What follows belongs to an exercise in optimizing a design on an open flow for small area and a short achievable clock period; a production flow would make more cautious choices. RTL that was checked went through simulation tests only; none was proved equivalent to the original. Some runs may be left out. An edit can pass the tests and still lose a function that they never use. The RTL of runs 1, 6 to 9, 15 and 16 was laid out without a check of its function.

[run.sh]
#!/bin/bash
# synth_recipe.tcl (not shown) runs the flow's synth.tcl, then flattens the netlist and writes it again
# the make line also repeats each setting of config.mk as NAME=value (left out here)
make -C /OpenROAD-flow-scripts/flow DESIGN_CONFIG=/design/flow/config.mk WORK_HOME=/design/flow/orfs CLKGATE_MAP_FILE= SYNTH_SCRIPT=/design/flow/synth_recipe.tcl finish
[design.v]
`timescale 1 ns / 1 ps
module AXIS_linear_regression_v1_0 #
	(
		parameter M = 8,
		parameter N = 3,
		parameter integer C_S00_AXIS_TDATA_WIDTH	= 32,
		parameter integer C_M00_AXIS_TDATA_WIDTH	= 32,
		parameter integer C_M00_AXIS_START_COUNT	= 32
	)
	(
		input wire  aclk,
		input wire  aresetn,
		output wire  s00_axis_tready,
		input wire [C_S00_AXIS_TDATA_WIDTH-1 : 0] s00_axis_tdata,
		input wire  s00_axis_tlast,
		input wire  s00_axis_tvalid,
		output wire  m00_axis_tvalid,
		output wire [C_M00_AXIS_TDATA_WIDTH-1 : 0] m00_axis_tdata,
		output wire  m00_axis_tlast,
		input wire  m00_axis_tready
	);
    reg        tready_r;
    reg  [2:0] vdly, ldly;
    reg        tvalid_r, tlast_r;
    reg  [31:0] tdata_r;
    reg  [1:0] col;         
    reg  [3:0] row;         
    reg        pending;     
    reg  [1:0] w;           
    assign s00_axis_tready = tready_r;
    assign m00_axis_tvalid = tvalid_r;
    assign m00_axis_tlast  = tlast_r;
    assign m00_axis_tdata  = tdata_r;
    wire take = s00_axis_tvalid & tready_r & ~pending;
    wire xrow = ~row[3];
    wire [15:0] bus16 = s00_axis_tdata[15:0];
    wire [15:0] enc;
    wire [7:0] encn;
    genvar g;
    generate for (g = 0; g < 8; g = g + 1) begin : be
        wire am1 = (g == 0) ? 1'b0 : bus16[2*g-1];
        wire a0 = bus16[2*g], a1 = bus16[2*g+1];
        assign enc[2*g]   = a0 ^ am1;
        assign enc[2*g+1] = (a1 & ~a0 & ~am1) | (~a1 & a0 & am1);
        assign encn[g]    = a1;
    end endgenerate
    reg [15:0] E0, E1, E2;
    reg [7:0] N0, N1, N2;
    wire ld0 = ~xrow | (col == 2'd0);
    wire ld1 = ~xrow | (col == 2'd1);
    wire ld2 = ~xrow | (col == 2'd2);
    wire flip = take & xrow & (col == 2'd3);
    wire [31:0] busx = (col == 2'd3) ? s00_axis_tdata : {{16{s00_axis_tdata[15]}}, bus16};
    reg [31:0] Q0, Q1, Q2;
    reg sx0, sx1, sx2, sx3;             
    reg st0, st1, st2;                  
    reg cA00, cA01, cA02, cB0, cA11, cA12, cB1, cA22, cB2;
    reg [31:0] A00, A01, A02, A11, A12, A22;
    reg [31:0] B0, B1, B2;              
    always @(posedge aclk) begin
        if (ld0) E0 <= enc;
        if (ld1) E1 <= enc;
        if (ld2) E2 <= enc;
        if (ld0 | flip) N0 <= ld0 ? encn : ~N0;
        if (ld1 | flip) N1 <= ld1 ? encn : ~N1;
        if (ld2 | flip) N2 <= ld2 ? encn : ~N2;
        Q0 <= xrow ? busx : (col == 2'd0) ? A00 : (col == 2'd1) ? A01 : A02;
        Q1 <= xrow ? busx : (col == 2'd0) ? A01 : (col == 2'd1) ? A11 : A12;
        Q2 <= xrow ? busx : (col == 2'd0) ? A02 : (col == 2'd1) ? A12 : A22;
        if (!aresetn) begin
            tready_r <= 1'b0;
            vdly <= 3'b0; ldly <= 3'b0;
            tvalid_r <= 1'b0; tlast_r <= 1'b0;
            col <= 2'd0; row <= 4'd0;
            pending <= 1'b0; w <= 2'd0;
            {sx0, sx1, sx2, sx3, st0, st1, st2} <= 7'b0;
            {cA00, cA01, cA02, cB0, cA11, cA12, cB1, cA22, cB2} <= 9'b0;
        end else begin
            tready_r <= m00_axis_tready;
            vdly <= {vdly[1:0], s00_axis_tvalid};
            ldly <= {ldly[1:0], s00_axis_tlast};
            tvalid_r <= vdly[2];
            tlast_r <= ldly[2];
            sx0 <= take & xrow & (col == 2'd0);
            sx1 <= take & xrow & (col == 2'd1);
            sx2 <= take & xrow & (col == 2'd2);
            sx3 <= take & xrow & (col == 2'd3);
            st0 <= take & ~xrow & (col == 2'd0);
            st1 <= take & ~xrow & (col == 2'd1);
            st2 <= take & ~xrow & (col == 2'd2);
            cA00 <= take & xrow & (row != 4'd0) & (col == 2'd0);
            cA01 <= take & xrow & (row != 4'd0) & (col == 2'd1);
            cA02 <= take & xrow & (row != 4'd0) & (col == 2'd2);
            cA11 <= take & xrow & (row != 4'd0) & (col == 2'd1);
            cA12 <= take & xrow & (row != 4'd0) & (col == 2'd2);
            cA22 <= take & xrow & (row != 4'd0) & (col == 2'd2);
            cB0  <= take & (xrow ? (row != 4'd0) & (col == 2'd3) : (col != 2'd3));
            cB1  <= take & (xrow ? (row != 4'd0) & (col == 2'd3) : (col != 2'd3));
            cB2  <= take & (xrow ? (row != 4'd0) & (col == 2'd3) : (col != 2'd3));
            if (take) begin
                col <= col + 2'd1;
                if (col == 2'd3) row <= row + 4'd1;
                if (~xrow && col == 2'd3) pending <= 1'b1;
            end
            if (pending & m00_axis_tready) begin
                w <= (w == 2'd2) ? 2'd0 : w + 2'd1;
                if (w == 2'd2) begin
                    pending <= 1'b0;
                    row <= 4'd0;
                    col <= 2'd0;
                end
            end
        end
    end
    wire st = st0 | st1 | st2;
    wire [31:0] c0 = ({32{cA00}} & A00) | ({32{cA01}} & A01) | ({32{cA02}} & A02) | ({32{cB0}} & B0);
    wire [31:0] r0;
    mac u0 (E0, N0, Q0, c0, r0);
    wire [31:0] c1 = ({32{cA11}} & A11) | ({32{cA12}} & A12) | ({32{cB1}} & B1);
    wire [31:0] r1;
    mac u1 (E1, N1, Q1, c1, r1);
    wire [31:0] c2 = ({32{cA22}} & A22) | ({32{cB2}} & B2);
    wire [31:0] r2;
    mac u2 (E2, N2, Q2, c2, r2);
    wire tload = ~aresetn | (pending & m00_axis_tready);
    wire [31:0] gw = (w == 2'd0) ? B0 : (w == 2'd1) ? B1 : B2;
    always @(posedge aclk)
        if (tload) tdata_r <= gw & {32{aresetn}};
    always @(posedge aclk) begin
        if (sx0) A00 <= r0;
        if (sx1) begin A01 <= r0; A11 <= r1; end
        if (sx2) begin A02 <= r0; A12 <= r1; A22 <= r2; end
        if (sx3 | st) begin B0 <= r0; B1 <= r1; B2 <= r2; end
    end
endmodule
module mac(input [15:0] e, input [7:0] n, input [31:0] b, input [31:0] c, output [31:0] r);
wire one0 = e[0];
wire two0 = e[1];
wire neg0 = n[0];
wire one1 = e[2];
wire two1 = e[3];
wire neg1 = n[1];
wire one2 = e[4];
wire two2 = e[5];
wire neg2 = n[2];
wire one3 = e[6];
wire two3 = e[7];
wire neg3 = n[3];
wire one4 = e[8];
wire two4 = e[9];
wire neg4 = n[4];
wire one5 = e[10];
wire two5 = e[11];
wire neg5 = n[5];
wire one6 = e[12];
wire two6 = e[13];
wire neg6 = n[6];
wire one7 = e[14];
wire two7 = e[15];
wire neg7 = n[7];
wire p0_0, p0_1; bpp2 u_p0_0(one0, two0, neg0, 1'b0, b[0], b[1], p0_0, p0_1);
wire p0_2, p0_3; bpp2 u_p0_2(one0, two0, neg0, b[1], b[2], b[3], p0_2, p0_3);
wire p0_4, p0_5; bpp2 u_p0_4(one0, two0, neg0, b[3], b[4], b[5], p0_4, p0_5);
wire p0_6, p0_7; bpp2 u_p0_6(one0, two0, neg0, b[5], b[6], b[7], p0_6, p0_7);
wire p0_8, p0_9; bpp2 u_p0_8(one0, two0, neg0, b[7], b[8], b[9], p0_8, p0_9);
wire p0_10, p0_11; bpp2 u_p0_10(one0, two0, neg0, b[9], b[10], b[11], p0_10, p0_11);
wire p0_12, p0_13; bpp2 u_p0_12(one0, two0, neg0, b[11], b[12], b[13], p0_12, p0_13);
wire p0_14, p0_15; bpp2 u_p0_14(one0, two0, neg0, b[13], b[14], b[15], p0_14, p0_15);
wire p0_16, p0_17; bpp2 u_p0_16(one0, two0, neg0, b[15], b[16], b[17], p0_16, p0_17);
wire p0_18, p0_19; bpp2 u_p0_18(one0, two0, neg0, b[17], b[18], b[19], p0_18, p0_19);
wire p0_20, p0_21; bpp2 u_p0_20(one0, two0, neg0, b[19], b[20], b[21], p0_20, p0_21);
wire p0_22, p0_23; bpp2 u_p0_22(one0, two0, neg0, b[21], b[22], b[23], p0_22, p0_23);
wire p0_24, p0_25; bpp2 u_p0_24(one0, two0, neg0, b[23], b[24], b[25], p0_24, p0_25);
wire p0_26, p0_27; bpp2 u_p0_26(one0, two0, neg0, b[25], b[26], b[27], p0_26, p0_27);
wire p0_28, p0_29; bpp2 u_p0_28(one0, two0, neg0, b[27], b[28], b[29], p0_28, p0_29);
wire p0_30, p0_31; bpp2 u_p0_30(one0, two0, neg0, b[29], b[30], b[31], p0_30, p0_31);
wire p1_0, p1_1; bpp2 u_p1_0(one1, two1, neg1, 1'b0, b[0], b[1], p1_0, p1_1);
wire p1_2, p1_3; bpp2 u_p1_2(one1, two1, neg1, b[1], b[2], b[3], p1_2, p1_3);
wire p1_4, p1_5; bpp2 u_p1_4(one1, two1, neg1, b[3], b[4], b[5], p1_4, p1_5);
wire p1_6, p1_7; bpp2 u_p1_6(one1, two1, neg1, b[5], b[6], b[7], p1_6, p1_7);
wire p1_8, p1_9; bpp2 u_p1_8(one1, two1, neg1, b[7], b[8], b[9], p1_8, p1_9);
wire p1_10, p1_11; bpp2 u_p1_10(one1, two1, neg1, b[9], b[10], b[11], p1_10, p1_11);
wire p1_12, p1_13; bpp2 u_p1_12(one1, two1, neg1, b[11], b[12], b[13], p1_12, p1_13);
wire p1_14, p1_15; bpp2 u_p1_14(one1, two1, neg1, b[13], b[14], b[15], p1_14, p1_15);
wire p1_16, p1_17; bpp2 u_p1_16(one1, two1, neg1, b[15], b[16], b[17], p1_16, p1_17);
wire p1_18, p1_19; bpp2 u_p1_18(one1, two1, neg1, b[17], b[18], b[19], p1_18, p1_19);
wire p1_20, p1_21; bpp2 u_p1_20(one1, two1, neg1, b[19], b[20], b[21], p1_20, p1_21);
wire p1_22, p1_23; bpp2 u_p1_22(one1, two1, neg1, b[21], b[22], b[23], p1_22, p1_23);
wire p1_24, p1_25; bpp2 u_p1_24(one1, two1, neg1, b[23], b[24], b[25], p1_24, p1_25);
wire p1_26, p1_27; bpp2 u_p1_26(one1, two1, neg1, b[25], b[26], b[27], p1_26, p1_27);
wire p1_28, p1_29; bpp2 u_p1_28(one1, two1, neg1, b[27], b[28], b[29], p1_28, p1_29);
wire p2_0, p2_1; bpp2 u_p2_0(one2, two2, neg2, 1'b0, b[0], b[1], p2_0, p2_1);
wire p2_2, p2_3; bpp2 u_p2_2(one2, two2, neg2, b[1], b[2], b[3], p2_2, p2_3);
wire p2_4, p2_5; bpp2 u_p2_4(one2, two2, neg2, b[3], b[4], b[5], p2_4, p2_5);
wire p2_6, p2_7; bpp2 u_p2_6(one2, two2, neg2, b[5], b[6], b[7], p2_6, p2_7);
wire p2_8, p2_9; bpp2 u_p2_8(one2, two2, neg2, b[7], b[8], b[9], p2_8, p2_9);
wire p2_10, p2_11; bpp2 u_p2_10(one2, two2, neg2, b[9], b[10], b[11], p2_10, p2_11);
wire p2_12, p2_13; bpp2 u_p2_12(one2, two2, neg2, b[11], b[12], b[13], p2_12, p2_13);
wire p2_14, p2_15; bpp2 u_p2_14(one2, two2, neg2, b[13], b[14], b[15], p2_14, p2_15);
wire p2_16, p2_17; bpp2 u_p2_16(one2, two2, neg2, b[15], b[16], b[17], p2_16, p2_17);
wire p2_18, p2_19; bpp2 u_p2_18(one2, two2, neg2, b[17], b[18], b[19], p2_18, p2_19);
wire p2_20, p2_21; bpp2 u_p2_20(one2, two2, neg2, b[19], b[20], b[21], p2_20, p2_21);
wire p2_22, p2_23; bpp2 u_p2_22(one2, two2, neg2, b[21], b[22], b[23], p2_22, p2_23);
wire p2_24, p2_25; bpp2 u_p2_24(one2, two2, neg2, b[23], b[24], b[25], p2_24, p2_25);
wire p2_26, p2_27; bpp2 u_p2_26(one2, two2, neg2, b[25], b[26], b[27], p2_26, p2_27);
wire p3_0, p3_1; bpp2 u_p3_0(one3, two3, neg3, 1'b0, b[0], b[1], p3_0, p3_1);
wire p3_2, p3_3; bpp2 u_p3_2(one3, two3, neg3, b[1], b[2], b[3], p3_2, p3_3);
wire p3_4, p3_5; bpp2 u_p3_4(one3, two3, neg3, b[3], b[4], b[5], p3_4, p3_5);
wire p3_6, p3_7; bpp2 u_p3_6(one3, two3, neg3, b[5], b[6], b[7], p3_6, p3_7);
wire p3_8, p3_9; bpp2 u_p3_8(one3, two3, neg3, b[7], b[8], b[9], p3_8, p3_9);
wire p3_10, p3_11; bpp2 u_p3_10(one3, two3, neg3, b[9], b[10], b[11], p3_10, p3_11);
wire p3_12, p3_13; bpp2 u_p3_12(one3, two3, neg3, b[11], b[12], b[13], p3_12, p3_13);
wire p3_14, p3_15; bpp2 u_p3_14(one3, two3, neg3, b[13], b[14], b[15], p3_14, p3_15);
wire p3_16, p3_17; bpp2 u_p3_16(one3, two3, neg3, b[15], b[16], b[17], p3_16, p3_17);
wire p3_18, p3_19; bpp2 u_p3_18(one3, two3, neg3, b[17], b[18], b[19], p3_18, p3_19);
wire p3_20, p3_21; bpp2 u_p3_20(one3, two3, neg3, b[19], b[20], b[21], p3_20, p3_21);
wire p3_22, p3_23; bpp2 u_p3_22(one3, two3, neg3, b[21], b[22], b[23], p3_22, p3_23);
wire p3_24, p3_25; bpp2 u_p3_24(one3, two3, neg3, b[23], b[24], b[25], p3_24, p3_25);
wire p4_0, p4_1; bpp2 u_p4_0(one4, two4, neg4, 1'b0, b[0], b[1], p4_0, p4_1);
wire p4_2, p4_3; bpp2 u_p4_2(one4, two4, neg4, b[1], b[2], b[3], p4_2, p4_3);
wire p4_4, p4_5; bpp2 u_p4_4(one4, two4, neg4, b[3], b[4], b[5], p4_4, p4_5);
wire p4_6, p4_7; bpp2 u_p4_6(one4, two4, neg4, b[5], b[6], b[7], p4_6, p4_7);
wire p4_8, p4_9; bpp2 u_p4_8(one4, two4, neg4, b[7], b[8], b[9], p4_8, p4_9);
wire p4_10, p4_11; bpp2 u_p4_10(one4, two4, neg4, b[9], b[10], b[11], p4_10, p4_11);
wire p4_12, p4_13; bpp2 u_p4_12(one4, two4, neg4, b[11], b[12], b[13], p4_12, p4_13);
wire p4_14, p4_15; bpp2 u_p4_14(one4, two4, neg4, b[13], b[14], b[15], p4_14, p4_15);
wire p4_16, p4_17; bpp2 u_p4_16(one4, two4, neg4, b[15], b[16], b[17], p4_16, p4_17);
wire p4_18, p4_19; bpp2 u_p4_18(one4, two4, neg4, b[17], b[18], b[19], p4_18, p4_19);
wire p4_20, p4_21; bpp2 u_p4_20(one4, two4, neg4, b[19], b[20], b[21], p4_20, p4_21);
wire p4_22, p4_23; bpp2 u_p4_22(one4, two4, neg4, b[21], b[22], b[23], p4_22, p4_23);
wire p5_0, p5_1; bpp2 u_p5_0(one5, two5, neg5, 1'b0, b[0], b[1], p5_0, p5_1);
wire p5_2, p5_3; bpp2 u_p5_2(one5, two5, neg5, b[1], b[2], b[3], p5_2, p5_3);
wire p5_4, p5_5; bpp2 u_p5_4(one5, two5, neg5, b[3], b[4], b[5], p5_4, p5_5);
wire p5_6, p5_7; bpp2 u_p5_6(one5, two5, neg5, b[5], b[6], b[7], p5_6, p5_7);
wire p5_8, p5_9; bpp2 u_p5_8(one5, two5, neg5, b[7], b[8], b[9], p5_8, p5_9);
wire p5_10, p5_11; bpp2 u_p5_10(one5, two5, neg5, b[9], b[10], b[11], p5_10, p5_11);
wire p5_12, p5_13; bpp2 u_p5_12(one5, two5, neg5, b[11], b[12], b[13], p5_12, p5_13);
wire p5_14, p5_15; bpp2 u_p5_14(one5, two5, neg5, b[13], b[14], b[15], p5_14, p5_15);
wire p5_16, p5_17; bpp2 u_p5_16(one5, two5, neg5, b[15], b[16], b[17], p5_16, p5_17);
wire p5_18, p5_19; bpp2 u_p5_18(one5, two5, neg5, b[17], b[18], b[19], p5_18, p5_19);
wire p5_20, p5_21; bpp2 u_p5_20(one5, two5, neg5, b[19], b[20], b[21], p5_20, p5_21);
wire p6_0, p6_1; bpp2 u_p6_0(one6, two6, neg6, 1'b0, b[0], b[1], p6_0, p6_1);
wire p6_2, p6_3; bpp2 u_p6_2(one6, two6, neg6, b[1], b[2], b[3], p6_2, p6_3);
wire p6_4, p6_5; bpp2 u_p6_4(one6, two6, neg6, b[3], b[4], b[5], p6_4, p6_5);
wire p6_6, p6_7; bpp2 u_p6_6(one6, two6, neg6, b[5], b[6], b[7], p6_6, p6_7);
wire p6_8, p6_9; bpp2 u_p6_8(one6, two6, neg6, b[7], b[8], b[9], p6_8, p6_9);
wire p6_10, p6_11; bpp2 u_p6_10(one6, two6, neg6, b[9], b[10], b[11], p6_10, p6_11);
wire p6_12, p6_13; bpp2 u_p6_12(one6, two6, neg6, b[11], b[12], b[13], p6_12, p6_13);
wire p6_14, p6_15; bpp2 u_p6_14(one6, two6, neg6, b[13], b[14], b[15], p6_14, p6_15);
wire p6_16, p6_17; bpp2 u_p6_16(one6, two6, neg6, b[15], b[16], b[17], p6_16, p6_17);
wire p6_18, p6_19; bpp2 u_p6_18(one6, two6, neg6, b[17], b[18], b[19], p6_18, p6_19);
wire p7_0, p7_1; bpp2 u_p7_0(one7, two7, neg7, 1'b0, b[0], b[1], p7_0, p7_1);
wire p7_2, p7_3; bpp2 u_p7_2(one7, two7, neg7, b[1], b[2], b[3], p7_2, p7_3);
wire p7_4, p7_5; bpp2 u_p7_4(one7, two7, neg7, b[3], b[4], b[5], p7_4, p7_5);
wire p7_6, p7_7; bpp2 u_p7_6(one7, two7, neg7, b[5], b[6], b[7], p7_6, p7_7);
wire p7_8, p7_9; bpp2 u_p7_8(one7, two7, neg7, b[7], b[8], b[9], p7_8, p7_9);
wire p7_10, p7_11; bpp2 u_p7_10(one7, two7, neg7, b[9], b[10], b[11], p7_10, p7_11);
wire p7_12, p7_13; bpp2 u_p7_12(one7, two7, neg7, b[11], b[12], b[13], p7_12, p7_13);
wire p7_14, p7_15; bpp2 u_p7_14(one7, two7, neg7, b[13], b[14], b[15], p7_14, p7_15);
wire p7_16, p7_17; bpp2 u_p7_16(one7, two7, neg7, b[15], b[16], b[17], p7_16, p7_17);
wire n1;
wire n2;
ha un2 (p0_14, p1_12, n1, n2);
wire n3;
wire n4;
ha un4 (p0_15, p1_13, n3, n4);
wire n5;
wire n6;
ha un6 (p0_16, p1_14, n5, n6);
wire n7;
wire n8;
ha un8 (p0_17, p1_15, n7, n8);
wire n9;
wire n10;
ha un10 (p0_18, p1_16, n9, n10);
wire n11;
wire n12;
ha un12 (p0_19, p1_17, n11, n12);
wire n13;
wire n14;
ha un14 (p0_20, p1_18, n13, n14);
wire n15;
wire n16;
ha un16 (p0_21, p1_19, n15, n16);
wire n17;
wire n18;
ha un18 (p0_22, p1_20, n17, n18);
wire n19;
wire n20;
ha un20 (p0_23, p1_21, n19, n20);
wire n21;
wire n22;
ha un22 (p0_24, p1_22, n21, n22);
wire n23;
wire n24;
ha un24 (p0_25, p1_23, n23, n24);
wire n25;
wire n26;
ha un26 (p0_26, p1_24, n25, n26);
wire n27;
wire n28;
ha un28 (p0_27, p1_25, n27, n28);
wire n29;
wire n30;
ha un30 (p0_28, p1_26, n29, n30);
wire n31;
wire n32;
ha un32 (p0_29, p1_27, n31, n32);
wire n33;
wire n34;
ha un34 (p0_30, p1_28, n33, n34);
wire n35;
wire n36;
ha un36 (p0_31, p1_29, n35, n36);
wire n37;
wire n38;
ha un38 (p0_8, p1_6, n37, n38);
wire n39;
wire n40;
ha un40 (p0_9, p1_7, n39, n40);
wire n41;
wire n42;
fa un42 (p0_10, p1_8, p2_6, n41, n42);
wire n43;
wire n44;
ha un44 (p3_4, p4_2, n43, n44);
wire n45;
wire n46;
fa un46 (p0_11, p1_9, p2_7, n45, n46);
wire n47;
wire n48;
ha un48 (p3_5, p4_3, n47, n48);
wire n49;
wire n50;
fa un50 (p0_12, p1_10, p2_8, n49, n50);
wire n51;
wire n52;
fa un52 (p3_6, p4_4, p5_2, n51, n52);
wire n53;
wire n54;
ha un54 (p6_0, neg6, n53, n54);
wire n55;
wire n56;
fa un56 (p0_13, p1_11, p2_9, n55, n56);
wire n57;
wire n58;
fa un58 (p3_7, p4_5, p5_3, n57, n58);
wire n59;
wire n60;
ha un60 (p6_1, c[13], n59, n60);
wire n61;
wire n62;
fa un62 (n1, p2_10, p3_8, n61, n62);
wire n63;
wire n64;
fa un64 (p4_6, p5_4, p6_2, n63, n64);
wire n65;
wire n66;
fa un66 (p7_0, neg7, c[14], n65, n66);
wire n67;
wire n68;
fa un68 (n2, n3, p2_11, n67, n68);
wire n69;
wire n70;
fa un70 (p3_9, p4_7, p5_5, n69, n70);
wire n71;
wire n72;
fa un72 (p6_3, p7_1, c[15], n71, n72);
wire n73;
wire n74;
fa un74 (n4, n5, p2_12, n73, n74);
wire n75;
wire n76;
fa un76 (p3_10, p4_8, p5_6, n75, n76);
wire n77;
wire n78;
fa un78 (p6_4, p7_2, c[16], n77, n78);
wire n79;
wire n80;
fa un80 (n6, n7, p2_13, n79, n80);
wire n81;
wire n82;
fa un82 (p3_11, p4_9, p5_7, n81, n82);
wire n83;
wire n84;
fa un84 (p6_5, p7_3, c[17], n83, n84);
wire n85;
wire n86;
fa un86 (n8, n9, p2_14, n85, n86);
wire n87;
wire n88;
fa un88 (p3_12, p4_10, p5_8, n87, n88);
wire n89;
wire n90;
fa un90 (p6_6, p7_4, c[18], n89, n90);
wire n91;
wire n92;
fa un92 (n10, n11, p2_15, n91, n92);
wire n93;
wire n94;
fa un94 (p3_13, p4_11, p5_9, n93, n94);
wire n95;
wire n96;
fa un96 (p6_7, p7_5, c[19], n95, n96);
wire n97;
wire n98;
fa un98 (n12, n13, p2_16, n97, n98);
wire n99;
wire n100;
fa un100 (p3_14, p4_12, p5_10, n99, n100);
wire n101;
wire n102;
fa un102 (p6_8, p7_6, c[20], n101, n102);
wire n103;
wire n104;
fa un104 (n14, n15, p2_17, n103, n104);
wire n105;
wire n106;
fa un106 (p3_15, p4_13, p5_11, n105, n106);
wire n107;
wire n108;
fa un108 (p6_9, p7_7, c[21], n107, n108);
wire n109;
wire n110;
fa un110 (n16, n17, p2_18, n109, n110);
wire n111;
wire n112;
fa un112 (p3_16, p4_14, p5_12, n111, n112);
wire n113;
wire n114;
fa un114 (p6_10, p7_8, c[22], n113, n114);
wire n115;
wire n116;
fa un116 (n18, n19, p2_19, n115, n116);
wire n117;
wire n118;
fa un118 (p3_17, p4_15, p5_13, n117, n118);
wire n119;
wire n120;
fa un120 (p6_11, p7_9, c[23], n119, n120);
wire n121;
wire n122;
fa un122 (n20, n21, p2_20, n121, n122);
wire n123;
wire n124;
fa un124 (p3_18, p4_16, p5_14, n123, n124);
wire n125;
wire n126;
fa un126 (p6_12, p7_10, c[24], n125, n126);
wire n127;
wire n128;
fa un128 (n22, n23, p2_21, n127, n128);
wire n129;
wire n130;
fa un130 (p3_19, p4_17, p5_15, n129, n130);
wire n131;
wire n132;
fa un132 (p6_13, p7_11, c[25], n131, n132);
wire n133;
wire n134;
fa un134 (n24, n25, p2_22, n133, n134);
wire n135;
wire n136;
fa un136 (p3_20, p4_18, p5_16, n135, n136);
wire n137;
wire n138;
fa un138 (p6_14, p7_12, c[26], n137, n138);
wire n139;
wire n140;
fa un140 (n26, n27, p2_23, n139, n140);
wire n141;
wire n142;
fa un142 (p3_21, p4_19, p5_17, n141, n142);
wire n143;
wire n144;
fa un144 (p6_15, p7_13, c[27], n143, n144);
wire n145;
wire n146;
fa un146 (n28, n29, p2_24, n145, n146);
wire n147;
wire n148;
fa un148 (p3_22, p4_20, p5_18, n147, n148);
wire n149;
wire n150;
fa un150 (p6_16, p7_14, c[28], n149, n150);
wire n151;
wire n152;
fa un152 (n30, n31, p2_25, n151, n152);
wire n153;
wire n154;
fa un154 (p3_23, p4_21, p5_19, n153, n154);
wire n155;
wire n156;
fa un156 (p6_17, p7_15, c[29], n155, n156);
wire n157;
wire n158;
fa un158 (n32, n33, p2_26, n157, n158);
wire n159;
wire n160;
fa un160 (p3_24, p4_22, p5_20, n159, n160);
wire n161;
wire n162;
fa un162 (p6_18, p7_16, c[30], n161, n162);
wire n163;
wire n164;
fa un164 (n34, n35, p2_27, n163, n164);
wire n165;
wire n166;
fa un166 (p3_25, p4_23, p5_21, n165, n166);
wire n167;
wire n168;
fa un168 (p6_19, p7_17, c[31], n167, n168);
wire n169;
wire n170;
ha un170 (p0_4, p1_2, n169, n170);
wire n171;
wire n172;
ha un172 (p0_5, p1_3, n171, n172);
wire n173;
wire n174;
fa un174 (p0_6, p1_4, p2_2, n173, n174);
wire n175;
wire n176;
ha un176 (p3_0, neg3, n175, n176);
wire n177;
wire n178;
fa un178 (p0_7, p1_5, p2_3, n177, n178);
wire n179;
wire n180;
ha un180 (p3_1, c[7], n179, n180);
wire n181;
wire n182;
fa un182 (n37, p2_4, p3_2, n181, n182);
wire n183;
wire n184;
fa un184 (p4_0, neg4, c[8], n183, n184);
wire n185;
wire n186;
fa un186 (n38, n39, p2_5, n185, n186);
wire n187;
wire n188;
fa un188 (p3_3, p4_1, c[9], n187, n188);
wire n189;
wire n190;
fa un190 (n40, n41, n43, n189, n190);
wire n191;
wire n192;
fa un192 (p5_0, neg5, c[10], n191, n192);
wire n193;
wire n194;
fa un194 (n42, n44, n45, n193, n194);
wire n195;
wire n196;
fa un196 (n47, p5_1, c[11], n195, n196);
wire n197;
wire n198;
fa un198 (n46, n48, n49, n197, n198);
wire n199;
wire n200;
fa un200 (n51, n53, c[12], n199, n200);
wire n201;
wire n202;
fa un202 (n50, n52, n54, n201, n202);
wire n203;
wire n204;
fa un204 (n55, n57, n59, n203, n204);
wire n205;
wire n206;
fa un206 (n56, n58, n60, n205, n206);
wire n207;
wire n208;
fa un208 (n61, n63, n65, n207, n208);
wire n209;
wire n210;
fa un210 (n62, n64, n66, n209, n210);
wire n211;
wire n212;
fa un212 (n67, n69, n71, n211, n212);
wire n213;
wire n214;
fa un214 (n68, n70, n72, n213, n214);
wire n215;
wire n216;
fa un216 (n73, n75, n77, n215, n216);
wire n217;
wire n218;
fa un218 (n74, n76, n78, n217, n218);
wire n219;
wire n220;
fa un220 (n79, n81, n83, n219, n220);
wire n221;
wire n222;
fa un222 (n80, n82, n84, n221, n222);
wire n223;
wire n224;
fa un224 (n85, n87, n89, n223, n224);
wire n225;
wire n226;
fa un226 (n86, n88, n90, n225, n226);
wire n227;
wire n228;
fa un228 (n91, n93, n95, n227, n228);
wire n229;
wire n230;
fa un230 (n92, n94, n96, n229, n230);
wire n231;
wire n232;
fa un232 (n97, n99, n101, n231, n232);
wire n233;
wire n234;
fa un234 (n98, n100, n102, n233, n234);
wire n235;
wire n236;
fa un236 (n103, n105, n107, n235, n236);
wire n237;
wire n238;
fa un238 (n104, n106, n108, n237, n238);
wire n239;
wire n240;
fa un240 (n109, n111, n113, n239, n240);
wire n241;
wire n242;
fa un242 (n110, n112, n114, n241, n242);
wire n243;
wire n244;
fa un244 (n115, n117, n119, n243, n244);
wire n245;
wire n246;
fa un246 (n116, n118, n120, n245, n246);
wire n247;
wire n248;
fa un248 (n121, n123, n125, n247, n248);
wire n249;
wire n250;
fa un250 (n122, n124, n126, n249, n250);
wire n251;
wire n252;
fa un252 (n127, n129, n131, n251, n252);
wire n253;
wire n254;
fa un254 (n128, n130, n132, n253, n254);
wire n255;
wire n256;
fa un256 (n133, n135, n137, n255, n256);
wire n257;
wire n258;
fa un258 (n134, n136, n138, n257, n258);
wire n259;
wire n260;
fa un260 (n139, n141, n143, n259, n260);
wire n261;
wire n262;
fa un262 (n140, n142, n144, n261, n262);
wire n263;
wire n264;
fa un264 (n145, n147, n149, n263, n264);
wire n265;
wire n266;
fa un266 (n146, n148, n150, n265, n266);
wire n267;
wire n268;
fa un268 (n151, n153, n155, n267, n268);
wire n269;
wire n270;
fa un270 (n152, n154, n156, n269, n270);
wire n271;
wire n272;
fa un272 (n157, n159, n161, n271, n272);
wire n273;
wire n274;
fa un274 (n158, n160, n162, n273, n274);
wire n275;
wire n276;
fa un276 (n163, n165, n167, n275, n276);
wire n277;
wire n278;
ha un278 (p0_2, p1_0, n277, n278);
wire n279;
wire n280;
ha un280 (p0_3, p1_1, n279, n280);
wire n281;
wire n282;
fa un282 (n169, p2_0, neg2, n281, n282);
wire n283;
wire n284;
fa un284 (n170, n171, p2_1, n283, n284);
wire n285;
wire n286;
fa un286 (n172, n173, n175, n285, n286);
wire n287;
wire n288;
fa un288 (n174, n176, n177, n287, n288);
wire n289;
wire n290;
fa un290 (n178, n180, n181, n289, n290);
wire n291;
wire n292;
fa un292 (n182, n184, n185, n291, n292);
wire n293;
wire n294;
fa un294 (n186, n188, n189, n293, n294);
wire n295;
wire n296;
fa un296 (n190, n192, n193, n295, n296);
wire n297;
wire n298;
fa un298 (n194, n196, n197, n297, n298);
wire n299;
wire n300;
fa un300 (n198, n200, n201, n299, n300);
wire n301;
wire n302;
fa un302 (n202, n204, n205, n301, n302);
wire n303;
wire n304;
fa un304 (n206, n208, n209, n303, n304);
wire n305;
wire n306;
fa un306 (n210, n212, n213, n305, n306);
wire n307;
wire n308;
fa un308 (n214, n216, n217, n307, n308);
wire n309;
wire n310;
fa un310 (n218, n220, n221, n309, n310);
wire n311;
wire n312;
fa un312 (n222, n224, n225, n311, n312);
wire n313;
wire n314;
fa un314 (n226, n228, n229, n313, n314);
wire n315;
wire n316;
fa un316 (n230, n232, n233, n315, n316);
wire n317;
wire n318;
fa un318 (n234, n236, n237, n317, n318);
wire n319;
wire n320;
fa un320 (n238, n240, n241, n319, n320);
wire n321;
wire n322;
fa un322 (n242, n244, n245, n321, n322);
wire n323;
wire n324;
fa un324 (n246, n248, n249, n323, n324);
wire n325;
wire n326;
fa un326 (n250, n252, n253, n325, n326);
wire n327;
wire n328;
fa un328 (n254, n256, n257, n327, n328);
wire n329;
wire n330;
fa un330 (n258, n260, n261, n329, n330);
wire n331;
wire n332;
fa un332 (n262, n264, n265, n331, n332);
wire n333;
wire n334;
fa un334 (n266, n268, n269, n333, n334);
wire n335;
wire n336;
fa un336 (n270, n272, n273, n335, n336);
wire n337;
wire n338;
ha un338 (p0_0, neg0, n337, n338);
wire n339;
wire n340;
ha un340 (p0_1, c[1], n339, n340);
wire n341;
wire n342;
fa un342 (n277, neg1, c[2], n341, n342);
wire n343;
wire n344;
fa un344 (n278, n279, c[3], n343, n344);
wire n345;
wire n346;
fa un346 (n280, n281, c[4], n345, n346);
wire n347;
wire n348;
fa un348 (n282, n283, c[5], n347, n348);
wire n349;
wire n350;
fa un350 (n284, n285, c[6], n349, n350);
wire n351;
wire n352;
fa un352 (n286, n287, n179, n351, n352);
wire n353;
wire n354;
fa un354 (n288, n289, n183, n353, n354);
wire n355;
wire n356;
fa un356 (n290, n291, n187, n355, n356);
wire n357;
wire n358;
fa un358 (n292, n293, n191, n357, n358);
wire n359;
wire n360;
fa un360 (n294, n295, n195, n359, n360);
wire n361;
wire n362;
fa un362 (n296, n297, n199, n361, n362);
wire n363;
wire n364;
fa un364 (n298, n299, n203, n363, n364);
wire n365;
wire n366;
fa un366 (n300, n301, n207, n365, n366);
wire n367;
wire n368;
fa un368 (n302, n303, n211, n367, n368);
wire n369;
wire n370;
fa un370 (n304, n305, n215, n369, n370);
wire n371;
wire n372;
fa un372 (n306, n307, n219, n371, n372);
wire n373;
wire n374;
fa un374 (n308, n309, n223, n373, n374);
wire n375;
wire n376;
fa un376 (n310, n311, n227, n375, n376);
wire n377;
wire n378;
fa un378 (n312, n313, n231, n377, n378);
wire n379;
wire n380;
fa un380 (n314, n315, n235, n379, n380);
wire n381;
wire n382;
fa un382 (n316, n317, n239, n381, n382);
wire n383;
wire n384;
fa un384 (n318, n319, n243, n383, n384);
wire n385;
wire n386;
fa un386 (n320, n321, n247, n385, n386);
wire n387;
wire n388;
fa un388 (n322, n323, n251, n387, n388);
wire n389;
wire n390;
fa un390 (n324, n325, n255, n389, n390);
wire n391;
wire n392;
fa un392 (n326, n327, n259, n391, n392);
wire n393;
wire n394;
fa un394 (n328, n329, n263, n393, n394);
wire n395;
wire n396;
fa un396 (n330, n331, n267, n395, n396);
wire n397;
wire n398;
fa un398 (n332, n333, n271, n397, n398);
wire n399;
wire n400;
fa un400 (n334, n335, n275, n399, n400);
wire [31:0] s0 = {n398, n396, n394, n392, n390, n388, n386, n384, n382, n380, n378, n376, n374, n372, n370, n368, n366, n364, n362, n360, n358, n356, n354, n352, n350, n348, n346, n344, n342, n340, n338, n337};
wire [31:0] s1 = {n399, n397, n395, n393, n391, n389, n387, n385, n383, n381, n379, n377, n375, n373, n371, n369, n367, n365, n363, n361, n359, n357, n355, n353, n351, n349, n347, n345, n343, n341, n339, c[0]};
add32 u_cpa(s0, s1, r);
endmodule
module fa(input a, input b, input c, output s, output co);
assign s = a ^ b ^ c;
assign co = (a & b) | (a & c) | (b & c);
endmodule
module ha(input a, input b, output s, output co);
assign s = a ^ b;
assign co = a & b;
endmodule
module bpp2(input one, input two, input neg, input bm1, input b0, input b1, output p0, output p1);
assign p0 = ((one & b0) | (two & bm1)) ^ neg;
assign p1 = ((one & b1) | (two & b0)) ^ neg;
endmodule
module add32(input [31:0] a, input [31:0] b, output [31:0] s);
wire q1;
wire q2;
pgc u_pg0(a[0], b[0], q1, q2);
wire q3;
wire q4;
pgc u_pg1(a[1], b[1], q3, q4);
wire q5;
wire q6;
pgc u_pg2(a[2], b[2], q5, q6);
wire q7;
wire q8;
pgc u_pg3(a[3], b[3], q7, q8);
wire q9;
wire q10;
pgc u_pg4(a[4], b[4], q9, q10);
wire q11;
wire q12;
pgc u_pg5(a[5], b[5], q11, q12);
wire q13;
wire q14;
pgc u_pg6(a[6], b[6], q13, q14);
wire q15;
wire q16;
pgc u_pg7(a[7], b[7], q15, q16);
wire q17;
wire q18;
pgc u_pg8(a[8], b[8], q17, q18);
wire q19;
wire q20;
pgc u_pg9(a[9], b[9], q19, q20);
wire q21;
wire q22;
pgc u_pg10(a[10], b[10], q21, q22);
wire q23;
wire q24;
pgc u_pg11(a[11], b[11], q23, q24);
wire q25;
wire q26;
pgc u_pg12(a[12], b[12], q25, q26);
wire q27;
wire q28;
pgc u_pg13(a[13], b[13], q27, q28);
wire q29;
wire q30;
pgc u_pg14(a[14], b[14], q29, q30);
wire q31;
wire q32;
pgc u_pg15(a[15], b[15], q31, q32);
wire q33;
wire q34;
pgc u_pg16(a[16], b[16], q33, q34);
wire q35;
wire q36;
pgc u_pg17(a[17], b[17], q35, q36);
wire q37;
wire q38;
pgc u_pg18(a[18], b[18], q37, q38);
wire q39;
wire q40;
pgc u_pg19(a[19], b[19], q39, q40);
wire q41;
wire q42;
pgc u_pg20(a[20], b[20], q41, q42);
wire q43;
wire q44;
pgc u_pg21(a[21], b[21], q43, q44);
wire q45;
wire q46;
pgc u_pg22(a[22], b[22], q45, q46);
wire q47;
wire q48;
pgc u_pg23(a[23], b[23], q47, q48);
wire q49;
wire q50;
pgc u_pg24(a[24], b[24], q49, q50);
wire q51;
wire q52;
pgc u_pg25(a[25], b[25], q51, q52);
wire q53;
wire q54;
pgc u_pg26(a[26], b[26], q53, q54);
wire q55;
wire q56;
pgc u_pg27(a[27], b[27], q55, q56);
wire q57;
wire q58;
pgc u_pg28(a[28], b[28], q57, q58);
wire q59;
wire q60;
pgc u_pg29(a[29], b[29], q59, q60);
wire q61;
wire q62;
pgc u_pg30(a[30], b[30], q61, q62);
wire q63;
wire q64;
pgc u_pg31(a[31], b[31], q63, q64);
wire q65;
gray u_g65(q3, q4, q1, q65);
wire q66;
wire q67;
dot u_d67(q7, q8, q5, q6, q66, q67);
wire q68;
wire q69;
dot u_d69(q11, q12, q9, q10, q68, q69);
wire q70;
wire q71;
dot u_d71(q15, q16, q13, q14, q70, q71);
wire q72;
wire q73;
dot u_d73(q19, q20, q17, q18, q72, q73);
wire q74;
wire q75;
dot u_d75(q23, q24, q21, q22, q74, q75);
wire q76;
wire q77;
dot u_d77(q27, q28, q25, q26, q76, q77);
wire q78;
wire q79;
dot u_d79(q31, q32, q29, q30, q78, q79);
wire q80;
wire q81;
dot u_d81(q35, q36, q33, q34, q80, q81);
wire q82;
wire q83;
dot u_d83(q39, q40, q37, q38, q82, q83);
wire q84;
wire q85;
dot u_d85(q43, q44, q41, q42, q84, q85);
wire q86;
wire q87;
dot u_d87(q47, q48, q45, q46, q86, q87);
wire q88;
wire q89;
dot u_d89(q51, q52, q49, q50, q88, q89);
wire q90;
wire q91;
dot u_d91(q55, q56, q53, q54, q90, q91);
wire q92;
wire q93;
dot u_d93(q59, q60, q57, q58, q92, q93);
wire q94;
wire q95;
dot u_d95(q63, q64, q61, q62, q94, q95);
wire q96;
gray u_g96(q66, q67, q65, q96);
wire q97;
wire q98;
dot u_d98(q70, q71, q68, q69, q97, q98);
wire q99;
wire q100;
dot u_d100(q74, q75, q72, q73, q99, q100);
wire q101;
wire q102;
dot u_d102(q78, q79, q76, q77, q101, q102);
wire q103;
wire q104;
dot u_d104(q82, q83, q80, q81, q103, q104);
wire q105;
wire q106;
dot u_d106(q86, q87, q84, q85, q105, q106);
wire q107;
wire q108;
dot u_d108(q90, q91, q88, q89, q107, q108);
wire q109;
wire q110;
dot u_d110(q94, q95, q92, q93, q109, q110);
wire q111;
gray u_g111(q97, q98, q96, q111);
wire q112;
wire q113;
dot u_d113(q101, q102, q99, q100, q112, q113);
wire q114;
wire q115;
dot u_d115(q105, q106, q103, q104, q114, q115);
wire q116;
wire q117;
dot u_d117(q109, q110, q107, q108, q116, q117);
wire q118;
gray u_g118(q112, q113, q111, q118);
wire q119;
wire q120;
dot u_d120(q116, q117, q114, q115, q119, q120);
wire q121;
gray u_g121(q119, q120, q118, q121);
wire q122;
gray u_g122(q114, q115, q118, q122);
wire q123;
gray u_g123(q99, q100, q111, q123);
wire q124;
gray u_g124(q103, q104, q118, q124);
wire q125;
gray u_g125(q107, q108, q122, q125);
wire q126;
gray u_g126(q68, q69, q96, q126);
wire q127;
gray u_g127(q72, q73, q111, q127);
wire q128;
gray u_g128(q76, q77, q123, q128);
wire q129;
gray u_g129(q80, q81, q118, q129);
wire q130;
gray u_g130(q84, q85, q124, q130);
wire q131;
gray u_g131(q88, q89, q122, q131);
wire q132;
gray u_g132(q92, q93, q125, q132);
wire q133;
gray u_g133(q5, q6, q65, q133);
wire q134;
gray u_g134(q9, q10, q96, q134);
wire q135;
gray u_g135(q13, q14, q126, q135);
wire q136;
gray u_g136(q17, q18, q111, q136);
wire q137;
gray u_g137(q21, q22, q127, q137);
wire q138;
gray u_g138(q25, q26, q123, q138);
wire q139;
gray u_g139(q29, q30, q128, q139);
wire q140;
gray u_g140(q33, q34, q118, q140);
wire q141;
gray u_g141(q37, q38, q129, q141);
wire q142;
gray u_g142(q41, q42, q124, q142);
wire q143;
gray u_g143(q45, q46, q130, q143);
wire q144;
gray u_g144(q49, q50, q122, q144);
wire q145;
gray u_g145(q53, q54, q131, q145);
wire q146;
gray u_g146(q57, q58, q125, q146);
wire q147;
gray u_g147(q61, q62, q132, q147);
assign s[0] = q2;
xr u_x1(q4, q1, s[1]);
xr u_x2(q6, q65, s[2]);
xr u_x3(q8, q133, s[3]);
xr u_x4(q10, q96, s[4]);
xr u_x5(q12, q134, s[5]);
xr u_x6(q14, q126, s[6]);
xr u_x7(q16, q135, s[7]);
xr u_x8(q18, q111, s[8]);
xr u_x9(q20, q136, s[9]);
xr u_x10(q22, q127, s[10]);
xr u_x11(q24, q137, s[11]);
xr u_x12(q26, q123, s[12]);
xr u_x13(q28, q138, s[13]);
xr u_x14(q30, q128, s[14]);
xr u_x15(q32, q139, s[15]);
xr u_x16(q34, q118, s[16]);
xr u_x17(q36, q140, s[17]);
xr u_x18(q38, q129, s[18]);
xr u_x19(q40, q141, s[19]);
xr u_x20(q42, q124, s[20]);
xr u_x21(q44, q142, s[21]);
xr u_x22(q46, q130, s[22]);
xr u_x23(q48, q143, s[23]);
xr u_x24(q50, q122, s[24]);
xr u_x25(q52, q144, s[25]);
xr u_x26(q54, q131, s[26]);
xr u_x27(q56, q145, s[27]);
xr u_x28(q58, q125, s[28]);
xr u_x29(q60, q146, s[29]);
xr u_x30(q62, q132, s[30]);
xr u_x31(q64, q147, s[31]);
endmodule
module pgc(input a, input b, output g, output p);
assign g = a & b;
assign p = a ^ b;
endmodule
module dot(input g1, input p1, input g0, input p0, output g, output p);
assign g = g1 | (p1 & g0);
assign p = p1 & p0;
endmodule
module gray(input g1, input p1, input g0, output g);
assign g = g1 | (p1 & g0);
endmodule
module xr(input a, input b, output y);
assign y = a ^ b;
endmodule
[constraint.sdc]
create_clock -name core_clock -period 22.0 [get_ports {aclk}]
set_input_delay 4.4000 -clock core_clock [delete_from_list [all_inputs] [get_ports {aclk}]]
set_output_delay 4.4000 -clock core_clock [all_outputs]
set_load 0.01 [all_outputs]
[config.mk]
export PLATFORM = sky130hd
export DESIGN_NAME = AXIS_linear_regression_v1_0
export DESIGN_NICKNAME = AXIS_linear_regression_v1_0
export VERILOG_FILES = /design/flow/design.v
export SDC_FILE = /design/flow/constraint.sdc
export NUM_CORES = 8
export LEC_CHECK = 0
export CAP_MARGIN = 20
export CORE_MARGIN = 2
export CORE_UTILIZATION = 40
export SLEW_MARGIN = 20
export SYNTH_HIERARCHICAL = 1
export SYNTH_MINIMUM_KEEP_SIZE = 0
### Signal wires on met2, run 1

Cells faint in the background.
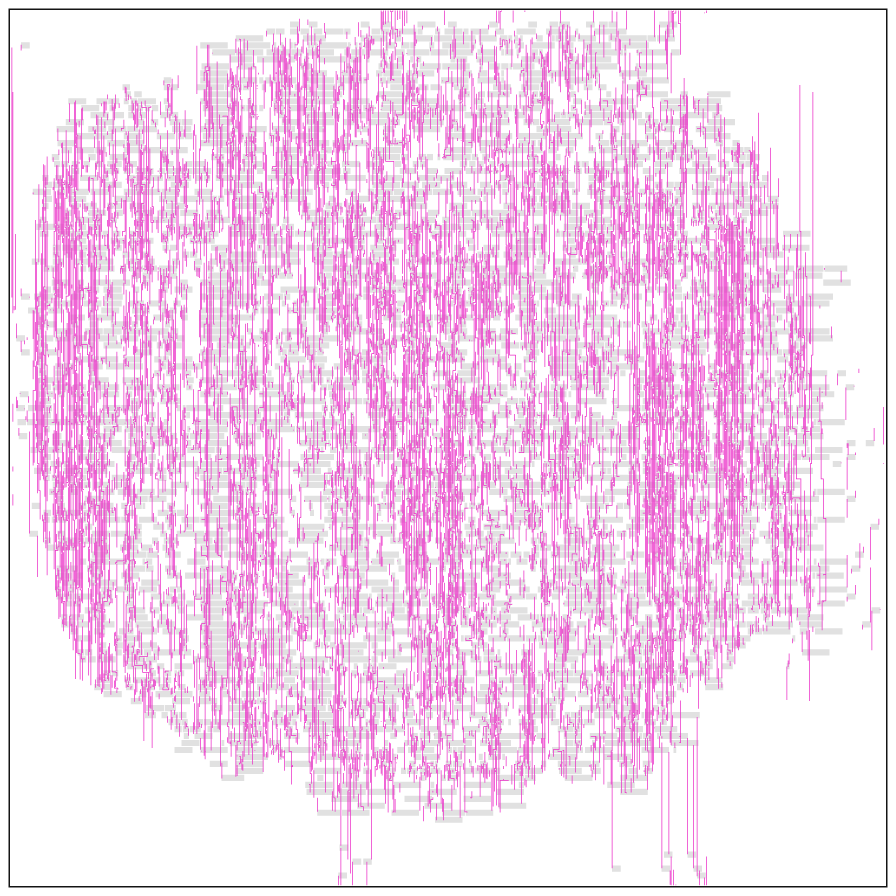
longest straight run = 105 µm
share of all routed wire = 43%
wire length on this layer = 62.5 mm
nets with wire on the layer = 3789
main direction = vertical

### Placement by cell class, run 1

Bar = 100 µm.
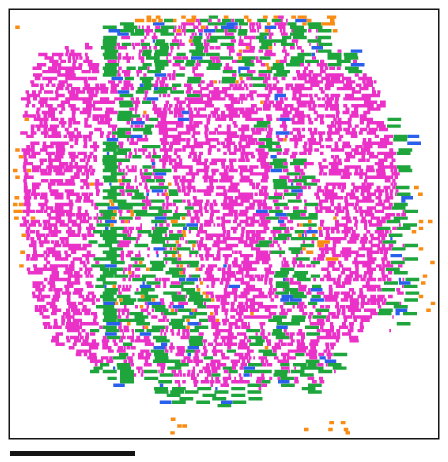
orange -> other buffers and delay cells  # cells 148, share of their area 2.8%
blue -> clock drivers and dummy loads  # cells 105, share of their area 4.1%
green -> flip-flops  # cells 517, share of their area 30%
magenta -> all other logic  # cells 3117, share of their area 64%
flip-flop and latch share of the layout cell area: 28.4%
core area: 0.113 mm²
post-route cell area: 0.0503 mm²
std cell rows: 123
Final Core Density: 44.6%

### Full-chip view from the flow's report step, run 1

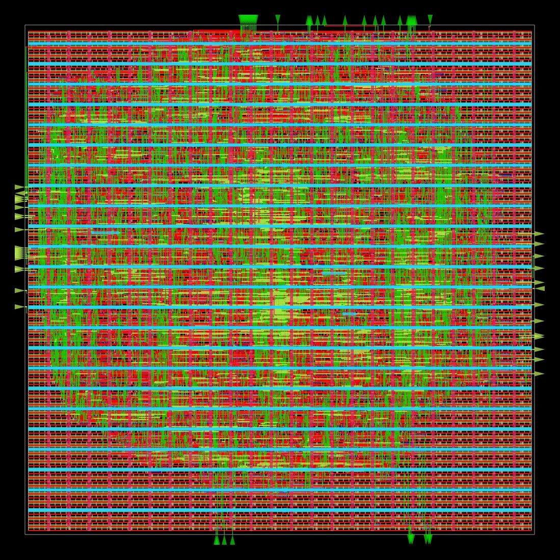
DIE AREA: 0.117 mm²
Ports: 72

### Signal wires on met1, run 1

Supply wires on this layer in grey. Cells faint in the background.
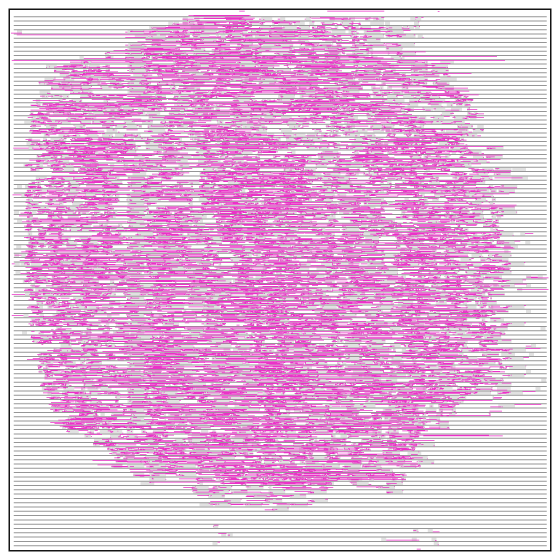
nets with wire on the layer = 4198
longest straight run = 134 µm

==> qor.csv, run 1 <==
stage,metric,value,unit
job,max_cap viols,0,
synthesis,top_reg_cell synth,edfxtp_1,
place,Placed Instances,5279,
finish,Nets,4579,
synthesis,ys async rst share,0,%
worst_setup_path,type of the worst setup path,reg2reg,
route,drt wl/cell,26.8,µm
sta,final setup fails,0,
synthesis,Syn Area/Cell,12.2,µm²
clock_tree,postcts setup bufs,0,
worst_setup_path,CP Max Fanout,44,
finish,Area growth syn-to-layout,10.3,%
route,Vias,32652,
clock_tree,CTS root buffer,clkbuf_16,
worst_setup_path,startpoint types,register,
place,Detailed Place HPWL,106000,µm
route,First DRT Iteration DRCs,3755,
finish,Non-Filler Instances,5389,
worst_setup_path,flop2flop setup slack,15.62,ns
synthesis,Post-Synthesis Cells,3734,
place,gpl congestion,0.935,
clock_tree,CTS H-tree lvls,2,
sta,clk_skew,0.0327,ns
worst_setup_path,max incr delay on CP,0.65,ns
sta,Final Hold Violating Endpoints,0,
worst_setup_path,worst reg-to-reg path cell count,18,
clock_tree,Clock Path Buffers,3,
sta,max-slew violations,0,
die,Chip Width,342,µm
worst_setup_path,crit-path cells,"buf_4, buf_4, a222oi_1, inv_1, fa_1, fa_1, fa_1, fa_1, ha_1, and2_1, and2_1, and2_1, a21o_1, a21o_1, a21o_1, a21o_1, a21o_1, xor2_1",
route,Vias/cell,6.06,
sta,slew of the pin with the lowest slew margin,1.17,ns
synthesis,register area share after synthesis,31.3,%
outcome,status,no timing/DRC/antenna violations,
die,die height,342,µm
global_route,global-route wire length before repair,217000,µm
worst_setup_path,CP max-delay cell,buf_4,
synthesis,"top cells by area, synth","edfxtp_1 26%, fa_1 22%, xnor2_1 12%",
synthesis,top-area cell type share of the netlist area,25.8,%
## run 1: layer usage
metal | vias to the layer above | GRT usage [%] | wire length (µm)
li1 | 14100 | - | -
met1 | 16805 | 36.6 | 66000
met2 | 1574 | 36.4 | 62500
met3 | 167 | 4.42 | 13000
met4 | 6 | 5.67 | 2820
met5 | - | 0 | 37
## run 1: cell usage in the layout, fill, tap and decap left out, types with 3 or more instances in the layout
cell / n
bufinv_16: 7
nand2_1: 89
dfxtp_1: 117
fa_1: 504
clkdlybuf4s50_1: 71
o21ai_0: 122
inv_1: 37
mux2_2: 32
clkbuf_8: 6
clkinv_1: 3
clkinvlp_4: 8
a21o_1: 156
xnor2_1: 602
dfxtp_2: 3
edfxtp_1: 392
nand2b_1: 20
a211oi_2: 59
dfxtp_4: 5
conb_1: 24
mux2i_1: 35
a22oi_1: 664
clkinv_2: 8
a22o_1: 32
nor2b_1: 98
clkbuf_1: 6
and2_1: 81
o21ai_1: 56
buf_4: 74
a21oi_1: 18
or2b_1: 3
o21bai_1: 48
a211oi_1: 38
xor2_1: 100
inv_6: 5
clkbuf_16: 58
nor2_1: 49
ha_1: 196
a222oi_1: 32
## run 1: Yosys stat by module (local to each module, per instance)
module	cells inside	flip-flops and latches
AXIS_linear_regression_v1_0	1517	517
bpp2	4	0
fa	1	0
dot	2	0
ha	1	0
pgc	1	0
xr	1	0
add32	1	0
gray	1	0
mac	1	0
## run 1: per-stage QoR
stage	setup WS [ns]	hold WS, ns	utilization [%]
final	15.62	0.432	44.6
after global routing	15.42	0.458	44.5
after detailed placement	15.63	0.417	42.7
after global placement	15.63	0.418	42.7
after floorplan	16.18	0.412	-
after CTS	15.58	0.432	44.5
## run 1: logic make-up after synthesis
logic type                 after synthesis  synth area share (%)
other                                    3                0.0247
buffers and inverters                  160                  1.79
and+or+nand+nor                        356                  4.20
DFF                                    517                  31.3
AOI/OAI and AO/OA                     1227                  20.0
muxes                                   67                  1.56
xor gates and xnor gates               702                  13.5
adders and majority gates              702                  27.6
## run 1: how the worst min path moves through the flow
stage / start / slack, ns / depth (start not counted) / endpoint
after global routing: vdly[1] / 0.46 / 1 / vdly[2]
after global placement: ldly[1] / 0.42 / 1 / ldly[2]
after detailed placement: ldly[1] / 0.42 / 1 / ldly[2]
after CTS: ldly[1] / 0.43 / 1 / ldly[2]
final: ldly[1] / 0.43 / 1 / ldly[2]
after floorplan: ldly[0] / 0.41 / 1 / ldly[1]
## run 1: critical path, delay by kind of cell, from the launching register on
kind / cells / cell delay, ns
AOI/OAI and AO/OA: 6 / 1.36
xor gates and xnor gates: 1 / 0.27
adders and majority gates: 5 / 2.13
buffers and inverters: 3 / 1.30
DFF: 1 / 0.52
and+or+nand+nor: 3 / 0.50
## run 1: cell usage after synthesis (all sizes together), types with 3 or more instances
library cell  instances
a22oi               664
xnor2               602
fa                  504
edfxtp              392
ha                  198
o21ai               178
a21o                156
dfxtp               125
xor2                100
nor2b                98
a211oi               97
nand2                90
and2                 82
buf                  65
clkbuf               56
nor2                 49
o21bai               48
inv                  39
mux2i                35
a222oi               32
a22o                 32
mux2                 32
nand2b               20
a21oi                19
conb                  3
or2                   3
or2b                  3
## run 1: final cells by class
cell class | count | area [µm²]
clock inverter | 35 | 440
clock buffer | 70 | 1560
inverter | 39 | 146
timing repair buffer | 148 | 1340
multi-input combinational | 3078 | 30600
tap | 1500 | 1880
sequential | 517 | 14300
fill | 10412 | 62500
antenna | 2 | 5.00
==> run 2: changes to the inputs <==
--- a/design.v
+++ b/design.v
@@ -1022,127 +1022,196 @@
 gray u_g96(q66, q67, q65, q96);
 wire q97;
 wire q98;
-dot u_d98(q70, q71, q68, q69, q97, q98);
+dot u_d98(q68, q69, q66, q67, q97, q98);
 wire q99;
 wire q100;
-dot u_d100(q74, q75, q72, q73, q99, q100);
+dot u_d100(q70, q71, q68, q69, q99, q100);
 wire q101;
 wire q102;
-dot u_d102(q78, q79, q76, q77, q101, q102);
+dot u_d102(q72, q73, q70, q71, q101, q102);
 wire q103;
 wire q104;
-dot u_d104(q82, q83, q80, q81, q103, q104);
+dot u_d104(q74, q75, q72, q73, q103, q104);
 wire q105;
 wire q106;
-dot u_d106(q86, q87, q84, q85, q105, q106);
+dot u_d106(q76, q77, q74, q75, q105, q106);
 wire q107;
 wire q108;
-dot u_d108(q90, q91, q88, q89, q107, q108);
+dot u_d108(q78, q79, q76, q77, q107, q108);
 wire q109;
 wire q110;
-dot u_d110(q94, q95, q92, q93, q109, q110);
+dot u_d110(q80, q81, q78, q79, q109, q110);
 wire q111;
-gray u_g111(q97, q98, q96, q111);
 wire q112;
+dot u_d112(q82, q83, q80, q81, q111, q112);
 wire q113;
-dot u_d113(q101, q102, q99, q100, q112, q113);
 wire q114;
+dot u_d114(q84, q85, q82, q83, q113, q114);
 wire q115;
-dot u_d115(q105, q106, q103, q104, q114, q115);
 wire q116;
+dot u_d116(q86, q87, q84, q85, q115, q116);
 wire q117;
-dot u_d117(q109, q110, q107, q108, q116, q117);
 wire q118;
-gray u_g118(q112, q113, q111, q118);
+dot u_d118(q88, q89, q86, q87, q117, q118);
 wire q119;
 wire q120;
-dot u_d120(q116, q117, q114, q115, q119, q120);
+dot u_d120(q90, q91, q88, q89, q119, q120);
 wire q121;
-gray u_g121(q119, q120, q118, q121);
 wire q122;
-gray u_g122(q114, q115, q118, q122);
+dot u_d122(q92, q93, q90, q91, q121, q122);
 wire q123;
-gray u_g123(q99, q100, q111, q123);
 wire q124;
-gray u_g124(q103, q104, q118, q124);
+dot u_d124(q94, q95, q92, q93, q123, q124);
 wire q125;
-gray u_g125(q107, q108, q122, q125);
+gray u_g125(q97, q98, q65, q125);
 wire q126;
-gray u_g126(q68, q69, q96, q126);
+gray u_g126(q99, q100, q96, q126);
 wire q127;
-gray u_g127(q72, q73, q111, q127);
 wire q128;
-gray u_g128(q76, q77, q123, q128);
+dot u_d128(q101, q102, q97, q98, q127, q128);
 wire q129;
-gray u_g129(q80, q81, q118, q129);
 wire q130;
-gray u_g130(q84, q85, q124, q130);
+dot u_d130(q103, q104, q99, q100, q129, q130);
 wire q131;
-gray u_g131(q88, q89, q122, q131);
 wire q132;
-gray u_g132(q92, q93, q125, q132);
+dot u_d132(q105, q106, q101, q102, q131, q132);
 wire q133;
-gray u_g133(q5, q6, q65, q133);
 wire q134;
-gray u_g134(q9, q10, q96, q134);
+dot u_d134(q107, q108, q103, q104, q133, q134);
 wire q135;
-gray u_g135(q13, q14, q126, q135);
 wire q136;
-gray u_g136(q17, q18, q111, q136);
+dot u_d136(q109, q110, q105, q106, q135, q136);
 wire q137;
-gray u_g137(q21, q22, q127, q137);
 wire q138;
-gray u_g138(q25, q26, q123, q138);
+dot u_d138(q111, q112, q107, q108, q137, q138);
 wire q139;
-gray u_g139(q29, q30, q128, q139);
 wire q140;
-gray u_g140(q33, q34, q118, q140);
+dot u_d140(q113, q114, q109, q110, q139, q140);
 wire q141;
-gray u_g141(q37, q38, q129, q141);
 wire q142;
-gray u_g142(q41, q42, q124, q142);
+dot u_d142(q115, q116, q111, q112, q141, q142);
 wire q143;
-gray u_g143(q45, q46, q130, q143);
 wire q144;
-gray u_g144(q49, q50, q122, q144);
+dot u_d144(q117, q118, q113, q114, q143, q144);
 wire q145;
-gray u_g145(q53, q54, q131, q145);
 wire q146;
-gray u_g146(q57, q58, q125, q146);
+dot u_d146(q119, q120, q115, q116, q145, q146);
 wire q147;
-gray u_g147(q61, q62, q132, q147);
+wire q148;
+dot u_d148(q121, q122, q117, q118, q147, q148);
+wire q149;
+wire q150;
+dot u_d150(q123, q124, q119, q120, q149, q150);
+wire q151;
+gray u_g151(q127, q128, q65, q151);
+wire q152;
+gray u_g152(q129, q130, q96, q152);
+wire q153;
+gray u_g153(q131, q132, q125, q153);
+wire q154;
+gray u_g154(q133, q134, q126, q154);
+wire q155;
+wire q156;
+dot u_d156(q135, q136, q127, q128, q155, q156);
+wire q157;
+wire q158;
+dot u_d158(q137, q138, q129, q130, q157, q158);
+wire q159;
+wire q160;
+dot u_d160(q139, q140, q131, q132, q159, q160);
+wire q161;
+wire q162;
+dot u_d162(q141, q142, q133, q134, q161, q162);
+wire q163;
+wire q164;
+dot u_d164(q143, q144, q135, q136, q163, q164);
+wire q165;
+wire q166;
+dot u_d166(q145, q146, q137, q138, q165, q166);
+wire q167;
+wire q168;
+dot u_d168(q147, q148, q139, q140, q167, q168);
+wire q169;
+wire q170;
+dot u_d170(q149, q150, q141, q142, q169, q170);
+wire q171;
+gray u_g171(q155, q156, q65, q171);
+wire q172;
+gray u_g172(q157, q158, q96, q172);
+wire q173;
+gray u_g173(q159, q160, q125, q173);
+wire q174;
+gray u_g174(q161, q162, q126, q174);
+wire q175;
+gray u_g175(q163, q164, q151, q175);
+wire q176;
+gray u_g176(q165, q166, q152, q176);
+wire q177;
+gray u_g177(q167, q168, q153, q177);
+wire q178;
+gray u_g178(q169, q170, q154, q178);
+wire q179;
+gray u_g179(q5, q6, q65, q179);
+wire q180;
+gray u_g180(q9, q10, q96, q180);
+wire q181;
+gray u_g181(q13, q14, q125, q181);
+wire q182;
+gray u_g182(q17, q18, q126, q182);
+wire q183;
+gray u_g183(q21, q22, q151, q183);
+wire q184;
+gray u_g184(q25, q26, q152, q184);
+wire q185;
+gray u_g185(q29, q30, q153, q185);
+wire q186;
+gray u_g186(q33, q34, q154, q186);
+wire q187;
+gray u_g187(q37, q38, q171, q187);
+wire q188;
+gray u_g188(q41, q42, q172, q188);
+wire q189;
+gray u_g189(q45, q46, q173, q189);
+wire q190;
+gray u_g190(q49, q50, q174, q190);
+wire q191;
+gray u_g191(q53, q54, q175, q191);
+wire q192;
+gray u_g192(q57, q58, q176, q192);
+wire q193;
+gray u_g193(q61, q62, q177, q193);
 assign s[0] = q2;
 xr u_x1(q4, q1, s[1]);
 xr u_x2(q6, q65, s[2]);
-xr u_x3(q8, q133, s[3]);
+xr u_x3(q8, q179, s[3]);
 xr u_x4(q10, q96, s[4]);
-xr u_x5(q12, q134, s[5]);
-xr u_x6(q14, q126, s[6]);
-xr u_x7(q16, q135, s[7]);
-xr u_x8(q18, q111, s[8]);
-xr u_x9(q20, q136, s[9]);
-xr u_x10(q22, q127, s[10]);
-xr u_x11(q24, q137, s[11]);
-xr u_x12(q26, q123, s[12]);
-xr u_x13(q28, q138, s[13]);
-xr u_x14(q30, q128, s[14]);
-xr u_x15(q32, q139, s[15]);
-xr u_x16(q34, q118, s[16]);
-xr u_x17(q36, q140, s[17]);
-xr u_x18(q38, q129, s[18]);
-xr u_x19(q40, q141, s[19]);
-xr u_x20(q42, q124, s[20]);
-xr u_x21(q44, q142, s[21]);
-xr u_x22(q46, q130, s[22]);
-xr u_x23(q48, q143, s[23]);
-xr u_x24(q50, q122, s[24]);
-xr u_x25(q52, q144, s[25]);
-xr u_x26(q54, q131, s[26]);
-xr u_x27(q56, q145, s[27]);
-xr u_x28(q58, q125, s[28]);
-xr u_x29(q60, q146, s[29]);
-xr u_x30(q62, q132, s[30]);
-xr u_x31(q64, q147, s[31]);
+xr u_x5(q12, q180, s[5]);
+xr u_x6(q14, q125, s[6]);
+xr u_x7(q16, q181, s[7]);
+xr u_x8(q18, q126, s[8]);
+xr u_x9(q20, q182, s[9]);
+xr u_x10(q22, q151, s[10]);
+xr u_x11(q24, q183, s[11]);
+xr u_x12(q26, q152, s[12]);
+xr u_x13(q28, q184, s[13]);
+xr u_x14(q30, q153, s[14]);
+xr u_x15(q32, q185, s[15]);
+xr u_x16(q34, q154, s[16]);
+xr u_x17(q36, q186, s[17]);
+xr u_x18(q38, q171, s[18]);
+xr u_x19(q40, q187, s[19]);
+xr u_x20(q42, q172, s[20]);
+xr u_x21(q44, q188, s[21]);
+xr u_x22(q46, q173, s[22]);
+xr u_x23(q48, q189, s[23]);
+xr u_x24(q50, q174, s[24]);
+xr u_x25(q52, q190, s[25]);
+xr u_x26(q54, q175, s[26]);
+xr u_x27(q56, q191, s[27]);
+xr u_x28(q58, q176, s[28]);
+xr u_x29(q60, q192, s[29]);
+xr u_x30(q62, q177, s[30]);
+xr u_x31(q64, q193, s[31]);
 endmodule
 module pgc(input a, input b, output g, output p);
 assign g = a & b;
### Signal wires on met2, run 2

Cells faint in the background.
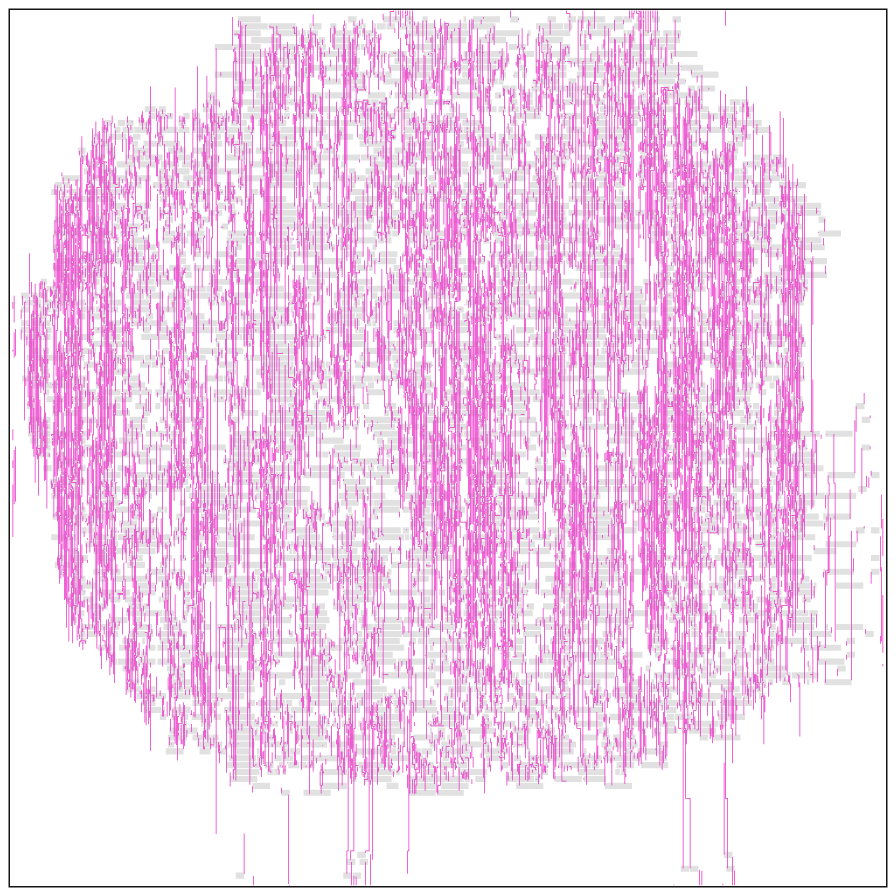
longest straight run = 149 µm
wire length on this layer = 68.7 mm
main direction = vertical

### Full-chip view from the flow's report step, run 2

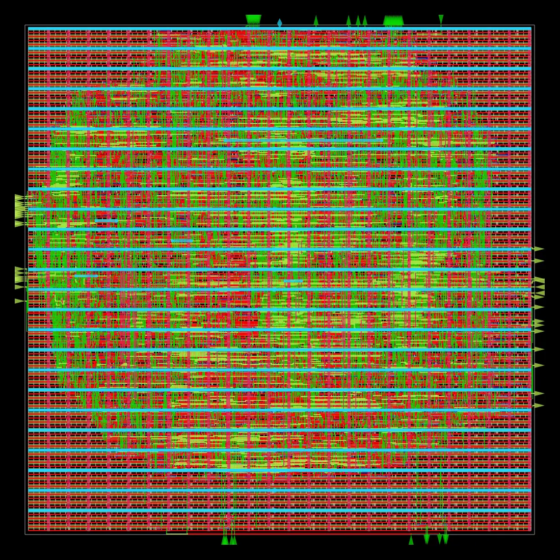
Non-Filler Instances: 5550
DIE AREA: 0.119 mm²
die height: 345 µm
Chip Width: 345 µm
Final Core Density: 44.1%

==> qor.csv, run 2 <==
stage,metric,value,unit,change
clock_tree,CTS root buffer,clkbuf_16,,
synthesis,Syn Area/Cell,12.0,µm²,-1.6%
worst_setup_path,CP max-delay cell,clkdlybuf4s50_1,,
outcome,status,no timing/DRC/antenna violations,,
clock_tree,Clock Path Buffers,3,,unchanged
synthesis,adder-cell share of the synthesized area,27.0,%,-0.56 points
route,Vias/cell,6.16,,+1.6%
synthesis,"top cells by area, synth","edfxtp_1 25%, fa_1 22%, xnor2_1 11%",,
synthesis,Commonest cells post-synth,"664 x a22oi_1, 602 x xnor2_1, 504 x fa_1",,
finish,"most common cell after layout, fill and taps aside",a22oi_1,,
place,Detailed Place HPWL,115000,µm,+8.5%
synthesis,count of different cell masters after synthesis,48,,
worst_setup_path,type of the worst setup path,reg2out,,
worst_setup_path,startpoint types,register,,
finish,share of cells above drive strength 1,6.81,%,
synthesis,post-synthesis mux area share,1.53,%,-0.032 points
sta,max-slew violations,0,,unchanged
worst_setup_path,max incr delay on CP,0.61,ns,-0.04 ns
finish,Nets,4715,,+3.0%
global_route,global-route wire length before repair,232000,µm,+7.1%
worst_setup_path,CP Max Fanout,4,,-91%
finish,post-route cell area,0.0511,mm²,+1.6%
clock_tree,CTS H-tree lvls,2,,unchanged
job,max_cap viols,0,,unchanged
sta,period utilization,28.0,%,
synthesis,most frequent cell after synthesis,a22oi_1,,
finish,Area growth syn-to-layout,9.72,%,
route,drt wl/cell,28.3,µm,+5.5%
worst_setup_path,"CP delay by family, top",buffers and inverters,,
synthesis,ys async rst share,0,%,unchanged
sta,final setup fails,0,,unchanged
route,First DRT Iteration DRCs,4104,,+9.3%
sta,slew of the pin with the lowest slew margin,1.26,ns,+0.0948 ns
sta,Final Hold Violating Endpoints,0,,unchanged
synthesis,largest family of logic cells by synthesized area,adder cells,,
synthesis,post-synthesis compound-gate area fraction,20.8,%,+0.70 points
worst_setup_path,Worst Path Buf+Inv,1,,-2
synthesis,register area share after synthesis,30.7,%,-0.64 points
place,Place WS,15.41,ns,-0.214 ns
synthesis,top_reg_cell synth,edfxtp_1,,
finish,most frequent cells in the layout,"664 x a22oi_1, 602 x xnor2_1, 504 x fa_1",,
clock_tree,postcts setup bufs,0,,unchanged
die,Ports,72,,unchanged
worst_setup_path,crit-path cells,clkdlybuf4s50_1,,
synthesis,Synth Area in Simple Gates,5.04,%,+0.84 points
synthesis,top-area cell type share of the netlist area,25.3,%,-0.53 points
### Signal wires on met1, run 2

Supply wires on this layer in grey. Cells faint in the background.
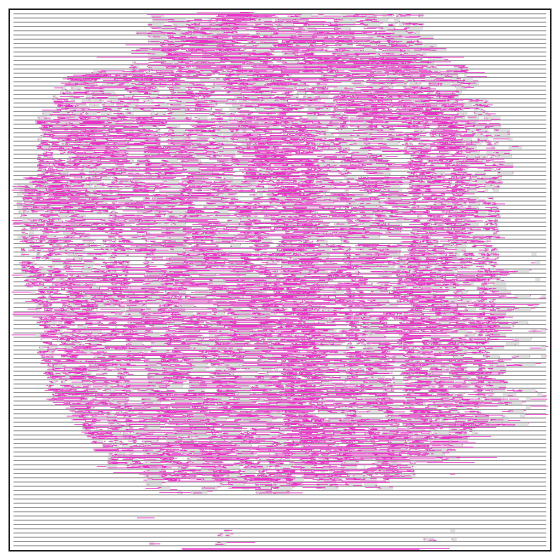
main direction = horizontal
longest straight run = 171 µm
nets with wire on the layer = 4363
Vias: 34182
WL final: 157000 µm
met1 Usage GRT: 36.7%

==> run 2: cells by family after synthesis <==
family | count (synthesis)
compound gates | 1296
xor+xnor | 702
fa+ha+maj | 702
buf+inv | 160
flops | 517
mux | 67
other cells | 3
simple gates | 425
==> run 2: layer usage <==
layer  GRT usage (%)  vias to the layer above  wire [µm]
li1                -                    14593          -
met4            5.91                       10       3290
met3            6.36                      218      16900
met5           0.640                        -        157
met2            39.2                     1798      68700
met1            36.7                    17563      67800
==> run 2: worst paths after layout <==
path	from	to	slack (ns)	depth (start not counted)
hold reg to reg	vdly[0]	vdly[1]	0.44	1
setup reg to reg	Q2[13]	B2[27]	16.02	15
setup / recovery	tready_r	s00_axis_tready	15.84	1
hold / removal	vdly[0]	vdly[1]	0.44	1
==> run 2: area by class of cell <==
type / instances / area, µm²
clock buffers: 70 / 1520
clock inverters: 36 / 325
inverters: 39 / 146
well taps: 1524 / 1910
repair buffers: 146 / 1290
fillers: 10773 / 64700
diodes: 2 / 5.00
flip-flops and latches: 517 / 14300
multi-input cells: 3216 / 31600
==> run 2: modules after synthesis (local to each module, per instance) <==
module                       cell area, µm²  copies in the design
AXIS_linear_regression_v1_0           20900                     1
bpp2                                   32.5                   300
fa                                     20.0                   504
dot                                    13.8                   135
ha                                     12.5                    96
pgc                                    12.5                    96
xr                                     8.76                    93
add32                                  7.51                     3
gray                                   7.51                    90
mac                                    3.75                     3
==> run 2: through the flow <==
stage	utilization, %	hold WS [ns]
final	44.1	0.436
after global routing	44.1	0.453
after CTS	44.1	0.438
after detailed placement	42.5	0.423
after global placement	42.5	0.415
after floorplan	-	0.412
==> run 3: changes to the inputs <==
==> flow/run.sh (new file) <==
#!/bin/bash
# The standard layout, with the port buffers made from buf_4 instead of the default cell
set -euo pipefail
bash standard.sh finish 'BUFFER_PORTS_ARGS=-buffer_cell sky130_fd_sc_hd__buf_4' > standard.log 2>&1
==> standard.sh (new file) <==
#!/bin/bash
# synth_recipe.tcl (not shown) runs the flow's synth.tcl, then flattens the netlist and writes it again
# the make line also repeats each setting of config.mk as NAME=value (left out here)
make -C /OpenROAD-flow-scripts/flow DESIGN_CONFIG=/design/flow/config.mk WORK_HOME=/design/flow/orfs CLKGATE_MAP_FILE= SYNTH_SCRIPT=/design/flow/synth_recipe.tcl "${@:-finish}"
removed: run.sh
==> qor.csv, run 3 <==
stage,metric,value,unit,change
outcome,status,no timing/DRC/antenna violations,,
clock_tree,postcts setup bufs,0,,unchanged
sta,slew of the pin with the lowest slew margin,1.17,ns,-0.0951 ns
clock_tree,CTS root buffer,clkbuf_16,,
sta,period utilization,26.5,%,-1.6 points
sta,Final Hold Violating Endpoints,0,,unchanged
finish,most frequent cells in the layout,"664 x a22oi_1, 602 x xnor2_1, 504 x fa_1",,
clock_tree,CTS H-tree lvls,2,,unchanged
route,drt wl/cell,27.9,µm,-1.3%
synthesis,top_reg_cell synth,edfxtp_1,,
synthesis,Commonest cells post-synth,"664 x a22oi_1, 602 x xnor2_1, 504 x fa_1",,
clock_tree,Clock Path Buffers,3,,unchanged
synthesis,"top cells by area, synth","edfxtp_1 25%, fa_1 22%, xnor2_1 11%",,
sta,max-slew violations,0,,unchanged
synthesis,most frequent cell after synthesis,a22oi_1,,
finish,"most common cell after layout, fill and taps aside",a22oi_1,,
die,Chip Width,345,µm,unchanged
worst_setup_path,CP Max Fanout,60,,+56
die,die height,345,µm,unchanged
die,Ports,72,,unchanged
worst_setup_path,type of the worst setup path,reg2reg,,
finish,Nets,4721,,+0.13%
[run 3: logic make-up (layout without fill, tap and decap cells)]
logic type,count (synthesis),after routing,synth area share (%)
compound gates,1296,1296,20.8
xor+xnor,702,702,13.2
fa+ha+maj,702,702,27.0
buf+inv,160,300,1.76
flops,517,517,30.7
mux,67,67,1.53
other cells,3,24,0.0242
simple gates,425,425,5.04
[run 3: worst paths after layout]
check / startpoint / slack [ns] / end
setup / recovery: cB0 / 16.18 / A11[29]
hold / removal: vdly[1] / 0.44 / vdly[2]
setup reg to reg: cB0 / 16.18 / A11[29]
hold reg to reg: vdly[1] / 0.44 / vdly[2]
[run 3: Yosys stat by module, one instance, submodules excluded, a selection]
module	flops+latches	cell area, µm²	copies in the design
AXIS_linear_regression_v1_0	517	20900	1
add32	0	7.51	3
bpp2	0	32.5	300
fa	0	20.0	504
gray	0	7.51	90
ha	0	12.5	96
mac	0	3.75	3
pgc	0	12.5	96
xr	0	8.76	93
[run 3: metrics by stage]
stage / std cells / worst slack, ns / cell area (µm²)
floorplan: 3893 / 16.36 / 46600
global placement: 5442 / 16.09 / 49000
detailed placement: 5442 / 16.08 / 49000
CTS: 5554 / 16.16 / 51000
global route: 5557 / 15.96 / 51000
finish: 5557 / 16.18 / 51000
[run 3: routing by layer]
layer | part of all wire (%) | track usage, % | vias up
li1 | - | - | 14592
met1 | 44 | 36.9 | 17517
met2 | 44 | 38.7 | 1839
met3 | 9.8 | 5.67 | 200
met4 | 2.4 | 6.12 | 6
met5 | 0.023 | 0 | -
[run 3: cell type report]
type,count,area (µm²)
inverters,39,146
repair buffers,149,1140
flip-flops and latches,517,14300
fillers,10862,64700
clock inverters,35,342
clock buffers,77,1630
multi-input cells,3216,31600
well taps,1524,1910
[run 3: worst max-delay path, delay by kind of cell (launching register included)]
| kind | cells | cell delay [ns] |
|---|---|---|
| compound gates | 3 | 0.71 |
| xor+xnor | 1 | 0.17 |
| fa+ha+maj | 5 | 2.17 |
| buf+inv | 2 | 0.94 |
| flops | 1 | 0.69 |
| simple gates | 4 | 0.73 |
### Placement by cell class, run 3

Bar = 100 µm.
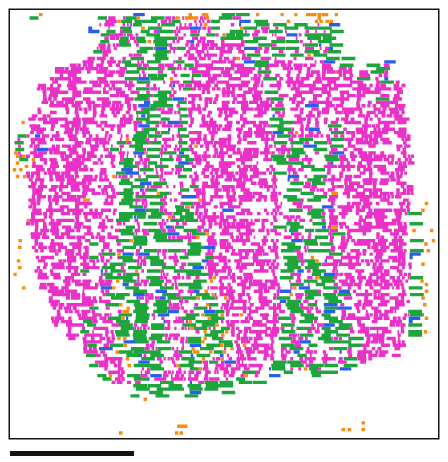
blue -> clock drivers and dummy loads  # cells 112, share of their area 4.0%
orange -> other buffers and delay cells  # cells 149, share of their area 2.3%
magenta -> all other logic  # cells 3255, share of their area 65%
green -> flip-flops  # cells 517, share of their area 29%
post-route cell area: 0.0510 mm²
std cell rows: 125
flip-flop and latch share of the layout cell area: 28.0%
Final Core Density: 44.1%

### Signal wires on met1, run 3

Supply wires on this layer in grey. Cells faint in the background.
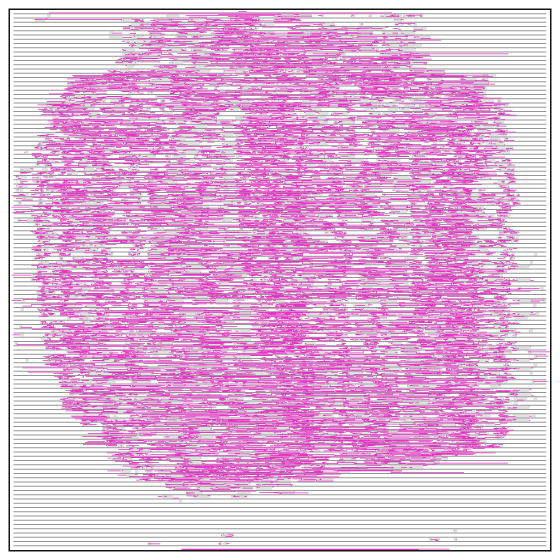
main direction = horizontal
longest straight run = 219 µm
nets with wire on the layer = 4344
share of all routed wire = 44%
Vias: 34154
met1 Usage GRT: 36.9%

### I/O nets highlighted, run 3

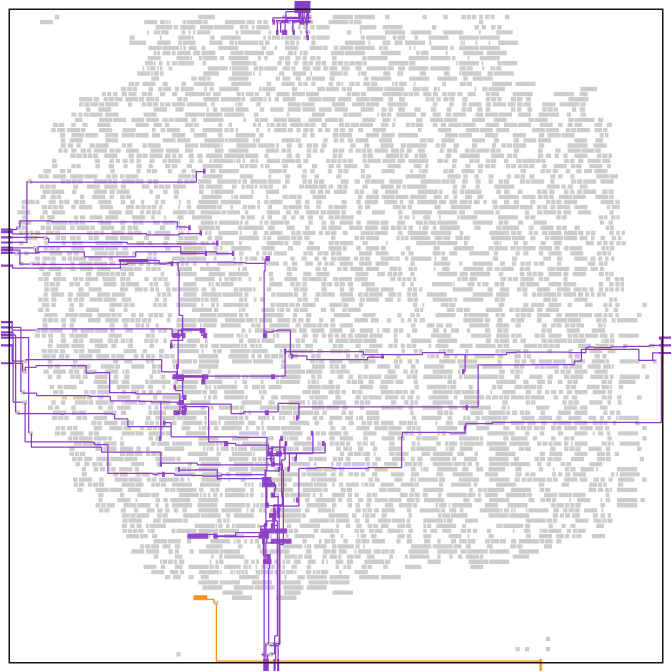
orange -> m00_axis_tlast  # direction output, end cells 1, buffers 1, wire 208 µm
purple -> s00_axis_tdata  # direction input, end cells 96, buffers 32, wire 4350 µm

==> run 4: changes to the inputs <==
==> flow/run.sh (replaced) <==
#!/bin/bash
# The standard layout, with the port buffers made from buf_4 instead of the default cell,
# and the resizer's timing repair aiming at 16.5 ns of setup slack
set -euo pipefail
bash standard.sh finish 'BUFFER_PORTS_ARGS=-buffer_cell sky130_fd_sc_hd__buf_4' SETUP_SLACK_MARGIN=16.5 > standard.log 2>&1
--- a/config.mk
+++ b/config.mk
@@ -7,7 +7,8 @@
 export LEC_CHECK = 0
 export CAP_MARGIN = 20
 export CORE_MARGIN = 2
-export CORE_UTILIZATION = 40
+export CORE_UTILIZATION = 65
+export PLACE_DENSITY = 0.75
 export SLEW_MARGIN = 20
 export SYNTH_HIERARCHICAL = 1
 export SYNTH_MINIMUM_KEEP_SIZE = 0
### Signal wires on met2, run 4

Cells faint in the background.
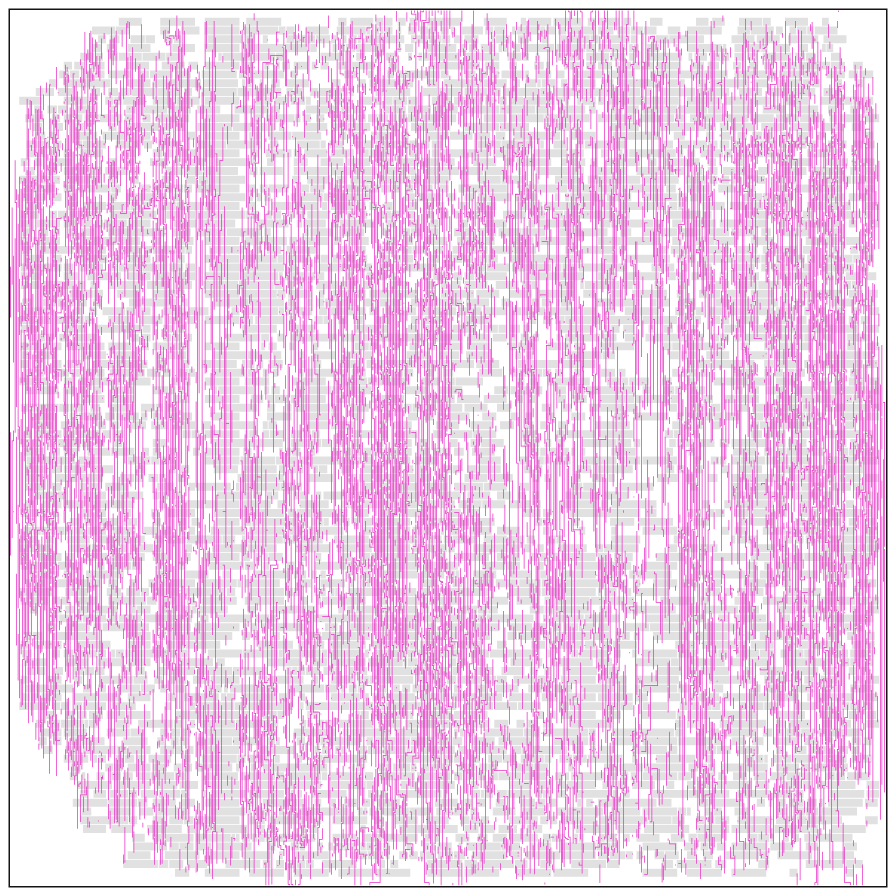
nets with wire on the layer = 4059
wire length on this layer = 66.1 mm
longest straight run = 135 µm
share of all routed wire = 44%
main direction = vertical

### Signal wires on met1, run 4

Supply wires on this layer in grey. Cells faint in the background.
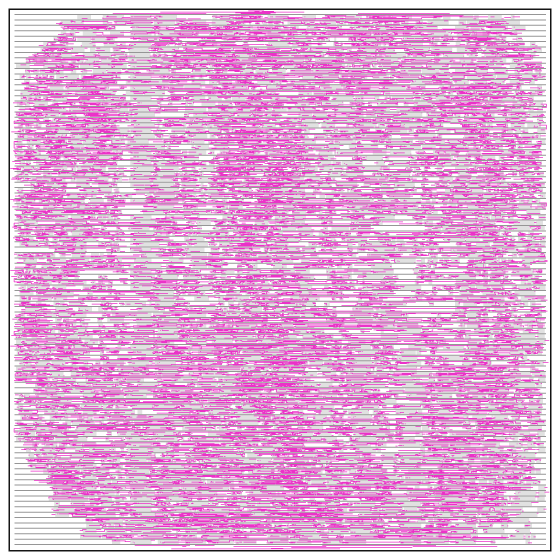
longest straight run = 129 µm
nets with wire on the layer = 4415

==> qor.csv, run 4 <==
stage,metric,value,unit,change
outcome,status,no timing/DRC/antenna violations,,
clock_tree,Clock Path Buffers,3,,unchanged
synthesis,most frequent cell after synthesis,a22oi_1,,
clock_tree,CTS root buffer,clkbuf_16,,
die,Ports,72,,unchanged
sta,unrepaired setup endpoints after global routing,true,,
sta,Final Hold Violating Endpoints,0,,unchanged
synthesis,Post-synth EDFFs,392,,
route,first-pass iteration count of the detailed router,6,,
sta,period utilization,25.5,%,-1.0 points
die,die height,272,µm,-21%
place,PortBufs,71,,
synthesis,"top cells by area, synth","edfxtp_1 25%, fa_1 22%, xnor2_1 11%",,
route,Vias,34816,,+1.9%
clock_tree,TritonCTS buffer count,56,,
worst_setup_path,"CP delay by family, top",flip-flops,,
finish,most frequent cells in the layout,"663 x a22oi_1, 602 x xnor2_1, 504 x fa_1",,
route,drt wl/cell,30.0,µm,+7.4%
sta,slew of the pin with the lowest slew margin,1.16,ns,-0.0102 ns
worst_setup_path,Worst Path Buf+Inv,1,,-1
worst_setup_path,CP Max Fanout,1,,-98%
worst_setup_path,max incr delay on CP,0.42,ns,
synthesis,Post-Synthesis Cells,3872,,
finish,Nets,4732,,+0.23%
worst_setup_path,startpoint types,register,,
sta,max-slew violations,0,,unchanged
global_route,global-route wire length before repair,221000,µm,
finish,"most common cell after layout, fill and taps aside",a22oi_1,,
clock_tree,CTS Hold Bufs,0,,
clock_tree,clock latency (worst-skew pair),0.65,ns,
worst_setup_path,type of the worst setup path,reg2out,,
synthesis,top_reg_cell synth,edfxtp_1,,
die,Chip Width,272,µm,-21%
clock_tree,CTS H-tree lvls,2,,unchanged
finish,Area growth syn-to-layout,9.15,%,
synthesis,Commonest cells post-synth,"664 x a22oi_1, 602 x xnor2_1, 504 x fa_1",,
### Placement by cell class, run 4

Bar = 100 µm.
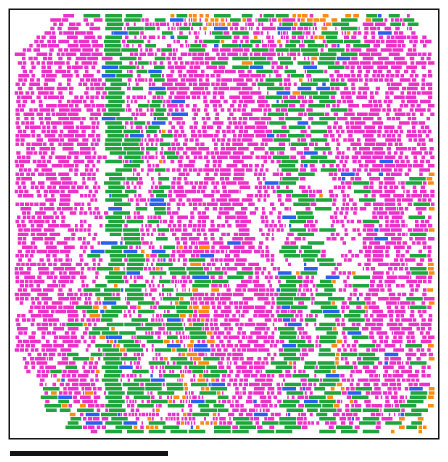
orange -> other buffers and delay cells  # cells 163, share of their area 3.1%
magenta -> all other logic  # cells 3255, share of their area 64%
green -> flip-flops  # cells 517, share of their area 29%
blue -> clock drivers and dummy loads  # cells 106, share of their area 3.9%
core area: 0.0712 mm²
Final Core Density: 71.3%
std cell rows: 98
post-route cell area: 0.0508 mm²
flip-flop and latch share of the layout cell area: 28.3%

run 4: cell counts after synthesis:
No cell type changed its count.
run 4: layout make-up:
| cell class | count | area [µm²] |
|---|---|---|
| tap | 950 | 1190 |
| timing repair buffer | 163 | 1560 |
| antenna | 7 | 17.5 |
| fill | 5188 | 20400 |
| multi-input combinational | 3216 | 31600 |
| sequential | 517 | 14400 |
| inverter | 39 | 146 |
| clock buffer | 69 | 1470 |
| clock inverter | 37 | 474 |
run 4: cells by family after synthesis:
logic type	after synthesis	share of synthesized area (%)
XOR/XNOR	702	13.2
other	3	0.0242
AND/OR/NAND/NOR	425	5.04
AO/OA/AOI/OAI	1296	20.8
multiplexers	67	1.53
flip-flops	517	30.7
buffers and inverters	160	1.76
adder cells (fa/ha/maj)	702	27.0
run 4: timing repair:
| item | 4_1_cts | 5_1_grt |
|---|---|---|
| endpoints found under the setup margin | 99 | 146 |
| gates resized for setup | 30 | 71 |
| cloned | 0 | 0 |
| buffers inserted | 3 | 22 |
run 4: final timing paths:
kind                    start            endpoint  slack [ns]  cells after the start
setup reg to reg        Q1[5]             A11[31]       16.52                     14
setup / recovery  tdata_r[25]  m00_axis_tdata[25]       16.40                      1
hold / removal        ldly[0]             ldly[1]        0.43                      1
hold reg to reg       ldly[0]             ldly[1]        0.43                      1
run 4: per-layer routing:
layer / global-route usage, % / vias to the layer above / routed length [µm]
met5: 0 / - / 24
met4: 12.1 / 4 / 6080
met3: 12.6 / 424 / 19400
met2: 60.9 / 2310 / 66100
met1: 54.3 / 17466 / 58300
li1: - / 14612 / -
run 4: per-module statistics from Yosys (local to each module, per instance):
module | times used | flops+latches | cell area [µm²]
AXIS_linear_regression_v1_0 | 1 | 517 | 20900
bpp2 | 300 | 0 | 32.5
fa | 504 | 0 | 20.0
dot | 135 | 0 | 13.8
ha | 96 | 0 | 12.5
pgc | 96 | 0 | 12.5
xr | 93 | 0 | 8.76
add32 | 3 | 0 | 7.51
gray | 90 | 0 | 7.51
mac | 3 | 0 | 3.75
run 4: worst reg2reg max path: cells and delay by family, from the launching register on:
| kind | cells | cell delay (ns) |
|---|---|---|
| adders and majority gates | 5 | 2.28 |
| DFF | 1 | 0.83 |
| xor gates and xnor gates | 2 | 0.56 |
| AOI/OAI and AO/OA | 7 | 1.58 |
run 4: per-stage QoR:
step	std cells	worst slack (ns)	instance area [µm²]	util (%)
6_report	4998	16.40	50800	71.3
5_1_grt	4995	16.38	50800	71.3
4_1_cts	4969	16.37	50300	70.6
3_5_place_dp	4860	16.30	48200	67.7
3_3_place_gp	4860	16.33	48200	67.7
2_1_floorplan	3893	16.57	46600	-
### Full-chip view from the flow's report step, run 4

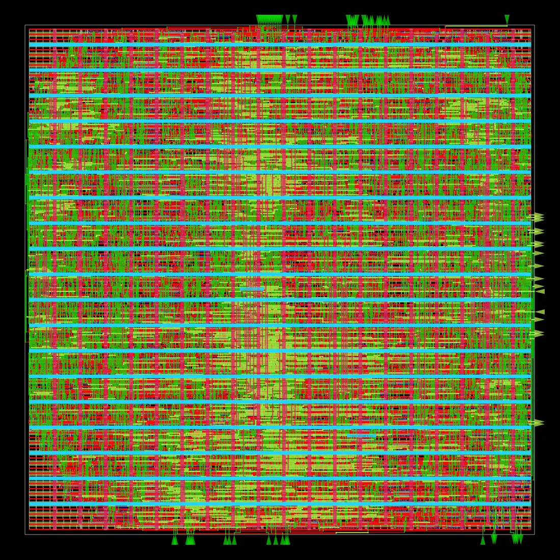

==> run 5: changes to the inputs <==
--- a/config.mk
+++ b/config.mk
@@ -7,8 +7,7 @@
 export LEC_CHECK = 0
 export CAP_MARGIN = 20
 export CORE_MARGIN = 2
-export CORE_UTILIZATION = 65
-export PLACE_DENSITY = 0.75
+export CORE_UTILIZATION = 40
 export SLEW_MARGIN = 20
 export SYNTH_HIERARCHICAL = 1
 export SYNTH_MINIMUM_KEEP_SIZE = 0
### Full-chip view from the flow's report step, run 5

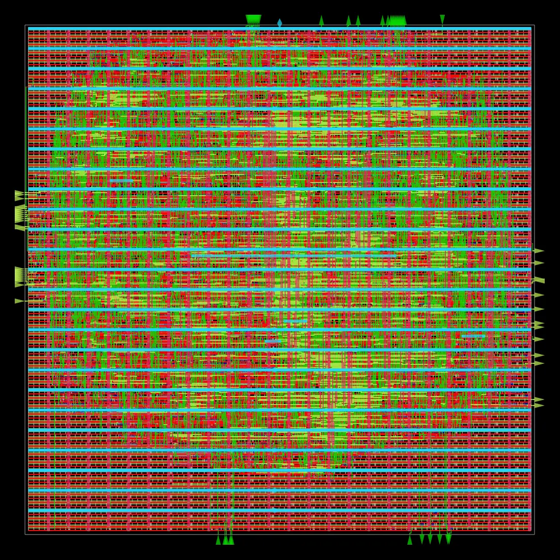
std cell rows: 125
post-route cell area: 0.0521 mm²
Non-Filler Instances: 5597

### Signal wires on met2, run 5

Cells faint in the background.
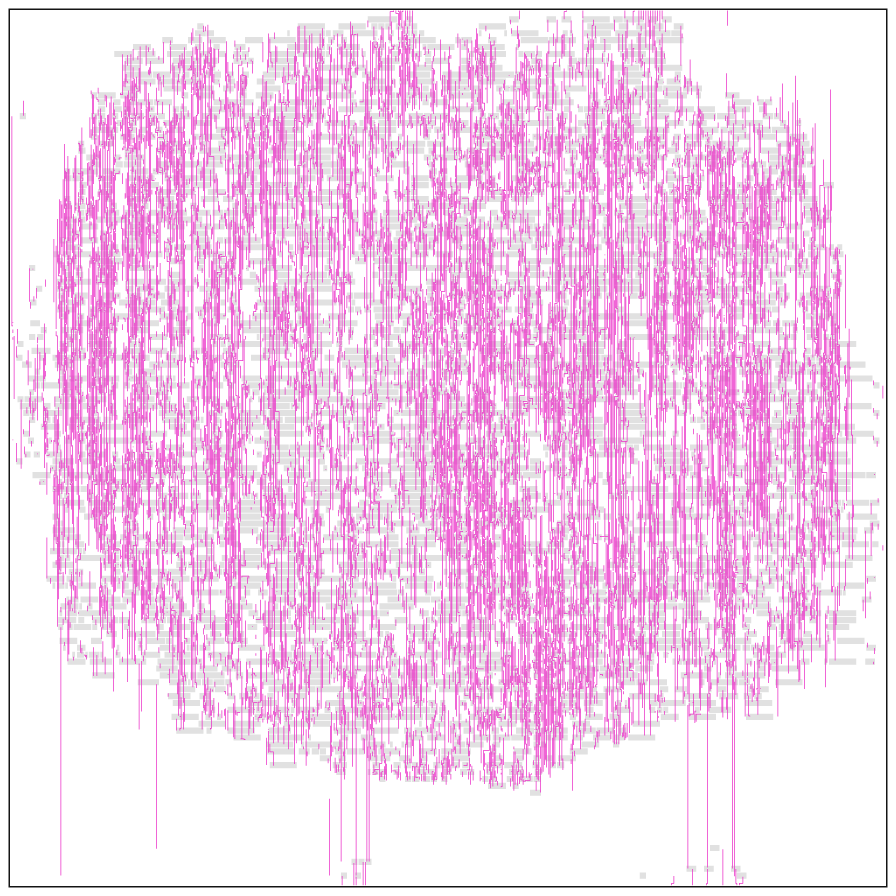
longest straight run = 121 µm
wire length on this layer = 73.5 mm

### I/O nets highlighted, run 5

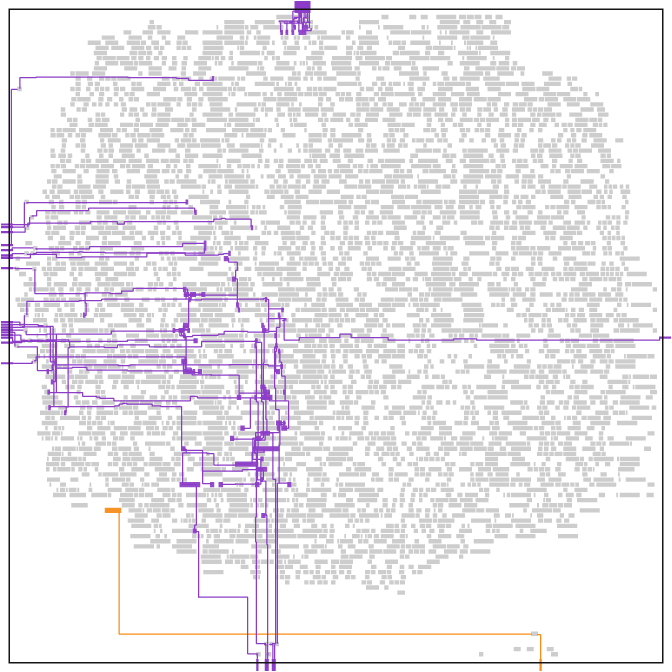
purple -> s00_axis_tdata  # direction input, end cells 96, buffers 32, wire 4210 µm
orange -> m00_axis_tlast  # direction output, end cells 1, buffers 1, wire 300 µm
PortBufs: 71

==> qor.csv, run 5 <==
stage,metric,value,unit,change
outcome,status,no timing/DRC/antenna violations,,
finish,"most common cell after layout, fill and taps aside",a22oi_1,,
finish,Area growth syn-to-layout,12.0,%,
worst_setup_path,max incr delay on CP,0.44,ns,+0.02 ns
sta,period utilization,25.5,%,+0.084 points
synthesis,top_reg_cell synth,edfxtp_1,,
sta,Final Hold Violating Endpoints,0,,unchanged
global_route,global-route wire length before repair,244000,µm,+10%
sta,final setup margin,16.38,ns,-0.0184 ns
worst_setup_path,R2R Path End,A00[23],,
synthesis,Post-Synthesis Cells,3872,,unchanged
finish,Nets,4761,,+0.61%
clock_tree,TritonCTS buffer count,58,,+3.6%
min_path,Worst Hold Depth,1,,unchanged
clock_tree,Clock Path Buffers,3,,unchanged
clock_tree,CTS H-tree lvls,2,,unchanged
die,Chip Width,345,µm,+27%
die,Ports,72,,unchanged
finish,most frequent cells in the layout,"650 x a22oi_1, 602 x xnor2_1, 503 x fa_1",,
sta,max-slew violations,0,,unchanged
sta,slew of the pin with the lowest slew margin,1.09,ns,-0.0672 ns
worst_setup_path,Worst Path Buf+Inv,1,,unchanged
synthesis,"top cells by area, synth","edfxtp_1 25%, fa_1 22%, xnor2_1 11%",,
route,drt wl/cell,30.0,µm,+0.18%
route,first-pass iteration count of the detailed router,9,,+3
-- run 5: cell counts after synthesis --
No cell type changed its count.
-- run 5: how the worst max path moves through the flow --
stage | from | end | slack (ns) | depth (start not counted)
finish | tdata_r[5] | m00_axis_tdata[5] | 16.38 | 1
global route | tlast_r | m00_axis_tlast | 16.32 | 1
CTS | tlast_r | m00_axis_tlast | 16.31 | 1
detailed placement | aresetn | tdata_r[10] | 16.11 | 3
global placement | s00_axis_tdata[15] | Q2[21] | 16.10 | 4
floorplan | N0[0] | A00[31] | 16.57 | 14
-- run 5: per-stage QoR --
| stage | instance area (µm²) | utilization (%) | hold WS (ns) |
|---|---|---|---|
| after floorplan | 46600 | - | 0.412 |
| after global routing | 52100 | 45.0 | 0.452 |
| after detailed placement | 49100 | 42.4 | 0.419 |
| after global placement | 49100 | 42.4 | 0.413 |
| final | 52100 | 45.0 | 0.429 |
| after CTS | 51400 | 44.4 | 0.434 |
-- run 5: layout make-up --
cell class | instances | area, µm²
Clock inverter | 30 | 378
Fill cell | 10729 | 63600
Tap cell | 1524 | 1910
Antenna cell | 1 | 2.50
Clock buffer | 80 | 1630
Inverter | 39 | 146
Timing Repair Buffer | 190 | 1920
Sequential cell | 517 | 14400
Multi-Input combinational cell | 3216 | 31800
-- run 5: per-module statistics from Yosys, one instance, submodules excluded, a selection --
module	flops+latches	copies in the design	cells inside	area, µm²
ha	0	96	1	12.5
add32	0	3	1	7.51
dot	0	135	2	13.8
mac	0	3	1	3.75
bpp2	0	300	4	32.5
xr	0	93	1	8.76
pgc	0	96	1	12.5
fa	0	504	1	20.0
gray	0	90	1	7.51
-- run 5: what timing repair did --
action,4_1_cts,5_1_grt
endpoints found under the hold margin,0,0
pin swaps,1,3
endpoints found under the setup margin,164,134
gates cloned,1,0
hold buffers,0,0
gates resized for setup,49,104
buffers inserted,11,24
-- run 5: logic make-up after synthesis --
family                     share of synthesized area (%)
AOI/OAI and AO/OA                                   20.8
xor gates and xnor gates                            13.2
adders and majority gates                           27.0
buffers and inverters                               1.76
DFF                                                 30.7
muxes                                               1.53
other                                             0.0242
and+or+nand+nor                                     5.04
-- run 5: layer usage --
| metal | wire length (µm) | GRT usage (%) | vias up |
|---|---|---|---|
| li1 | - | - | 14670 |
| met1 | 70100 | 38.6 | 17878 |
| met2 | 73500 | 41.3 | 2105 |
| met3 | 18900 | 6.58 | 313 |
| met4 | 5430 | 8.49 | 10 |
| met5 | 187 | 0.800 | - |
### Placement by cell class, run 5

Bar = 100 µm.
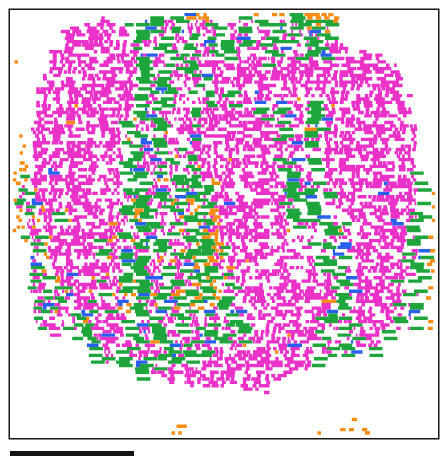

==> run 6: changes to the inputs <==
--- a/design.v
+++ b/design.v
@@ -33,6 +33,7 @@
     assign m00_axis_tdata  = tdata_r;
     wire take = s00_axis_tvalid & tready_r & ~pending;
     wire xrow = ~row[3];
+    wire nz = row != 4'd0;              
     wire [15:0] bus16 = s00_axis_tdata[15:0];
     wire [15:0] enc;
     wire [7:0] encn;
@@ -50,13 +51,17 @@
     wire ld1 = ~xrow | (col == 2'd1);
     wire ld2 = ~xrow | (col == 2'd2);
     wire flip = take & xrow & (col == 2'd3);
+    reg [31:0] R0a, R0b, R0c;           
+    reg [31:0] R1a, R1b;                
+    reg [31:0] A22;
+    reg [31:0] B0, B1, B2;              
     wire [31:0] busx = (col == 2'd3) ? s00_axis_tdata : {{16{s00_axis_tdata[15]}}, bus16};
     reg [31:0] Q0, Q1, Q2;
     reg sx0, sx1, sx2, sx3;             
-    reg st0, st1, st2;                  
-    reg cA00, cA01, cA02, cB0, cA11, cA12, cB1, cA22, cB2;
-    reg [31:0] A00, A01, A02, A11, A12, A22;
-    reg [31:0] B0, B1, B2;              
+    reg st;                             
+    reg cR0, cB0, cR1, cB1, cR2, cB2;
+    wire rot0 = take & ~xrow & (col != 2'd3);
+    wire rot1 = take & ~xrow & (col == 2'd1 || col == 2'd2);
     always @(posedge aclk) begin
         if (ld0) E0 <= enc;
         if (ld1) E1 <= enc;
@@ -64,17 +69,17 @@
         if (ld0 | flip) N0 <= ld0 ? encn : ~N0;
         if (ld1 | flip) N1 <= ld1 ? encn : ~N1;
         if (ld2 | flip) N2 <= ld2 ? encn : ~N2;
-        Q0 <= xrow ? busx : (col == 2'd0) ? A00 : (col == 2'd1) ? A01 : A02;
-        Q1 <= xrow ? busx : (col == 2'd0) ? A01 : (col == 2'd1) ? A11 : A12;
-        Q2 <= xrow ? busx : (col == 2'd0) ? A02 : (col == 2'd1) ? A12 : A22;
+        Q0 <= xrow ? busx : R0a;
+        Q1 <= xrow ? busx : (col == 2'd0) ? R0b : R1a;
+        Q2 <= xrow ? busx : (col == 2'd0) ? R0c : (col == 2'd1) ? R1b : A22;
         if (!aresetn) begin
             tready_r <= 1'b0;
             vdly <= 3'b0; ldly <= 3'b0;
             tvalid_r <= 1'b0; tlast_r <= 1'b0;
             col <= 2'd0; row <= 4'd0;
             pending <= 1'b0; w <= 2'd0;
-            {sx0, sx1, sx2, sx3, st0, st1, st2} <= 7'b0;
-            {cA00, cA01, cA02, cB0, cA11, cA12, cB1, cA22, cB2} <= 9'b0;
+            {sx0, sx1, sx2, sx3, st} <= 5'b0;
+            {cR0, cB0, cR1, cB1, cR2, cB2} <= 6'b0;
         end else begin
             tready_r <= m00_axis_tready;
             vdly <= {vdly[1:0], s00_axis_tvalid};
@@ -85,18 +90,13 @@
             sx1 <= take & xrow & (col == 2'd1);
             sx2 <= take & xrow & (col == 2'd2);
             sx3 <= take & xrow & (col == 2'd3);
-            st0 <= take & ~xrow & (col == 2'd0);
-            st1 <= take & ~xrow & (col == 2'd1);
-            st2 <= take & ~xrow & (col == 2'd2);
-            cA00 <= take & xrow & (row != 4'd0) & (col == 2'd0);
-            cA01 <= take & xrow & (row != 4'd0) & (col == 2'd1);
-            cA02 <= take & xrow & (row != 4'd0) & (col == 2'd2);
-            cA11 <= take & xrow & (row != 4'd0) & (col == 2'd1);
-            cA12 <= take & xrow & (row != 4'd0) & (col == 2'd2);
-            cA22 <= take & xrow & (row != 4'd0) & (col == 2'd2);
-            cB0  <= take & (xrow ? (row != 4'd0) & (col == 2'd3) : (col != 2'd3));
-            cB1  <= take & (xrow ? (row != 4'd0) & (col == 2'd3) : (col != 2'd3));
-            cB2  <= take & (xrow ? (row != 4'd0) & (col == 2'd3) : (col != 2'd3));
+            st  <= rot0;
+            cR0 <= take & xrow & nz & (col != 2'd3);
+            cB0 <= take & (xrow ? nz & (col == 2'd3) : (col != 2'd3));
+            cR1 <= take & xrow & nz & (col == 2'd1 || col == 2'd2);
+            cB1 <= take & (xrow ? nz & (col == 2'd3) : 1'b1);
+            cR2 <= take & xrow & nz & (col == 2'd2);
+            cB2 <= take & (xrow ? nz & col[0] : 1'b1);
             if (take) begin
                 col <= col + 2'd1;
                 if (col == 2'd3) row <= row + 4'd1;
@@ -112,24 +112,32 @@
             end
         end
     end
-    wire st = st0 | st1 | st2;
-    wire [31:0] c0 = ({32{cA00}} & A00) | ({32{cA01}} & A01) | ({32{cA02}} & A02) | ({32{cB0}} & B0);
+    wire tload = ~aresetn | (pending & m00_axis_tready);
+    wire [31:0] gw = (w == 2'd0) ? B0 : (w == 2'd1) ? B1 : B2;
+    always @(posedge aclk)
+        if (tload) tdata_r <= gw & {32{aresetn}};
+    wire [31:0] c0 = ({32{cR0}} & R0a) | ({32{cB0}} & B0);
     wire [31:0] r0;
     mac u0 (E0, N0, Q0, c0, r0);
-    wire [31:0] c1 = ({32{cA11}} & A11) | ({32{cA12}} & A12) | ({32{cB1}} & B1);
+    wire [31:0] c1 = ({32{cR1}} & R1a) | ({32{cB1}} & B1);
     wire [31:0] r1;
     mac u1 (E1, N1, Q1, c1, r1);
-    wire [31:0] c2 = ({32{cA22}} & A22) | ({32{cB2}} & B2);
+    wire [31:0] c2 = ({32{cR2}} & A22) | ({32{cB2}} & B2);
     wire [31:0] r2;
     mac u2 (E2, N2, Q2, c2, r2);
-    wire tload = ~aresetn | (pending & m00_axis_tready);
-    wire [31:0] gw = (w == 2'd0) ? B0 : (w == 2'd1) ? B1 : B2;
-    always @(posedge aclk)
-        if (tload) tdata_r <= gw & {32{aresetn}};
+    wire wa0 = sx0 | sx1 | sx2;
+    wire wa1 = sx1 | sx2;
     always @(posedge aclk) begin
-        if (sx0) A00 <= r0;
-        if (sx1) begin A01 <= r0; A11 <= r1; end
-        if (sx2) begin A02 <= r0; A12 <= r1; A22 <= r2; end
+        if (wa0 | rot0) begin
+            R0a <= R0b;
+            R0b <= R0c;
+            R0c <= wa0 ? r0 : R0a;
+        end
+        if (wa1 | rot1) begin
+            R1a <= R1b;
+            R1b <= wa1 ? r1 : R1a;
+        end
+        if (sx2) A22 <= r2;
         if (sx3 | st) begin B0 <= r0; B1 <= r1; B2 <= r2; end
     end
 endmodule
==> run.sh (new file) <==
#!/bin/bash
# synth_recipe.tcl (not shown) runs the flow's synth.tcl, then flattens the netlist and writes it again
# the make line also repeats each setting of config.mk as NAME=value (left out here)
make -C /OpenROAD-flow-scripts/flow DESIGN_CONFIG=/design/flow/config.mk WORK_HOME=/design/flow/orfs CLKGATE_MAP_FILE= SYNTH_SCRIPT=/design/flow/synth_recipe.tcl finish
removed: flow/run.sh
removed: standard.sh
### Placement by cell class, run 6

Bar = 100 µm.
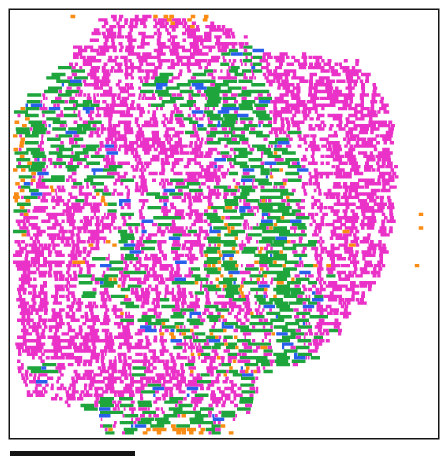
magenta -> all other logic  # cells 3132, share of their area 64%
blue -> clock drivers and dummy loads  # cells 108, share of their area 3.9%
green -> flip-flops  # cells 517, share of their area 29%
orange -> other buffers and delay cells  # cells 165, share of their area 3.0%
Final Core Density: 44.7%
std cell rows: 123
core area: 0.113 mm²
flip-flop and latch share of the layout cell area: 28.4%
post-route cell area: 0.0503 mm²

### Full-chip view from the flow's report step, run 6

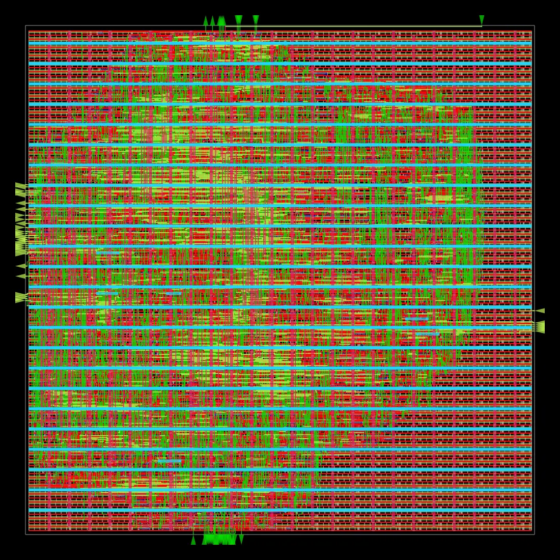
DIE AREA: 0.116 mm²
Chip Width: 341 µm

### Signal wires on met1, run 6

Supply wires on this layer in grey. Cells faint in the background.
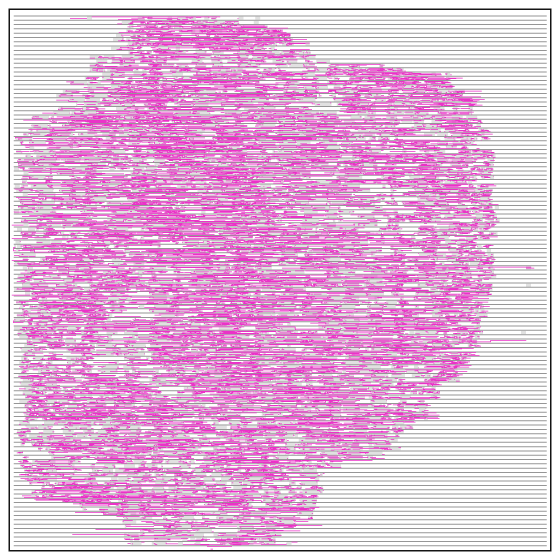
main direction = horizontal
wire length on this layer = 66.0 mm
WL final: 158000 µm
Vias: 33506
met1 Usage GRT: 37.9%

==> qor.csv, run 6 <==
stage,metric,value,unit,change
outcome,status,no timing/DRC/antenna violations,,
clock_tree,PostCTS Resize Cnt,0,,-100%
sta,slew of the pin with the lowest slew margin,1.15,ns,+0.0571 ns
sta,final setup fails,0,,
finish,Nets,4612,,-3.1%
sta,final setup margin,15.11,ns,-1.27 ns
clock_tree,postcts setup bufs,0,,-11
clock_tree,CTS Hold Bufs,0,,unchanged
clock_tree,clock latency (worst-skew pair),0.65,ns,
place,Post-DP Area,0.0484,mm²,-1.3%
sta,max-slew violations,0,,unchanged
worst_setup_path,R2R Path Start,N2[0],,
synthesis,Post-Synthesis Cells,3726,,-3.8%
finish,Multi-input gate area,0.0307,mm²,-3.3%
clock_tree,Clock Path Buffers,3,,unchanged
worst_setup_path,R2R Path End,A22[25],,
finish,most frequent cells in the layout,"602 x xnor2_1, 600 x a22oi_1, 504 x fa_1",,
clock_tree,TritonCTS buffer count,57,,-1.7%
finish,"most common cell after layout, fill and taps aside",xnor2_1,,
worst_setup_path,Worst Path Buf+Inv,2,,+1
synthesis,"top cells by area, synth","edfxtp_1 26%, fa_1 22%, xnor2_1 12%",,
min_path,Worst Hold Depth,1,,unchanged
sta,Achievable Freq,145,MHz,
sta,Final Hold Violating Endpoints,0,,unchanged
finish,Reg area,0.0143,mm²,-0.46%
finish,Area growth syn-to-layout,10.8,%,
route,first-pass iteration count of the detailed router,6,,-3
global_route,global-route wire length before repair,235000,µm,-3.8%
route,drt wl/cell,29.2,µm,-2.9%
die,Ports,72,,unchanged
worst_setup_path,max incr delay on CP,0.81,ns,+0.37 ns
sta,Min Hold Slack,0.438,ns,+0.00852 ns
finish,# fillers,10546,,-1.7%
min_path,Worst Hold Class,reg2reg,,
clock_tree,CTS H-tree lvls,2,,unchanged
sta,period utilization,31.3,%,+5.8 points
place,PortBufs,71,,unchanged
min_path,WHS Endpoint,ldly[1],,
route,First DRT Iteration DRCs,3988,,
## run 6: how the worst max path moves through the flow
stage | startpoint | end | depth (start not counted)
4_1_cts | s00_axis_tvalid | R0a[29] | 4
2_1_floorplan | s00_axis_tvalid | R0a[0] | 2
3_3_place_gp | s00_axis_tvalid | R0b[25] | 4
3_5_place_dp | s00_axis_tvalid | R0a[25] | 4
6_report | s00_axis_tvalid | R0a[29] | 4
5_1_grt | s00_axis_tvalid | R0a[23] | 4
## run 6: cells by family after synthesis
kind of cell	synth area share [%]
AO/OA/AOI/OAI	18.6
adder cells (fa/ha/maj)	27.7
AND/OR/NAND/NOR	4.50
buffers and inverters	1.24
multiplexers	3.06
flip-flops	31.4
other	0.0248
XOR/XNOR	13.5
## run 6: cell type report
type	instances	share of cell area, %
diodes	6	0.0298
clock buffers	77	3.36
multi-input cells	3109	61.0
inverters	23	0.172
repair buffers	165	2.87
flip-flops and latches	517	28.4
well taps	1500	3.73
clock inverters	31	0.415
## run 6: routing by layer
layer / part of all wire, % / wire, µm / GRT usage, %
met1: 42 / 66000 / 37.9
met2: 43 / 67900 / 39.4
met3: 11 / 17300 / 7.85
met4: 4.5 / 7100 / 11.0
met5: 0.048 / 76 / 0
## run 6: per-module statistics from Yosys, one instance, submodules excluded, a selection
module                       cells  times used  flip-flops and latches  cell area [µm²]
fa                               1         504                       0             20.0
bpp2                             4         300                       0             32.5
add32                            1           3                       0             7.51
ha                               1          96                       0             12.5
gray                             1          90                       0             7.51
AXIS_linear_regression_v1_0   1371           1                     517            19800
dot                              2         135                       0             13.8
## run 6: per-stage QoR
step                std cells  util, %
floorplan                3747        -
global placement         5311     42.9
detailed placement       5314     43.0
CTS                      5422     44.7
global route             5423     44.7
finish                   5428     44.7
==> run 7: changes to the inputs <==
==> flow/run.sh (new file) <==
#!/bin/bash
# The standard layout, with the port buffers made from buf_4 instead of the default cell,
# and the resizer's timing repair aiming at 16.5 ns of setup slack
set -euo pipefail
bash standard.sh finish 'BUFFER_PORTS_ARGS=-buffer_cell sky130_fd_sc_hd__buf_4' SETUP_SLACK_MARGIN=16.5 > standard.log 2>&1
==> standard.sh (new file) <==
#!/bin/bash
# synth_recipe.tcl (not shown) runs the flow's synth.tcl, then flattens the netlist and writes it again
# the make line also repeats each setting of config.mk as NAME=value (left out here)
make -C /OpenROAD-flow-scripts/flow DESIGN_CONFIG=/design/flow/config.mk WORK_HOME=/design/flow/orfs CLKGATE_MAP_FILE= SYNTH_SCRIPT=/design/flow/synth_recipe.tcl "${@:-finish}"
removed: run.sh
==> qor.csv, run 7 <==
stage,metric,value,unit,change
outcome,status,no timing/DRC/antenna violations,,
clock_tree,CTS tree,done,,
min_path,Worst Hold Class,reg2reg,,
route,DR top layer,met5,,
route,drt wl/cell,30.9,µm,+5.9%
synthesis,"top cells by area, synth","edfxtp_1 26%, fa_1 22%, xnor2_1 12%",,
synthesis,post-synth top area cell,edfxtp_1,,
clock_tree,TritonCTS buffer count,51,,-11%
min_path,Worst Hold Depth,1,,unchanged
sta,max_slew headroom,27.5,%,
sta,Final Hold Violating Endpoints,0,,unchanged
sta,slew of the pin with the lowest slew margin,1.08,ns,-0.0730 ns
finish,"most common cell after layout, fill and taps aside",xnor2_1,,
finish,Area growth syn-to-layout,15.5,%,
worst_setup_path,first element of the critical path,tdata_r[15],,
route,first-pass iteration count of the detailed router,6,,unchanged
worst_setup_path,CP endpoint,m00_axis_tdata[15],,
route,M1 WL,67700,µm,+2.5%
worst_setup_path,R2R Path Start,cB1,,
die,DIE AREA,0.116,mm²,unchanged
clock_tree,CTS H-tree lvls,2,,unchanged
die,core area,0.113,mm²,unchanged
worst_setup_path,WP depth,1,,-3
sta,final setup margin,16.41,ns,+1.30 ns
synthesis,Post-synth EDFFs,392,,
sta,final setup fails,0,,unchanged
worst_setup_path,Crit. End Element,output pin,,
finish,# fillers,10292,,-2.4%
route,met3 wire len,17600,µm,+2.0%
die,std cell rows,123,,unchanged
sta,period utilization,25.4,%,-5.9 points
clock_tree,Clock Path Buffers,3,,unchanged
global_route,global-route wire length before repair,246000,µm,+5.1%
worst_setup_path,Worst Path Buf+Inv,1,,-1
place,PortBufs,71,,unchanged
sta,Achievable Freq,179,MHz,+23%
clock_tree,clock latency (worst-skew pair),0.64,ns,about the same
sta,Min Hold Slack,0.431,ns,-0.00657 ns
finish,Final Core Density,46.6,%,+1.9 points
synthesis,Post-Synthesis Cells,3726,,unchanged
route,metal2 WL,76200,µm,+12%
worst_setup_path,R2R Path End,R1b[31],,
worst_setup_path,max incr delay on CP,0.42,ns,-0.39 ns
sta,max-slew violations,0,,unchanged
die,Ports,72,,unchanged
route,First DRT Iteration DRCs,4208,,+5.5%
worst_setup_path,"CP delay by family, top",flip-flops,,
finish,most frequent cells in the layout,"602 x xnor2_1, 549 x a22oi_1, 419 x fa_1",,
finish,Nets,4679,,+1.5%
die,Chip Width,341,µm,unchanged
run 7: changes by cell type in the layout (fill, tap and decap cells not counted), moves of 43 or more:
| cell | change |
|---|---|
| dfxtp_1 | -43 |
| fa_1 | -85 |
| a22oi_1 | -51 |
| a22oi_2 | +51 |
| buf_4 | +50 |
| fa_2 | +85 |
| buf_6 | +58 |
| clkdlybuf4s50_1 | -70 |
run 7: final cells by class:
class,count,area [µm²],share of cell area (%)
Timing Repair Buffer,238,2510,4.78
Sequential cell,517,14400,27.4
Tap cell,1500,1880,3.58
Clock inverter,31,293,0.558
Inverter,23,86.3,0.165
Antenna cell,4,10.0,0.0191
Clock buffer,65,1440,2.75
Multi-Input combinational cell,3109,31900,60.8
run 7: worst min-delay path by stage:
stage	from	end	slack, ns
finish	ldly[0]	ldly[1]	0.43
global route	R0c[27]	R0b[27]	0.44
CTS	vdly[1]	vdly[2]	0.44
detailed placement	ldly[0]	ldly[1]	0.42
global placement	ldly[0]	ldly[1]	0.41
floorplan	ldly[0]	ldly[1]	0.41
run 7: through the flow:
stage	std cells	area [µm²]
5_1_grt	5483	52500
3_5_place_dp	5317	48700
3_3_place_gp	5317	48700
6_report	5487	52500
2_1_floorplan	3747	46000
4_1_cts	5434	51000
run 7: kinds of logic after synthesis:
family,after synthesis,synth area share [%]
flops,517,31.4
simple gates,378,4.50
fa+ha+maj,702,27.7
mux,131,3.06
other cells,3,0.0248
buf+inv,121,1.24
xor+xnor,702,13.5
compound gates,1172,18.6
run 7: modules after synthesis, one instance, submodules excluded, a selection:
module | cells inside | copies in the design | area, µm² | flops+latches
add32 | 1 | 3 | 7.51 | 0
bpp2 | 4 | 300 | 32.5 | 0
dot | 2 | 135 | 13.8 | 0
gray | 1 | 90 | 7.51 | 0
ha | 1 | 96 | 12.5 | 0
mac | 1 | 3 | 3.75 | 0
xr | 1 | 93 | 8.76 | 0
run 7: metal layers:
metal | vias to the layer above | GRT usage (%)
li1 | 14209 | -
met1 | 17862 | 38.9
met2 | 2092 | 44.5
met3 | 362 | 6.37
met4 | 6 | 11.5
met5 | - | 0
run 7: what timing repair did:
action / 4_1_cts / 5_1_grt
setup endpoints to repair: 256 / 99
buffers inserted: 20 / 45
gates cloned: 1 / 4
hold buffers: 0 / 0
pin swaps: 1 / 101
gates resized for setup: 93 / 167
### I/O nets highlighted, run 7

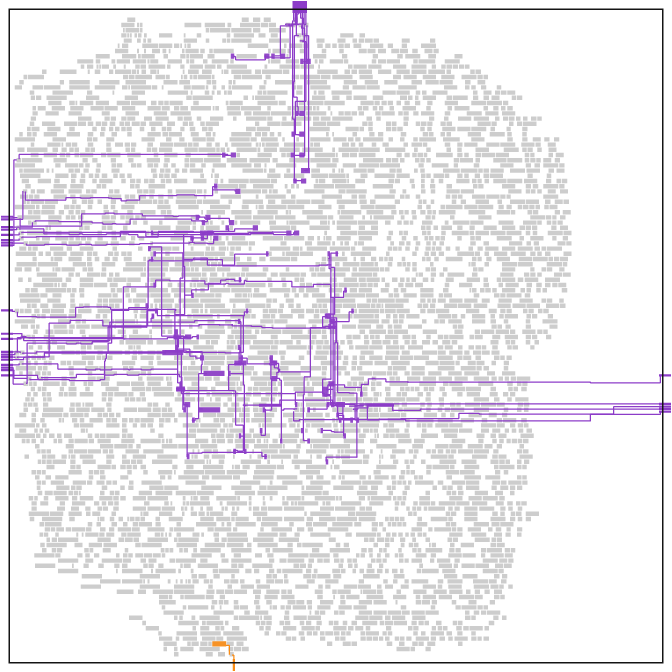
purple -> s00_axis_tdata  # direction input, end cells 112, buffers 32, wire 5820 µm
orange -> m00_axis_tlast  # direction output, end cells 1, buffers 1, wire 10.8 µm

### Full-chip view from the flow's report step, run 7

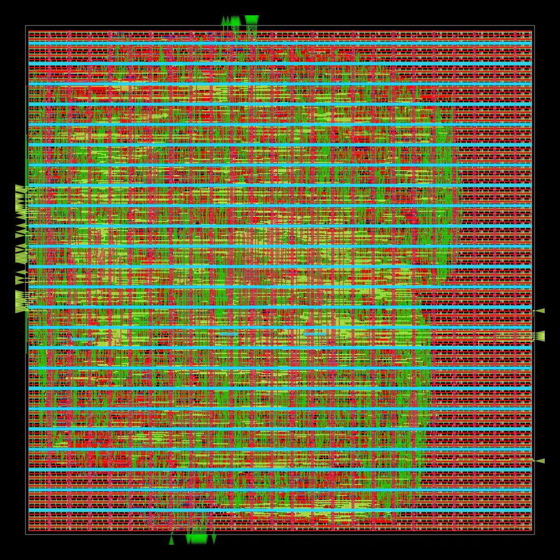
die height: 341 µm
WL final: 170000 µm

### Signal wires on met2, run 7

Cells faint in the background.
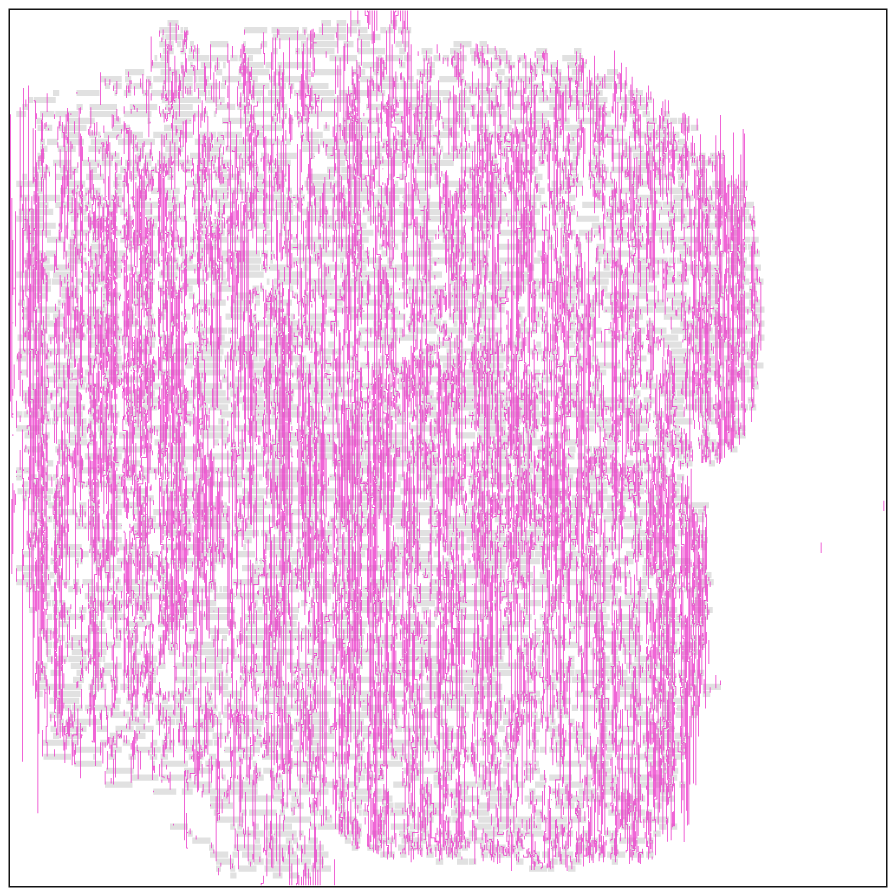
wire length on this layer = 76.2 mm
share of all routed wire = 45%
Vias: 34531
grt met2 use: 44.5%

==> run 8: changes to the inputs <==
--- a/design.v
+++ b/design.v
@@ -58,10 +58,9 @@
     wire [31:0] busx = (col == 2'd3) ? s00_axis_tdata : {{16{s00_axis_tdata[15]}}, bus16};
     reg [31:0] Q0, Q1, Q2;
     reg sx0, sx1, sx2, sx3;             
-    reg st;                             
+    reg st0, st1, st2;                  
     reg cR0, cB0, cR1, cB1, cR2, cB2;
-    wire rot0 = take & ~xrow & (col != 2'd3);
-    wire rot1 = take & ~xrow & (col == 2'd1 || col == 2'd2);
+    wire st = st0 | st1 | st2;
     always @(posedge aclk) begin
         if (ld0) E0 <= enc;
         if (ld1) E1 <= enc;
@@ -69,8 +68,8 @@
         if (ld0 | flip) N0 <= ld0 ? encn : ~N0;
         if (ld1 | flip) N1 <= ld1 ? encn : ~N1;
         if (ld2 | flip) N2 <= ld2 ? encn : ~N2;
-        Q0 <= xrow ? busx : R0a;
-        Q1 <= xrow ? busx : (col == 2'd0) ? R0b : R1a;
+        Q0 <= xrow ? busx : st ? R0b : R0a;
+        Q1 <= xrow ? busx : (col == 2'd0) ? R0b : st1 ? R1b : R1a;
         Q2 <= xrow ? busx : (col == 2'd0) ? R0c : (col == 2'd1) ? R1b : A22;
         if (!aresetn) begin
             tready_r <= 1'b0;
@@ -78,7 +77,7 @@
             tvalid_r <= 1'b0; tlast_r <= 1'b0;
             col <= 2'd0; row <= 4'd0;
             pending <= 1'b0; w <= 2'd0;
-            {sx0, sx1, sx2, sx3, st} <= 5'b0;
+            {sx0, sx1, sx2, sx3, st0, st1, st2} <= 7'b0;
             {cR0, cB0, cR1, cB1, cR2, cB2} <= 6'b0;
         end else begin
             tready_r <= m00_axis_tready;
@@ -90,7 +89,9 @@
             sx1 <= take & xrow & (col == 2'd1);
             sx2 <= take & xrow & (col == 2'd2);
             sx3 <= take & xrow & (col == 2'd3);
-            st  <= rot0;
+            st0 <= take & ~xrow & (col == 2'd0);
+            st1 <= take & ~xrow & (col == 2'd1);
+            st2 <= take & ~xrow & (col == 2'd2);
             cR0 <= take & xrow & nz & (col != 2'd3);
             cB0 <= take & (xrow ? nz & (col == 2'd3) : (col != 2'd3));
             cR1 <= take & xrow & nz & (col == 2'd1 || col == 2'd2);
@@ -127,6 +128,8 @@
     mac u2 (E2, N2, Q2, c2, r2);
     wire wa0 = sx0 | sx1 | sx2;
     wire wa1 = sx1 | sx2;
+    wire rot0 = st;
+    wire rot1 = st1 | st2;
     always @(posedge aclk) begin
         if (wa0 | rot0) begin
             R0a <= R0b;
### Signal wires on met1, run 8

Supply wires on this layer in grey. Cells faint in the background.
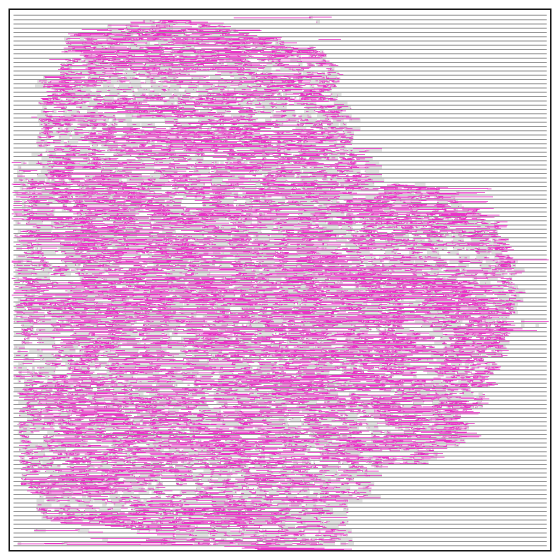
share of all routed wire = 40%
nets with wire on the layer = 4350
main direction = horizontal
longest straight run = 130 µm
wire length on this layer = 68.7 mm
met1 Usage GRT: 38.9%
Vias: 34897
WL final: 171000 µm

### I/O nets highlighted, run 8

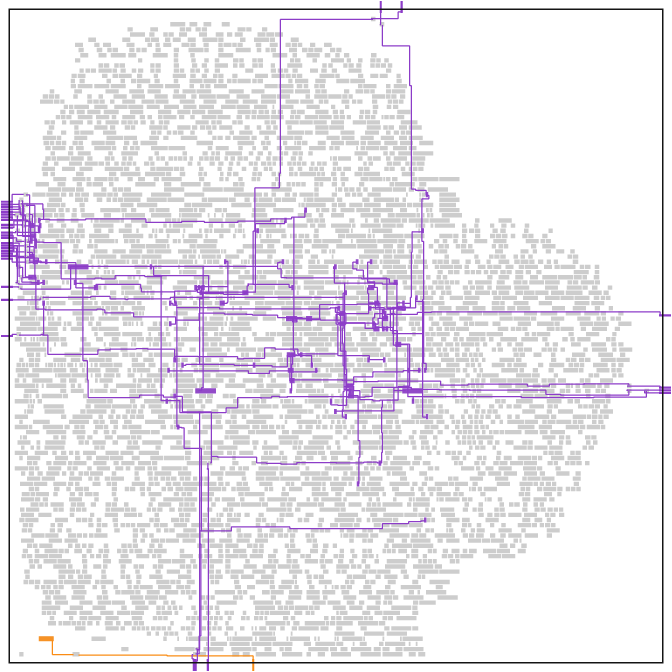
purple -> s00_axis_tdata  # direction input, end cells 112, buffers 32, wire 5740 µm
orange -> m00_axis_tlast  # direction output, end cells 1, buffers 1, wire 114 µm

==> qor.csv, run 8 <==
stage,metric,value,unit,change
place,PortBufs,71,,unchanged
worst_setup_path,type of the worst setup path,reg2out,,
synthesis,Commonest cells post-synth,"602 x xnor2_1, 600 x a22oi_1, 504 x fa_1",,
clock_tree,TritonCTS buffer count,56,,+9.8%
route,drt wl/cell,30.8,µm,-0.42%
worst_setup_path,Worst Path Buf+Inv,1,,unchanged
place,Detailed Place HPWL,122000,µm,
finish,Area growth syn-to-layout,15.1,%,
sta,Final Hold Violating Endpoints,0,,unchanged
finish,Final Core Density,46.4,%,-0.20 points
clock_tree,Clock Path Buffers,3,,unchanged
worst_setup_path,Crit. End Element,output pin,,
synthesis,Post-synth EDFFs,392,,unchanged
sta,max-slew violations,0,,unchanged
die,core area,0.114,mm²,+1.5%
sta,max_slew headroom,31.3,%,+3.8 points
sta,slew of the pin with the lowest slew margin,1.02,ns,-0.0564 ns
die,Ports,72,,unchanged
clock_tree,CTS H-tree lvls,2,,unchanged
worst_setup_path,flop2flop setup slack,16.45,ns,
finish,# fillers,10357,,+0.63%
clock_tree,clock slew at reported path FFs,0.06,ns,
global_route,largest net degree at the start of global routing,81,,
place,Placed Instances,5390,,+1.4%
global_route,grt total ovfl,0,,
clock_tree,clock latency (worst-skew pair),0.65,ns,about the same
synthesis,ys async rst share,0,%,
synthesis,Post-Synthesis Cells,3809,,+2.2%
synthesis,most frequent cell after synthesis,xnor2_1,,
synthesis,Syn Area/Cell,12.1,µm²,
worst_setup_path,Crit path required time,17.60,ns,
route,First DRT Iteration DRCs,4225,,+0.40%
sta,final setup fails,0,,unchanged
die,std cell rows,124,,+0.81%
finish,post-route cell area,0.0530,mm²,+1.1%
die,Chip Width,343,µm,+0.69%
clock_tree,CTS Hold Bufs,0,,unchanged
sta,Achievable Freq,177,MHz,-0.87%
min_path,Worst Hold Class,reg2reg,,
synthesis,count of different cell masters after synthesis,42,,
worst_setup_path,"CP delay by family, top",flip-flops,,
outcome,status,no timing/DRC/antenna violations,,
sta,period utilization,25.6,%,+0.22 points
synthesis,post-synth top area cell,edfxtp_1,,
finish,"most common cell after layout, fill and taps aside",xnor2_1,,
finish,Non-Filler Instances,5568,,+1.5%
synthesis,"top cells by area, synth","edfxtp_1 26%, fa_1 22%, xnor2_1 11%",,
worst_setup_path,max incr delay on CP,0.46,ns,+0.04 ns
finish,Nets,4746,,+1.4%
synthesis,top_reg_cell synth,edfxtp_1,,
clock_tree,CTS tree,done,,
route,first-pass iteration count of the detailed router,6,,unchanged
place,Post-DP Area,0.0493,mm²,+1.2%
finish,most frequent cells in the layout,"596 x xnor2_1, 548 x a22oi_1, 423 x fa_1",,
global_route,global-route wire length before repair,247000,µm,+0.28%
route,DRT antenna net count,0,,
### Full-chip view from the flow's report step, run 8

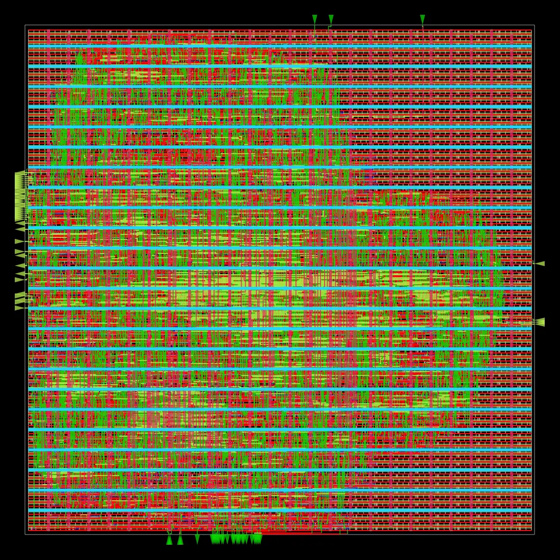
DIE AREA: 0.118 mm²
die height: 343 µm

==> run 8: cell count changes in the layout (fill, tap and decap cells not counted), moves of 17 or more <==
cell / delta
nor2_1: +49
mux2_2: +37
and2_1: -34
a21o_1: +32
a21oi_1: -32
o21ai_0: -24
and3_1: +18
dfxtp_2: +17
==> run 8: cell families after synthesis <==
kind of cell	share of synthesized area (%)
xor+xnor	13.3
mux	3.76
simple gates	4.69
fa+ha+maj	27.3
flops	31.1
other cells	0.0244
compound gates	18.6
buf+inv	1.21
==> run 8: layout make-up <==
type	instances	area (µm²)	area share, %
Sequential cell	519	14400	27.1
Clock buffer	80	1680	3.16
Clock inverter	24	190	0.359
Multi-Input combinational cell	3178	32400	61.0
Antenna cell	3	7.51	0.0142
Timing Repair Buffer	229	2430	4.59
Inverter	23	86.3	0.163
Tap cell	1512	1890	3.57
==> run 8: Yosys stat by module, one instance, submodules excluded <==
module,times used,area [µm²]
AXIS_linear_regression_v1_0,1,20400
add32,3,7.51
gray,90,7.51
pgc,96,12.5
mac,3,3.75
bpp2,300,32.5
ha,96,12.5
fa,504,20.0
xr,93,8.76
dot,135,13.8
==> run 8: path summary, 6_finish.rpt <==
check                       end   startpoint  depth (start not counted)
min reg2reg             vdly[2]      vdly[1]                          1
min                     vdly[2]      vdly[1]                          1
max reg2reg             R0c[29]        E0[1]                         19
max          m00_axis_tdata[27]  tdata_r[27]                          1
==> run 8: repair_timing <==
action | CTS | global route
pin swaps | 0 | 76
gates resized for setup | 69 | 171
endpoints found under the hold margin | 0 | 0
endpoints found under the setup margin | 118 | 94
cloned | 0 | 7
buffers inserted | 27 | 36
==> run 8: routing by layer <==
| metal | GRT usage [%] | part of all wire (%) |
|---|---|---|
| met4 | 12.8 | 5.6 |
| met2 | 43.6 | 45 |
| met3 | 5.71 | 9.8 |
| met5 | 0.160 | 0 |
| met1 | 38.9 | 40 |
==> run 8: metrics by stage <==
step                      setup WS (ns)  hold WS, ns
after floorplan                   16.43        0.412
after global placement            15.96        0.414
after detailed placement          15.95        0.418
after CTS                         16.32        0.435
after global routing              16.33        0.444
final                             16.36        0.433
==> run 9: changes to the inputs <==
==> run.sh (new file) <==
#!/bin/bash
# synth_recipe.tcl (not shown) runs the flow's synth.tcl, then flattens the netlist and writes it again
# the make line also repeats each setting of config.mk as NAME=value (left out here)
make -C /OpenROAD-flow-scripts/flow DESIGN_CONFIG=/design/flow/config.mk WORK_HOME=/design/flow/orfs CLKGATE_MAP_FILE= SYNTH_SCRIPT=/design/flow/synth_recipe.tcl finish
removed: flow/run.sh
removed: standard.sh
### Signal wires on met1, run 9

Supply wires on this layer in grey. Cells faint in the background.
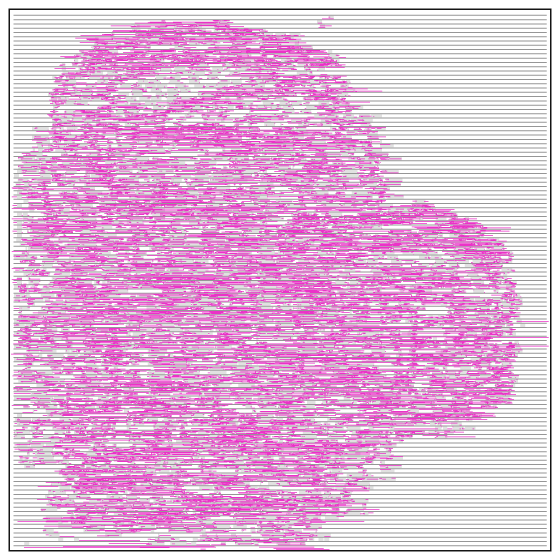
share of all routed wire = 40%
nets with wire on the layer = 4261
longest straight run = 107 µm
wire length on this layer = 65.6 mm
Vias: 34377
met1 Usage GRT: 37.4%
WL final: 162000 µm

### Signal wires on met2, run 9

Cells faint in the background.
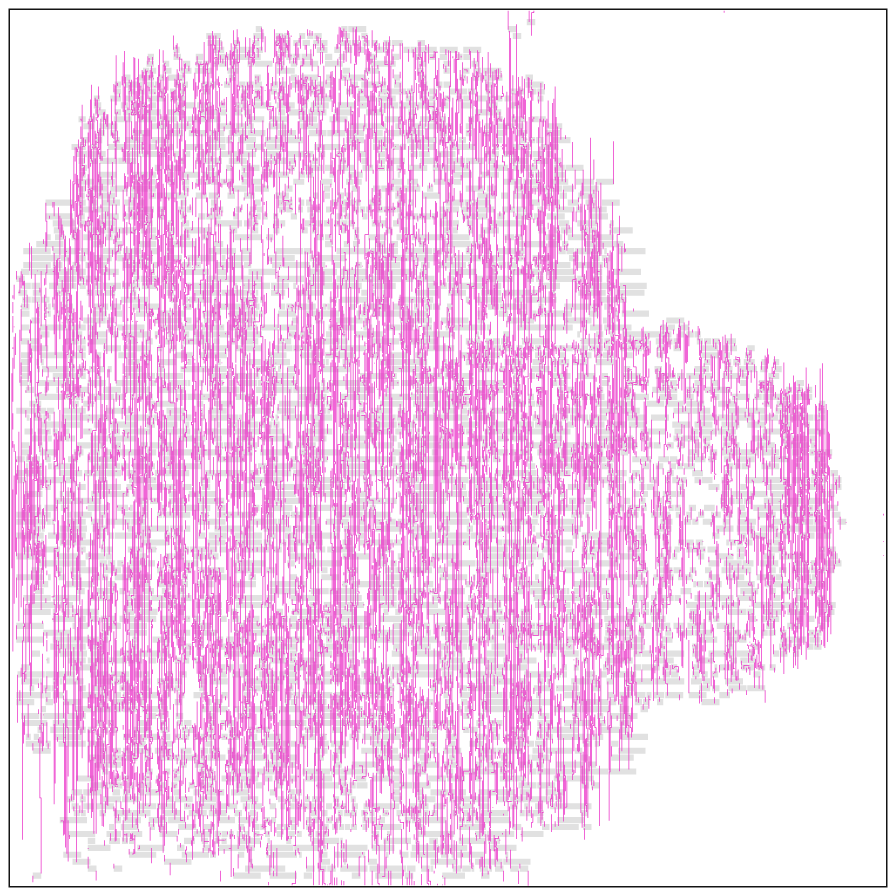
wire length on this layer = 74.9 mm
longest straight run = 141 µm
grt met2 use: 43.1%

### Full-chip view from the flow's report step, run 9

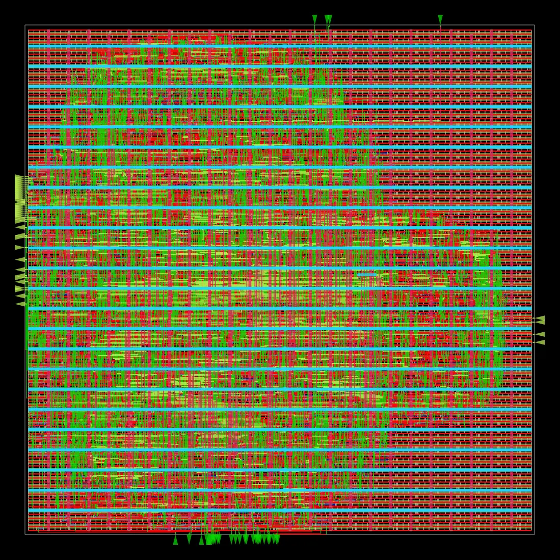
std cell rows: 124
Chip Width: 343 µm

==> qor.csv, run 9 <==
stage,metric,value,unit,change
sta,max-slew violations,0,,unchanged
synthesis,Commonest cells post-synth,"602 x xnor2_1, 600 x a22oi_1, 504 x fa_1",,
route,DRT antenna net count,0,,unchanged
global_route,grt total ovfl,0,,unchanged
finish,Nets,4678,,-1.4%
clock_tree,CTS tree,done,,
worst_setup_path,R2R Path Start,E1[1],,
synthesis,Synth Area in Simple Gates,4.69,%,unchanged
clock_tree,clock latency (worst-skew pair),0.65,ns,about the same
sta,final setup fails,0,,unchanged
synthesis,adder-cell share of the synthesized area,27.3,%,unchanged
min_path,Worst Hold Launch,ldly[1],,
route,drt wl/cell,29.5,µm,-4.0%
synthesis,ys async rst share,0,%,unchanged
clock_tree,CTS Hold Bufs,0,,unchanged
clock_tree,Clock Path Buffers,3,,unchanged
finish,Area growth syn-to-layout,10.6,%,
synthesis,Post-synth EDFFs,392,,unchanged
route,first-pass iteration count of the detailed router,6,,unchanged
die,DIE AREA,0.118,mm²,unchanged
synthesis,top_reg_cell synth,edfxtp_1,,
synthesis,post-synthesis mux area share,3.76,%,unchanged
synthesis,Yosys warnings,7,,
sta,max_slew headroom,20.6,%,-11 points
clock_tree,TritonCTS buffer count,56,,unchanged
sta,period utilization,28.9,%,+3.3 points
min_path,Worst Hold Class,reg2reg,,
synthesis,post-synth top area cell,edfxtp_1,,
finish,"most common cell after layout, fill and taps aside",xnor2_1,,
min_path,Worst Hold Depth,1,,unchanged
synthesis,"top cells by area, synth","edfxtp_1 26%, fa_1 22%, xnor2_1 11%",,
synthesis,most frequent cell after synthesis,xnor2_1,,
clock_tree,PostCTS Resize Cnt,0,,-100%
die,core area,0.114,mm²,unchanged
sta,Final Hold Violating Endpoints,0,,unchanged
synthesis,count of different cell masters after synthesis,42,,unchanged
route,First DRT Iteration DRCs,3766,,-11%
synthesis,XOR/XNOR share of the synthesized area,13.3,%,unchanged
place,PortBufs,71,,unchanged
synthesis,post-synthesis compound-gate area fraction,18.6,%,unchanged
sta,Achievable Freq,157,MHz,-11%
worst_setup_path,Crit. End Element,register,,
synthesis,Syn Area/Cell,12.1,µm²,unchanged
min_path,WHS Endpoint,ldly[2],,
worst_setup_path,flop2flop setup slack,15.64,ns,-0.81 ns
global_route,largest net degree at the start of global routing,159,,+96%
outcome,status,no timing/DRC/antenna violations,,
global_route,global-route wire length before repair,239000,µm,-3.3%
clock_tree,CTS H-tree lvls,2,,unchanged
die,Ports,72,,unchanged
worst_setup_path,type of the worst setup path,reg2reg,,
synthesis,largest family of logic cells by synthesized area,adder cells,,
worst_setup_path,worst reg-to-reg path cell count,16,,-3
==> run 9: through the flow <==
| step | setup slack, ns | utilization (%) | instance area [µm²] | cells |
|---|---|---|---|---|
| after detailed placement | 15.56 | 42.9 | 49000 | 5392 |
| after floorplan | 16.35 | - | 46200 | 3830 |
| after CTS | 15.83 | 44.6 | 51000 | 5497 |
| after global placement | 15.58 | 42.9 | 49000 | 5392 |
| final | 15.64 | 44.6 | 51000 | 5500 |
| after global routing | 15.49 | 44.6 | 51000 | 5499 |
==> run 9: worst max-delay path by stage <==
stage                       start      end  slack, ns  depth (start not counted)
2_1_floorplan               N0[0]  R0c[31]      16.35                         15
3_3_place_gp      s00_axis_tvalid    N0[5]      15.58                          3
3_5_place_dp   s00_axis_tdata[15]   Q0[18]      15.56                          4
4_1_cts                     E1[1]  R1b[27]      15.83                         16
5_1_grt                     E1[1]  R1b[25]      15.49                         16
6_report                    E1[1]  R1b[21]      15.64                         16
==> run 9: area by class of cell <==
class | instances | area, µm² | area share [%]
clock buffers | 76 | 1580 | 3.09
diodes | 2 | 5.00 | 0.00982
clock inverters | 29 | 352 | 0.690
multi-input cells | 3178 | 31300 | 61.5
flip-flops and latches | 519 | 14300 | 28.1
well taps | 1512 | 1890 | 3.71
repair buffers | 161 | 1410 | 2.76
inverters | 23 | 86.3 | 0.169
==> run 9: critical path, cell delays in order (launching register included) <==
cell and delay (ns):
edfxtp_1 1.03, a22oi_1 0.24, xnor2_1 0.18, ha_1 0.35, fa_1 0.52, fa_1 0.46, fa_1 0.57, fa_1 0.45
ha_1 0.33, and2_1 0.19, and2_1 0.18, and2_1 0.17, and2_1 0.16, a21o_1 0.21, a21o_1 0.17, xor2_1 0.68
mux2_2 0.29
==> run 9: kinds of logic after synthesis <==
group                    count (synthesis)
flip-flops                             519
AO/OA/AOI/OAI                         1171
adder cells (fa/ha/maj)                702
multiplexers                           161
AND/OR/NAND/NOR                        418
other                                    3
XOR/XNOR                               702
buffers and inverters                  133
==> run 9: Yosys stat by module (local to each module, per instance), a selection <==
module / cells / times used / flops+latches / area [µm²]
AXIS_linear_regression_v1_0: 1454 / 1 / 519 / 20400
add32: 1 / 3 / 0 / 7.51
fa: 1 / 504 / 0 / 20.0
mac: 1 / 3 / 0 / 3.75
pgc: 1 / 96 / 0 / 12.5
xr: 1 / 93 / 0 / 8.76
==> run 9: per-layer routing <==
layer / vias up / part of all wire [%] / global-route usage [%]
met5: - / 0.0068 / 0
met4: 2 / 4.8 / 12.1
li1: 14404 / - / -
met2: 1824 / 46 / 43.1
met3: 293 / 8.7 / 4.64
met1: 17854 / 40 / 37.4
==> run 10: changes to the inputs <==
--- a/design.v
+++ b/design.v
@@ -58,9 +58,8 @@
     wire [31:0] busx = (col == 2'd3) ? s00_axis_tdata : {{16{s00_axis_tdata[15]}}, bus16};
     reg [31:0] Q0, Q1, Q2;
     reg sx0, sx1, sx2, sx3;             
-    reg st0, st1, st2;                  
+    reg st;                             
     reg cR0, cB0, cR1, cB1, cR2, cB2;
-    wire st = st0 | st1 | st2;
     always @(posedge aclk) begin
         if (ld0) E0 <= enc;
         if (ld1) E1 <= enc;
@@ -68,8 +67,8 @@
         if (ld0 | flip) N0 <= ld0 ? encn : ~N0;
         if (ld1 | flip) N1 <= ld1 ? encn : ~N1;
         if (ld2 | flip) N2 <= ld2 ? encn : ~N2;
-        Q0 <= xrow ? busx : st ? R0b : R0a;
-        Q1 <= xrow ? busx : (col == 2'd0) ? R0b : st1 ? R1b : R1a;
+        Q0 <= xrow ? busx : (col == 2'd0) ? R0a : (col == 2'd1) ? R0b : R0c;
+        Q1 <= xrow ? busx : (col == 2'd0) ? R0b : (col == 2'd1) ? R1a : R1b;
         Q2 <= xrow ? busx : (col == 2'd0) ? R0c : (col == 2'd1) ? R1b : A22;
         if (!aresetn) begin
             tready_r <= 1'b0;
@@ -77,7 +76,7 @@
             tvalid_r <= 1'b0; tlast_r <= 1'b0;
             col <= 2'd0; row <= 4'd0;
             pending <= 1'b0; w <= 2'd0;
-            {sx0, sx1, sx2, sx3, st0, st1, st2} <= 7'b0;
+            {sx0, sx1, sx2, sx3, st} <= 5'b0;
             {cR0, cB0, cR1, cB1, cR2, cB2} <= 6'b0;
         end else begin
             tready_r <= m00_axis_tready;
@@ -89,9 +88,7 @@
             sx1 <= take & xrow & (col == 2'd1);
             sx2 <= take & xrow & (col == 2'd2);
             sx3 <= take & xrow & (col == 2'd3);
-            st0 <= take & ~xrow & (col == 2'd0);
-            st1 <= take & ~xrow & (col == 2'd1);
-            st2 <= take & ~xrow & (col == 2'd2);
+            st  <= take & ~xrow & (col != 2'd3);
             cR0 <= take & xrow & nz & (col != 2'd3);
             cB0 <= take & (xrow ? nz & (col == 2'd3) : (col != 2'd3));
             cR1 <= take & xrow & nz & (col == 2'd1 || col == 2'd2);
@@ -113,10 +110,10 @@
             end
         end
     end
-    wire tload = ~aresetn | (pending & m00_axis_tready);
+    wire tload = pending & m00_axis_tready;
     wire [31:0] gw = (w == 2'd0) ? B0 : (w == 2'd1) ? B1 : B2;
     always @(posedge aclk)
-        if (tload) tdata_r <= gw & {32{aresetn}};
+        tdata_r <= ({32{tload & aresetn}} & gw) | ({32{~tload & aresetn}} & tdata_r);
     wire [31:0] c0 = ({32{cR0}} & R0a) | ({32{cB0}} & B0);
     wire [31:0] r0;
     mac u0 (E0, N0, Q0, c0, r0);
@@ -128,17 +125,15 @@
     mac u2 (E2, N2, Q2, c2, r2);
     wire wa0 = sx0 | sx1 | sx2;
     wire wa1 = sx1 | sx2;
-    wire rot0 = st;
-    wire rot1 = st1 | st2;
     always @(posedge aclk) begin
-        if (wa0 | rot0) begin
+        if (wa0) begin
             R0a <= R0b;
             R0b <= R0c;
-            R0c <= wa0 ? r0 : R0a;
+            R0c <= r0;
         end
-        if (wa1 | rot1) begin
+        if (wa1) begin
             R1a <= R1b;
-            R1b <= wa1 ? r1 : R1a;
+            R1b <= r1;
         end
         if (sx2) A22 <= r2;
         if (sx3 | st) begin B0 <= r0; B1 <= r1; B2 <= r2; end
==> flow/run.sh (new file) <==
#!/bin/bash
# The standard layout, with the port buffers made from buf_2 instead of the default cell,
# and the resizer's timing repair aiming at 16.5 ns of setup slack
set -euo pipefail
bash standard.sh finish 'BUFFER_PORTS_ARGS=-buffer_cell sky130_fd_sc_hd__buf_2' SETUP_SLACK_MARGIN=16.5 > standard.log 2>&1
==> standard.sh (new file) <==
#!/bin/bash
# synth_recipe.tcl (not shown) runs the flow's synth.tcl, then flattens the netlist and writes it again
# the make line also repeats each setting of config.mk as NAME=value (left out here)
make -C /OpenROAD-flow-scripts/flow DESIGN_CONFIG=/design/flow/config.mk WORK_HOME=/design/flow/orfs CLKGATE_MAP_FILE= SYNTH_SCRIPT=/design/flow/synth_recipe.tcl "${@:-finish}"
--- a/config.mk
+++ b/config.mk
@@ -7,7 +7,8 @@
 export LEC_CHECK = 0
 export CAP_MARGIN = 20
 export CORE_MARGIN = 2
-export CORE_UTILIZATION = 40
+export CORE_UTILIZATION = 65
+export PLACE_DENSITY = 0.75
 export SLEW_MARGIN = 20
 export SYNTH_HIERARCHICAL = 1
 export SYNTH_MINIMUM_KEEP_SIZE = 0
removed: run.sh
==> qor.csv, run 10 <==
stage,metric,value,unit,change
outcome,status,no timing/DRC/antenna violations,,
worst_setup_path,crit-path cells,"buf_2, nand2_2, a221oi_1, o2bb2ai_1",,
route,drt wl/cell,34.8,µm,+18%
synthesis,"top cells by area, synth","edfxtp_1 24%, fa_1 22%, xnor2_1 12%",,
finish,Nets,4683,,+0.11%
global_route,grt total ovfl,0,,unchanged
clock_tree,CTS tree,done,,
finish,Multi-input gate area,0.0313,mm²,about the same
clock_tree,CTS Hold Bufs,0,,unchanged
synthesis,most frequent cell after synthesis,xnor2_1,,
sta,period utilization,25.6,%,-3.3 points
clock_tree,TritonCTS buffer count,53,,-5.4%
place,Place WS,15.89,ns,+0.332 ns
finish,"most common cell after layout, fill and taps aside",xnor2_1,,
place,Placed Instances,4762,,-12%
die,Ports,72,,unchanged
worst_setup_path,type of the worst setup path,in2reg,,
synthesis,Commonest cells post-synth,"602 x xnor2_1, 600 x a22oi_1, 504 x fa_1",,
worst_setup_path,first element of the critical path,m00_axis_tready,,
global_route,largest net degree at the start of global routing,107,,-33%
sta,Final Hold Violating Endpoints,0,,unchanged
global_route,global-route wire length before repair,246000,µm,+2.8%
finish,Area growth syn-to-layout,11.3,%,
min_path,Worst Hold Launch,ldly[0],,
sta,final setup fails,0,,unchanged
place,PortBufs,71,,unchanged
route,DRT antenna net count,0,,unchanged
worst_setup_path,Crit. End Element,register,,
die,core area,0.0688,mm²,-40%
synthesis,ys async rst share,0,%,unchanged
finish,Reg area,0.0141,mm²,-1.6%
synthesis,Post-synth EDFFs,360,,-8.2%
clock_tree,CTS H-tree lvls,2,,unchanged
finish,Non-Filler Instances,4924,,-10%
synthesis,Syn Area/Cell,12.0,µm²,-0.53%
worst_setup_path,Worst Path Buf+Inv,1,,+1
worst_setup_path,CP max-delay cell,a221oi_1,,
route,Vias,36919,,+7.4%
route,First DRT Iteration DRCs,6052,,+61%
sta,Achievable Freq,177,MHz,+13%
clock_tree,Clock Path Buffers,3,,unchanged
worst_setup_path,max incr delay on CP,0.86,ns,-0.17 ns
synthesis,top_reg_cell synth,edfxtp_1,,
[run 10: cell count changes after synthesis, moves of 23 or more]
cell,delta
clkbuf_1,-23
o21ai_1,+39
a221oi_1,+31
dfxtp_1,+30
nor2_1,-52
o2bb2ai_1,+31
mux2_2,-96
o21ai_0,+70
o22ai_1,-32
edfxtp_1,-32
[run 10: final timing paths]
kind / end / slack, ns / cells past startpoint
hold / removal: ldly[1] / 0.43 / 1
setup / recovery: tdata_r[28] / 16.36 / 4
hold reg to reg: ldly[1] / 0.43 / 1
setup reg to reg: B2[29] / 16.49 / 15
[run 10: what timing repair did]
action	in CTS	in global routing
buffers inserted	20	36
hold endpoints to repair	0	0
pin swaps	1	24
gates resized for setup	113	114
cloned	0	1
endpoints found under the setup margin	97	127
[run 10: logic make-up (layout without fill, tap and decap cells)]
| family | Yosys count | count (layout) | share of synthesized area [%] |
|---|---|---|---|
| AOI/OAI and AO/OA | 1313 | 1313 | 21.1 |
| adders and majority gates | 702 | 702 | 27.7 |
| xor gates and xnor gates | 702 | 702 | 13.5 |
| DFF | 517 | 517 | 30.7 |
| and+or+nand+nor | 364 | 364 | 4.41 |
| buffers and inverters | 119 | 316 | 1.30 |
| muxes | 51 | 51 | 1.12 |
| other | 3 | 28 | 0.0248 |
[run 10: worst register-to-register path: cells and delay by family (launching register included)]
family | cells | cell delay [ns]
AO/OA/AOI/OAI | 7 | 1.42
XOR/XNOR | 2 | 0.38
adder cells (fa/ha/maj) | 5 | 2.32
buffers and inverters | 1 | 0.30
flip-flops | 1 | 0.82
[run 10: per-module statistics from Yosys (local to each module, per instance)]
module                       flip-flops and latches  times used  cells
gray                                              0          90      1
dot                                               0         135      2
ha                                                0          96      1
fa                                                0         504      1
pgc                                               0          96      1
xr                                                0          93      1
add32                                             0           3      1
bpp2                                              0         300      4
AXIS_linear_regression_v1_0                     517           1   1416
mac                                               0           3      1
[run 10: per-layer routing]
layer  GRT usage [%]  vias to the layer above  share of wire (%)
li1                -                    14377                  -
met1            63.7                    18276                 35
met2            65.2                     3566                 41
met3            19.2                      696                 17
met4            24.6                        4                6.6
met5               0                        -              0.016
[run 10: through the flow]
stage | utilization, % | cell area (µm²) | hold WS [ns]
3_3_place_gp | 68.3 | 47000 | 0.424
3_5_place_dp | 68.4 | 47100 | 0.420
5_1_grt | 73.4 | 50500 | 0.468
2_1_floorplan | - | 45500 | 0.412
4_1_cts | 71.9 | 49500 | 0.436
6_report | 73.4 | 50500 | 0.432
[run 10: final cells by class]
cell class / instances / area share [%]
flip-flops and latches: 517 / 27.9
multi-input cells: 3156 / 62.0
clock buffers: 71 / 3.00
diodes: 4 / 0.0198
inverters: 7 / 0.0520
clock inverters: 29 / 0.763
well taps: 931 / 2.31
repair buffers: 209 / 3.94
### Signal wires on met1, run 10

Supply wires on this layer in grey. Cells faint in the background.
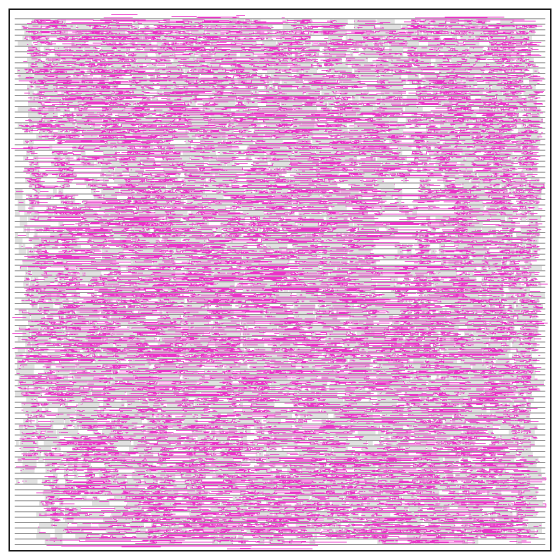
wire length on this layer = 60.7 mm
main direction = horizontal

### Full-chip view from the flow's report step, run 10

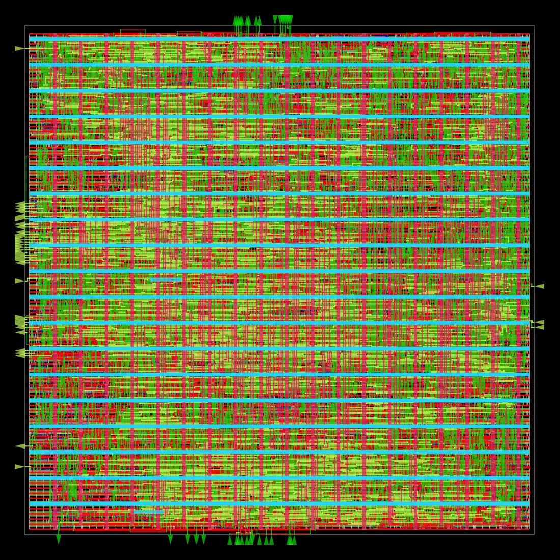
Final Core Density: 73.4%
DIE AREA: 0.0719 mm²
std cell rows: 96

### Placement by cell class, run 10

Bar = 100 µm.
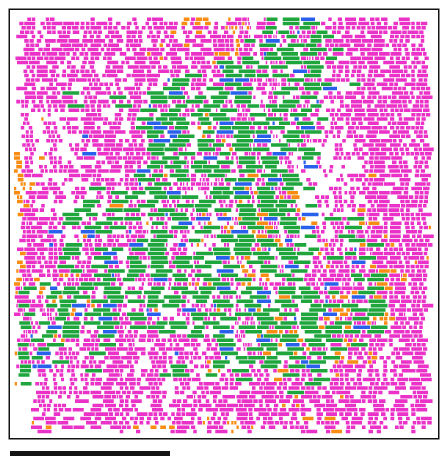
green -> flip-flops  # cells 517, share of their area 29%
magenta -> all other logic  # cells 3163, share of their area 64%
orange -> other buffers and delay cells  # cells 209, share of their area 4.0%
blue -> clock drivers and dummy loads  # cells 100, share of their area 3.9%

==> run 11: changes to the inputs <==
==> flow/run.sh (replaced) <==
#!/bin/bash
# The standard layout, with the port buffers made from buf_4 instead of the default cell,
# and the resizer's timing repair aiming at 17 ns of setup slack
set -euo pipefail
bash standard.sh finish 'BUFFER_PORTS_ARGS=-buffer_cell sky130_fd_sc_hd__buf_4' SETUP_SLACK_MARGIN=17 > standard.log 2>&1
--- a/config.mk
+++ b/config.mk
@@ -7,8 +7,7 @@
 export LEC_CHECK = 0
 export CAP_MARGIN = 20
 export CORE_MARGIN = 2
-export CORE_UTILIZATION = 65
-export PLACE_DENSITY = 0.75
+export CORE_UTILIZATION = 40
 export SLEW_MARGIN = 20
 export SYNTH_HIERARCHICAL = 1
 export SYNTH_MINIMUM_KEEP_SIZE = 0
### I/O nets highlighted, run 11

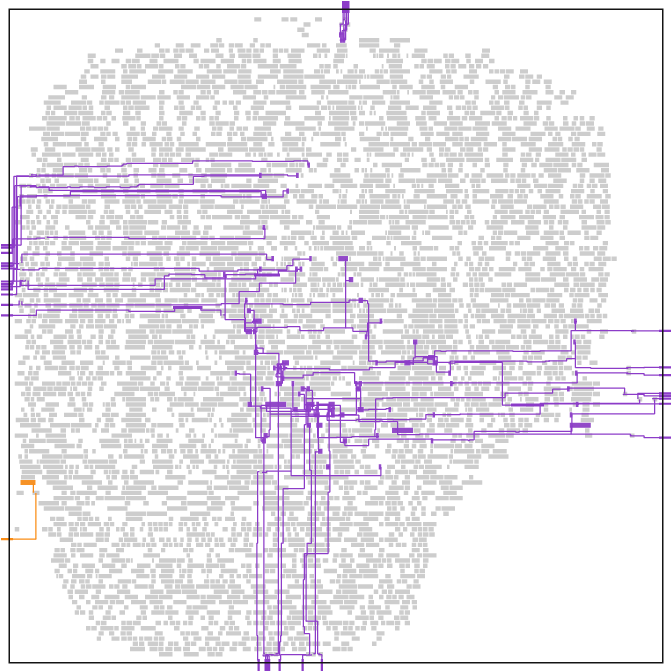
purple -> s00_axis_tdata  # direction input, end cells 96, buffers 32, wire 5820 µm
orange -> m00_axis_tlast  # direction output, end cells 1, buffers 1, wire 42.0 µm

### Placement by cell class, run 11

Bar = 100 µm.
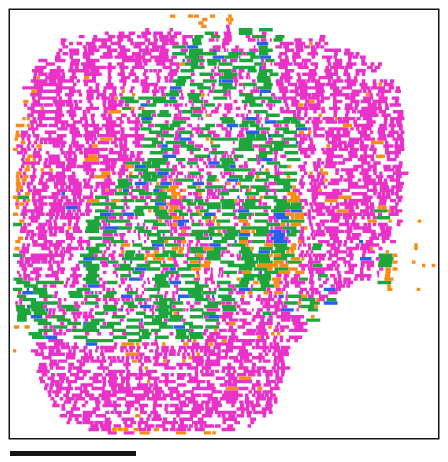
orange -> other buffers and delay cells  # cells 279, share of their area 6.1%
magenta -> all other logic  # cells 3164, share of their area 63%
blue -> clock drivers and dummy loads  # cells 99, share of their area 3.5%
green -> flip-flops  # cells 517, share of their area 27%
Final Core Density: 48.2%
post-route cell area: 0.0542 mm²
std cell rows: 123
core area: 0.112 mm²
flip-flop and latch share of the layout cell area: 26.1%

### Full-chip view from the flow's report step, run 11

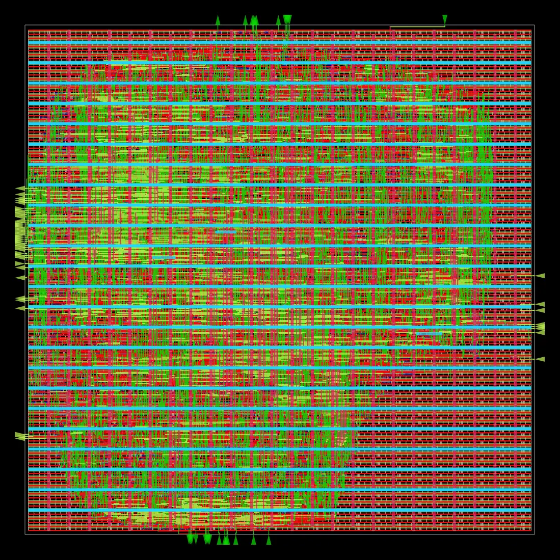
Non-Filler Instances: 5559
DIE AREA: 0.116 mm²
WL final: 168000 µm
Chip Width: 341 µm

==> qor.csv, run 11 <==
stage,metric,value,unit,change
sta,Achievable Freq,179,MHz,+1.1%
worst_setup_path,max incr delay on CP,0.38,ns,-0.48 ns
global_route,largest net degree at the start of global routing,100,,-6.5%
synthesis,"top cells by area, synth","edfxtp_1 24%, fa_1 22%, xnor2_1 12%",,
worst_setup_path,crit-path cells,buf_6,,
synthesis,Commonest cells post-synth,"602 x xnor2_1, 600 x a22oi_1, 504 x fa_1",,
worst_setup_path,Crit. End Element,output pin,,
worst_setup_path,type of the worst setup path,reg2out,,
finish,Ant. Diodes,0,,-4
synthesis,register area share after synthesis,30.7,%,
synthesis,Post-Synthesis Cells,3771,,
place,PortBufs,71,,unchanged
die,Ports,72,,unchanged
outcome,status,no timing/DRC/antenna violations,,
synthesis,Syn Area/Cell,12.0,µm²,unchanged
route,Vias,34974,,-5.3%
clock_tree,Clock Sinks,517,,
sta,clk_skew,0.0675,ns,
finish,Nets,4754,,+1.5%
clock_tree,TritonCTS buffer count,53,,unchanged
route,drt wl/cell,30.2,µm,-13%
finish,share of cells above drive strength 1,21.6,%,
clock_tree,CTS tree,done,,
global_route,global-route wire length before repair,247000,µm,+0.48%
global_route,grt total ovfl,0,,unchanged
route,DRT antenna net count,0,,unchanged
finish,Area growth syn-to-layout,19.5,%,
sta,final setup fails,0,,unchanged
sta,period utilization,25.3,%,-0.28 points
place,Place WS,15.92,ns,+0.0247 ns
clock_tree,CTS H-tree lvls,2,,unchanged
worst_setup_path,CP max-delay cell,dfxtp_4,,
synthesis,Post-synth EDFFs,360,,unchanged
synthesis,ys async rst share,0,%,unchanged
place,Detailed Place HPWL,118000,µm,
sta,Min Hold Slack,0.439,ns,+0.00623 ns
clock_tree,CTS Hold Bufs,0,,unchanged
synthesis,top-area cell type share of the netlist area,23.8,%,
sta,unrepaired setup endpoints after global routing,true,,
clock_tree,Clock Path Buffers,3,,unchanged
synthesis,top_reg_cell synth,edfxtp_1,,
sta,Final Hold Violating Endpoints,0,,unchanged
finish,"most common cell after layout, fill and taps aside",xnor2_1,,
route,First DRT Iteration DRCs,4700,,-22%
worst_setup_path,Worst Path Buf+Inv,1,,unchanged
synthesis,most frequent cell after synthesis,xnor2_1,,
## run 11: what timing repair did
item                                    in CTS  in global routing
resized for setup                          396                107
pin swaps                                  217                171
setup buffers                               83                 26
endpoints found under the setup margin     186                171
gates cloned                                14                  0
## run 11: final timing paths
check             startpoint           endpoint  slack [ns]  cells past startpoint
setup / recovery  tdata_r[1]  m00_axis_tdata[1]       16.43                      1
hold / removal       ldly[0]            ldly[1]        0.44                      1
setup reg to reg       E1[2]             B1[21]       16.72                     17
hold reg to reg      ldly[0]            ldly[1]        0.44                      1
## run 11: metal layers
layer  vias up  wire (µm)  track usage [%]
met5         -         41                0
met4         6       6610             9.63
met3       289      19300             7.05
met2      2132      73400             42.9
met1     18043      68800             40.6
li1      14504          -                -
## run 11: cell type report
type | count | area (µm²)
Clock inverter | 25 | 307
Tap cell | 1500 | 1880
Inverter | 7 | 26.3
Clock buffer | 74 | 1510
Multi-Input combinational cell | 3157 | 33200
Timing Repair Buffer | 279 | 3200
Fill cell | 9941 | 58300
Sequential cell | 517 | 14200
## run 11: worst register-to-register path, delay by kind of cell (launching register included)
family | cells | cell delay, ns
DFF | 1 | 0.40
adders and majority gates | 6 | 2.61
buffers and inverters | 2 | 0.33
xor gates and xnor gates | 2 | 0.37
AOI/OAI and AO/OA | 3 | 0.63
and+or+nand+nor | 4 | 0.68
## run 11: through the flow
step / cells / cell area [µm²]
floorplan: 3792 / 46400
CTS: 5533 / 53500
global route: 5559 / 54200
detailed placement: 5337 / 48900
finish: 5559 / 54200
global placement: 5336 / 48900
## run 11: logic make-up after synthesis
group / count (synthesis) / synth area share, %
multiplexers: 51 / 1.12
adder cells (fa/ha/maj): 702 / 27.7
flip-flops: 517 / 30.7
AND/OR/NAND/NOR: 364 / 4.41
XOR/XNOR: 702 / 13.5
AO/OA/AOI/OAI: 1313 / 21.1
other: 3 / 0.0248
buffers and inverters: 119 / 1.30
## run 11: Yosys stat by module (local to each module, per instance), a selection
module,cells inside,area [µm²]
pgc,1,12.5
gray,1,7.51
add32,1,7.51
mac,1,3.75
fa,1,20.0
ha,1,12.5
dot,2,13.8
==> run 12: changes to the inputs <==
==> flow/run.sh (replaced) <==
#!/bin/bash
# The standard layout, with the port buffers made from buf_4 instead of the default cell,
# and the resizer's timing repair aiming at 16.5 ns of setup slack
set -euo pipefail
bash standard.sh finish 'BUFFER_PORTS_ARGS=-buffer_cell sky130_fd_sc_hd__buf_4' SETUP_SLACK_MARGIN=16.5 > standard.log 2>&1
--- a/config.mk
+++ b/config.mk
@@ -8,6 +8,8 @@
 export CAP_MARGIN = 20
 export CORE_MARGIN = 2
 export CORE_UTILIZATION = 40
+export CTS_CLUSTER_DIAMETER = 60
+export CTS_CLUSTER_SIZE = 30
 export SLEW_MARGIN = 20
 export SYNTH_HIERARCHICAL = 1
 export SYNTH_MINIMUM_KEEP_SIZE = 0
### Placement by cell class, run 12

Bar = 100 µm.
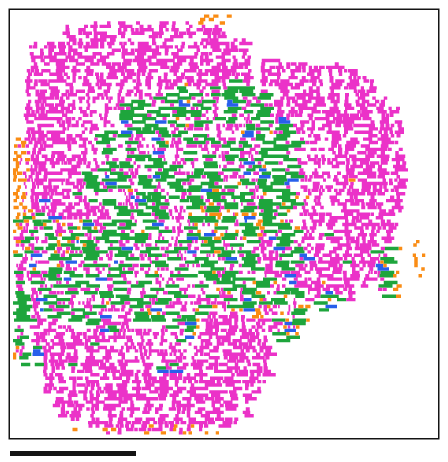
magenta -> all other logic  # cells 3163, share of their area 65%
orange -> other buffers and delay cells  # cells 180, share of their area 3.3%
green -> flip-flops  # cells 517, share of their area 29%
blue -> clock drivers and dummy loads  # cells 68, share of their area 2.9%
Final Core Density: 44.5%
post-route cell area: 0.0500 mm²
flip-flop and latch share of the layout cell area: 28.2%

### Signal wires on met2, run 12

Cells faint in the background.
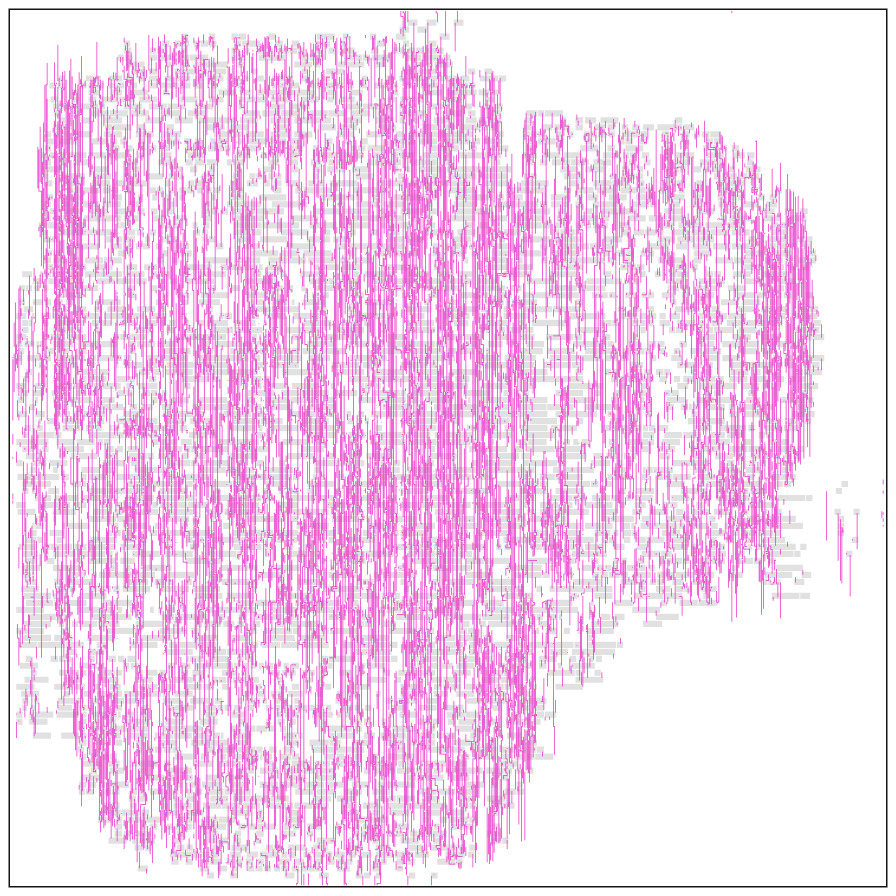
main direction = vertical
nets with wire on the layer = 3958
WL final: 164000 µm
grt met2 use: 42.0%
Vias: 34163

### Full-chip view from the flow's report step, run 12

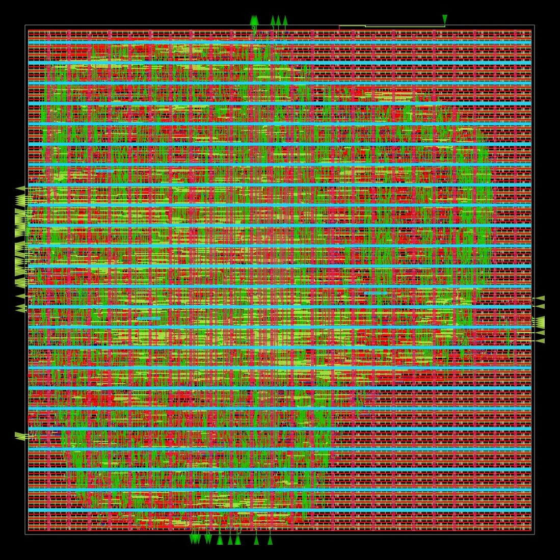
Non-Filler Instances: 5430
die height: 341 µm

==> qor.csv, run 12 <==
stage,metric,value,unit,change
outcome,status,no timing/DRC/antenna violations,,
synthesis,top-area cell type share of the netlist area,23.8,%,unchanged
sta,final setup fails,0,,unchanged
min_path,Worst Hold Launch,ldly[0],,
worst_setup_path,R2R Path End,R0c[30],,
die,Chip Width,341,µm,unchanged
worst_setup_path,Crit. End Element,output pin,,
synthesis,"top cells by area, synth","edfxtp_1 24%, fa_1 22%, xnor2_1 12%",,
sta,clk_skew,0.0483,ns,-0.0193 ns
finish,# fillers,10439,,+5.0%
worst_setup_path,crit-path cells,buf_6,,
worst_setup_path,CP max-delay cell,dfxtp_4,,
min_path,WHS Endpoint,ldly[1],,
global_route,global route hottest layer,met2,,
synthesis,Post-Synthesis Cells,3771,,unchanged
sta,Achievable Freq,180,MHz,+0.54%
place,PortBufs,71,,unchanged
worst_setup_path,max incr delay on CP,0.42,ns,+0.04 ns
worst_setup_path,Worst Path Buf+Inv,1,,unchanged
die,std cell rows,123,,unchanged
synthesis,Post-synth EDFFs,360,,unchanged
synthesis,register area share after synthesis,30.7,%,unchanged
clock_tree,CTS H-tree lvls,2,,unchanged
synthesis,Syn Area/Cell,12.0,µm²,unchanged
-- run 12: changes by cell type in the layout (fill, tap and decap cells not counted), moves of 33 or more --
cell,previous run,this run
buf_12,37,1
a22oi_2,87,0
buf_6,84,49
fa_1,349,504
fa_2,155,0
ha_4,57,2
xor2_1,57,90
and2_4,44,1
ha_1,138,196
a22oi_1,513,600
dfxtp_1,65,100
and2_1,103,146
-- run 12: how the worst max path moves through the flow --
stage	start	slack, ns	depth (start not counted)	endpoint
3_3_place_gp	s00_axis_tdata[15]	15.72	5	Q2[31]
2_1_floorplan	N0[0]	16.59	14	B0[31]
4_1_cts	tdata_r[4]	16.44	1	m00_axis_tdata[4]
6_report	tdata_r[12]	16.46	1	m00_axis_tdata[12]
3_5_place_dp	m00_axis_tready	16.00	4	col[1]
5_1_grt	tdata_r[12]	16.43	1	m00_axis_tdata[12]
-- run 12: Yosys stat by module, one instance, submodules excluded --
module                       copies in the design  flip-flops and latches  area (µm²)  cells
AXIS_linear_regression_v1_0                     1                     517       19700   1416
add32                                           3                       0        7.51      1
bpp2                                          300                       0        32.5      4
dot                                           135                       0        13.8      2
fa                                            504                       0        20.0      1
gray                                           90                       0        7.51      1
ha                                             96                       0        12.5      1
mac                                             3                       0        3.75      1
pgc                                            96                       0        12.5      1
xr                                             93                       0        8.76      1
-- run 12: through the flow --
step / setup slack (ns) / utilization, % / hold slack, ns / cell area, µm²
2_1_floorplan: 16.59 / - / 0.412 / 45500
3_3_place_gp: 15.72 / 42.7 / 0.414 / 48100
3_5_place_dp: 16.00 / 42.7 / 0.419 / 48100
4_1_cts: 16.44 / 44.3 / 0.444 / 49900
5_1_grt: 16.43 / 44.5 / 0.451 / 50000
6_report: 16.46 / 44.5 / 0.439 / 50000
-- run 12: cells by family after synthesis --
logic type	count (synthesis)	synth area share [%]
AOI/OAI and AO/OA	1313	21.1
adders and majority gates	702	27.7
xor gates and xnor gates	702	13.5
DFF	517	30.7
and+or+nand+nor	364	4.41
buffers and inverters	119	1.30
muxes	51	1.12
other	3	0.0248
-- run 12: repair_timing --
item / 4_1_cts / 5_1_grt
endpoints found under the setup margin: 95 / 105
pin swaps: 0 / 2
setup buffers: 6 / 4
gates resized for setup: 109 / 39
-- run 12: routing by layer --
layer	part of all wire, %	wire (µm)
met5	0.023	37
met4	4.7	7680
met3	9.9	16100
met2	44	72000
met1	41	67700
-- run 12: cell type report --
| cell class | instances | area, µm² | share of cell area, % |
|---|---|---|---|
| Multi-Input combinational cell | 3156 | 31000 | 62.0 |
| Sequential cell | 517 | 14100 | 28.2 |
| Tap cell | 1500 | 1880 | 3.75 |
| Timing Repair Buffer | 180 | 1580 | 3.15 |
| Clock buffer | 38 | 930 | 1.86 |
| Clock inverter | 30 | 474 | 0.948 |
| Inverter | 7 | 26.3 | 0.0525 |
| Antenna cell | 2 | 5.00 | 0.0100 |
==> run 13: changes to the inputs <==
--- a/config.mk
+++ b/config.mk
@@ -8,8 +8,6 @@
 export CAP_MARGIN = 20
 export CORE_MARGIN = 2
 export CORE_UTILIZATION = 40
-export CTS_CLUSTER_DIAMETER = 60
-export CTS_CLUSTER_SIZE = 30
 export SLEW_MARGIN = 20
 export SYNTH_HIERARCHICAL = 1
 export SYNTH_MINIMUM_KEEP_SIZE = 0
### I/O nets highlighted, run 13

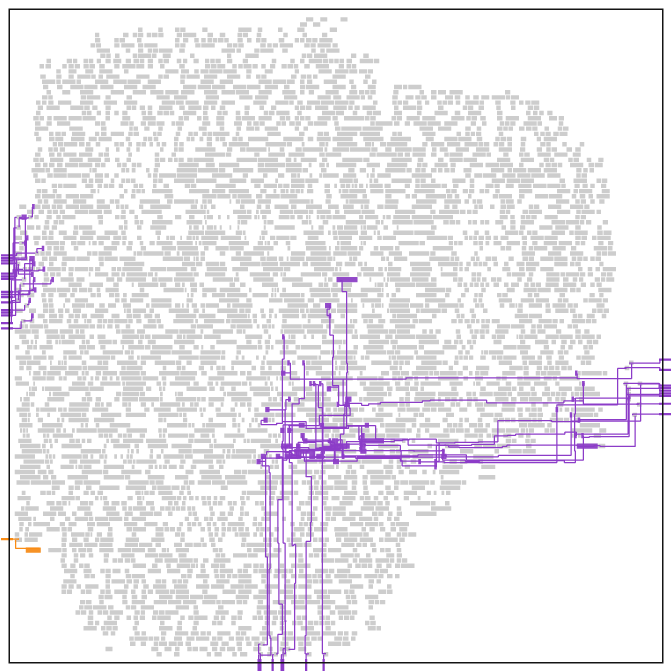
purple -> s00_axis_tdata  # direction input, end cells 96, buffers 32, wire 4180 µm
orange -> m00_axis_tlast  # direction output, end cells 1, buffers 1, wire 20.9 µm

### Placement by cell class, run 13

Bar = 100 µm.
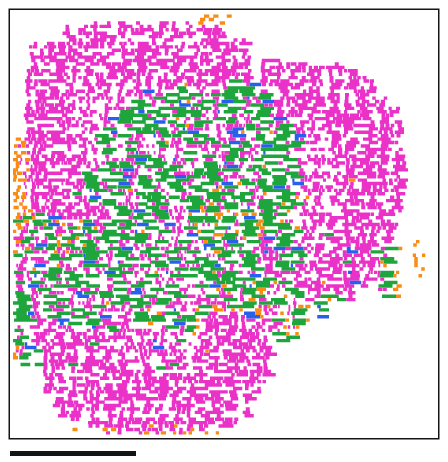
orange -> other buffers and delay cells  # cells 182, share of their area 3.4%
blue -> clock drivers and dummy loads  # cells 101, share of their area 3.7%
green -> flip-flops  # cells 517, share of their area 29%
magenta -> all other logic  # cells 3163, share of their area 64%
flip-flop and latch share of the layout cell area: 27.9%
post-route cell area: 0.0505 mm²
Final Core Density: 44.9%

### Signal wires on met2, run 13

Cells faint in the background.
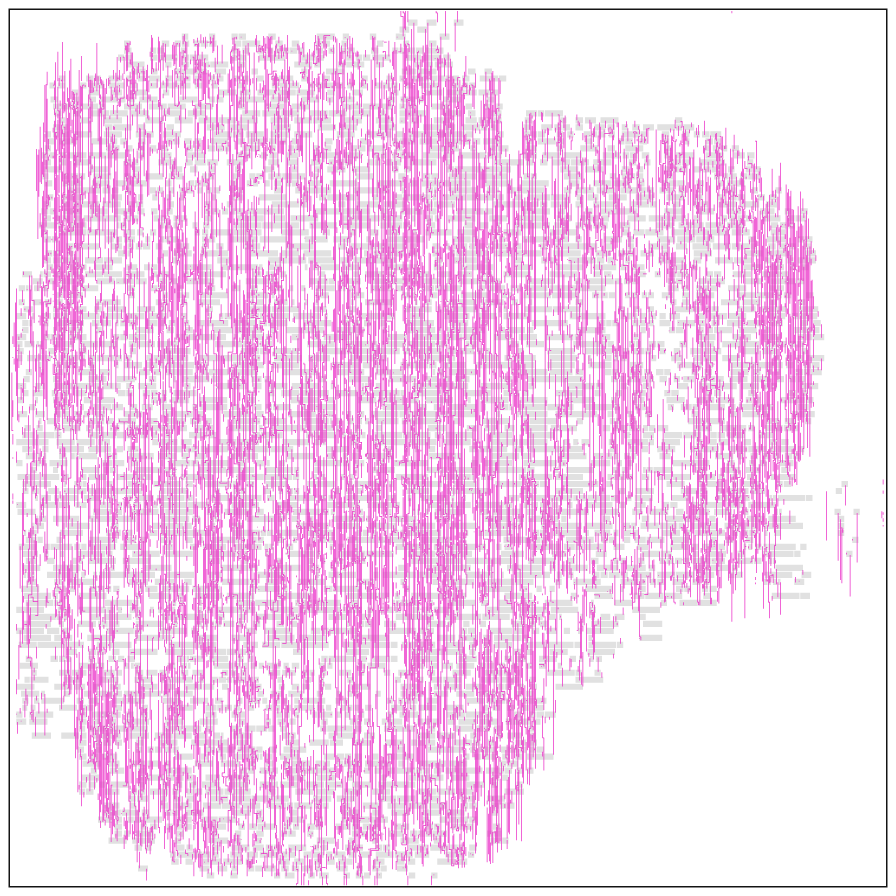
share of all routed wire = 44%
longest straight run = 148 µm

==> qor.csv, run 13 <==
stage,metric,value,unit,change
sta,clk_skew,0.0403,ns,-0.00799 ns
synthesis,post-synthesis mux area share,1.12,%,unchanged
clock_tree,CTS H-tree lvls,2,,unchanged
place,Place WS,16.00,ns,unchanged
route,First DRT Iteration DRCs,4109,,
sta,final setup margin,16.44,ns,-0.0119 ns
worst_setup_path,startpoint types,register,,
worst_setup_path,CP Max Fanout,2,,
sta,unrepaired setup endpoints after global routing,true,,
sta,Final Critical Period,5.56,ns,
worst_setup_path,CP max-delay cell,dfxtp_4,,
route,drt wl/cell,30.1,µm,
synthesis,top-area cell type share of the netlist area,23.8,%,unchanged
outcome,status,no timing/DRC/antenna violations,,
worst_setup_path,Crit. End Element,output pin,,
global_route,vias in the first global route,34237,,
synthesis,top_reg_cell synth,edfxtp_1,,
synthesis,Synth Register Bits,517,,
job,max_cap viols,0,,
sta,Achievable Freq,180,MHz,-0.21%
synthesis,adder-cell share of the synthesized area,27.7,%,unchanged
worst_setup_path,type of the worst setup path,reg2out,,
worst_setup_path,R2R Path End,R0c[18],,
clock_tree,clock slew at reported path FFs,0.06,ns,
synthesis,register area share after synthesis,30.7,%,unchanged
route,DRT antenna net count,0,,
worst_setup_path,max incr delay on CP,0.39,ns,-0.03 ns
sta,final setup fails,0,,unchanged
synthesis,post-synthesis compound-gate area fraction,21.1,%,unchanged
place,PortBufs,71,,unchanged
min_path,Worst Hold Class,reg2reg,,
die,Initial Utilization,40.3,%,
die,Chip Width,341,µm,unchanged
synthesis,post-synth top area cell,edfxtp_1,,
synthesis,Synth Area in Simple Gates,4.41,%,unchanged
synthesis,Syn Area/Cell,12.0,µm²,unchanged
synthesis,Post-Synthesis Cells,3771,,unchanged
worst_setup_path,CP endpoint,m00_axis_tdata[5],,
worst_setup_path,crit path DAT,1.16,ns,
worst_setup_path,Worst Path Buf+Inv,1,,unchanged
synthesis,Post-synth EDFFs,360,,unchanged
sta,max-slew violations,0,,
worst_setup_path,WP depth,1,,unchanged
synthesis,largest family of logic cells by synthesized area,adder cells,,
worst_setup_path,crit-path cells,buf_6,,
finish,Nets,4657,,
route,WL final,165000,µm,+0.72%
global_route,grt total ovfl,0,,
synthesis,"top cells by area, synth","edfxtp_1 24%, fa_1 22%, xnor2_1 12%",,
worst_setup_path,first element of the critical path,tdata_r[5],,
die,die height,341,µm,unchanged
die,std cell rows,123,,unchanged
route,Vias,34208,,+0.13%
synthesis,XOR/XNOR share of the synthesized area,13.5,%,unchanged
worst_setup_path,R2R Path Start,E0[1],,
run 13: cell counts after synthesis:
No cell type changed its count.
run 13: per-module statistics from Yosys (local to each module, per instance), excerpt:
module | area (µm²) | cells inside | flops+latches | copies in the design
xr | 8.76 | 1 | 0 | 93
add32 | 7.51 | 1 | 0 | 3
fa | 20.0 | 1 | 0 | 504
mac | 3.75 | 1 | 0 | 3
bpp2 | 32.5 | 4 | 0 | 300
ha | 12.5 | 1 | 0 | 96
run 13: per-stage QoR:
step           cells  hold slack, ns  area [µm²]
4_1_cts         5457           0.438       50200
6_report        5465           0.433       50500
3_5_place_dp    5350           0.419       48100
2_1_floorplan   3792           0.412       45500
5_1_grt         5463           0.443       50500
3_3_place_gp    5349           0.414       48100
run 13: how the worst min path moves through the flow:
stage | start | endpoint | slack [ns] | cells after the start
3_5_place_dp | vdly[2] | tvalid_r | 0.42 | 1
5_1_grt | vdly[1] | vdly[2] | 0.44 | 1
6_report | ldly[0] | ldly[1] | 0.43 | 1
4_1_cts | vdly[1] | vdly[2] | 0.44 | 1
3_3_place_gp | ldly[0] | ldly[1] | 0.41 | 1
2_1_floorplan | ldly[0] | ldly[1] | 0.41 | 1
run 13: cell type report:
type | instances | area, µm²
fillers | 10414 | 62000
multi-input cells | 3156 | 31100
flip-flops and latches | 517 | 14100
well taps | 1500 | 1880
repair buffers | 182 | 1640
clock buffers | 76 | 1520
clock inverters | 25 | 268
inverters | 7 | 26.3
diodes | 2 | 5.00
run 13: metal layers:
layer	GRT usage (%)	up-vias	routed length, µm
met1	39.5	17700	67800
li1	-	14320	-
met4	12.7	2	8230
met3	5.56	306	16600
met5	0	-	10
met2	41.7	1880	72100
run 13: cells by family (layout without fill, tap and decap cells):
| kind of cell | Yosys count | in the layout |
|---|---|---|
| simple gates | 364 | 364 |
| xor+xnor | 702 | 702 |
| other cells | 3 | 26 |
| compound gates | 1313 | 1313 |
| flops | 517 | 517 |
| buf+inv | 119 | 290 |
| mux | 51 | 51 |
| fa+ha+maj | 702 | 702 |
run 13: repair_timing:
item                                    CTS  global route
endpoints found under the setup margin   97           112
endpoints found under the hold margin     0             0
resized for setup                       104            61
cloned                                    0             0
buffers inserted                          6             6
hold buffers                              0             0
==> run 14: changes to the inputs <==
--- a/config.mk
+++ b/config.mk
@@ -8,6 +8,8 @@
 export CAP_MARGIN = 20
 export CORE_MARGIN = 2
 export CORE_UTILIZATION = 40
+export CTS_CLUSTER_DIAMETER = 50
+export CTS_CLUSTER_SIZE = 24
 export SLEW_MARGIN = 20
 export SYNTH_HIERARCHICAL = 1
 export SYNTH_MINIMUM_KEEP_SIZE = 0
==> qor.csv, run 14 <==
stage,metric,value,unit,change
route,DRT antenna net count,0,,unchanged
synthesis,post-synthesis mux area share,1.12,%,unchanged
worst_setup_path,type of the worst setup path,reg2out,,
synthesis,Syn Area/Cell,12.0,µm²,unchanged
worst_setup_path,Worst Path Buf+Inv,1,,unchanged
clock_tree,CTS Hold Bufs,0,,unchanged
worst_setup_path,max incr delay on CP,0.41,ns,+0.02 ns
place,PortBufs,71,,unchanged
outcome,status,no timing/DRC/antenna violations,,
clock_tree,clock slew at reported path FFs,0.08,ns,+0.02 ns
sta,unrepaired setup endpoints after global routing,true,,
synthesis,"top cells by area, synth","edfxtp_1 24%, fa_1 22%, xnor2_1 12%",,
global_route,vias in the first global route,34088,,-0.44%
die,die height,341,µm,unchanged
sta,Achievable Freq,180,MHz,about the same
sta,clk_skew,0.0478,ns,+0.00751 ns
global_route,global-route wire length before repair,240000,µm,
synthesis,Synth Area in Simple Gates,4.41,%,unchanged
synthesis,post-synth top area cell,edfxtp_1,,
job,max_cap viols,0,,unchanged
route,First DRT Iteration DRCs,4141,,+0.78%
min_path,Worst Hold Class,reg2reg,,
worst_setup_path,startpoint types,register,,
clock_tree,CTS H-tree lvls,2,,unchanged
sta,max-slew violations,0,,unchanged
synthesis,Post-Synthesis Cells,3771,,unchanged
synthesis,XOR/XNOR share of the synthesized area,13.5,%,unchanged
worst_setup_path,crit-path cells,buf_6,,
die,std cell rows,123,,unchanged
synthesis,adder-cell share of the synthesized area,27.7,%,unchanged
synthesis,largest family of logic cells by synthesized area,adder cells,,
synthesis,register area share after synthesis,30.7,%,unchanged
sta,Final Critical Period,5.56,ns,+0.00160 ns
worst_setup_path,crit path DAT,1.16,ns,about the same
synthesis,count of different cell masters after synthesis,50,,
synthesis,post-synthesis compound-gate area fraction,21.1,%,unchanged
place,Place WS,16.00,ns,unchanged
finish,Nets,4650,,-0.15%
die,Chip Width,341,µm,unchanged
==> run 14: per-layer routing <==
layer | wire (µm) | track usage, % | vias up | part of all wire (%)
li1 | - | - | 14305 | -
met1 | 67600 | 39.3 | 17616 | 41
met2 | 72100 | 42.2 | 1889 | 44
met3 | 16100 | 5.38 | 304 | 9.8
met4 | 7790 | 11.7 | 2 | 4.8
met5 | 9 | 0 | - | 0.0055
==> run 14: cells by family after synthesis <==
family                   count (synthesis)
AO/OA/AOI/OAI                         1313
XOR/XNOR                               702
adder cells (fa/ha/maj)                702
buffers and inverters                  119
flip-flops                             517
multiplexers                            51
other                                    3
AND/OR/NAND/NOR                        364
==> run 14: per-module statistics from Yosys, one instance, submodules excluded, a selection <==
module	cell area (µm²)	cells	times used	flops+latches
bpp2	32.5	4	300	0
gray	7.51	1	90	0
AXIS_linear_regression_v1_0	19700	1416	1	517
fa	20.0	1	504	0
mac	3.75	1	3	0
ha	12.5	1	96	0
==> run 14: final cells by class <==
class | instances | area, µm²
tap | 1500 | 1880
inverter | 7 | 26.3
sequential | 517 | 14100
clock inverter | 37 | 429
clock buffer | 52 | 1220
antenna | 2 | 5.00
fill | 10412 | 62200
multi-input combinational | 3156 | 31000
timing repair buffer | 181 | 1590
==> run 14: timing repair <==
item | 4_1_cts | 5_1_grt
pin swaps | 0 | 2
buffers inserted | 6 | 5
endpoints found under the setup margin | 97 | 103
resized for setup | 110 | 36
hold endpoints to repair | 0 | 0
==> run 14: final timing paths <==
check               from  cells past startpoint                 end
max          tdata_r[31]                      1  m00_axis_tdata[31]
min              ldly[0]                      1             ldly[1]
max reg2reg        E0[1]                     16              B0[21]
min reg2reg      ldly[0]                      1             ldly[1]
==> run 14: through the flow <==
step                      instance area, µm²  hold WS, ns  std cells
after floorplan                        45500        0.412       3792
after global placement                 48100        0.414       5349
after detailed placement               48100        0.419       5350
after CTS                              50100        0.441       5445
after global routing                   50300        0.446       5450
final                                  50300        0.436       5452
### Signal wires on met2, run 14

Cells faint in the background.
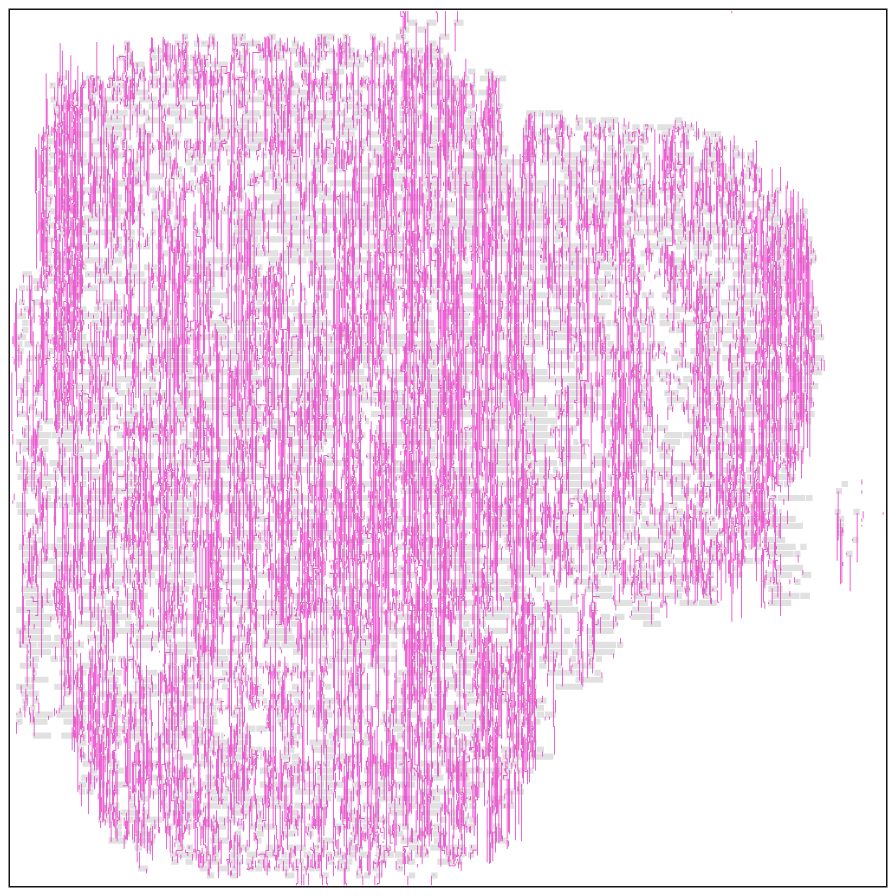
main direction = vertical
share of all routed wire = 44%
longest straight run = 148 µm
wire length on this layer = 72.1 mm
grt met2 use: 42.2%
WL final: 164000 µm
Vias: 34116

### Placement by cell class, run 14

Bar = 100 µm.
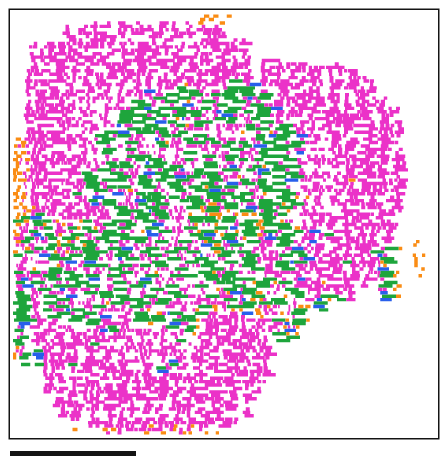
orange -> other buffers and delay cells  # cells 181, share of their area 3.3%
green -> flip-flops  # cells 517, share of their area 29%
blue -> clock drivers and dummy loads  # cells 89, share of their area 3.4%
magenta -> all other logic  # cells 3163, share of their area 64%
post-route cell area: 0.0503 mm²
Final Core Density: 44.7%
flip-flop and latch share of the layout cell area: 28.0%

### Signal wires on met1, run 14

Supply wires on this layer in grey. Cells faint in the background.
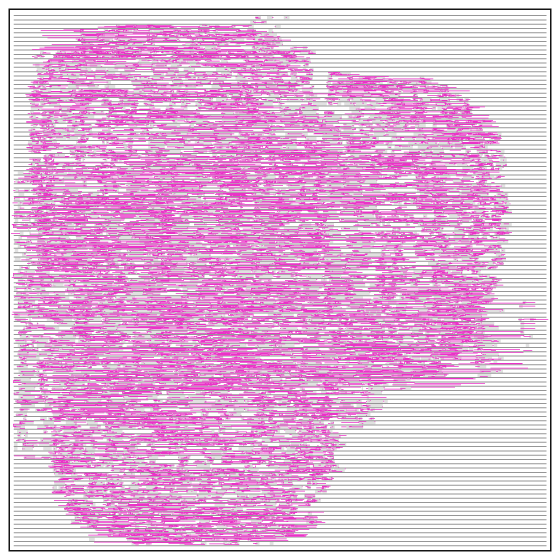
longest straight run = 128 µm
nets with wire on the layer = 4231
wire length on this layer = 67.6 mm

==> run 15: changes to the inputs <==
--- a/design.v
+++ b/design.v
@@ -164,7 +164,7 @@
 wire one7 = e[14];
 wire two7 = e[15];
 wire neg7 = n[7];
-wire p0_0, p0_1; bpp2 u_p0_0(one0, two0, neg0, 1'b0, b[0], b[1], p0_0, p0_1);
+wire p0_0, p0_1; bpp2z u_p0_0(one0, two0, neg0, b[0], b[1], p0_0, p0_1);
 wire p0_2, p0_3; bpp2 u_p0_2(one0, two0, neg0, b[1], b[2], b[3], p0_2, p0_3);
 wire p0_4, p0_5; bpp2 u_p0_4(one0, two0, neg0, b[3], b[4], b[5], p0_4, p0_5);
 wire p0_6, p0_7; bpp2 u_p0_6(one0, two0, neg0, b[5], b[6], b[7], p0_6, p0_7);
@@ -180,7 +180,7 @@
 wire p0_26, p0_27; bpp2 u_p0_26(one0, two0, neg0, b[25], b[26], b[27], p0_26, p0_27);
 wire p0_28, p0_29; bpp2 u_p0_28(one0, two0, neg0, b[27], b[28], b[29], p0_28, p0_29);
 wire p0_30, p0_31; bpp2 u_p0_30(one0, two0, neg0, b[29], b[30], b[31], p0_30, p0_31);
-wire p1_0, p1_1; bpp2 u_p1_0(one1, two1, neg1, 1'b0, b[0], b[1], p1_0, p1_1);
+wire p1_0, p1_1; bpp2z u_p1_0(one1, two1, neg1, b[0], b[1], p1_0, p1_1);
 wire p1_2, p1_3; bpp2 u_p1_2(one1, two1, neg1, b[1], b[2], b[3], p1_2, p1_3);
 wire p1_4, p1_5; bpp2 u_p1_4(one1, two1, neg1, b[3], b[4], b[5], p1_4, p1_5);
 wire p1_6, p1_7; bpp2 u_p1_6(one1, two1, neg1, b[5], b[6], b[7], p1_6, p1_7);
@@ -195,7 +195,7 @@
 wire p1_24, p1_25; bpp2 u_p1_24(one1, two1, neg1, b[23], b[24], b[25], p1_24, p1_25);
 wire p1_26, p1_27; bpp2 u_p1_26(one1, two1, neg1, b[25], b[26], b[27], p1_26, p1_27);
 wire p1_28, p1_29; bpp2 u_p1_28(one1, two1, neg1, b[27], b[28], b[29], p1_28, p1_29);
-wire p2_0, p2_1; bpp2 u_p2_0(one2, two2, neg2, 1'b0, b[0], b[1], p2_0, p2_1);
+wire p2_0, p2_1; bpp2z u_p2_0(one2, two2, neg2, b[0], b[1], p2_0, p2_1);
 wire p2_2, p2_3; bpp2 u_p2_2(one2, two2, neg2, b[1], b[2], b[3], p2_2, p2_3);
 wire p2_4, p2_5; bpp2 u_p2_4(one2, two2, neg2, b[3], b[4], b[5], p2_4, p2_5);
 wire p2_6, p2_7; bpp2 u_p2_6(one2, two2, neg2, b[5], b[6], b[7], p2_6, p2_7);
@@ -209,7 +209,7 @@
 wire p2_22, p2_23; bpp2 u_p2_22(one2, two2, neg2, b[21], b[22], b[23], p2_22, p2_23);
 wire p2_24, p2_25; bpp2 u_p2_24(one2, two2, neg2, b[23], b[24], b[25], p2_24, p2_25);
 wire p2_26, p2_27; bpp2 u_p2_26(one2, two2, neg2, b[25], b[26], b[27], p2_26, p2_27);
-wire p3_0, p3_1; bpp2 u_p3_0(one3, two3, neg3, 1'b0, b[0], b[1], p3_0, p3_1);
+wire p3_0, p3_1; bpp2z u_p3_0(one3, two3, neg3, b[0], b[1], p3_0, p3_1);
 wire p3_2, p3_3; bpp2 u_p3_2(one3, two3, neg3, b[1], b[2], b[3], p3_2, p3_3);
 wire p3_4, p3_5; bpp2 u_p3_4(one3, two3, neg3, b[3], b[4], b[5], p3_4, p3_5);
 wire p3_6, p3_7; bpp2 u_p3_6(one3, two3, neg3, b[5], b[6], b[7], p3_6, p3_7);
@@ -222,7 +222,7 @@
 wire p3_20, p3_21; bpp2 u_p3_20(one3, two3, neg3, b[19], b[20], b[21], p3_20, p3_21);
 wire p3_22, p3_23; bpp2 u_p3_22(one3, two3, neg3, b[21], b[22], b[23], p3_22, p3_23);
 wire p3_24, p3_25; bpp2 u_p3_24(one3, two3, neg3, b[23], b[24], b[25], p3_24, p3_25);
-wire p4_0, p4_1; bpp2 u_p4_0(one4, two4, neg4, 1'b0, b[0], b[1], p4_0, p4_1);
+wire p4_0, p4_1; bpp2z u_p4_0(one4, two4, neg4, b[0], b[1], p4_0, p4_1);
 wire p4_2, p4_3; bpp2 u_p4_2(one4, two4, neg4, b[1], b[2], b[3], p4_2, p4_3);
 wire p4_4, p4_5; bpp2 u_p4_4(one4, two4, neg4, b[3], b[4], b[5], p4_4, p4_5);
 wire p4_6, p4_7; bpp2 u_p4_6(one4, two4, neg4, b[5], b[6], b[7], p4_6, p4_7);
@@ -234,7 +234,7 @@
 wire p4_18, p4_19; bpp2 u_p4_18(one4, two4, neg4, b[17], b[18], b[19], p4_18, p4_19);
 wire p4_20, p4_21; bpp2 u_p4_20(one4, two4, neg4, b[19], b[20], b[21], p4_20, p4_21);
 wire p4_22, p4_23; bpp2 u_p4_22(one4, two4, neg4, b[21], b[22], b[23], p4_22, p4_23);
-wire p5_0, p5_1; bpp2 u_p5_0(one5, two5, neg5, 1'b0, b[0], b[1], p5_0, p5_1);
+wire p5_0, p5_1; bpp2z u_p5_0(one5, two5, neg5, b[0], b[1], p5_0, p5_1);
 wire p5_2, p5_3; bpp2 u_p5_2(one5, two5, neg5, b[1], b[2], b[3], p5_2, p5_3);
 wire p5_4, p5_5; bpp2 u_p5_4(one5, two5, neg5, b[3], b[4], b[5], p5_4, p5_5);
 wire p5_6, p5_7; bpp2 u_p5_6(one5, two5, neg5, b[5], b[6], b[7], p5_6, p5_7);
@@ -245,7 +245,7 @@
 wire p5_16, p5_17; bpp2 u_p5_16(one5, two5, neg5, b[15], b[16], b[17], p5_16, p5_17);
 wire p5_18, p5_19; bpp2 u_p5_18(one5, two5, neg5, b[17], b[18], b[19], p5_18, p5_19);
 wire p5_20, p5_21; bpp2 u_p5_20(one5, two5, neg5, b[19], b[20], b[21], p5_20, p5_21);
-wire p6_0, p6_1; bpp2 u_p6_0(one6, two6, neg6, 1'b0, b[0], b[1], p6_0, p6_1);
+wire p6_0, p6_1; bpp2z u_p6_0(one6, two6, neg6, b[0], b[1], p6_0, p6_1);
 wire p6_2, p6_3; bpp2 u_p6_2(one6, two6, neg6, b[1], b[2], b[3], p6_2, p6_3);
 wire p6_4, p6_5; bpp2 u_p6_4(one6, two6, neg6, b[3], b[4], b[5], p6_4, p6_5);
 wire p6_6, p6_7; bpp2 u_p6_6(one6, two6, neg6, b[5], b[6], b[7], p6_6, p6_7);
@@ -255,7 +255,7 @@
 wire p6_14, p6_15; bpp2 u_p6_14(one6, two6, neg6, b[13], b[14], b[15], p6_14, p6_15);
 wire p6_16, p6_17; bpp2 u_p6_16(one6, two6, neg6, b[15], b[16], b[17], p6_16, p6_17);
 wire p6_18, p6_19; bpp2 u_p6_18(one6, two6, neg6, b[17], b[18], b[19], p6_18, p6_19);
-wire p7_0, p7_1; bpp2 u_p7_0(one7, two7, neg7, 1'b0, b[0], b[1], p7_0, p7_1);
+wire p7_0, p7_1; bpp2z u_p7_0(one7, two7, neg7, b[0], b[1], p7_0, p7_1);
 wire p7_2, p7_3; bpp2 u_p7_2(one7, two7, neg7, b[1], b[2], b[3], p7_2, p7_3);
 wire p7_4, p7_5; bpp2 u_p7_4(one7, two7, neg7, b[3], b[4], b[5], p7_4, p7_5);
 wire p7_6, p7_7; bpp2 u_p7_6(one7, two7, neg7, b[5], b[6], b[7], p7_6, p7_7);
@@ -880,6 +880,10 @@
 assign p0 = ((one & b0) | (two & bm1)) ^ neg;
 assign p1 = ((one & b1) | (two & b0)) ^ neg;
 endmodule
+module bpp2z(input one, input two, input neg, input b0, input b1, output p0, output p1);
+assign p0 = (one & b0) ^ neg;
+assign p1 = ((one & b1) | (two & b0)) ^ neg;
+endmodule
 module add32(input [31:0] a, input [31:0] b, output [31:0] s);
 wire q1;
 wire q2;
--- a/config.mk
+++ b/config.mk
@@ -8,8 +8,6 @@
 export CAP_MARGIN = 20
 export CORE_MARGIN = 2
 export CORE_UTILIZATION = 40
-export CTS_CLUSTER_DIAMETER = 50
-export CTS_CLUSTER_SIZE = 24
 export SLEW_MARGIN = 20
 export SYNTH_HIERARCHICAL = 1
 export SYNTH_MINIMUM_KEEP_SIZE = 0
==> qor.csv, run 15 <==
stage,metric,value,unit,change
min_path,Worst Hold Class,reg2reg,,
sta,Achievable Freq,179,MHz,-0.27%
outcome,status,no timing/DRC/antenna violations,,
worst_setup_path,Worst Path Buf+Inv,1,,unchanged
synthesis,post-synth top area cell,edfxtp_1,,
clock_tree,clock slew at reported path FFs,0.07,ns,about the same
synthesis,"top cells by area, synth","edfxtp_1 24%, fa_1 22%, xnor2_1 12%",,
finish,post-route cell area,0.0506,mm²,+0.55%
job,max_cap viols,0,,unchanged
synthesis,Post-Synthesis Cells,3768,,-0.080%
worst_setup_path,crit path DAT,1.17,ns,about the same
worst_setup_path,crit-path cells,buf_6,,
route,First DRT Iteration DRCs,4696,,+13%
route,DRT antenna net count,0,,unchanged
synthesis,register area share after synthesis,30.7,%,about the same
synthesis,count of different cell masters after synthesis,50,,unchanged
die,std cell rows,123,,unchanged
global_route,global-route wire length before repair,242000,µm,+0.77%
place,Post-DP Area,0.0481,mm²,about the same
route,WL final,166000,µm,+1.4%
die,Chip Width,341,µm,about the same
worst_setup_path,type of the worst setup path,reg2out,,
worst_setup_path,max incr delay on CP,0.40,ns,about the same
-- run 15: final timing paths --
kind	from	slack, ns	cells after the start	endpoint
hold / removal	ldly[0]	0.43	1	ldly[1]
setup / recovery	tdata_r[2]	16.43	1	m00_axis_tdata[2]
hold reg to reg	ldly[0]	0.43	1	ldly[1]
setup reg to reg	Q1[7]	16.63	14	R1b[31]
-- run 15: kinds of logic (layout without fill, tap and decap cells) --
| family | count (synthesis) | count (layout) | synth area share [%] |
|---|---|---|---|
| adder cells (fa/ha/maj) | 702 | 702 | 27.7 |
| other | 0 | 1 | 0 |
| buffers and inverters | 119 | 306 | 1.30 |
| multiplexers | 51 | 51 | 1.12 |
| flip-flops | 517 | 517 | 30.7 |
| AND/OR/NAND/NOR | 388 | 388 | 4.61 |
| AO/OA/AOI/OAI | 1289 | 1289 | 21.0 |
| XOR/XNOR | 702 | 702 | 13.5 |
-- run 15: through the flow --
step | std cells | setup WS, ns | utilization [%]
3_3_place_gp | 5335 | 16.11 | 42.7
5_1_grt | 5455 | 16.41 | 44.9
6_report | 5456 | 16.43 | 44.9
2_1_floorplan | 3768 | 16.59 | -
3_5_place_dp | 5337 | 16.11 | 42.8
4_1_cts | 5443 | 16.41 | 44.7
-- run 15: area by class of cell --
cell class / instances / area, µm²
Timing Repair Buffer: 197 / 1750
Sequential cell: 517 / 14100
Fill cell: 10307 / 61900
Multi-Input combinational cell: 3132 / 30900
Inverter: 7 / 26.3
Clock inverter: 24 / 337
Clock buffer: 78 / 1570
Tap cell: 1500 / 1880
Antenna cell: 1 / 2.50
-- run 15: modules after synthesis, one instance, submodules excluded, a selection --
module,flip-flops and latches,copies in the design,cells inside,area [µm²]
dot,0,135,2,13.8
fa,0,504,1,20.0
bpp2,0,276,4,32.5
bpp2z,0,24,4,33.8
AXIS_linear_regression_v1_0,517,1,1416,19700
xr,0,93,1,8.76
add32,0,3,1,7.51
ha,0,96,1,12.5
gray,0,90,1,7.51
-- run 15: routing by layer --
layer  share of wire (%)  track usage, %
met1                  41            39.3
met2                  44            41.9
met3                  11            6.78
met4                 4.5            10.8
met5               0.040               0
-- run 15: repair_timing --
action,4_1_cts,5_1_grt
buffers inserted,4,12
gates resized for setup,98,32
hold buffers,0,0
endpoints found under the setup margin,71,101
gates cloned,0,0
### Signal wires on met2, run 15

Cells faint in the background.
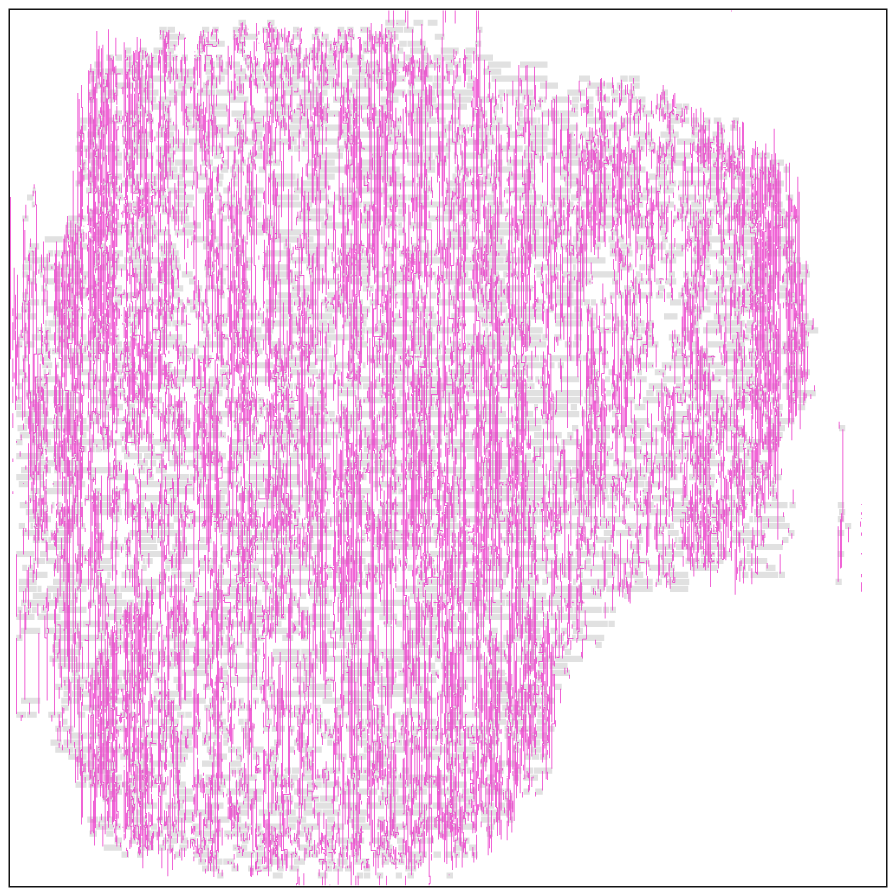
longest straight run = 154 µm
wire length on this layer = 72.3 mm
share of all routed wire = 44%

### Signal wires on met1, run 15

Supply wires on this layer in grey. Cells faint in the background.
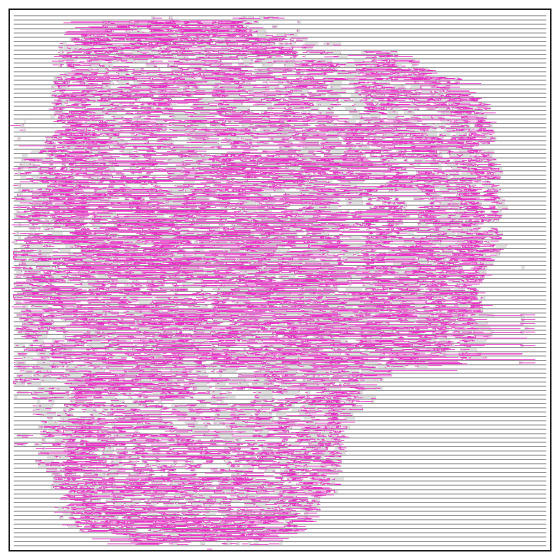
main direction = horizontal
longest straight run = 124 µm
wire length on this layer = 68.0 mm
share of all routed wire = 41%
nets with wire on the layer = 4275

### I/O nets highlighted, run 15

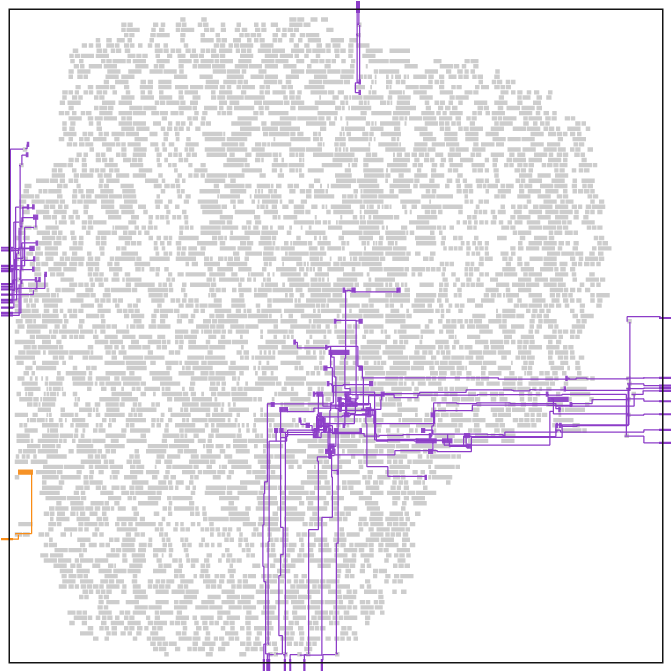
orange -> m00_axis_tlast  # direction output, end cells 1, buffers 1, wire 46.0 µm
purple -> s00_axis_tdata  # direction input, end cells 96, buffers 32, wire 4230 µm

==> run 16: changes to the inputs <==
==> flow/run.sh (replaced) <==
#!/bin/bash
# The standard layout, with the port buffers made from buf_4 instead of the default cell,
# and the resizer's timing repair aiming at 16.3 ns of setup slack
set -euo pipefail
bash standard.sh finish 'BUFFER_PORTS_ARGS=-buffer_cell sky130_fd_sc_hd__buf_4' SETUP_SLACK_MARGIN=16.3 > standard.log 2>&1
### I/O nets highlighted, run 16

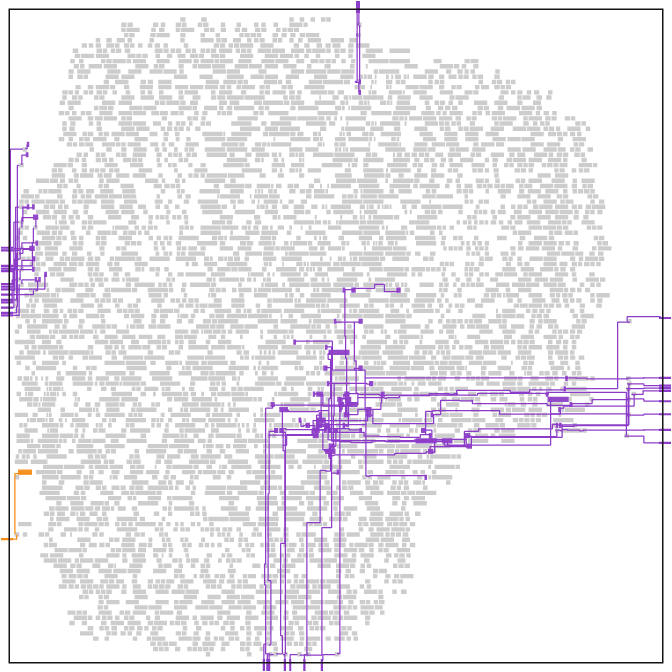
orange -> m00_axis_tlast  # direction output, end cells 1, buffers 1, wire 45.6 µm
purple -> s00_axis_tdata  # direction input, end cells 96, buffers 32, wire 4220 µm

### Signal wires on met1, run 16

Supply wires on this layer in grey. Cells faint in the background.
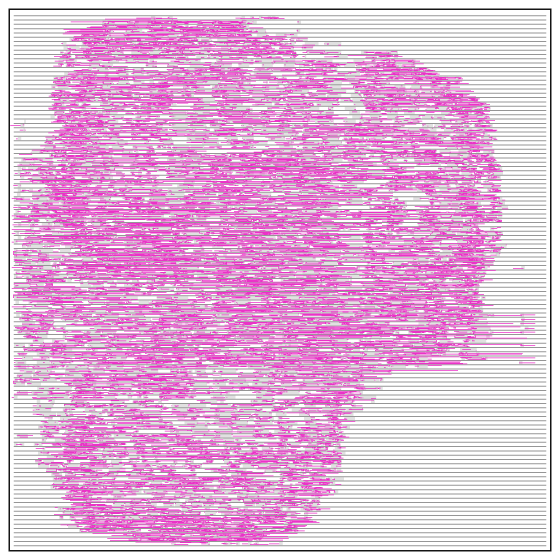
longest straight run = 118 µm
wire length on this layer = 67.4 mm
main direction = horizontal
nets with wire on the layer = 4278

==> qor.csv, run 16 <==
stage,metric,value,unit,change
die,Chip Width,341,µm,unchanged
outcome,status,no timing/DRC/antenna violations,,
finish,Non-Filler Instances,5448,,-0.15%
sta,unrepaired setup endpoints after global routing,false,,
synthesis,count of different cell masters after synthesis,50,,unchanged
worst_setup_path,R2R Path End,B0[25],,
worst_setup_path,worst reg-to-reg path cell count,15,,+1
min_path,Worst Hold Class,reg2reg,,
global_route,global-route wire length before repair,241000,µm,-0.33%
worst_setup_path,max incr delay on CP,0.48,ns,+0.08 ns
global_route,GR Util met3,6.66,%,-0.12 points
synthesis,Post-synth EDFFs,360,,
synthesis,Commonest cells post-synth,"602 x xnor2_1, 552 x a22oi_1, 504 x fa_1",,
worst_setup_path,flop2flop setup slack,16.43,ns,-0.20 ns
sta,Achievable Freq,176,MHz,-2.1%
global_route,met1 Usage GRT,39.3,%,about the same
sta,final setup margin,16.31,ns,-0.121 ns
clock_tree,clock slew at reported path FFs,0.06,ns,about the same
route,First DRT Iteration DRCs,5130,,+9.2%
synthesis,post-synth top area cell,edfxtp_1,,
place,Placed Instances,5337,,unchanged
job,max_cap viols,0,,unchanged
global_route,global route hottest layer,met2,,
sta,Final Critical Period,5.69,ns,
place,Detailed Place HPWL,120000,µm,
synthesis,"top cells by area, synth","edfxtp_1 24%, fa_1 22%, xnor2_1 12%",,
die,DIE AREA,0.116,mm²,
place,Place WS,16.11,ns,unchanged
worst_setup_path,type of the worst setup path,reg2out,,
finish,# fillers,10360,,+0.51%
finish,Reg area,0.0140,mm²,-0.86%
min_path,Worst Hold Launch,ldly[0],,
sta,max-slew violations,0,,
finish,Final Core Density,44.6,%,-0.37 points
sta,Setup TNS Final,0,ns,
finish,Multi-input gate area,0.0309,mm²,about the same
synthesis,register area share after synthesis,30.7,%,unchanged
worst_setup_path,R2R Path Start,Q0[12],,
die,std cell rows,123,,unchanged
min_path,WHS Endpoint,ldly[1],,
worst_setup_path,crit-path cells,buf_4,,
min_path,Worst Hold Depth,1,,unchanged
route,DRT antenna net count,0,,unchanged
synthesis,Post-Synthesis Cells,3768,,unchanged
worst_setup_path,Worst Path Buf+Inv,1,,unchanged
worst_setup_path,crit path DAT,1.29,ns,+0.12 ns
### Signal wires on met2, run 16

Cells faint in the background.
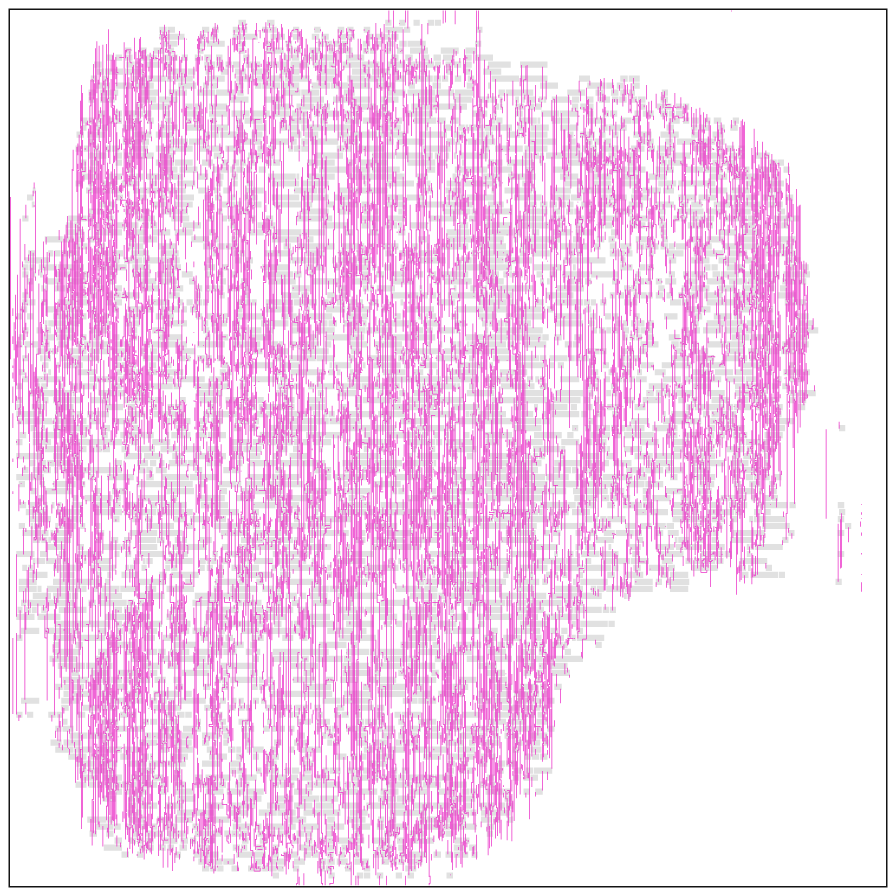
nets with wire on the layer = 3908
wire length on this layer = 71.4 mm
main direction = vertical
longest straight run = 144 µm
share of all routed wire = 43%
grt met2 use: 41.6%
WL final: 165000 µm
Vias: 34164

## run 16: cell counts after synthesis
Identical to the previous run, type by type.
## run 16: area by class of cell
class / instances / area share, %
Antenna cell: 1 / 0.00499
Clock buffer: 78 / 3.14
Clock inverter: 24 / 0.671
Inverter: 7 / 0.0524
Multi-Input combinational cell: 3132 / 61.6
Sequential cell: 517 / 27.9
Tap cell: 1500 / 3.74
Timing Repair Buffer: 189 / 2.91
## run 16: per-stage QoR
step	area (µm²)	hold WS, ns
3_3_place_gp	48100	0.416
2_1_floorplan	45400	0.412
3_5_place_dp	48100	0.424
4_1_cts	50000	0.438
6_report	50100	0.434
5_1_grt	50100	0.451
## run 16: cells by family after synthesis
logic type      synth area share, %
fa+ha+maj                      27.7
xor+xnor                       13.5
mux                            1.12
simple gates                   4.61
flops                          30.7
compound gates                 21.0
buf+inv                        1.30
## run 16: worst max-delay path by stage
stage / end / depth (start not counted) / startpoint / slack, ns
2_1_floorplan: B0[31] / 14 / N0[0] / 16.59
3_3_place_gp: col[0] / 4 / m00_axis_tready / 16.11
3_5_place_dp: col[1] / 4 / m00_axis_tready / 16.11
4_1_cts: m00_axis_tdata[30] / 1 / tdata_r[30] / 16.30
5_1_grt: B0[25] / 14 / E0[11] / 16.30
6_report: m00_axis_tdata[22] / 1 / tdata_r[22] / 16.31
## run 16: per-module statistics from Yosys, one instance, submodules excluded, a selection
module / times used / flip-flops and latches / cells
dot: 135 / 0 / 2
xr: 93 / 0 / 1
ha: 96 / 0 / 1
bpp2z: 24 / 0 / 4
AXIS_linear_regression_v1_0: 1 / 517 / 1416
fa: 504 / 0 / 1
gray: 90 / 0 / 1
## run 16: worst register-to-register path, stage by stage (launching register included)
cell	delay (ns)
dfxtp_1	0.88
a22oi_1	0.19
xnor2_1	0.17
ha_1	0.32
fa_1	0.51
fa_1	0.46
fa_1	0.56
fa_1	0.44
ha_1	0.32
and2_1	0.20
and2_1	0.18
a21o_1	0.18
a21o_1	0.18
a21o_1	0.18
a21o_1	0.17
xor2_1	0.37
## run 16: layer usage
layer / share of wire, % / up-vias / wire, µm
met3: 11 / 296 / 18300
met4: 4.6 / 4 / 7520
met5: 0.018 / - / 29
li1: - / 14263 / -
met2: 43 / 2093 / 71400
met1: 41 / 17508 / 67400
## run 16: repair_timing
item	4_1_cts	5_1_grt
pin swaps	0	0
buffers inserted	0	7
endpoints found under the setup margin	7	36
resized for setup	7	9
hold buffers	0	0
==> run 17: changes to the inputs <==
--- a/design.v
+++ b/design.v
@@ -67,8 +67,8 @@
         if (ld0 | flip) N0 <= ld0 ? encn : ~N0;
         if (ld1 | flip) N1 <= ld1 ? encn : ~N1;
         if (ld2 | flip) N2 <= ld2 ? encn : ~N2;
-        Q0 <= xrow ? busx : (col == 2'd0) ? R0a : (col == 2'd1) ? R0b : R0c;
-        Q1 <= xrow ? busx : (col == 2'd0) ? R0b : (col == 2'd1) ? R1a : R1b;
+        Q0 <= xrow ? busx : R0a;
+        Q1 <= xrow ? busx : (col == 2'd0) ? R0b : R1a;
         Q2 <= xrow ? busx : (col == 2'd0) ? R0c : (col == 2'd1) ? R1b : A22;
         if (!aresetn) begin
             tready_r <= 1'b0;
@@ -123,8 +123,8 @@
     wire [31:0] c2 = ({32{cR2}} & A22) | ({32{cB2}} & B2);
     wire [31:0] r2;
     mac u2 (E2, N2, Q2, c2, r2);
-    wire wa0 = sx0 | sx1 | sx2;
-    wire wa1 = sx1 | sx2;
+    wire wa0 = sx0 | sx1 | sx2 | (take & ~xrow & (col != 2'd3));
+    wire wa1 = sx1 | sx2 | (take & ~xrow & (col == 2'd1));
     always @(posedge aclk) begin
         if (wa0) begin
             R0a <= R0b;
==> flow/run.sh (replaced) <==
#!/bin/bash
# The standard layout, with the port buffers made from buf_4 instead of the default cell,
# and the resizer's timing repair aiming at 16.5 ns of setup slack
set -euo pipefail
bash standard.sh finish 'BUFFER_PORTS_ARGS=-buffer_cell sky130_fd_sc_hd__buf_4' SETUP_SLACK_MARGIN=16.5 > standard.log 2>&1
### Signal wires on met2, run 17

Cells faint in the background.
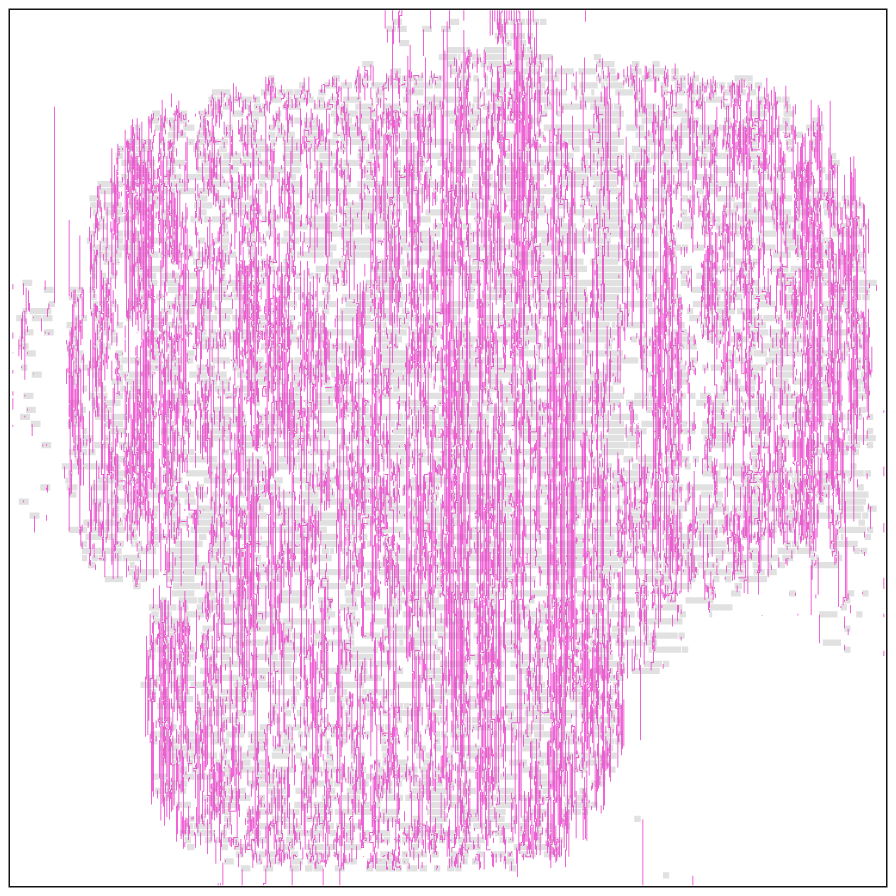
share of all routed wire = 43%
wire length on this layer = 67.8 mm
nets with wire on the layer = 3796
main direction = vertical
longest straight run = 200 µm
WL final: 158000 µm
grt met2 use: 39.9%

### Signal wires on met1, run 17

Supply wires on this layer in grey. Cells faint in the background.
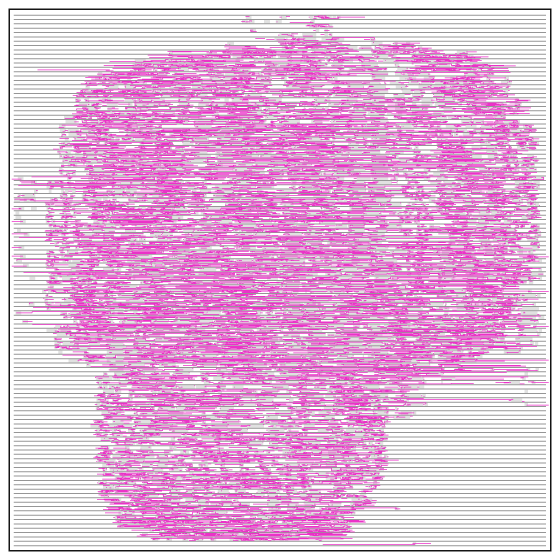
share of all routed wire = 43%
wire length on this layer = 67.6 mm
longest straight run = 122 µm
main direction = horizontal
nets with wire on the layer = 4087

==> qor.csv, run 17 <==
stage,metric,value,unit,change
min_path,Worst Hold Class,reg2reg,,
worst_setup_path,type of the worst setup path,reg2out,,
synthesis,Post-Synthesis Cells,3576,,-5.1%
sta,Setup TNS Final,0,ns,unchanged
global_route,global route hottest layer,met1,,
place,Place WS,15.19,ns,-0.917 ns
synthesis,"top cells by area, synth","edfxtp_1 24%, fa_1 23%, xnor2_1 12%",,
route,First DRT Iteration DRCs,4389,,-14%
die,std cell rows,122,,-0.81%
route,Vias,32693,,-4.3%
worst_setup_path,max incr delay on CP,0.40,ns,-0.08 ns
outcome,status,no timing/DRC/antenna violations,,
synthesis,top_reg_cell synth,edfxtp_1,,
finish,Ant. Diodes,0,,-1
clock_tree,clock slew at reported path FFs,0.07,ns,about the same
sta,unrepaired setup endpoints after global routing,true,,
synthesis,Post-synth EDFFs,360,,unchanged
job,max_cap viols,0,,unchanged
global_route,global-route wire length before repair,229000,µm,-5.1%
worst_setup_path,Worst Path Buf+Inv,1,,unchanged
synthesis,register area share after synthesis,31.3,%,+0.57 points
sta,Achievable Freq,179,MHz,+2.0%
die,Chip Width,338,µm,-0.91%
synthesis,post-synth top area cell,edfxtp_1,,
global_route,GR Util met3,6.00,%,-0.67 points
sta,max-slew violations,0,,unchanged
worst_setup_path,crit-path cells,buf_6,,
synthesis,count of different cell masters after synthesis,53,,+6.0%
die,DIE AREA,0.114,mm²,-1.8%
place,Detailed Place HPWL,113000,µm,-5.4%
worst_setup_path,Crit. End Element,output pin,,
global_route,met1 Usage GRT,40.0,%,+0.76 points
synthesis,Commonest cells post-synth,"602 x xnor2_1, 552 x a22oi_1, 504 x fa_1",,
worst_setup_path,crit path DAT,1.18,ns,-0.11 ns
sta,final setup margin,16.42,ns,+0.109 ns
### I/O nets highlighted, run 17

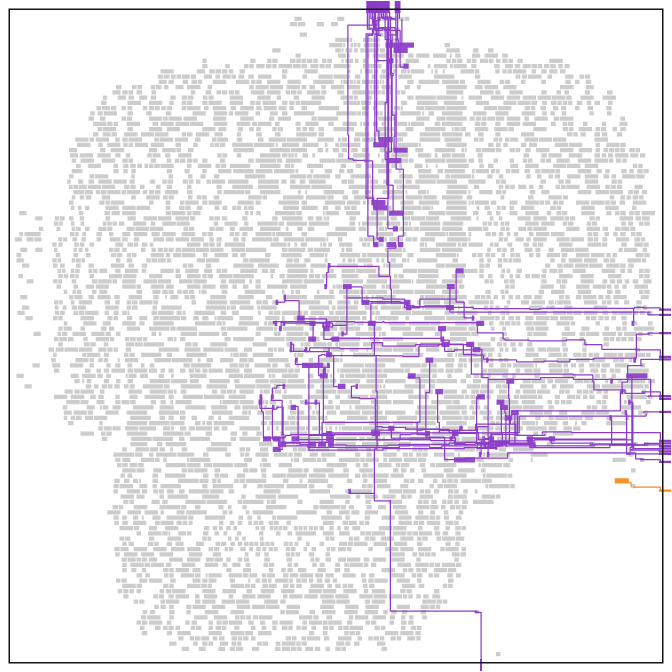
purple -> s00_axis_tdata  # direction input, end cells 128, buffers 32, wire 5820 µm
orange -> m00_axis_tlast  # direction output, end cells 1, buffers 1, wire 19.3 µm

run 17: cells by family (layout without fill, tap and decap cells):
family | Yosys count | in the layout | share of synthesized area [%]
XOR/XNOR | 702 | 702 | 13.8
AO/OA/AOI/OAI | 1133 | 1134 | 19.5
adder cells (fa/ha/maj) | 702 | 702 | 28.2
AND/OR/NAND/NOR | 313 | 313 | 3.72
buffers and inverters | 112 | 299 | 1.24
multiplexers | 97 | 97 | 2.27
flip-flops | 517 | 517 | 31.3
run 17: worst reg2reg max path: cells and delay by family, from the launching register on:
kind | cells | cell delay [ns]
xor+xnor | 2 | 0.66
flops | 1 | 0.90
fa+ha+maj | 5 | 2.33
compound gates | 4 | 0.85
simple gates | 2 | 0.36
run 17: path summary, 6_finish.rpt:
path	startpoint	end	slack [ns]	cells past startpoint
min	ldly[1]	ldly[2]	0.44	1
max	tdata_r[1]	m00_axis_tdata[1]	16.42	1
max reg2reg	Q2[10]	B2[28]	16.60	13
min reg2reg	ldly[1]	ldly[2]	0.44	1
run 17: per-module statistics from Yosys (local to each module, per instance), excerpt:
module / cells inside / area, µm² / flip-flops and latches
AXIS_linear_regression_v1_0: 1224 / 18900 / 517
bpp2z: 4 / 33.8 / 0
bpp2: 4 / 32.5 / 0
fa: 1 / 20.0 / 0
dot: 2 / 13.8 / 0
ha: 1 / 12.5 / 0
pgc: 1 / 12.5 / 0
xr: 1 / 8.76 / 0
add32: 1 / 7.51 / 0
gray: 1 / 7.51 / 0
run 17: repair_timing:
| action | CTS | global route |
|---|---|---|
| resized for setup | 116 | 50 |
| cloned | 1 | 0 |
| endpoints found under the setup margin | 149 | 101 |
| hold buffers | 0 | 0 |
| buffers inserted | 5 | 15 |
| pin swaps | 1 | 0 |
run 17: metrics by stage:
step	hold slack, ns	instances	area (µm²)	util, %
2_1_floorplan	0.412	3576	44600	-
3_3_place_gp	0.415	5128	47200	42.7
3_5_place_dp	0.421	5128	47200	42.7
4_1_cts	0.436	5236	49300	44.7
5_1_grt	0.457	5252	49700	45.0
6_report	0.435	5252	49700	45.0
run 17: cell type report:
class                   instances  area, µm²
fillers                     10253      60800
clock inverters                24        277
well taps                    1488       1860
flip-flops and latches        517      14100
inverters                      22       82.6
clock buffers                  78       1540
repair buffers                175       1630
multi-input cells            2948      30200
run 17: routing by layer:
layer / wire, µm / vias up
met1: 67600 / 17008
li1: - / 13582
met5: 13 / -
met3: 16500 / 200
met4: 5910 / 2
met2: 67800 / 1901
### Full-chip view from the flow's report step, run 17

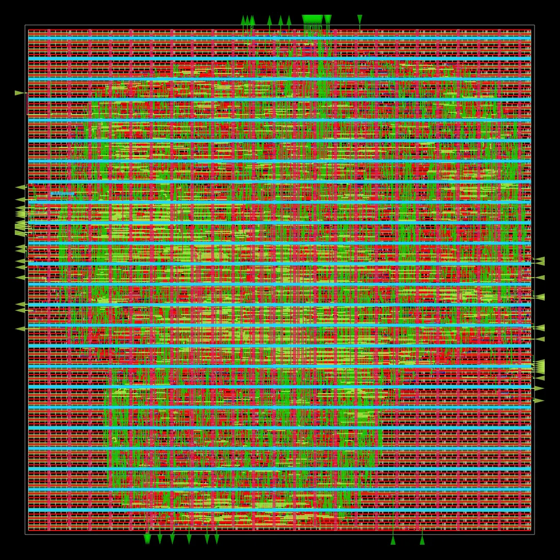

==> run 18: changes to the inputs <==
--- a/config.mk
+++ b/config.mk
@@ -8,6 +8,9 @@
 export CAP_MARGIN = 20
 export CORE_MARGIN = 2
 export CORE_UTILIZATION = 40
+export CTS_CLUSTER_DIAMETER = 50
+export CTS_CLUSTER_SIZE = 24
+export PLACE_DENSITY = 0.7
 export SLEW_MARGIN = 20
 export SYNTH_HIERARCHICAL = 1
 export SYNTH_MINIMUM_KEEP_SIZE = 0
### Full-chip view from the flow's report step, run 18

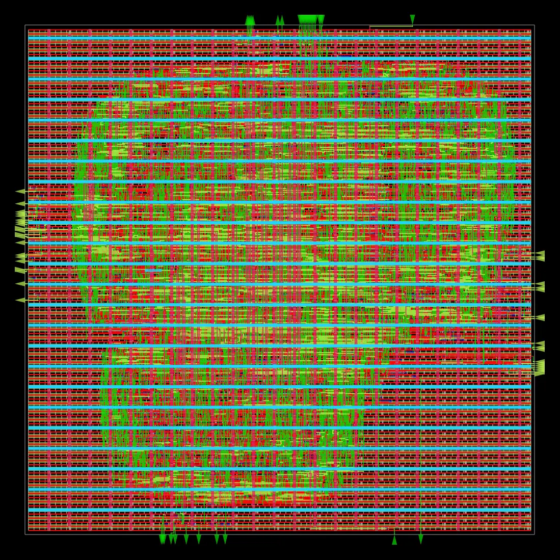
Final Core Density: 44.9%
Chip Width: 338 µm
post-route cell area: 0.0496 mm²

### Signal wires on met1, run 18

Supply wires on this layer in grey. Cells faint in the background.
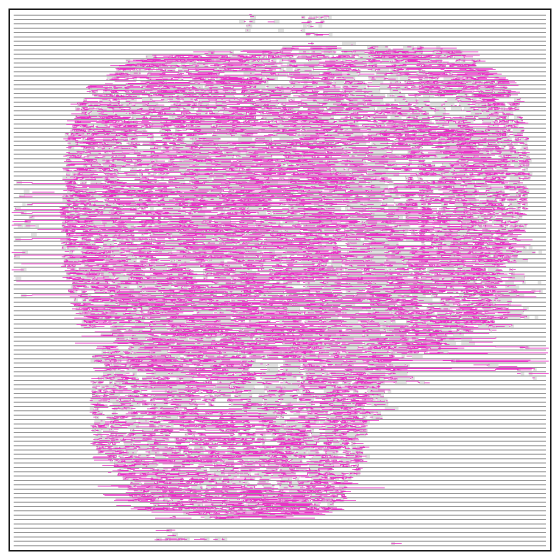
share of all routed wire = 40%
nets with wire on the layer = 4073
longest straight run = 116 µm
Vias: 33005
WL final: 152000 µm

==> qor.csv, run 18 <==
stage,metric,value,unit,change
place,Detailed Place HPWL,111000,µm,-1.7%
worst_setup_path,worst reg-to-reg path cell count,15,,+2
route,First DRT Iteration DRCs,4504,,+2.6%
sta,Achievable Freq,179,MHz,+0.21%
clock_tree,CTS Hold Bufs,0,,unchanged
outcome,status,no timing/DRC/antenna violations,,
synthesis,"top cells by area, synth","edfxtp_1 24%, fa_1 23%, xnor2_1 12%",,
worst_setup_path,max incr delay on CP,0.42,ns,+0.02 ns
sta,max-slew violations,0,,unchanged
synthesis,adder-cell share of the synthesized area,28.2,%,unchanged
min_path,Worst Hold Depth,0,,-1
sta,Setup TNS Final,0,ns,unchanged
global_route,global-route wire length before repair,224000,µm,-2.5%
synthesis,register area share after synthesis,31.3,%,unchanged
worst_setup_path,Worst Path Buf+Inv,1,,unchanged
synthesis,count of different cell masters after synthesis,53,,unchanged
job,max_cap viols,0,,unchanged
synthesis,post-synthesis mux area share,2.27,%,unchanged
synthesis,Post-synth EDFFs,360,,unchanged
synthesis,XOR/XNOR share of the synthesized area,13.8,%,unchanged
synthesis,top_reg_cell synth,edfxtp_1,,
worst_setup_path,crit-path cells,buf_6,,
sta,Min Hold Slack,0.438,ns,+0.00263 ns
die,std cell rows,122,,unchanged
### I/O nets highlighted, run 18

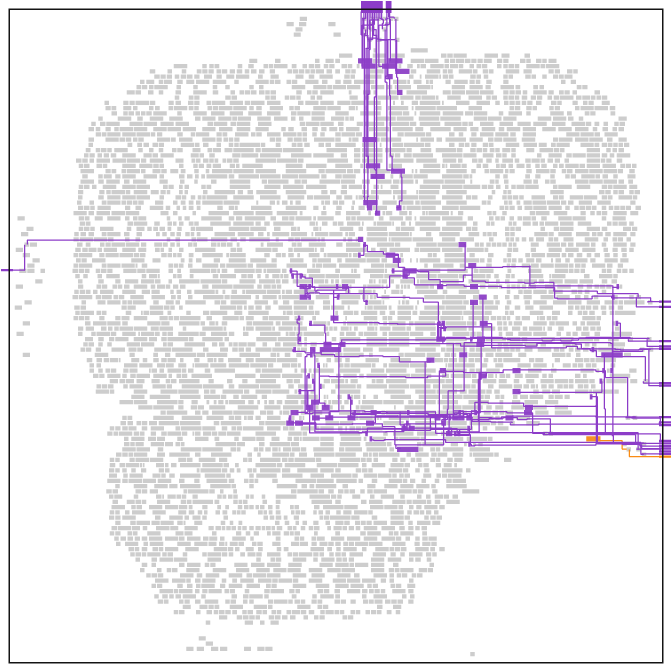
purple -> s00_axis_tdata  # direction input, end cells 128, buffers 32, wire 5720 µm
orange -> m00_axis_tlast  # direction output, end cells 1, buffers 1, wire 38.1 µm

[run 18: what timing repair did]
action	4_1_cts	5_1_grt
gates cloned	1	0
pin swaps	1	0
setup endpoints to repair	177	167
hold endpoints to repair	0	0
resized for setup	112	28
buffers inserted	4	19
[run 18: layer usage]
layer / share of wire, % / GRT usage, %
met3: 11 / 5.18
met1: 40 / 37.4
met4: 4.4 / 10.4
met5: 0.0059 / 0
met2: 44 / 39.2
[run 18: area by class of cell]
class                           count  area [µm²]  area share, %
Clock buffer                       48        1160           2.33
Sequential cell                   517       14100           28.4
Clock inverter                     38         526           1.06
Multi-Input combinational cell   2948       30100           60.7
Antenna cell                        1        2.50        0.00504
Inverter                           22        82.6          0.166
Tap cell                         1488        1860           3.75
Timing Repair Buffer              185        1770           3.56
[run 18: path summary, 6_finish.rpt]
kind                                  start                  to  slack (ns)
worst min register to register      R1b[13]             R1a[13]        0.44
worst max register to register        E1[9]             R1b[31]       16.64
worst min-delay path                R1b[13]             R1a[13]        0.44
worst max-delay path            tdata_r[10]  m00_axis_tdata[10]       16.43
[run 18: modules after synthesis, one instance, submodules excluded, a selection]
module	copies in the design	cell area, µm²
xr	93	8.76
AXIS_linear_regression_v1_0	1	18900
gray	90	7.51
bpp2z	24	33.8
bpp2	276	32.5
dot	135	13.8
add32	3	7.51
[run 18: cell families after synthesis]
kind of cell | after synthesis
AOI/OAI and AO/OA | 1133
DFF | 517
and+or+nand+nor | 313
muxes | 97
adders and majority gates | 702
buffers and inverters | 112
xor gates and xnor gates | 702
[run 18: stage by stage]
step	std cells	worst slack [ns]	area, µm²
global placement	5134	15.48	47200
floorplan	3576	15.43	44600
global route	5246	16.42	49600
finish	5247	16.43	49600
CTS	5226	16.42	49200
detailed placement	5135	15.43	47200
==> run 19: changes to the inputs <==
--- a/config.mk
+++ b/config.mk
@@ -7,10 +7,9 @@
 export LEC_CHECK = 0
 export CAP_MARGIN = 20
 export CORE_MARGIN = 2
-export CORE_UTILIZATION = 40
+export CORE_UTILIZATION = 50
 export CTS_CLUSTER_DIAMETER = 50
 export CTS_CLUSTER_SIZE = 24
-export PLACE_DENSITY = 0.7
 export SLEW_MARGIN = 20
 export SYNTH_HIERARCHICAL = 1
 export SYNTH_MINIMUM_KEEP_SIZE = 0
==> qor.csv, run 19 <==
stage,metric,value,unit,change
worst_setup_path,Worst Path Buf+Inv,1,,unchanged
worst_setup_path,crit-path cells,buf_6,,
synthesis,Commonest cells post-synth,"602 x xnor2_1, 552 x a22oi_1, 504 x fa_1",,
global_route,largest net degree at the start of global routing,82,,
sta,Final Hold Violating Endpoints,0,,
worst_setup_path,first element of the critical path,tdata_r[21],,
die,Chip Width,303,µm,-10%
sta,max-slew violations,0,,unchanged
global_route,total track usage,35.4,%,
clock_tree,clock slew at reported path FFs,0.07,ns,
synthesis,Post-synth EDFFs,360,,unchanged
outcome,status,no timing/DRC/antenna violations,,
place,PortBufs,71,,
route,First DRT Iteration DRCs,4610,,+2.4%
clock_tree,CTS Hold Bufs,0,,unchanged
worst_setup_path,max incr delay on CP,0.40,ns,-0.02 ns
sta,Final Critical Period,5.54,ns,
sta,slew of the pin with the lowest slew margin,1.02,ns,
worst_setup_path,CP max-delay cell,dfxtp_4,,
synthesis,count of different cell masters after synthesis,53,,unchanged
job,max_cap viols,0,,unchanged
die,DIE AREA,0.0915,mm²,
clock_tree,CTS root buffer,clkbuf_16,,
sta,Achievable Freq,181,MHz,+0.59%
finish,Multi-input gate area,0.0303,mm²,+0.58%
global_route,vias in the first global route,33752,,
clock_tree,TritonCTS buffer count,60,,
sta,unrepaired setup endpoints after global routing,true,,
worst_setup_path,flop2flop setup slack,16.53,ns,-0.11 ns
route,Remaining DRCs,0,,
sta,final setup fails,0,,
synthesis,most frequent cell after synthesis,xnor2_1,,
global_route,initial antenna violation count,2,,
min_path,Worst Hold Launch,vdly[2],,
synthesis,synthesized area,0.0446,mm²,
worst_setup_path,crit path DAT,1.14,ns,
synthesis,"top cells by area, synth","edfxtp_1 24%, fa_1 23%, xnor2_1 12%",,
clock_tree,Clock Sinks,517,,
finish,Area growth syn-to-layout,12.6,%,
place,Detailed Place HPWL,117000,µm,+4.6%
global_route,global-route wire length before repair,237000,µm,+6.2%
die,std cell rows,109,,-11%
worst_setup_path,Crit path required time,17.60,ns,
sta,Setup TNS Final,0,ns,unchanged
die,core area,0.0884,mm²,
finish,Reg area,0.0141,mm²,about the same
worst_setup_path,R2R Path Start,E1[0],,
synthesis,register area share after synthesis,31.3,%,unchanged
synthesis,top_reg_cell synth,edfxtp_1,,
[run 19: cell count changes in the layout (fill, tap and decap cells not counted), sizes merged]
cell,previous run,this run
clkbuf,49,68
clkinvlp,4,7
inv,42,46
clkinv,10,12
buf,184,210
o21ai,83,82
[run 19: metal layers]
layer  GRT usage [%]  vias to the layer above  wire [µm]
met3            6.93                      292      18100
met2            53.2                     2250      71800
met4            11.6                        0       6350
met5               0                        -          0
li1                -                    13672          -
met1            51.6                    17337      66800
[run 19: per-module statistics from Yosys (local to each module, per instance), a selection]
module,cell area (µm²),flip-flops and latches,cells
AXIS_linear_regression_v1_0,18900,517,1224
bpp2z,33.8,0,4
bpp2,32.5,0,4
fa,20.0,0,1
dot,13.8,0,2
ha,12.5,0,1
pgc,12.5,0,1
xr,8.76,0,1
add32,7.51,0,1
gray,7.51,0,1
[run 19: what timing repair did]
action | 4_1_cts | 5_1_grt
resized for setup | 112 | 76
pin swaps | 0 | 4
gates cloned | 0 | 1
endpoints found under the setup margin | 225 | 179
setup buffers | 12 | 39
[run 19: path summary, 6_finish.rpt]
kind,end,cells after the start
max,m00_axis_tdata[21],1
max reg2reg,B1[19],16
min,tvalid_r,1
min reg2reg,tvalid_r,1
[run 19: kinds of logic (layout without fill, tap and decap cells)]
group	count (synthesis)	in the layout	share of synthesized area (%)
flops	517	517	31.3
simple gates	313	313	3.72
mux	97	97	2.27
compound gates	1133	1133	19.5
other cells	0	1	0
buf+inv	112	347	1.24
xor+xnor	702	702	13.8
fa+ha+maj	702	702	28.2
[run 19: through the flow]
step           utilization (%)  instances  setup WS [ns]  hold slack [ns]  area (µm²)
2_1_floorplan                -       3576          15.43            0.412       44600
6_report                  56.8       4977          16.46            0.436       50200
3_3_place_gp              52.9       4806          15.50            0.420       46800
5_1_grt                   56.8       4976          16.44            0.457       50200
4_1_cts                   55.9       4935          16.45            0.435       49400
3_5_place_dp              53.0       4811          15.41            0.425       46800
[run 19: final cells by class]
type,count,share of cell area (%)
repair buffers,213,4.31
multi-input cells,2947,60.4
diodes,1,0.00499
inverters,22,0.165
flip-flops and latches,517,28.1
clock buffers,65,3.09
well taps,1165,2.90
clock inverters,47,1.08
[run 19: worst register-to-register path, stage by stage, from the launching register on]
cell and delay, ns:
edfxtp_1 0.35, buf_6 0.33, a22oi_1 0.22, xnor2_1 0.17, ha_1 0.34, fa_1 0.44, fa_1 0.46, fa_1 0.58
fa_1 0.45, ha_1 0.34, and2_1 0.25, and2_1 0.23, and2_1 0.22, and2_1 0.17, a21o_1 0.25, a21o_1 0.21
xor2_2 0.20
### I/O nets highlighted, run 19

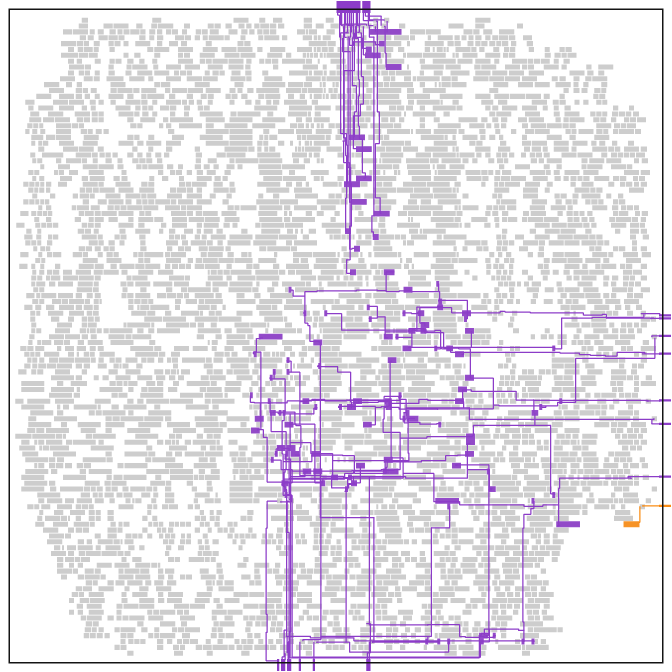
purple -> s00_axis_tdata  # direction input, end cells 128, buffers 32, wire 5710 µm
orange -> m00_axis_tlast  # direction output, end cells 1, buffers 1, wire 16.6 µm

### Signal wires on met1, run 19

Supply wires on this layer in grey. Cells faint in the background.
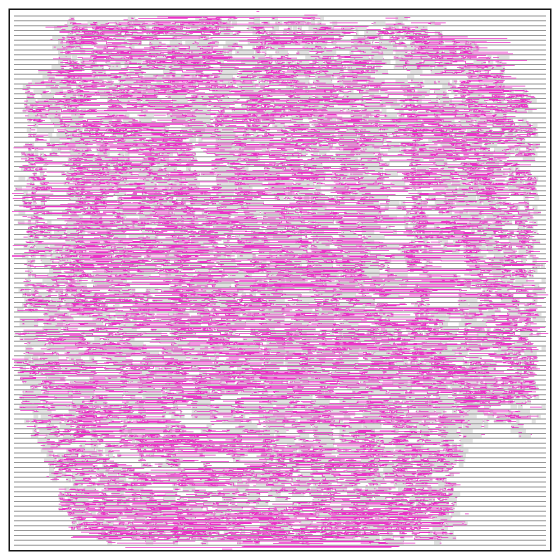
main direction = horizontal
nets with wire on the layer = 4124
share of all routed wire = 41%
WL final: 163000 µm
Vias: 33551
met1 Usage GRT: 51.6%

### Placement by cell class, run 19

Bar = 100 µm.
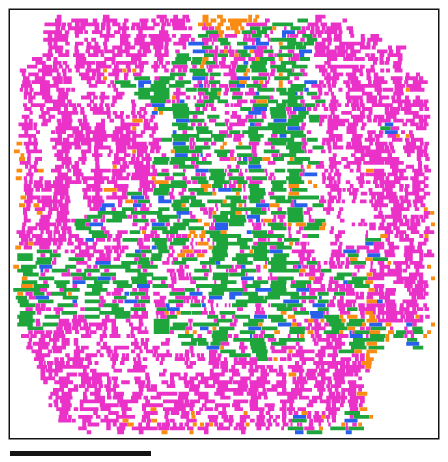
magenta -> all other logic  # cells 2969, share of their area 62%
green -> flip-flops  # cells 517, share of their area 29%
orange -> other buffers and delay cells  # cells 213, share of their area 4.4%
blue -> clock drivers and dummy loads  # cells 112, share of their area 4.3%

### Full-chip view from the flow's report step, run 19

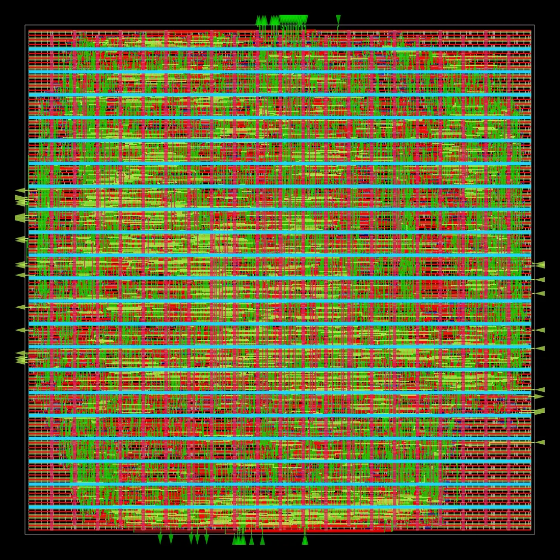

==> run 20: changes to the inputs <==
--- a/config.mk
+++ b/config.mk
@@ -7,9 +7,10 @@
 export LEC_CHECK = 0
 export CAP_MARGIN = 20
 export CORE_MARGIN = 2
-export CORE_UTILIZATION = 50
+export CORE_UTILIZATION = 40
 export CTS_CLUSTER_DIAMETER = 50
 export CTS_CLUSTER_SIZE = 24
+export GPL_TIMING_DRIVEN = 1
 export SLEW_MARGIN = 20
 export SYNTH_HIERARCHICAL = 1
 export SYNTH_MINIMUM_KEEP_SIZE = 0
### Full-chip view from the flow's report step, run 20

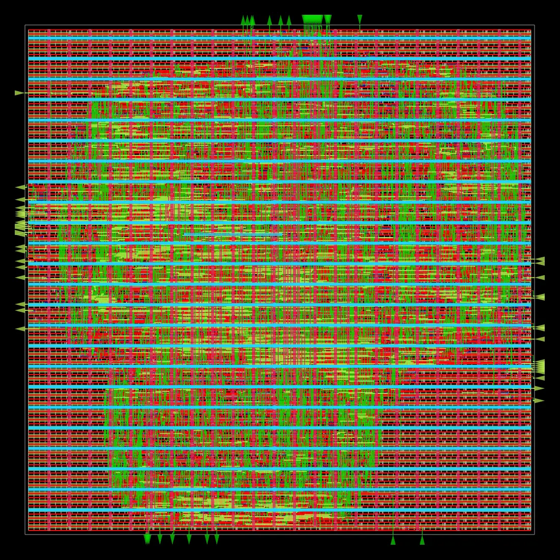
std cell rows: 122
Non-Filler Instances: 5235
Final Core Density: 44.9%
die height: 338 µm

### I/O nets highlighted, run 20

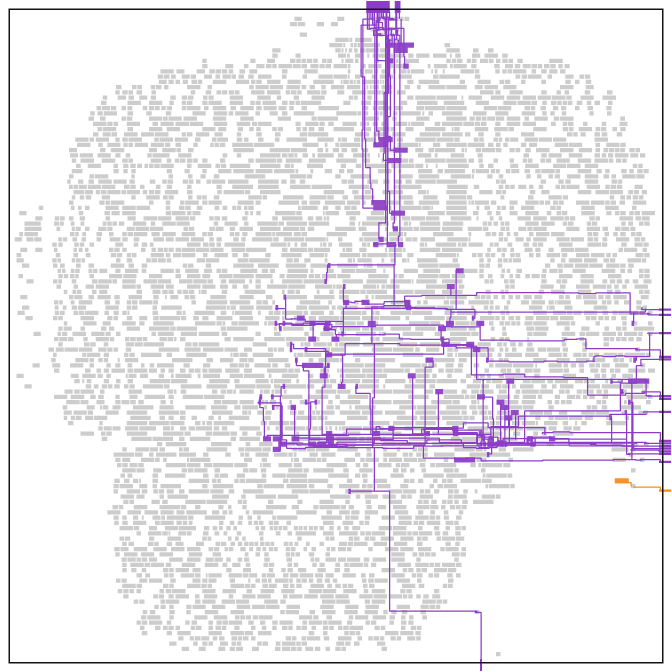
orange -> m00_axis_tlast  # direction output, end cells 1, buffers 1, wire 19.3 µm
purple -> s00_axis_tdata  # direction input, end cells 128, buffers 32, wire 5770 µm

### Signal wires on met2, run 20

Cells faint in the background.
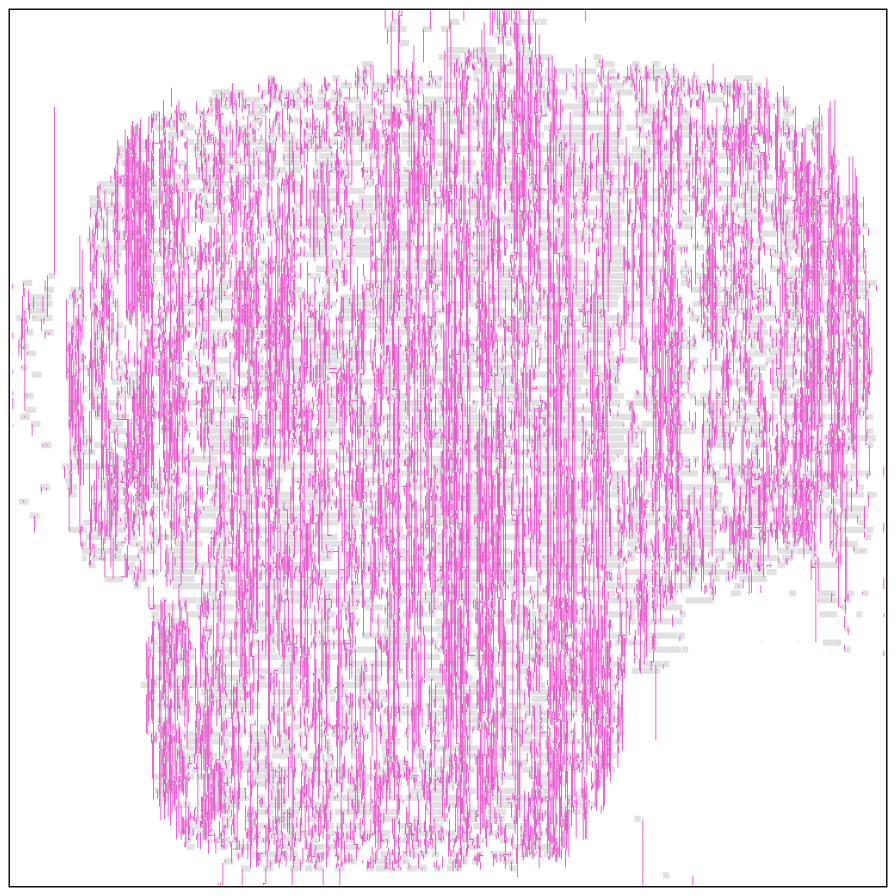
wire length on this layer = 67.4 mm
longest straight run = 200 µm
share of all routed wire = 43%
main direction = vertical
nets with wire on the layer = 3801

==> qor.csv, run 20 <==
stage,metric,value,unit,change
place,Detailed Place HPWL,113000,µm,-2.8%
worst_setup_path,max incr delay on CP,0.41,ns,about the same
min_path,Worst Hold Launch,ldly[1],,
sta,final setup fails,0,,unchanged
clock_tree,CTS Hold Bufs,0,,unchanged
synthesis,Post-Synthesis Cells,3576,,
synthesis,most frequent cell after synthesis,xnor2_1,,
die,core area,0.111,mm²,+25%
place,PortBufs,71,,unchanged
global_route,total track usage,27.2,%,-8.2 points
place,Post-DP Area,0.0472,mm²,+0.67%
job,max_cap viols,0,,unchanged
global_route,global-route wire length before repair,229000,µm,-3.6%
sta,period utilization,25.2,%,
synthesis,count of different cell masters after synthesis,53,,unchanged
sta,Setup TNS Final,0,ns,unchanged
synthesis,synthesized area,0.0446,mm²,unchanged
synthesis,Post-synth EDFFs,360,,unchanged
die,Chip Width,338,µm,+12%
place,gpl congestion,0.954,,
finish,share of cells above drive strength 1,11.9,%,
sta,slew of the pin with the lowest slew margin,1.12,ns,+0.0972 ns
die,DIE AREA,0.114,mm²,+25%
global_route,largest net degree at the start of global routing,66,,-20%
clock_tree,Clock Sinks,517,,unchanged
worst_setup_path,Crit path required time,17.60,ns,about the same
worst_setup_path,R2R Path Start,E1[3],,
route,WL final,157000,µm,-3.5%
worst_setup_path,crit path DAT,1.14,ns,about the same
worst_setup_path,CP max-delay cell,dfxtp_4,,
synthesis,register area share after synthesis,31.3,%,unchanged
outcome,status,no timing/DRC/antenna violations,,
finish,Area growth syn-to-layout,11.3,%,
worst_setup_path,first element of the critical path,tdata_r[21],,
clock_tree,CTS tree,done,,
global_route,initial antenna violation count,2,,unchanged
clock_tree,CTS root buffer,clkbuf_16,,
clock_tree,TritonCTS buffer count,46,,-23%
finish,most frequent cells in the layout,"602 x xnor2_1, 544 x a22oi_1, 504 x fa_1",,
route,Vias,32543,,-3.0%
worst_setup_path,crit-path cells,buf_6,,
worst_setup_path,Worst Path Buf+Inv,1,,unchanged
global_route,vias in the first global route,32268,,-4.4%
finish,post-route cell area,0.0496,mm²,-1.1%
sta,Final Hold Violating Endpoints,0,,unchanged
sta,Achievable Freq,180,MHz,about the same
route,Vias/cell,6.22,,
route,Remaining DRCs,0,,unchanged
synthesis,top_reg_cell synth,edfxtp_1,,
sta,Final Critical Period,5.54,ns,+0.00510 ns
synthesis,"top cells by area, synth","edfxtp_1 24%, fa_1 23%, xnor2_1 12%",,
die,Initial Utilization,40.3,%,
==> run 20: cell counts after synthesis <==
No cell type changed its count.
==> run 20: final timing paths <==
kind	cells past startpoint	endpoint	slack, ns
max reg2reg	16	R1b[21]	16.58
max	1	m00_axis_tdata[21]	16.46
min	1	ldly[2]	0.44
min reg2reg	1	ldly[2]	0.44
==> run 20: layer usage <==
layer | GRT usage [%] | vias to the layer above | part of all wire (%)
li1 | - | 13577 | -
met1 | 40.0 | 16877 | 43
met3 | 5.67 | 235 | 10
met2 | 39.6 | 1852 | 43
met4 | 9.53 | 2 | 4.1
met5 | 0 | - | 0.040
==> run 20: per-module statistics from Yosys, one instance, submodules excluded, excerpt <==
module / times used / cells inside / cell area [µm²] / flops+latches
AXIS_linear_regression_v1_0: 1 / 1224 / 18900 / 517
bpp2z: 24 / 4 / 33.8 / 0
bpp2: 276 / 4 / 32.5 / 0
fa: 504 / 1 / 20.0 / 0
dot: 135 / 2 / 13.8 / 0
ha: 96 / 1 / 12.5 / 0
pgc: 96 / 1 / 12.5 / 0
xr: 93 / 1 / 8.76 / 0
add32: 3 / 1 / 7.51 / 0
gray: 90 / 1 / 7.51 / 0
==> run 20: stage by stage <==
stage	setup WS (ns)	hold slack (ns)	cells
detailed placement	15.19	0.421	5128
CTS	16.44	0.442	5218
finish	16.46	0.441	5235
global placement	15.21	0.415	5128
global route	16.42	0.466	5234
floorplan	15.43	0.412	3576
==> run 20: cell type report <==
class                           instances  area (µm²)  share of cell area [%]
Sequential cell                       517       14100                    28.5
Multi-Input combinational cell       2948       30300                    61.0
Tap cell                             1488        1860                    3.75
Clock inverter                         37         484                   0.976
Inverter                               22        82.6                   0.166
Clock buffer                           47        1150                    2.33
Antenna cell                            1        2.50                 0.00504
Timing Repair Buffer                  175        1650                    3.33
==> run 20: cells by family after synthesis <==
kind of cell	synth area share, %
buffers and inverters	1.24
AOI/OAI and AO/OA	19.5
and+or+nand+nor	3.72
xor gates and xnor gates	13.8
adders and majority gates	28.2
DFF	31.3
muxes	2.27
==> run 20: repair_timing <==
item	CTS	global route
setup endpoints to repair	179	97
gates resized for setup	116	65
pin swaps	1	0
gates cloned	1	0
buffers inserted	5	15

-- afterwards: timing with drivers on the ports --
The results above use ideal ports. As a check the final layouts listed here were re-extracted and re-timed, cells and wires unchanged. Step 1 (the two cells are an assumption about what drives the block):
set clk [get_ports {aclk}]
set_driving_cell -lib_cell sky130_fd_sc_hd__clkbuf_16 $clk
set_driving_cell -lib_cell sky130_fd_sc_hd__buf_2 [delete_from_list [all_inputs] $clk]
Step 2 times the ports against the registers' clock, not the clock port: input delays grow and output delays shrink by t, the midpoint of the rising clock arrivals with the driver on. Slacks: ideal ports / drivers / drivers and shift; pairs: ideal ports / drivers.
run | shift t [ns] | setup slack, ns | latest minus earliest clock arrival (ns)
run 1 | 0.709 | 15.616 / 15.563 / 15.453 | 0.034 / 0.034
run 2 | 0.708 | 15.835 / 15.767 / 15.459 | 0.064 / 0.064
run 3 | 0.741 | 16.178 / 16.134 / 16.054 | 0.048 / 0.048
run 4 | 0.706 | 16.398 / 16.327 / 16.218 | 0.030 / 0.030
run 5 | 0.732 | 16.380 / 16.310 / 16.111 | 0.070 / 0.069
run 6 | 0.708 | 15.109 / 15.158 / 14.450 | 0.039 / 0.039
run 7 | 0.715 | 16.410 / 16.323 / 15.919 | 0.031 / 0.032
run 8 | 0.705 | 16.361 / 16.285 / 15.967 | 0.044 / 0.044
run 9 | 0.716 | 15.641 / 15.641 / 15.468 | 0.033 / 0.034
run 10 | 0.678 | 16.364 / 16.404 / 15.725 | 0.024 / 0.023
run 11 | 0.705 | 16.427 / 16.360 / 16.282 | 0.070 / 0.070
run 12 | 0.665 | 16.457 / 16.388 / 16.023 | 0.048 / 0.048
run 13 | 0.696 | 16.445 / 16.373 / 15.982 | 0.041 / 0.042
run 14 | 0.682 | 16.443 / 16.373 / 16.035 | 0.048 / 0.048
run 15 | 0.708 | 16.428 / 16.357 / 16.057 | 0.050 / 0.051
run 16 | 0.712 | 16.308 / 16.236 / 16.092 | 0.051 / 0.051
run 17 | 0.698 | 16.417 / 16.342 / 15.939 | 0.093 / 0.093
run 18 | 0.669 | 16.428 / 16.373 / 15.768 | 0.055 / 0.056
run 19 | 0.682 | 16.461 / 16.393 / 15.940 | 0.028 / 0.028
run 20 | 0.664 | 16.456 / 16.388 / 15.956 | 0.050 / 0.050
After both steps setup and hold are still met in every run listed. The setup slack of run 18, which loses most, moves by -0.055 ns with the drivers and by -0.660 ns with both steps.
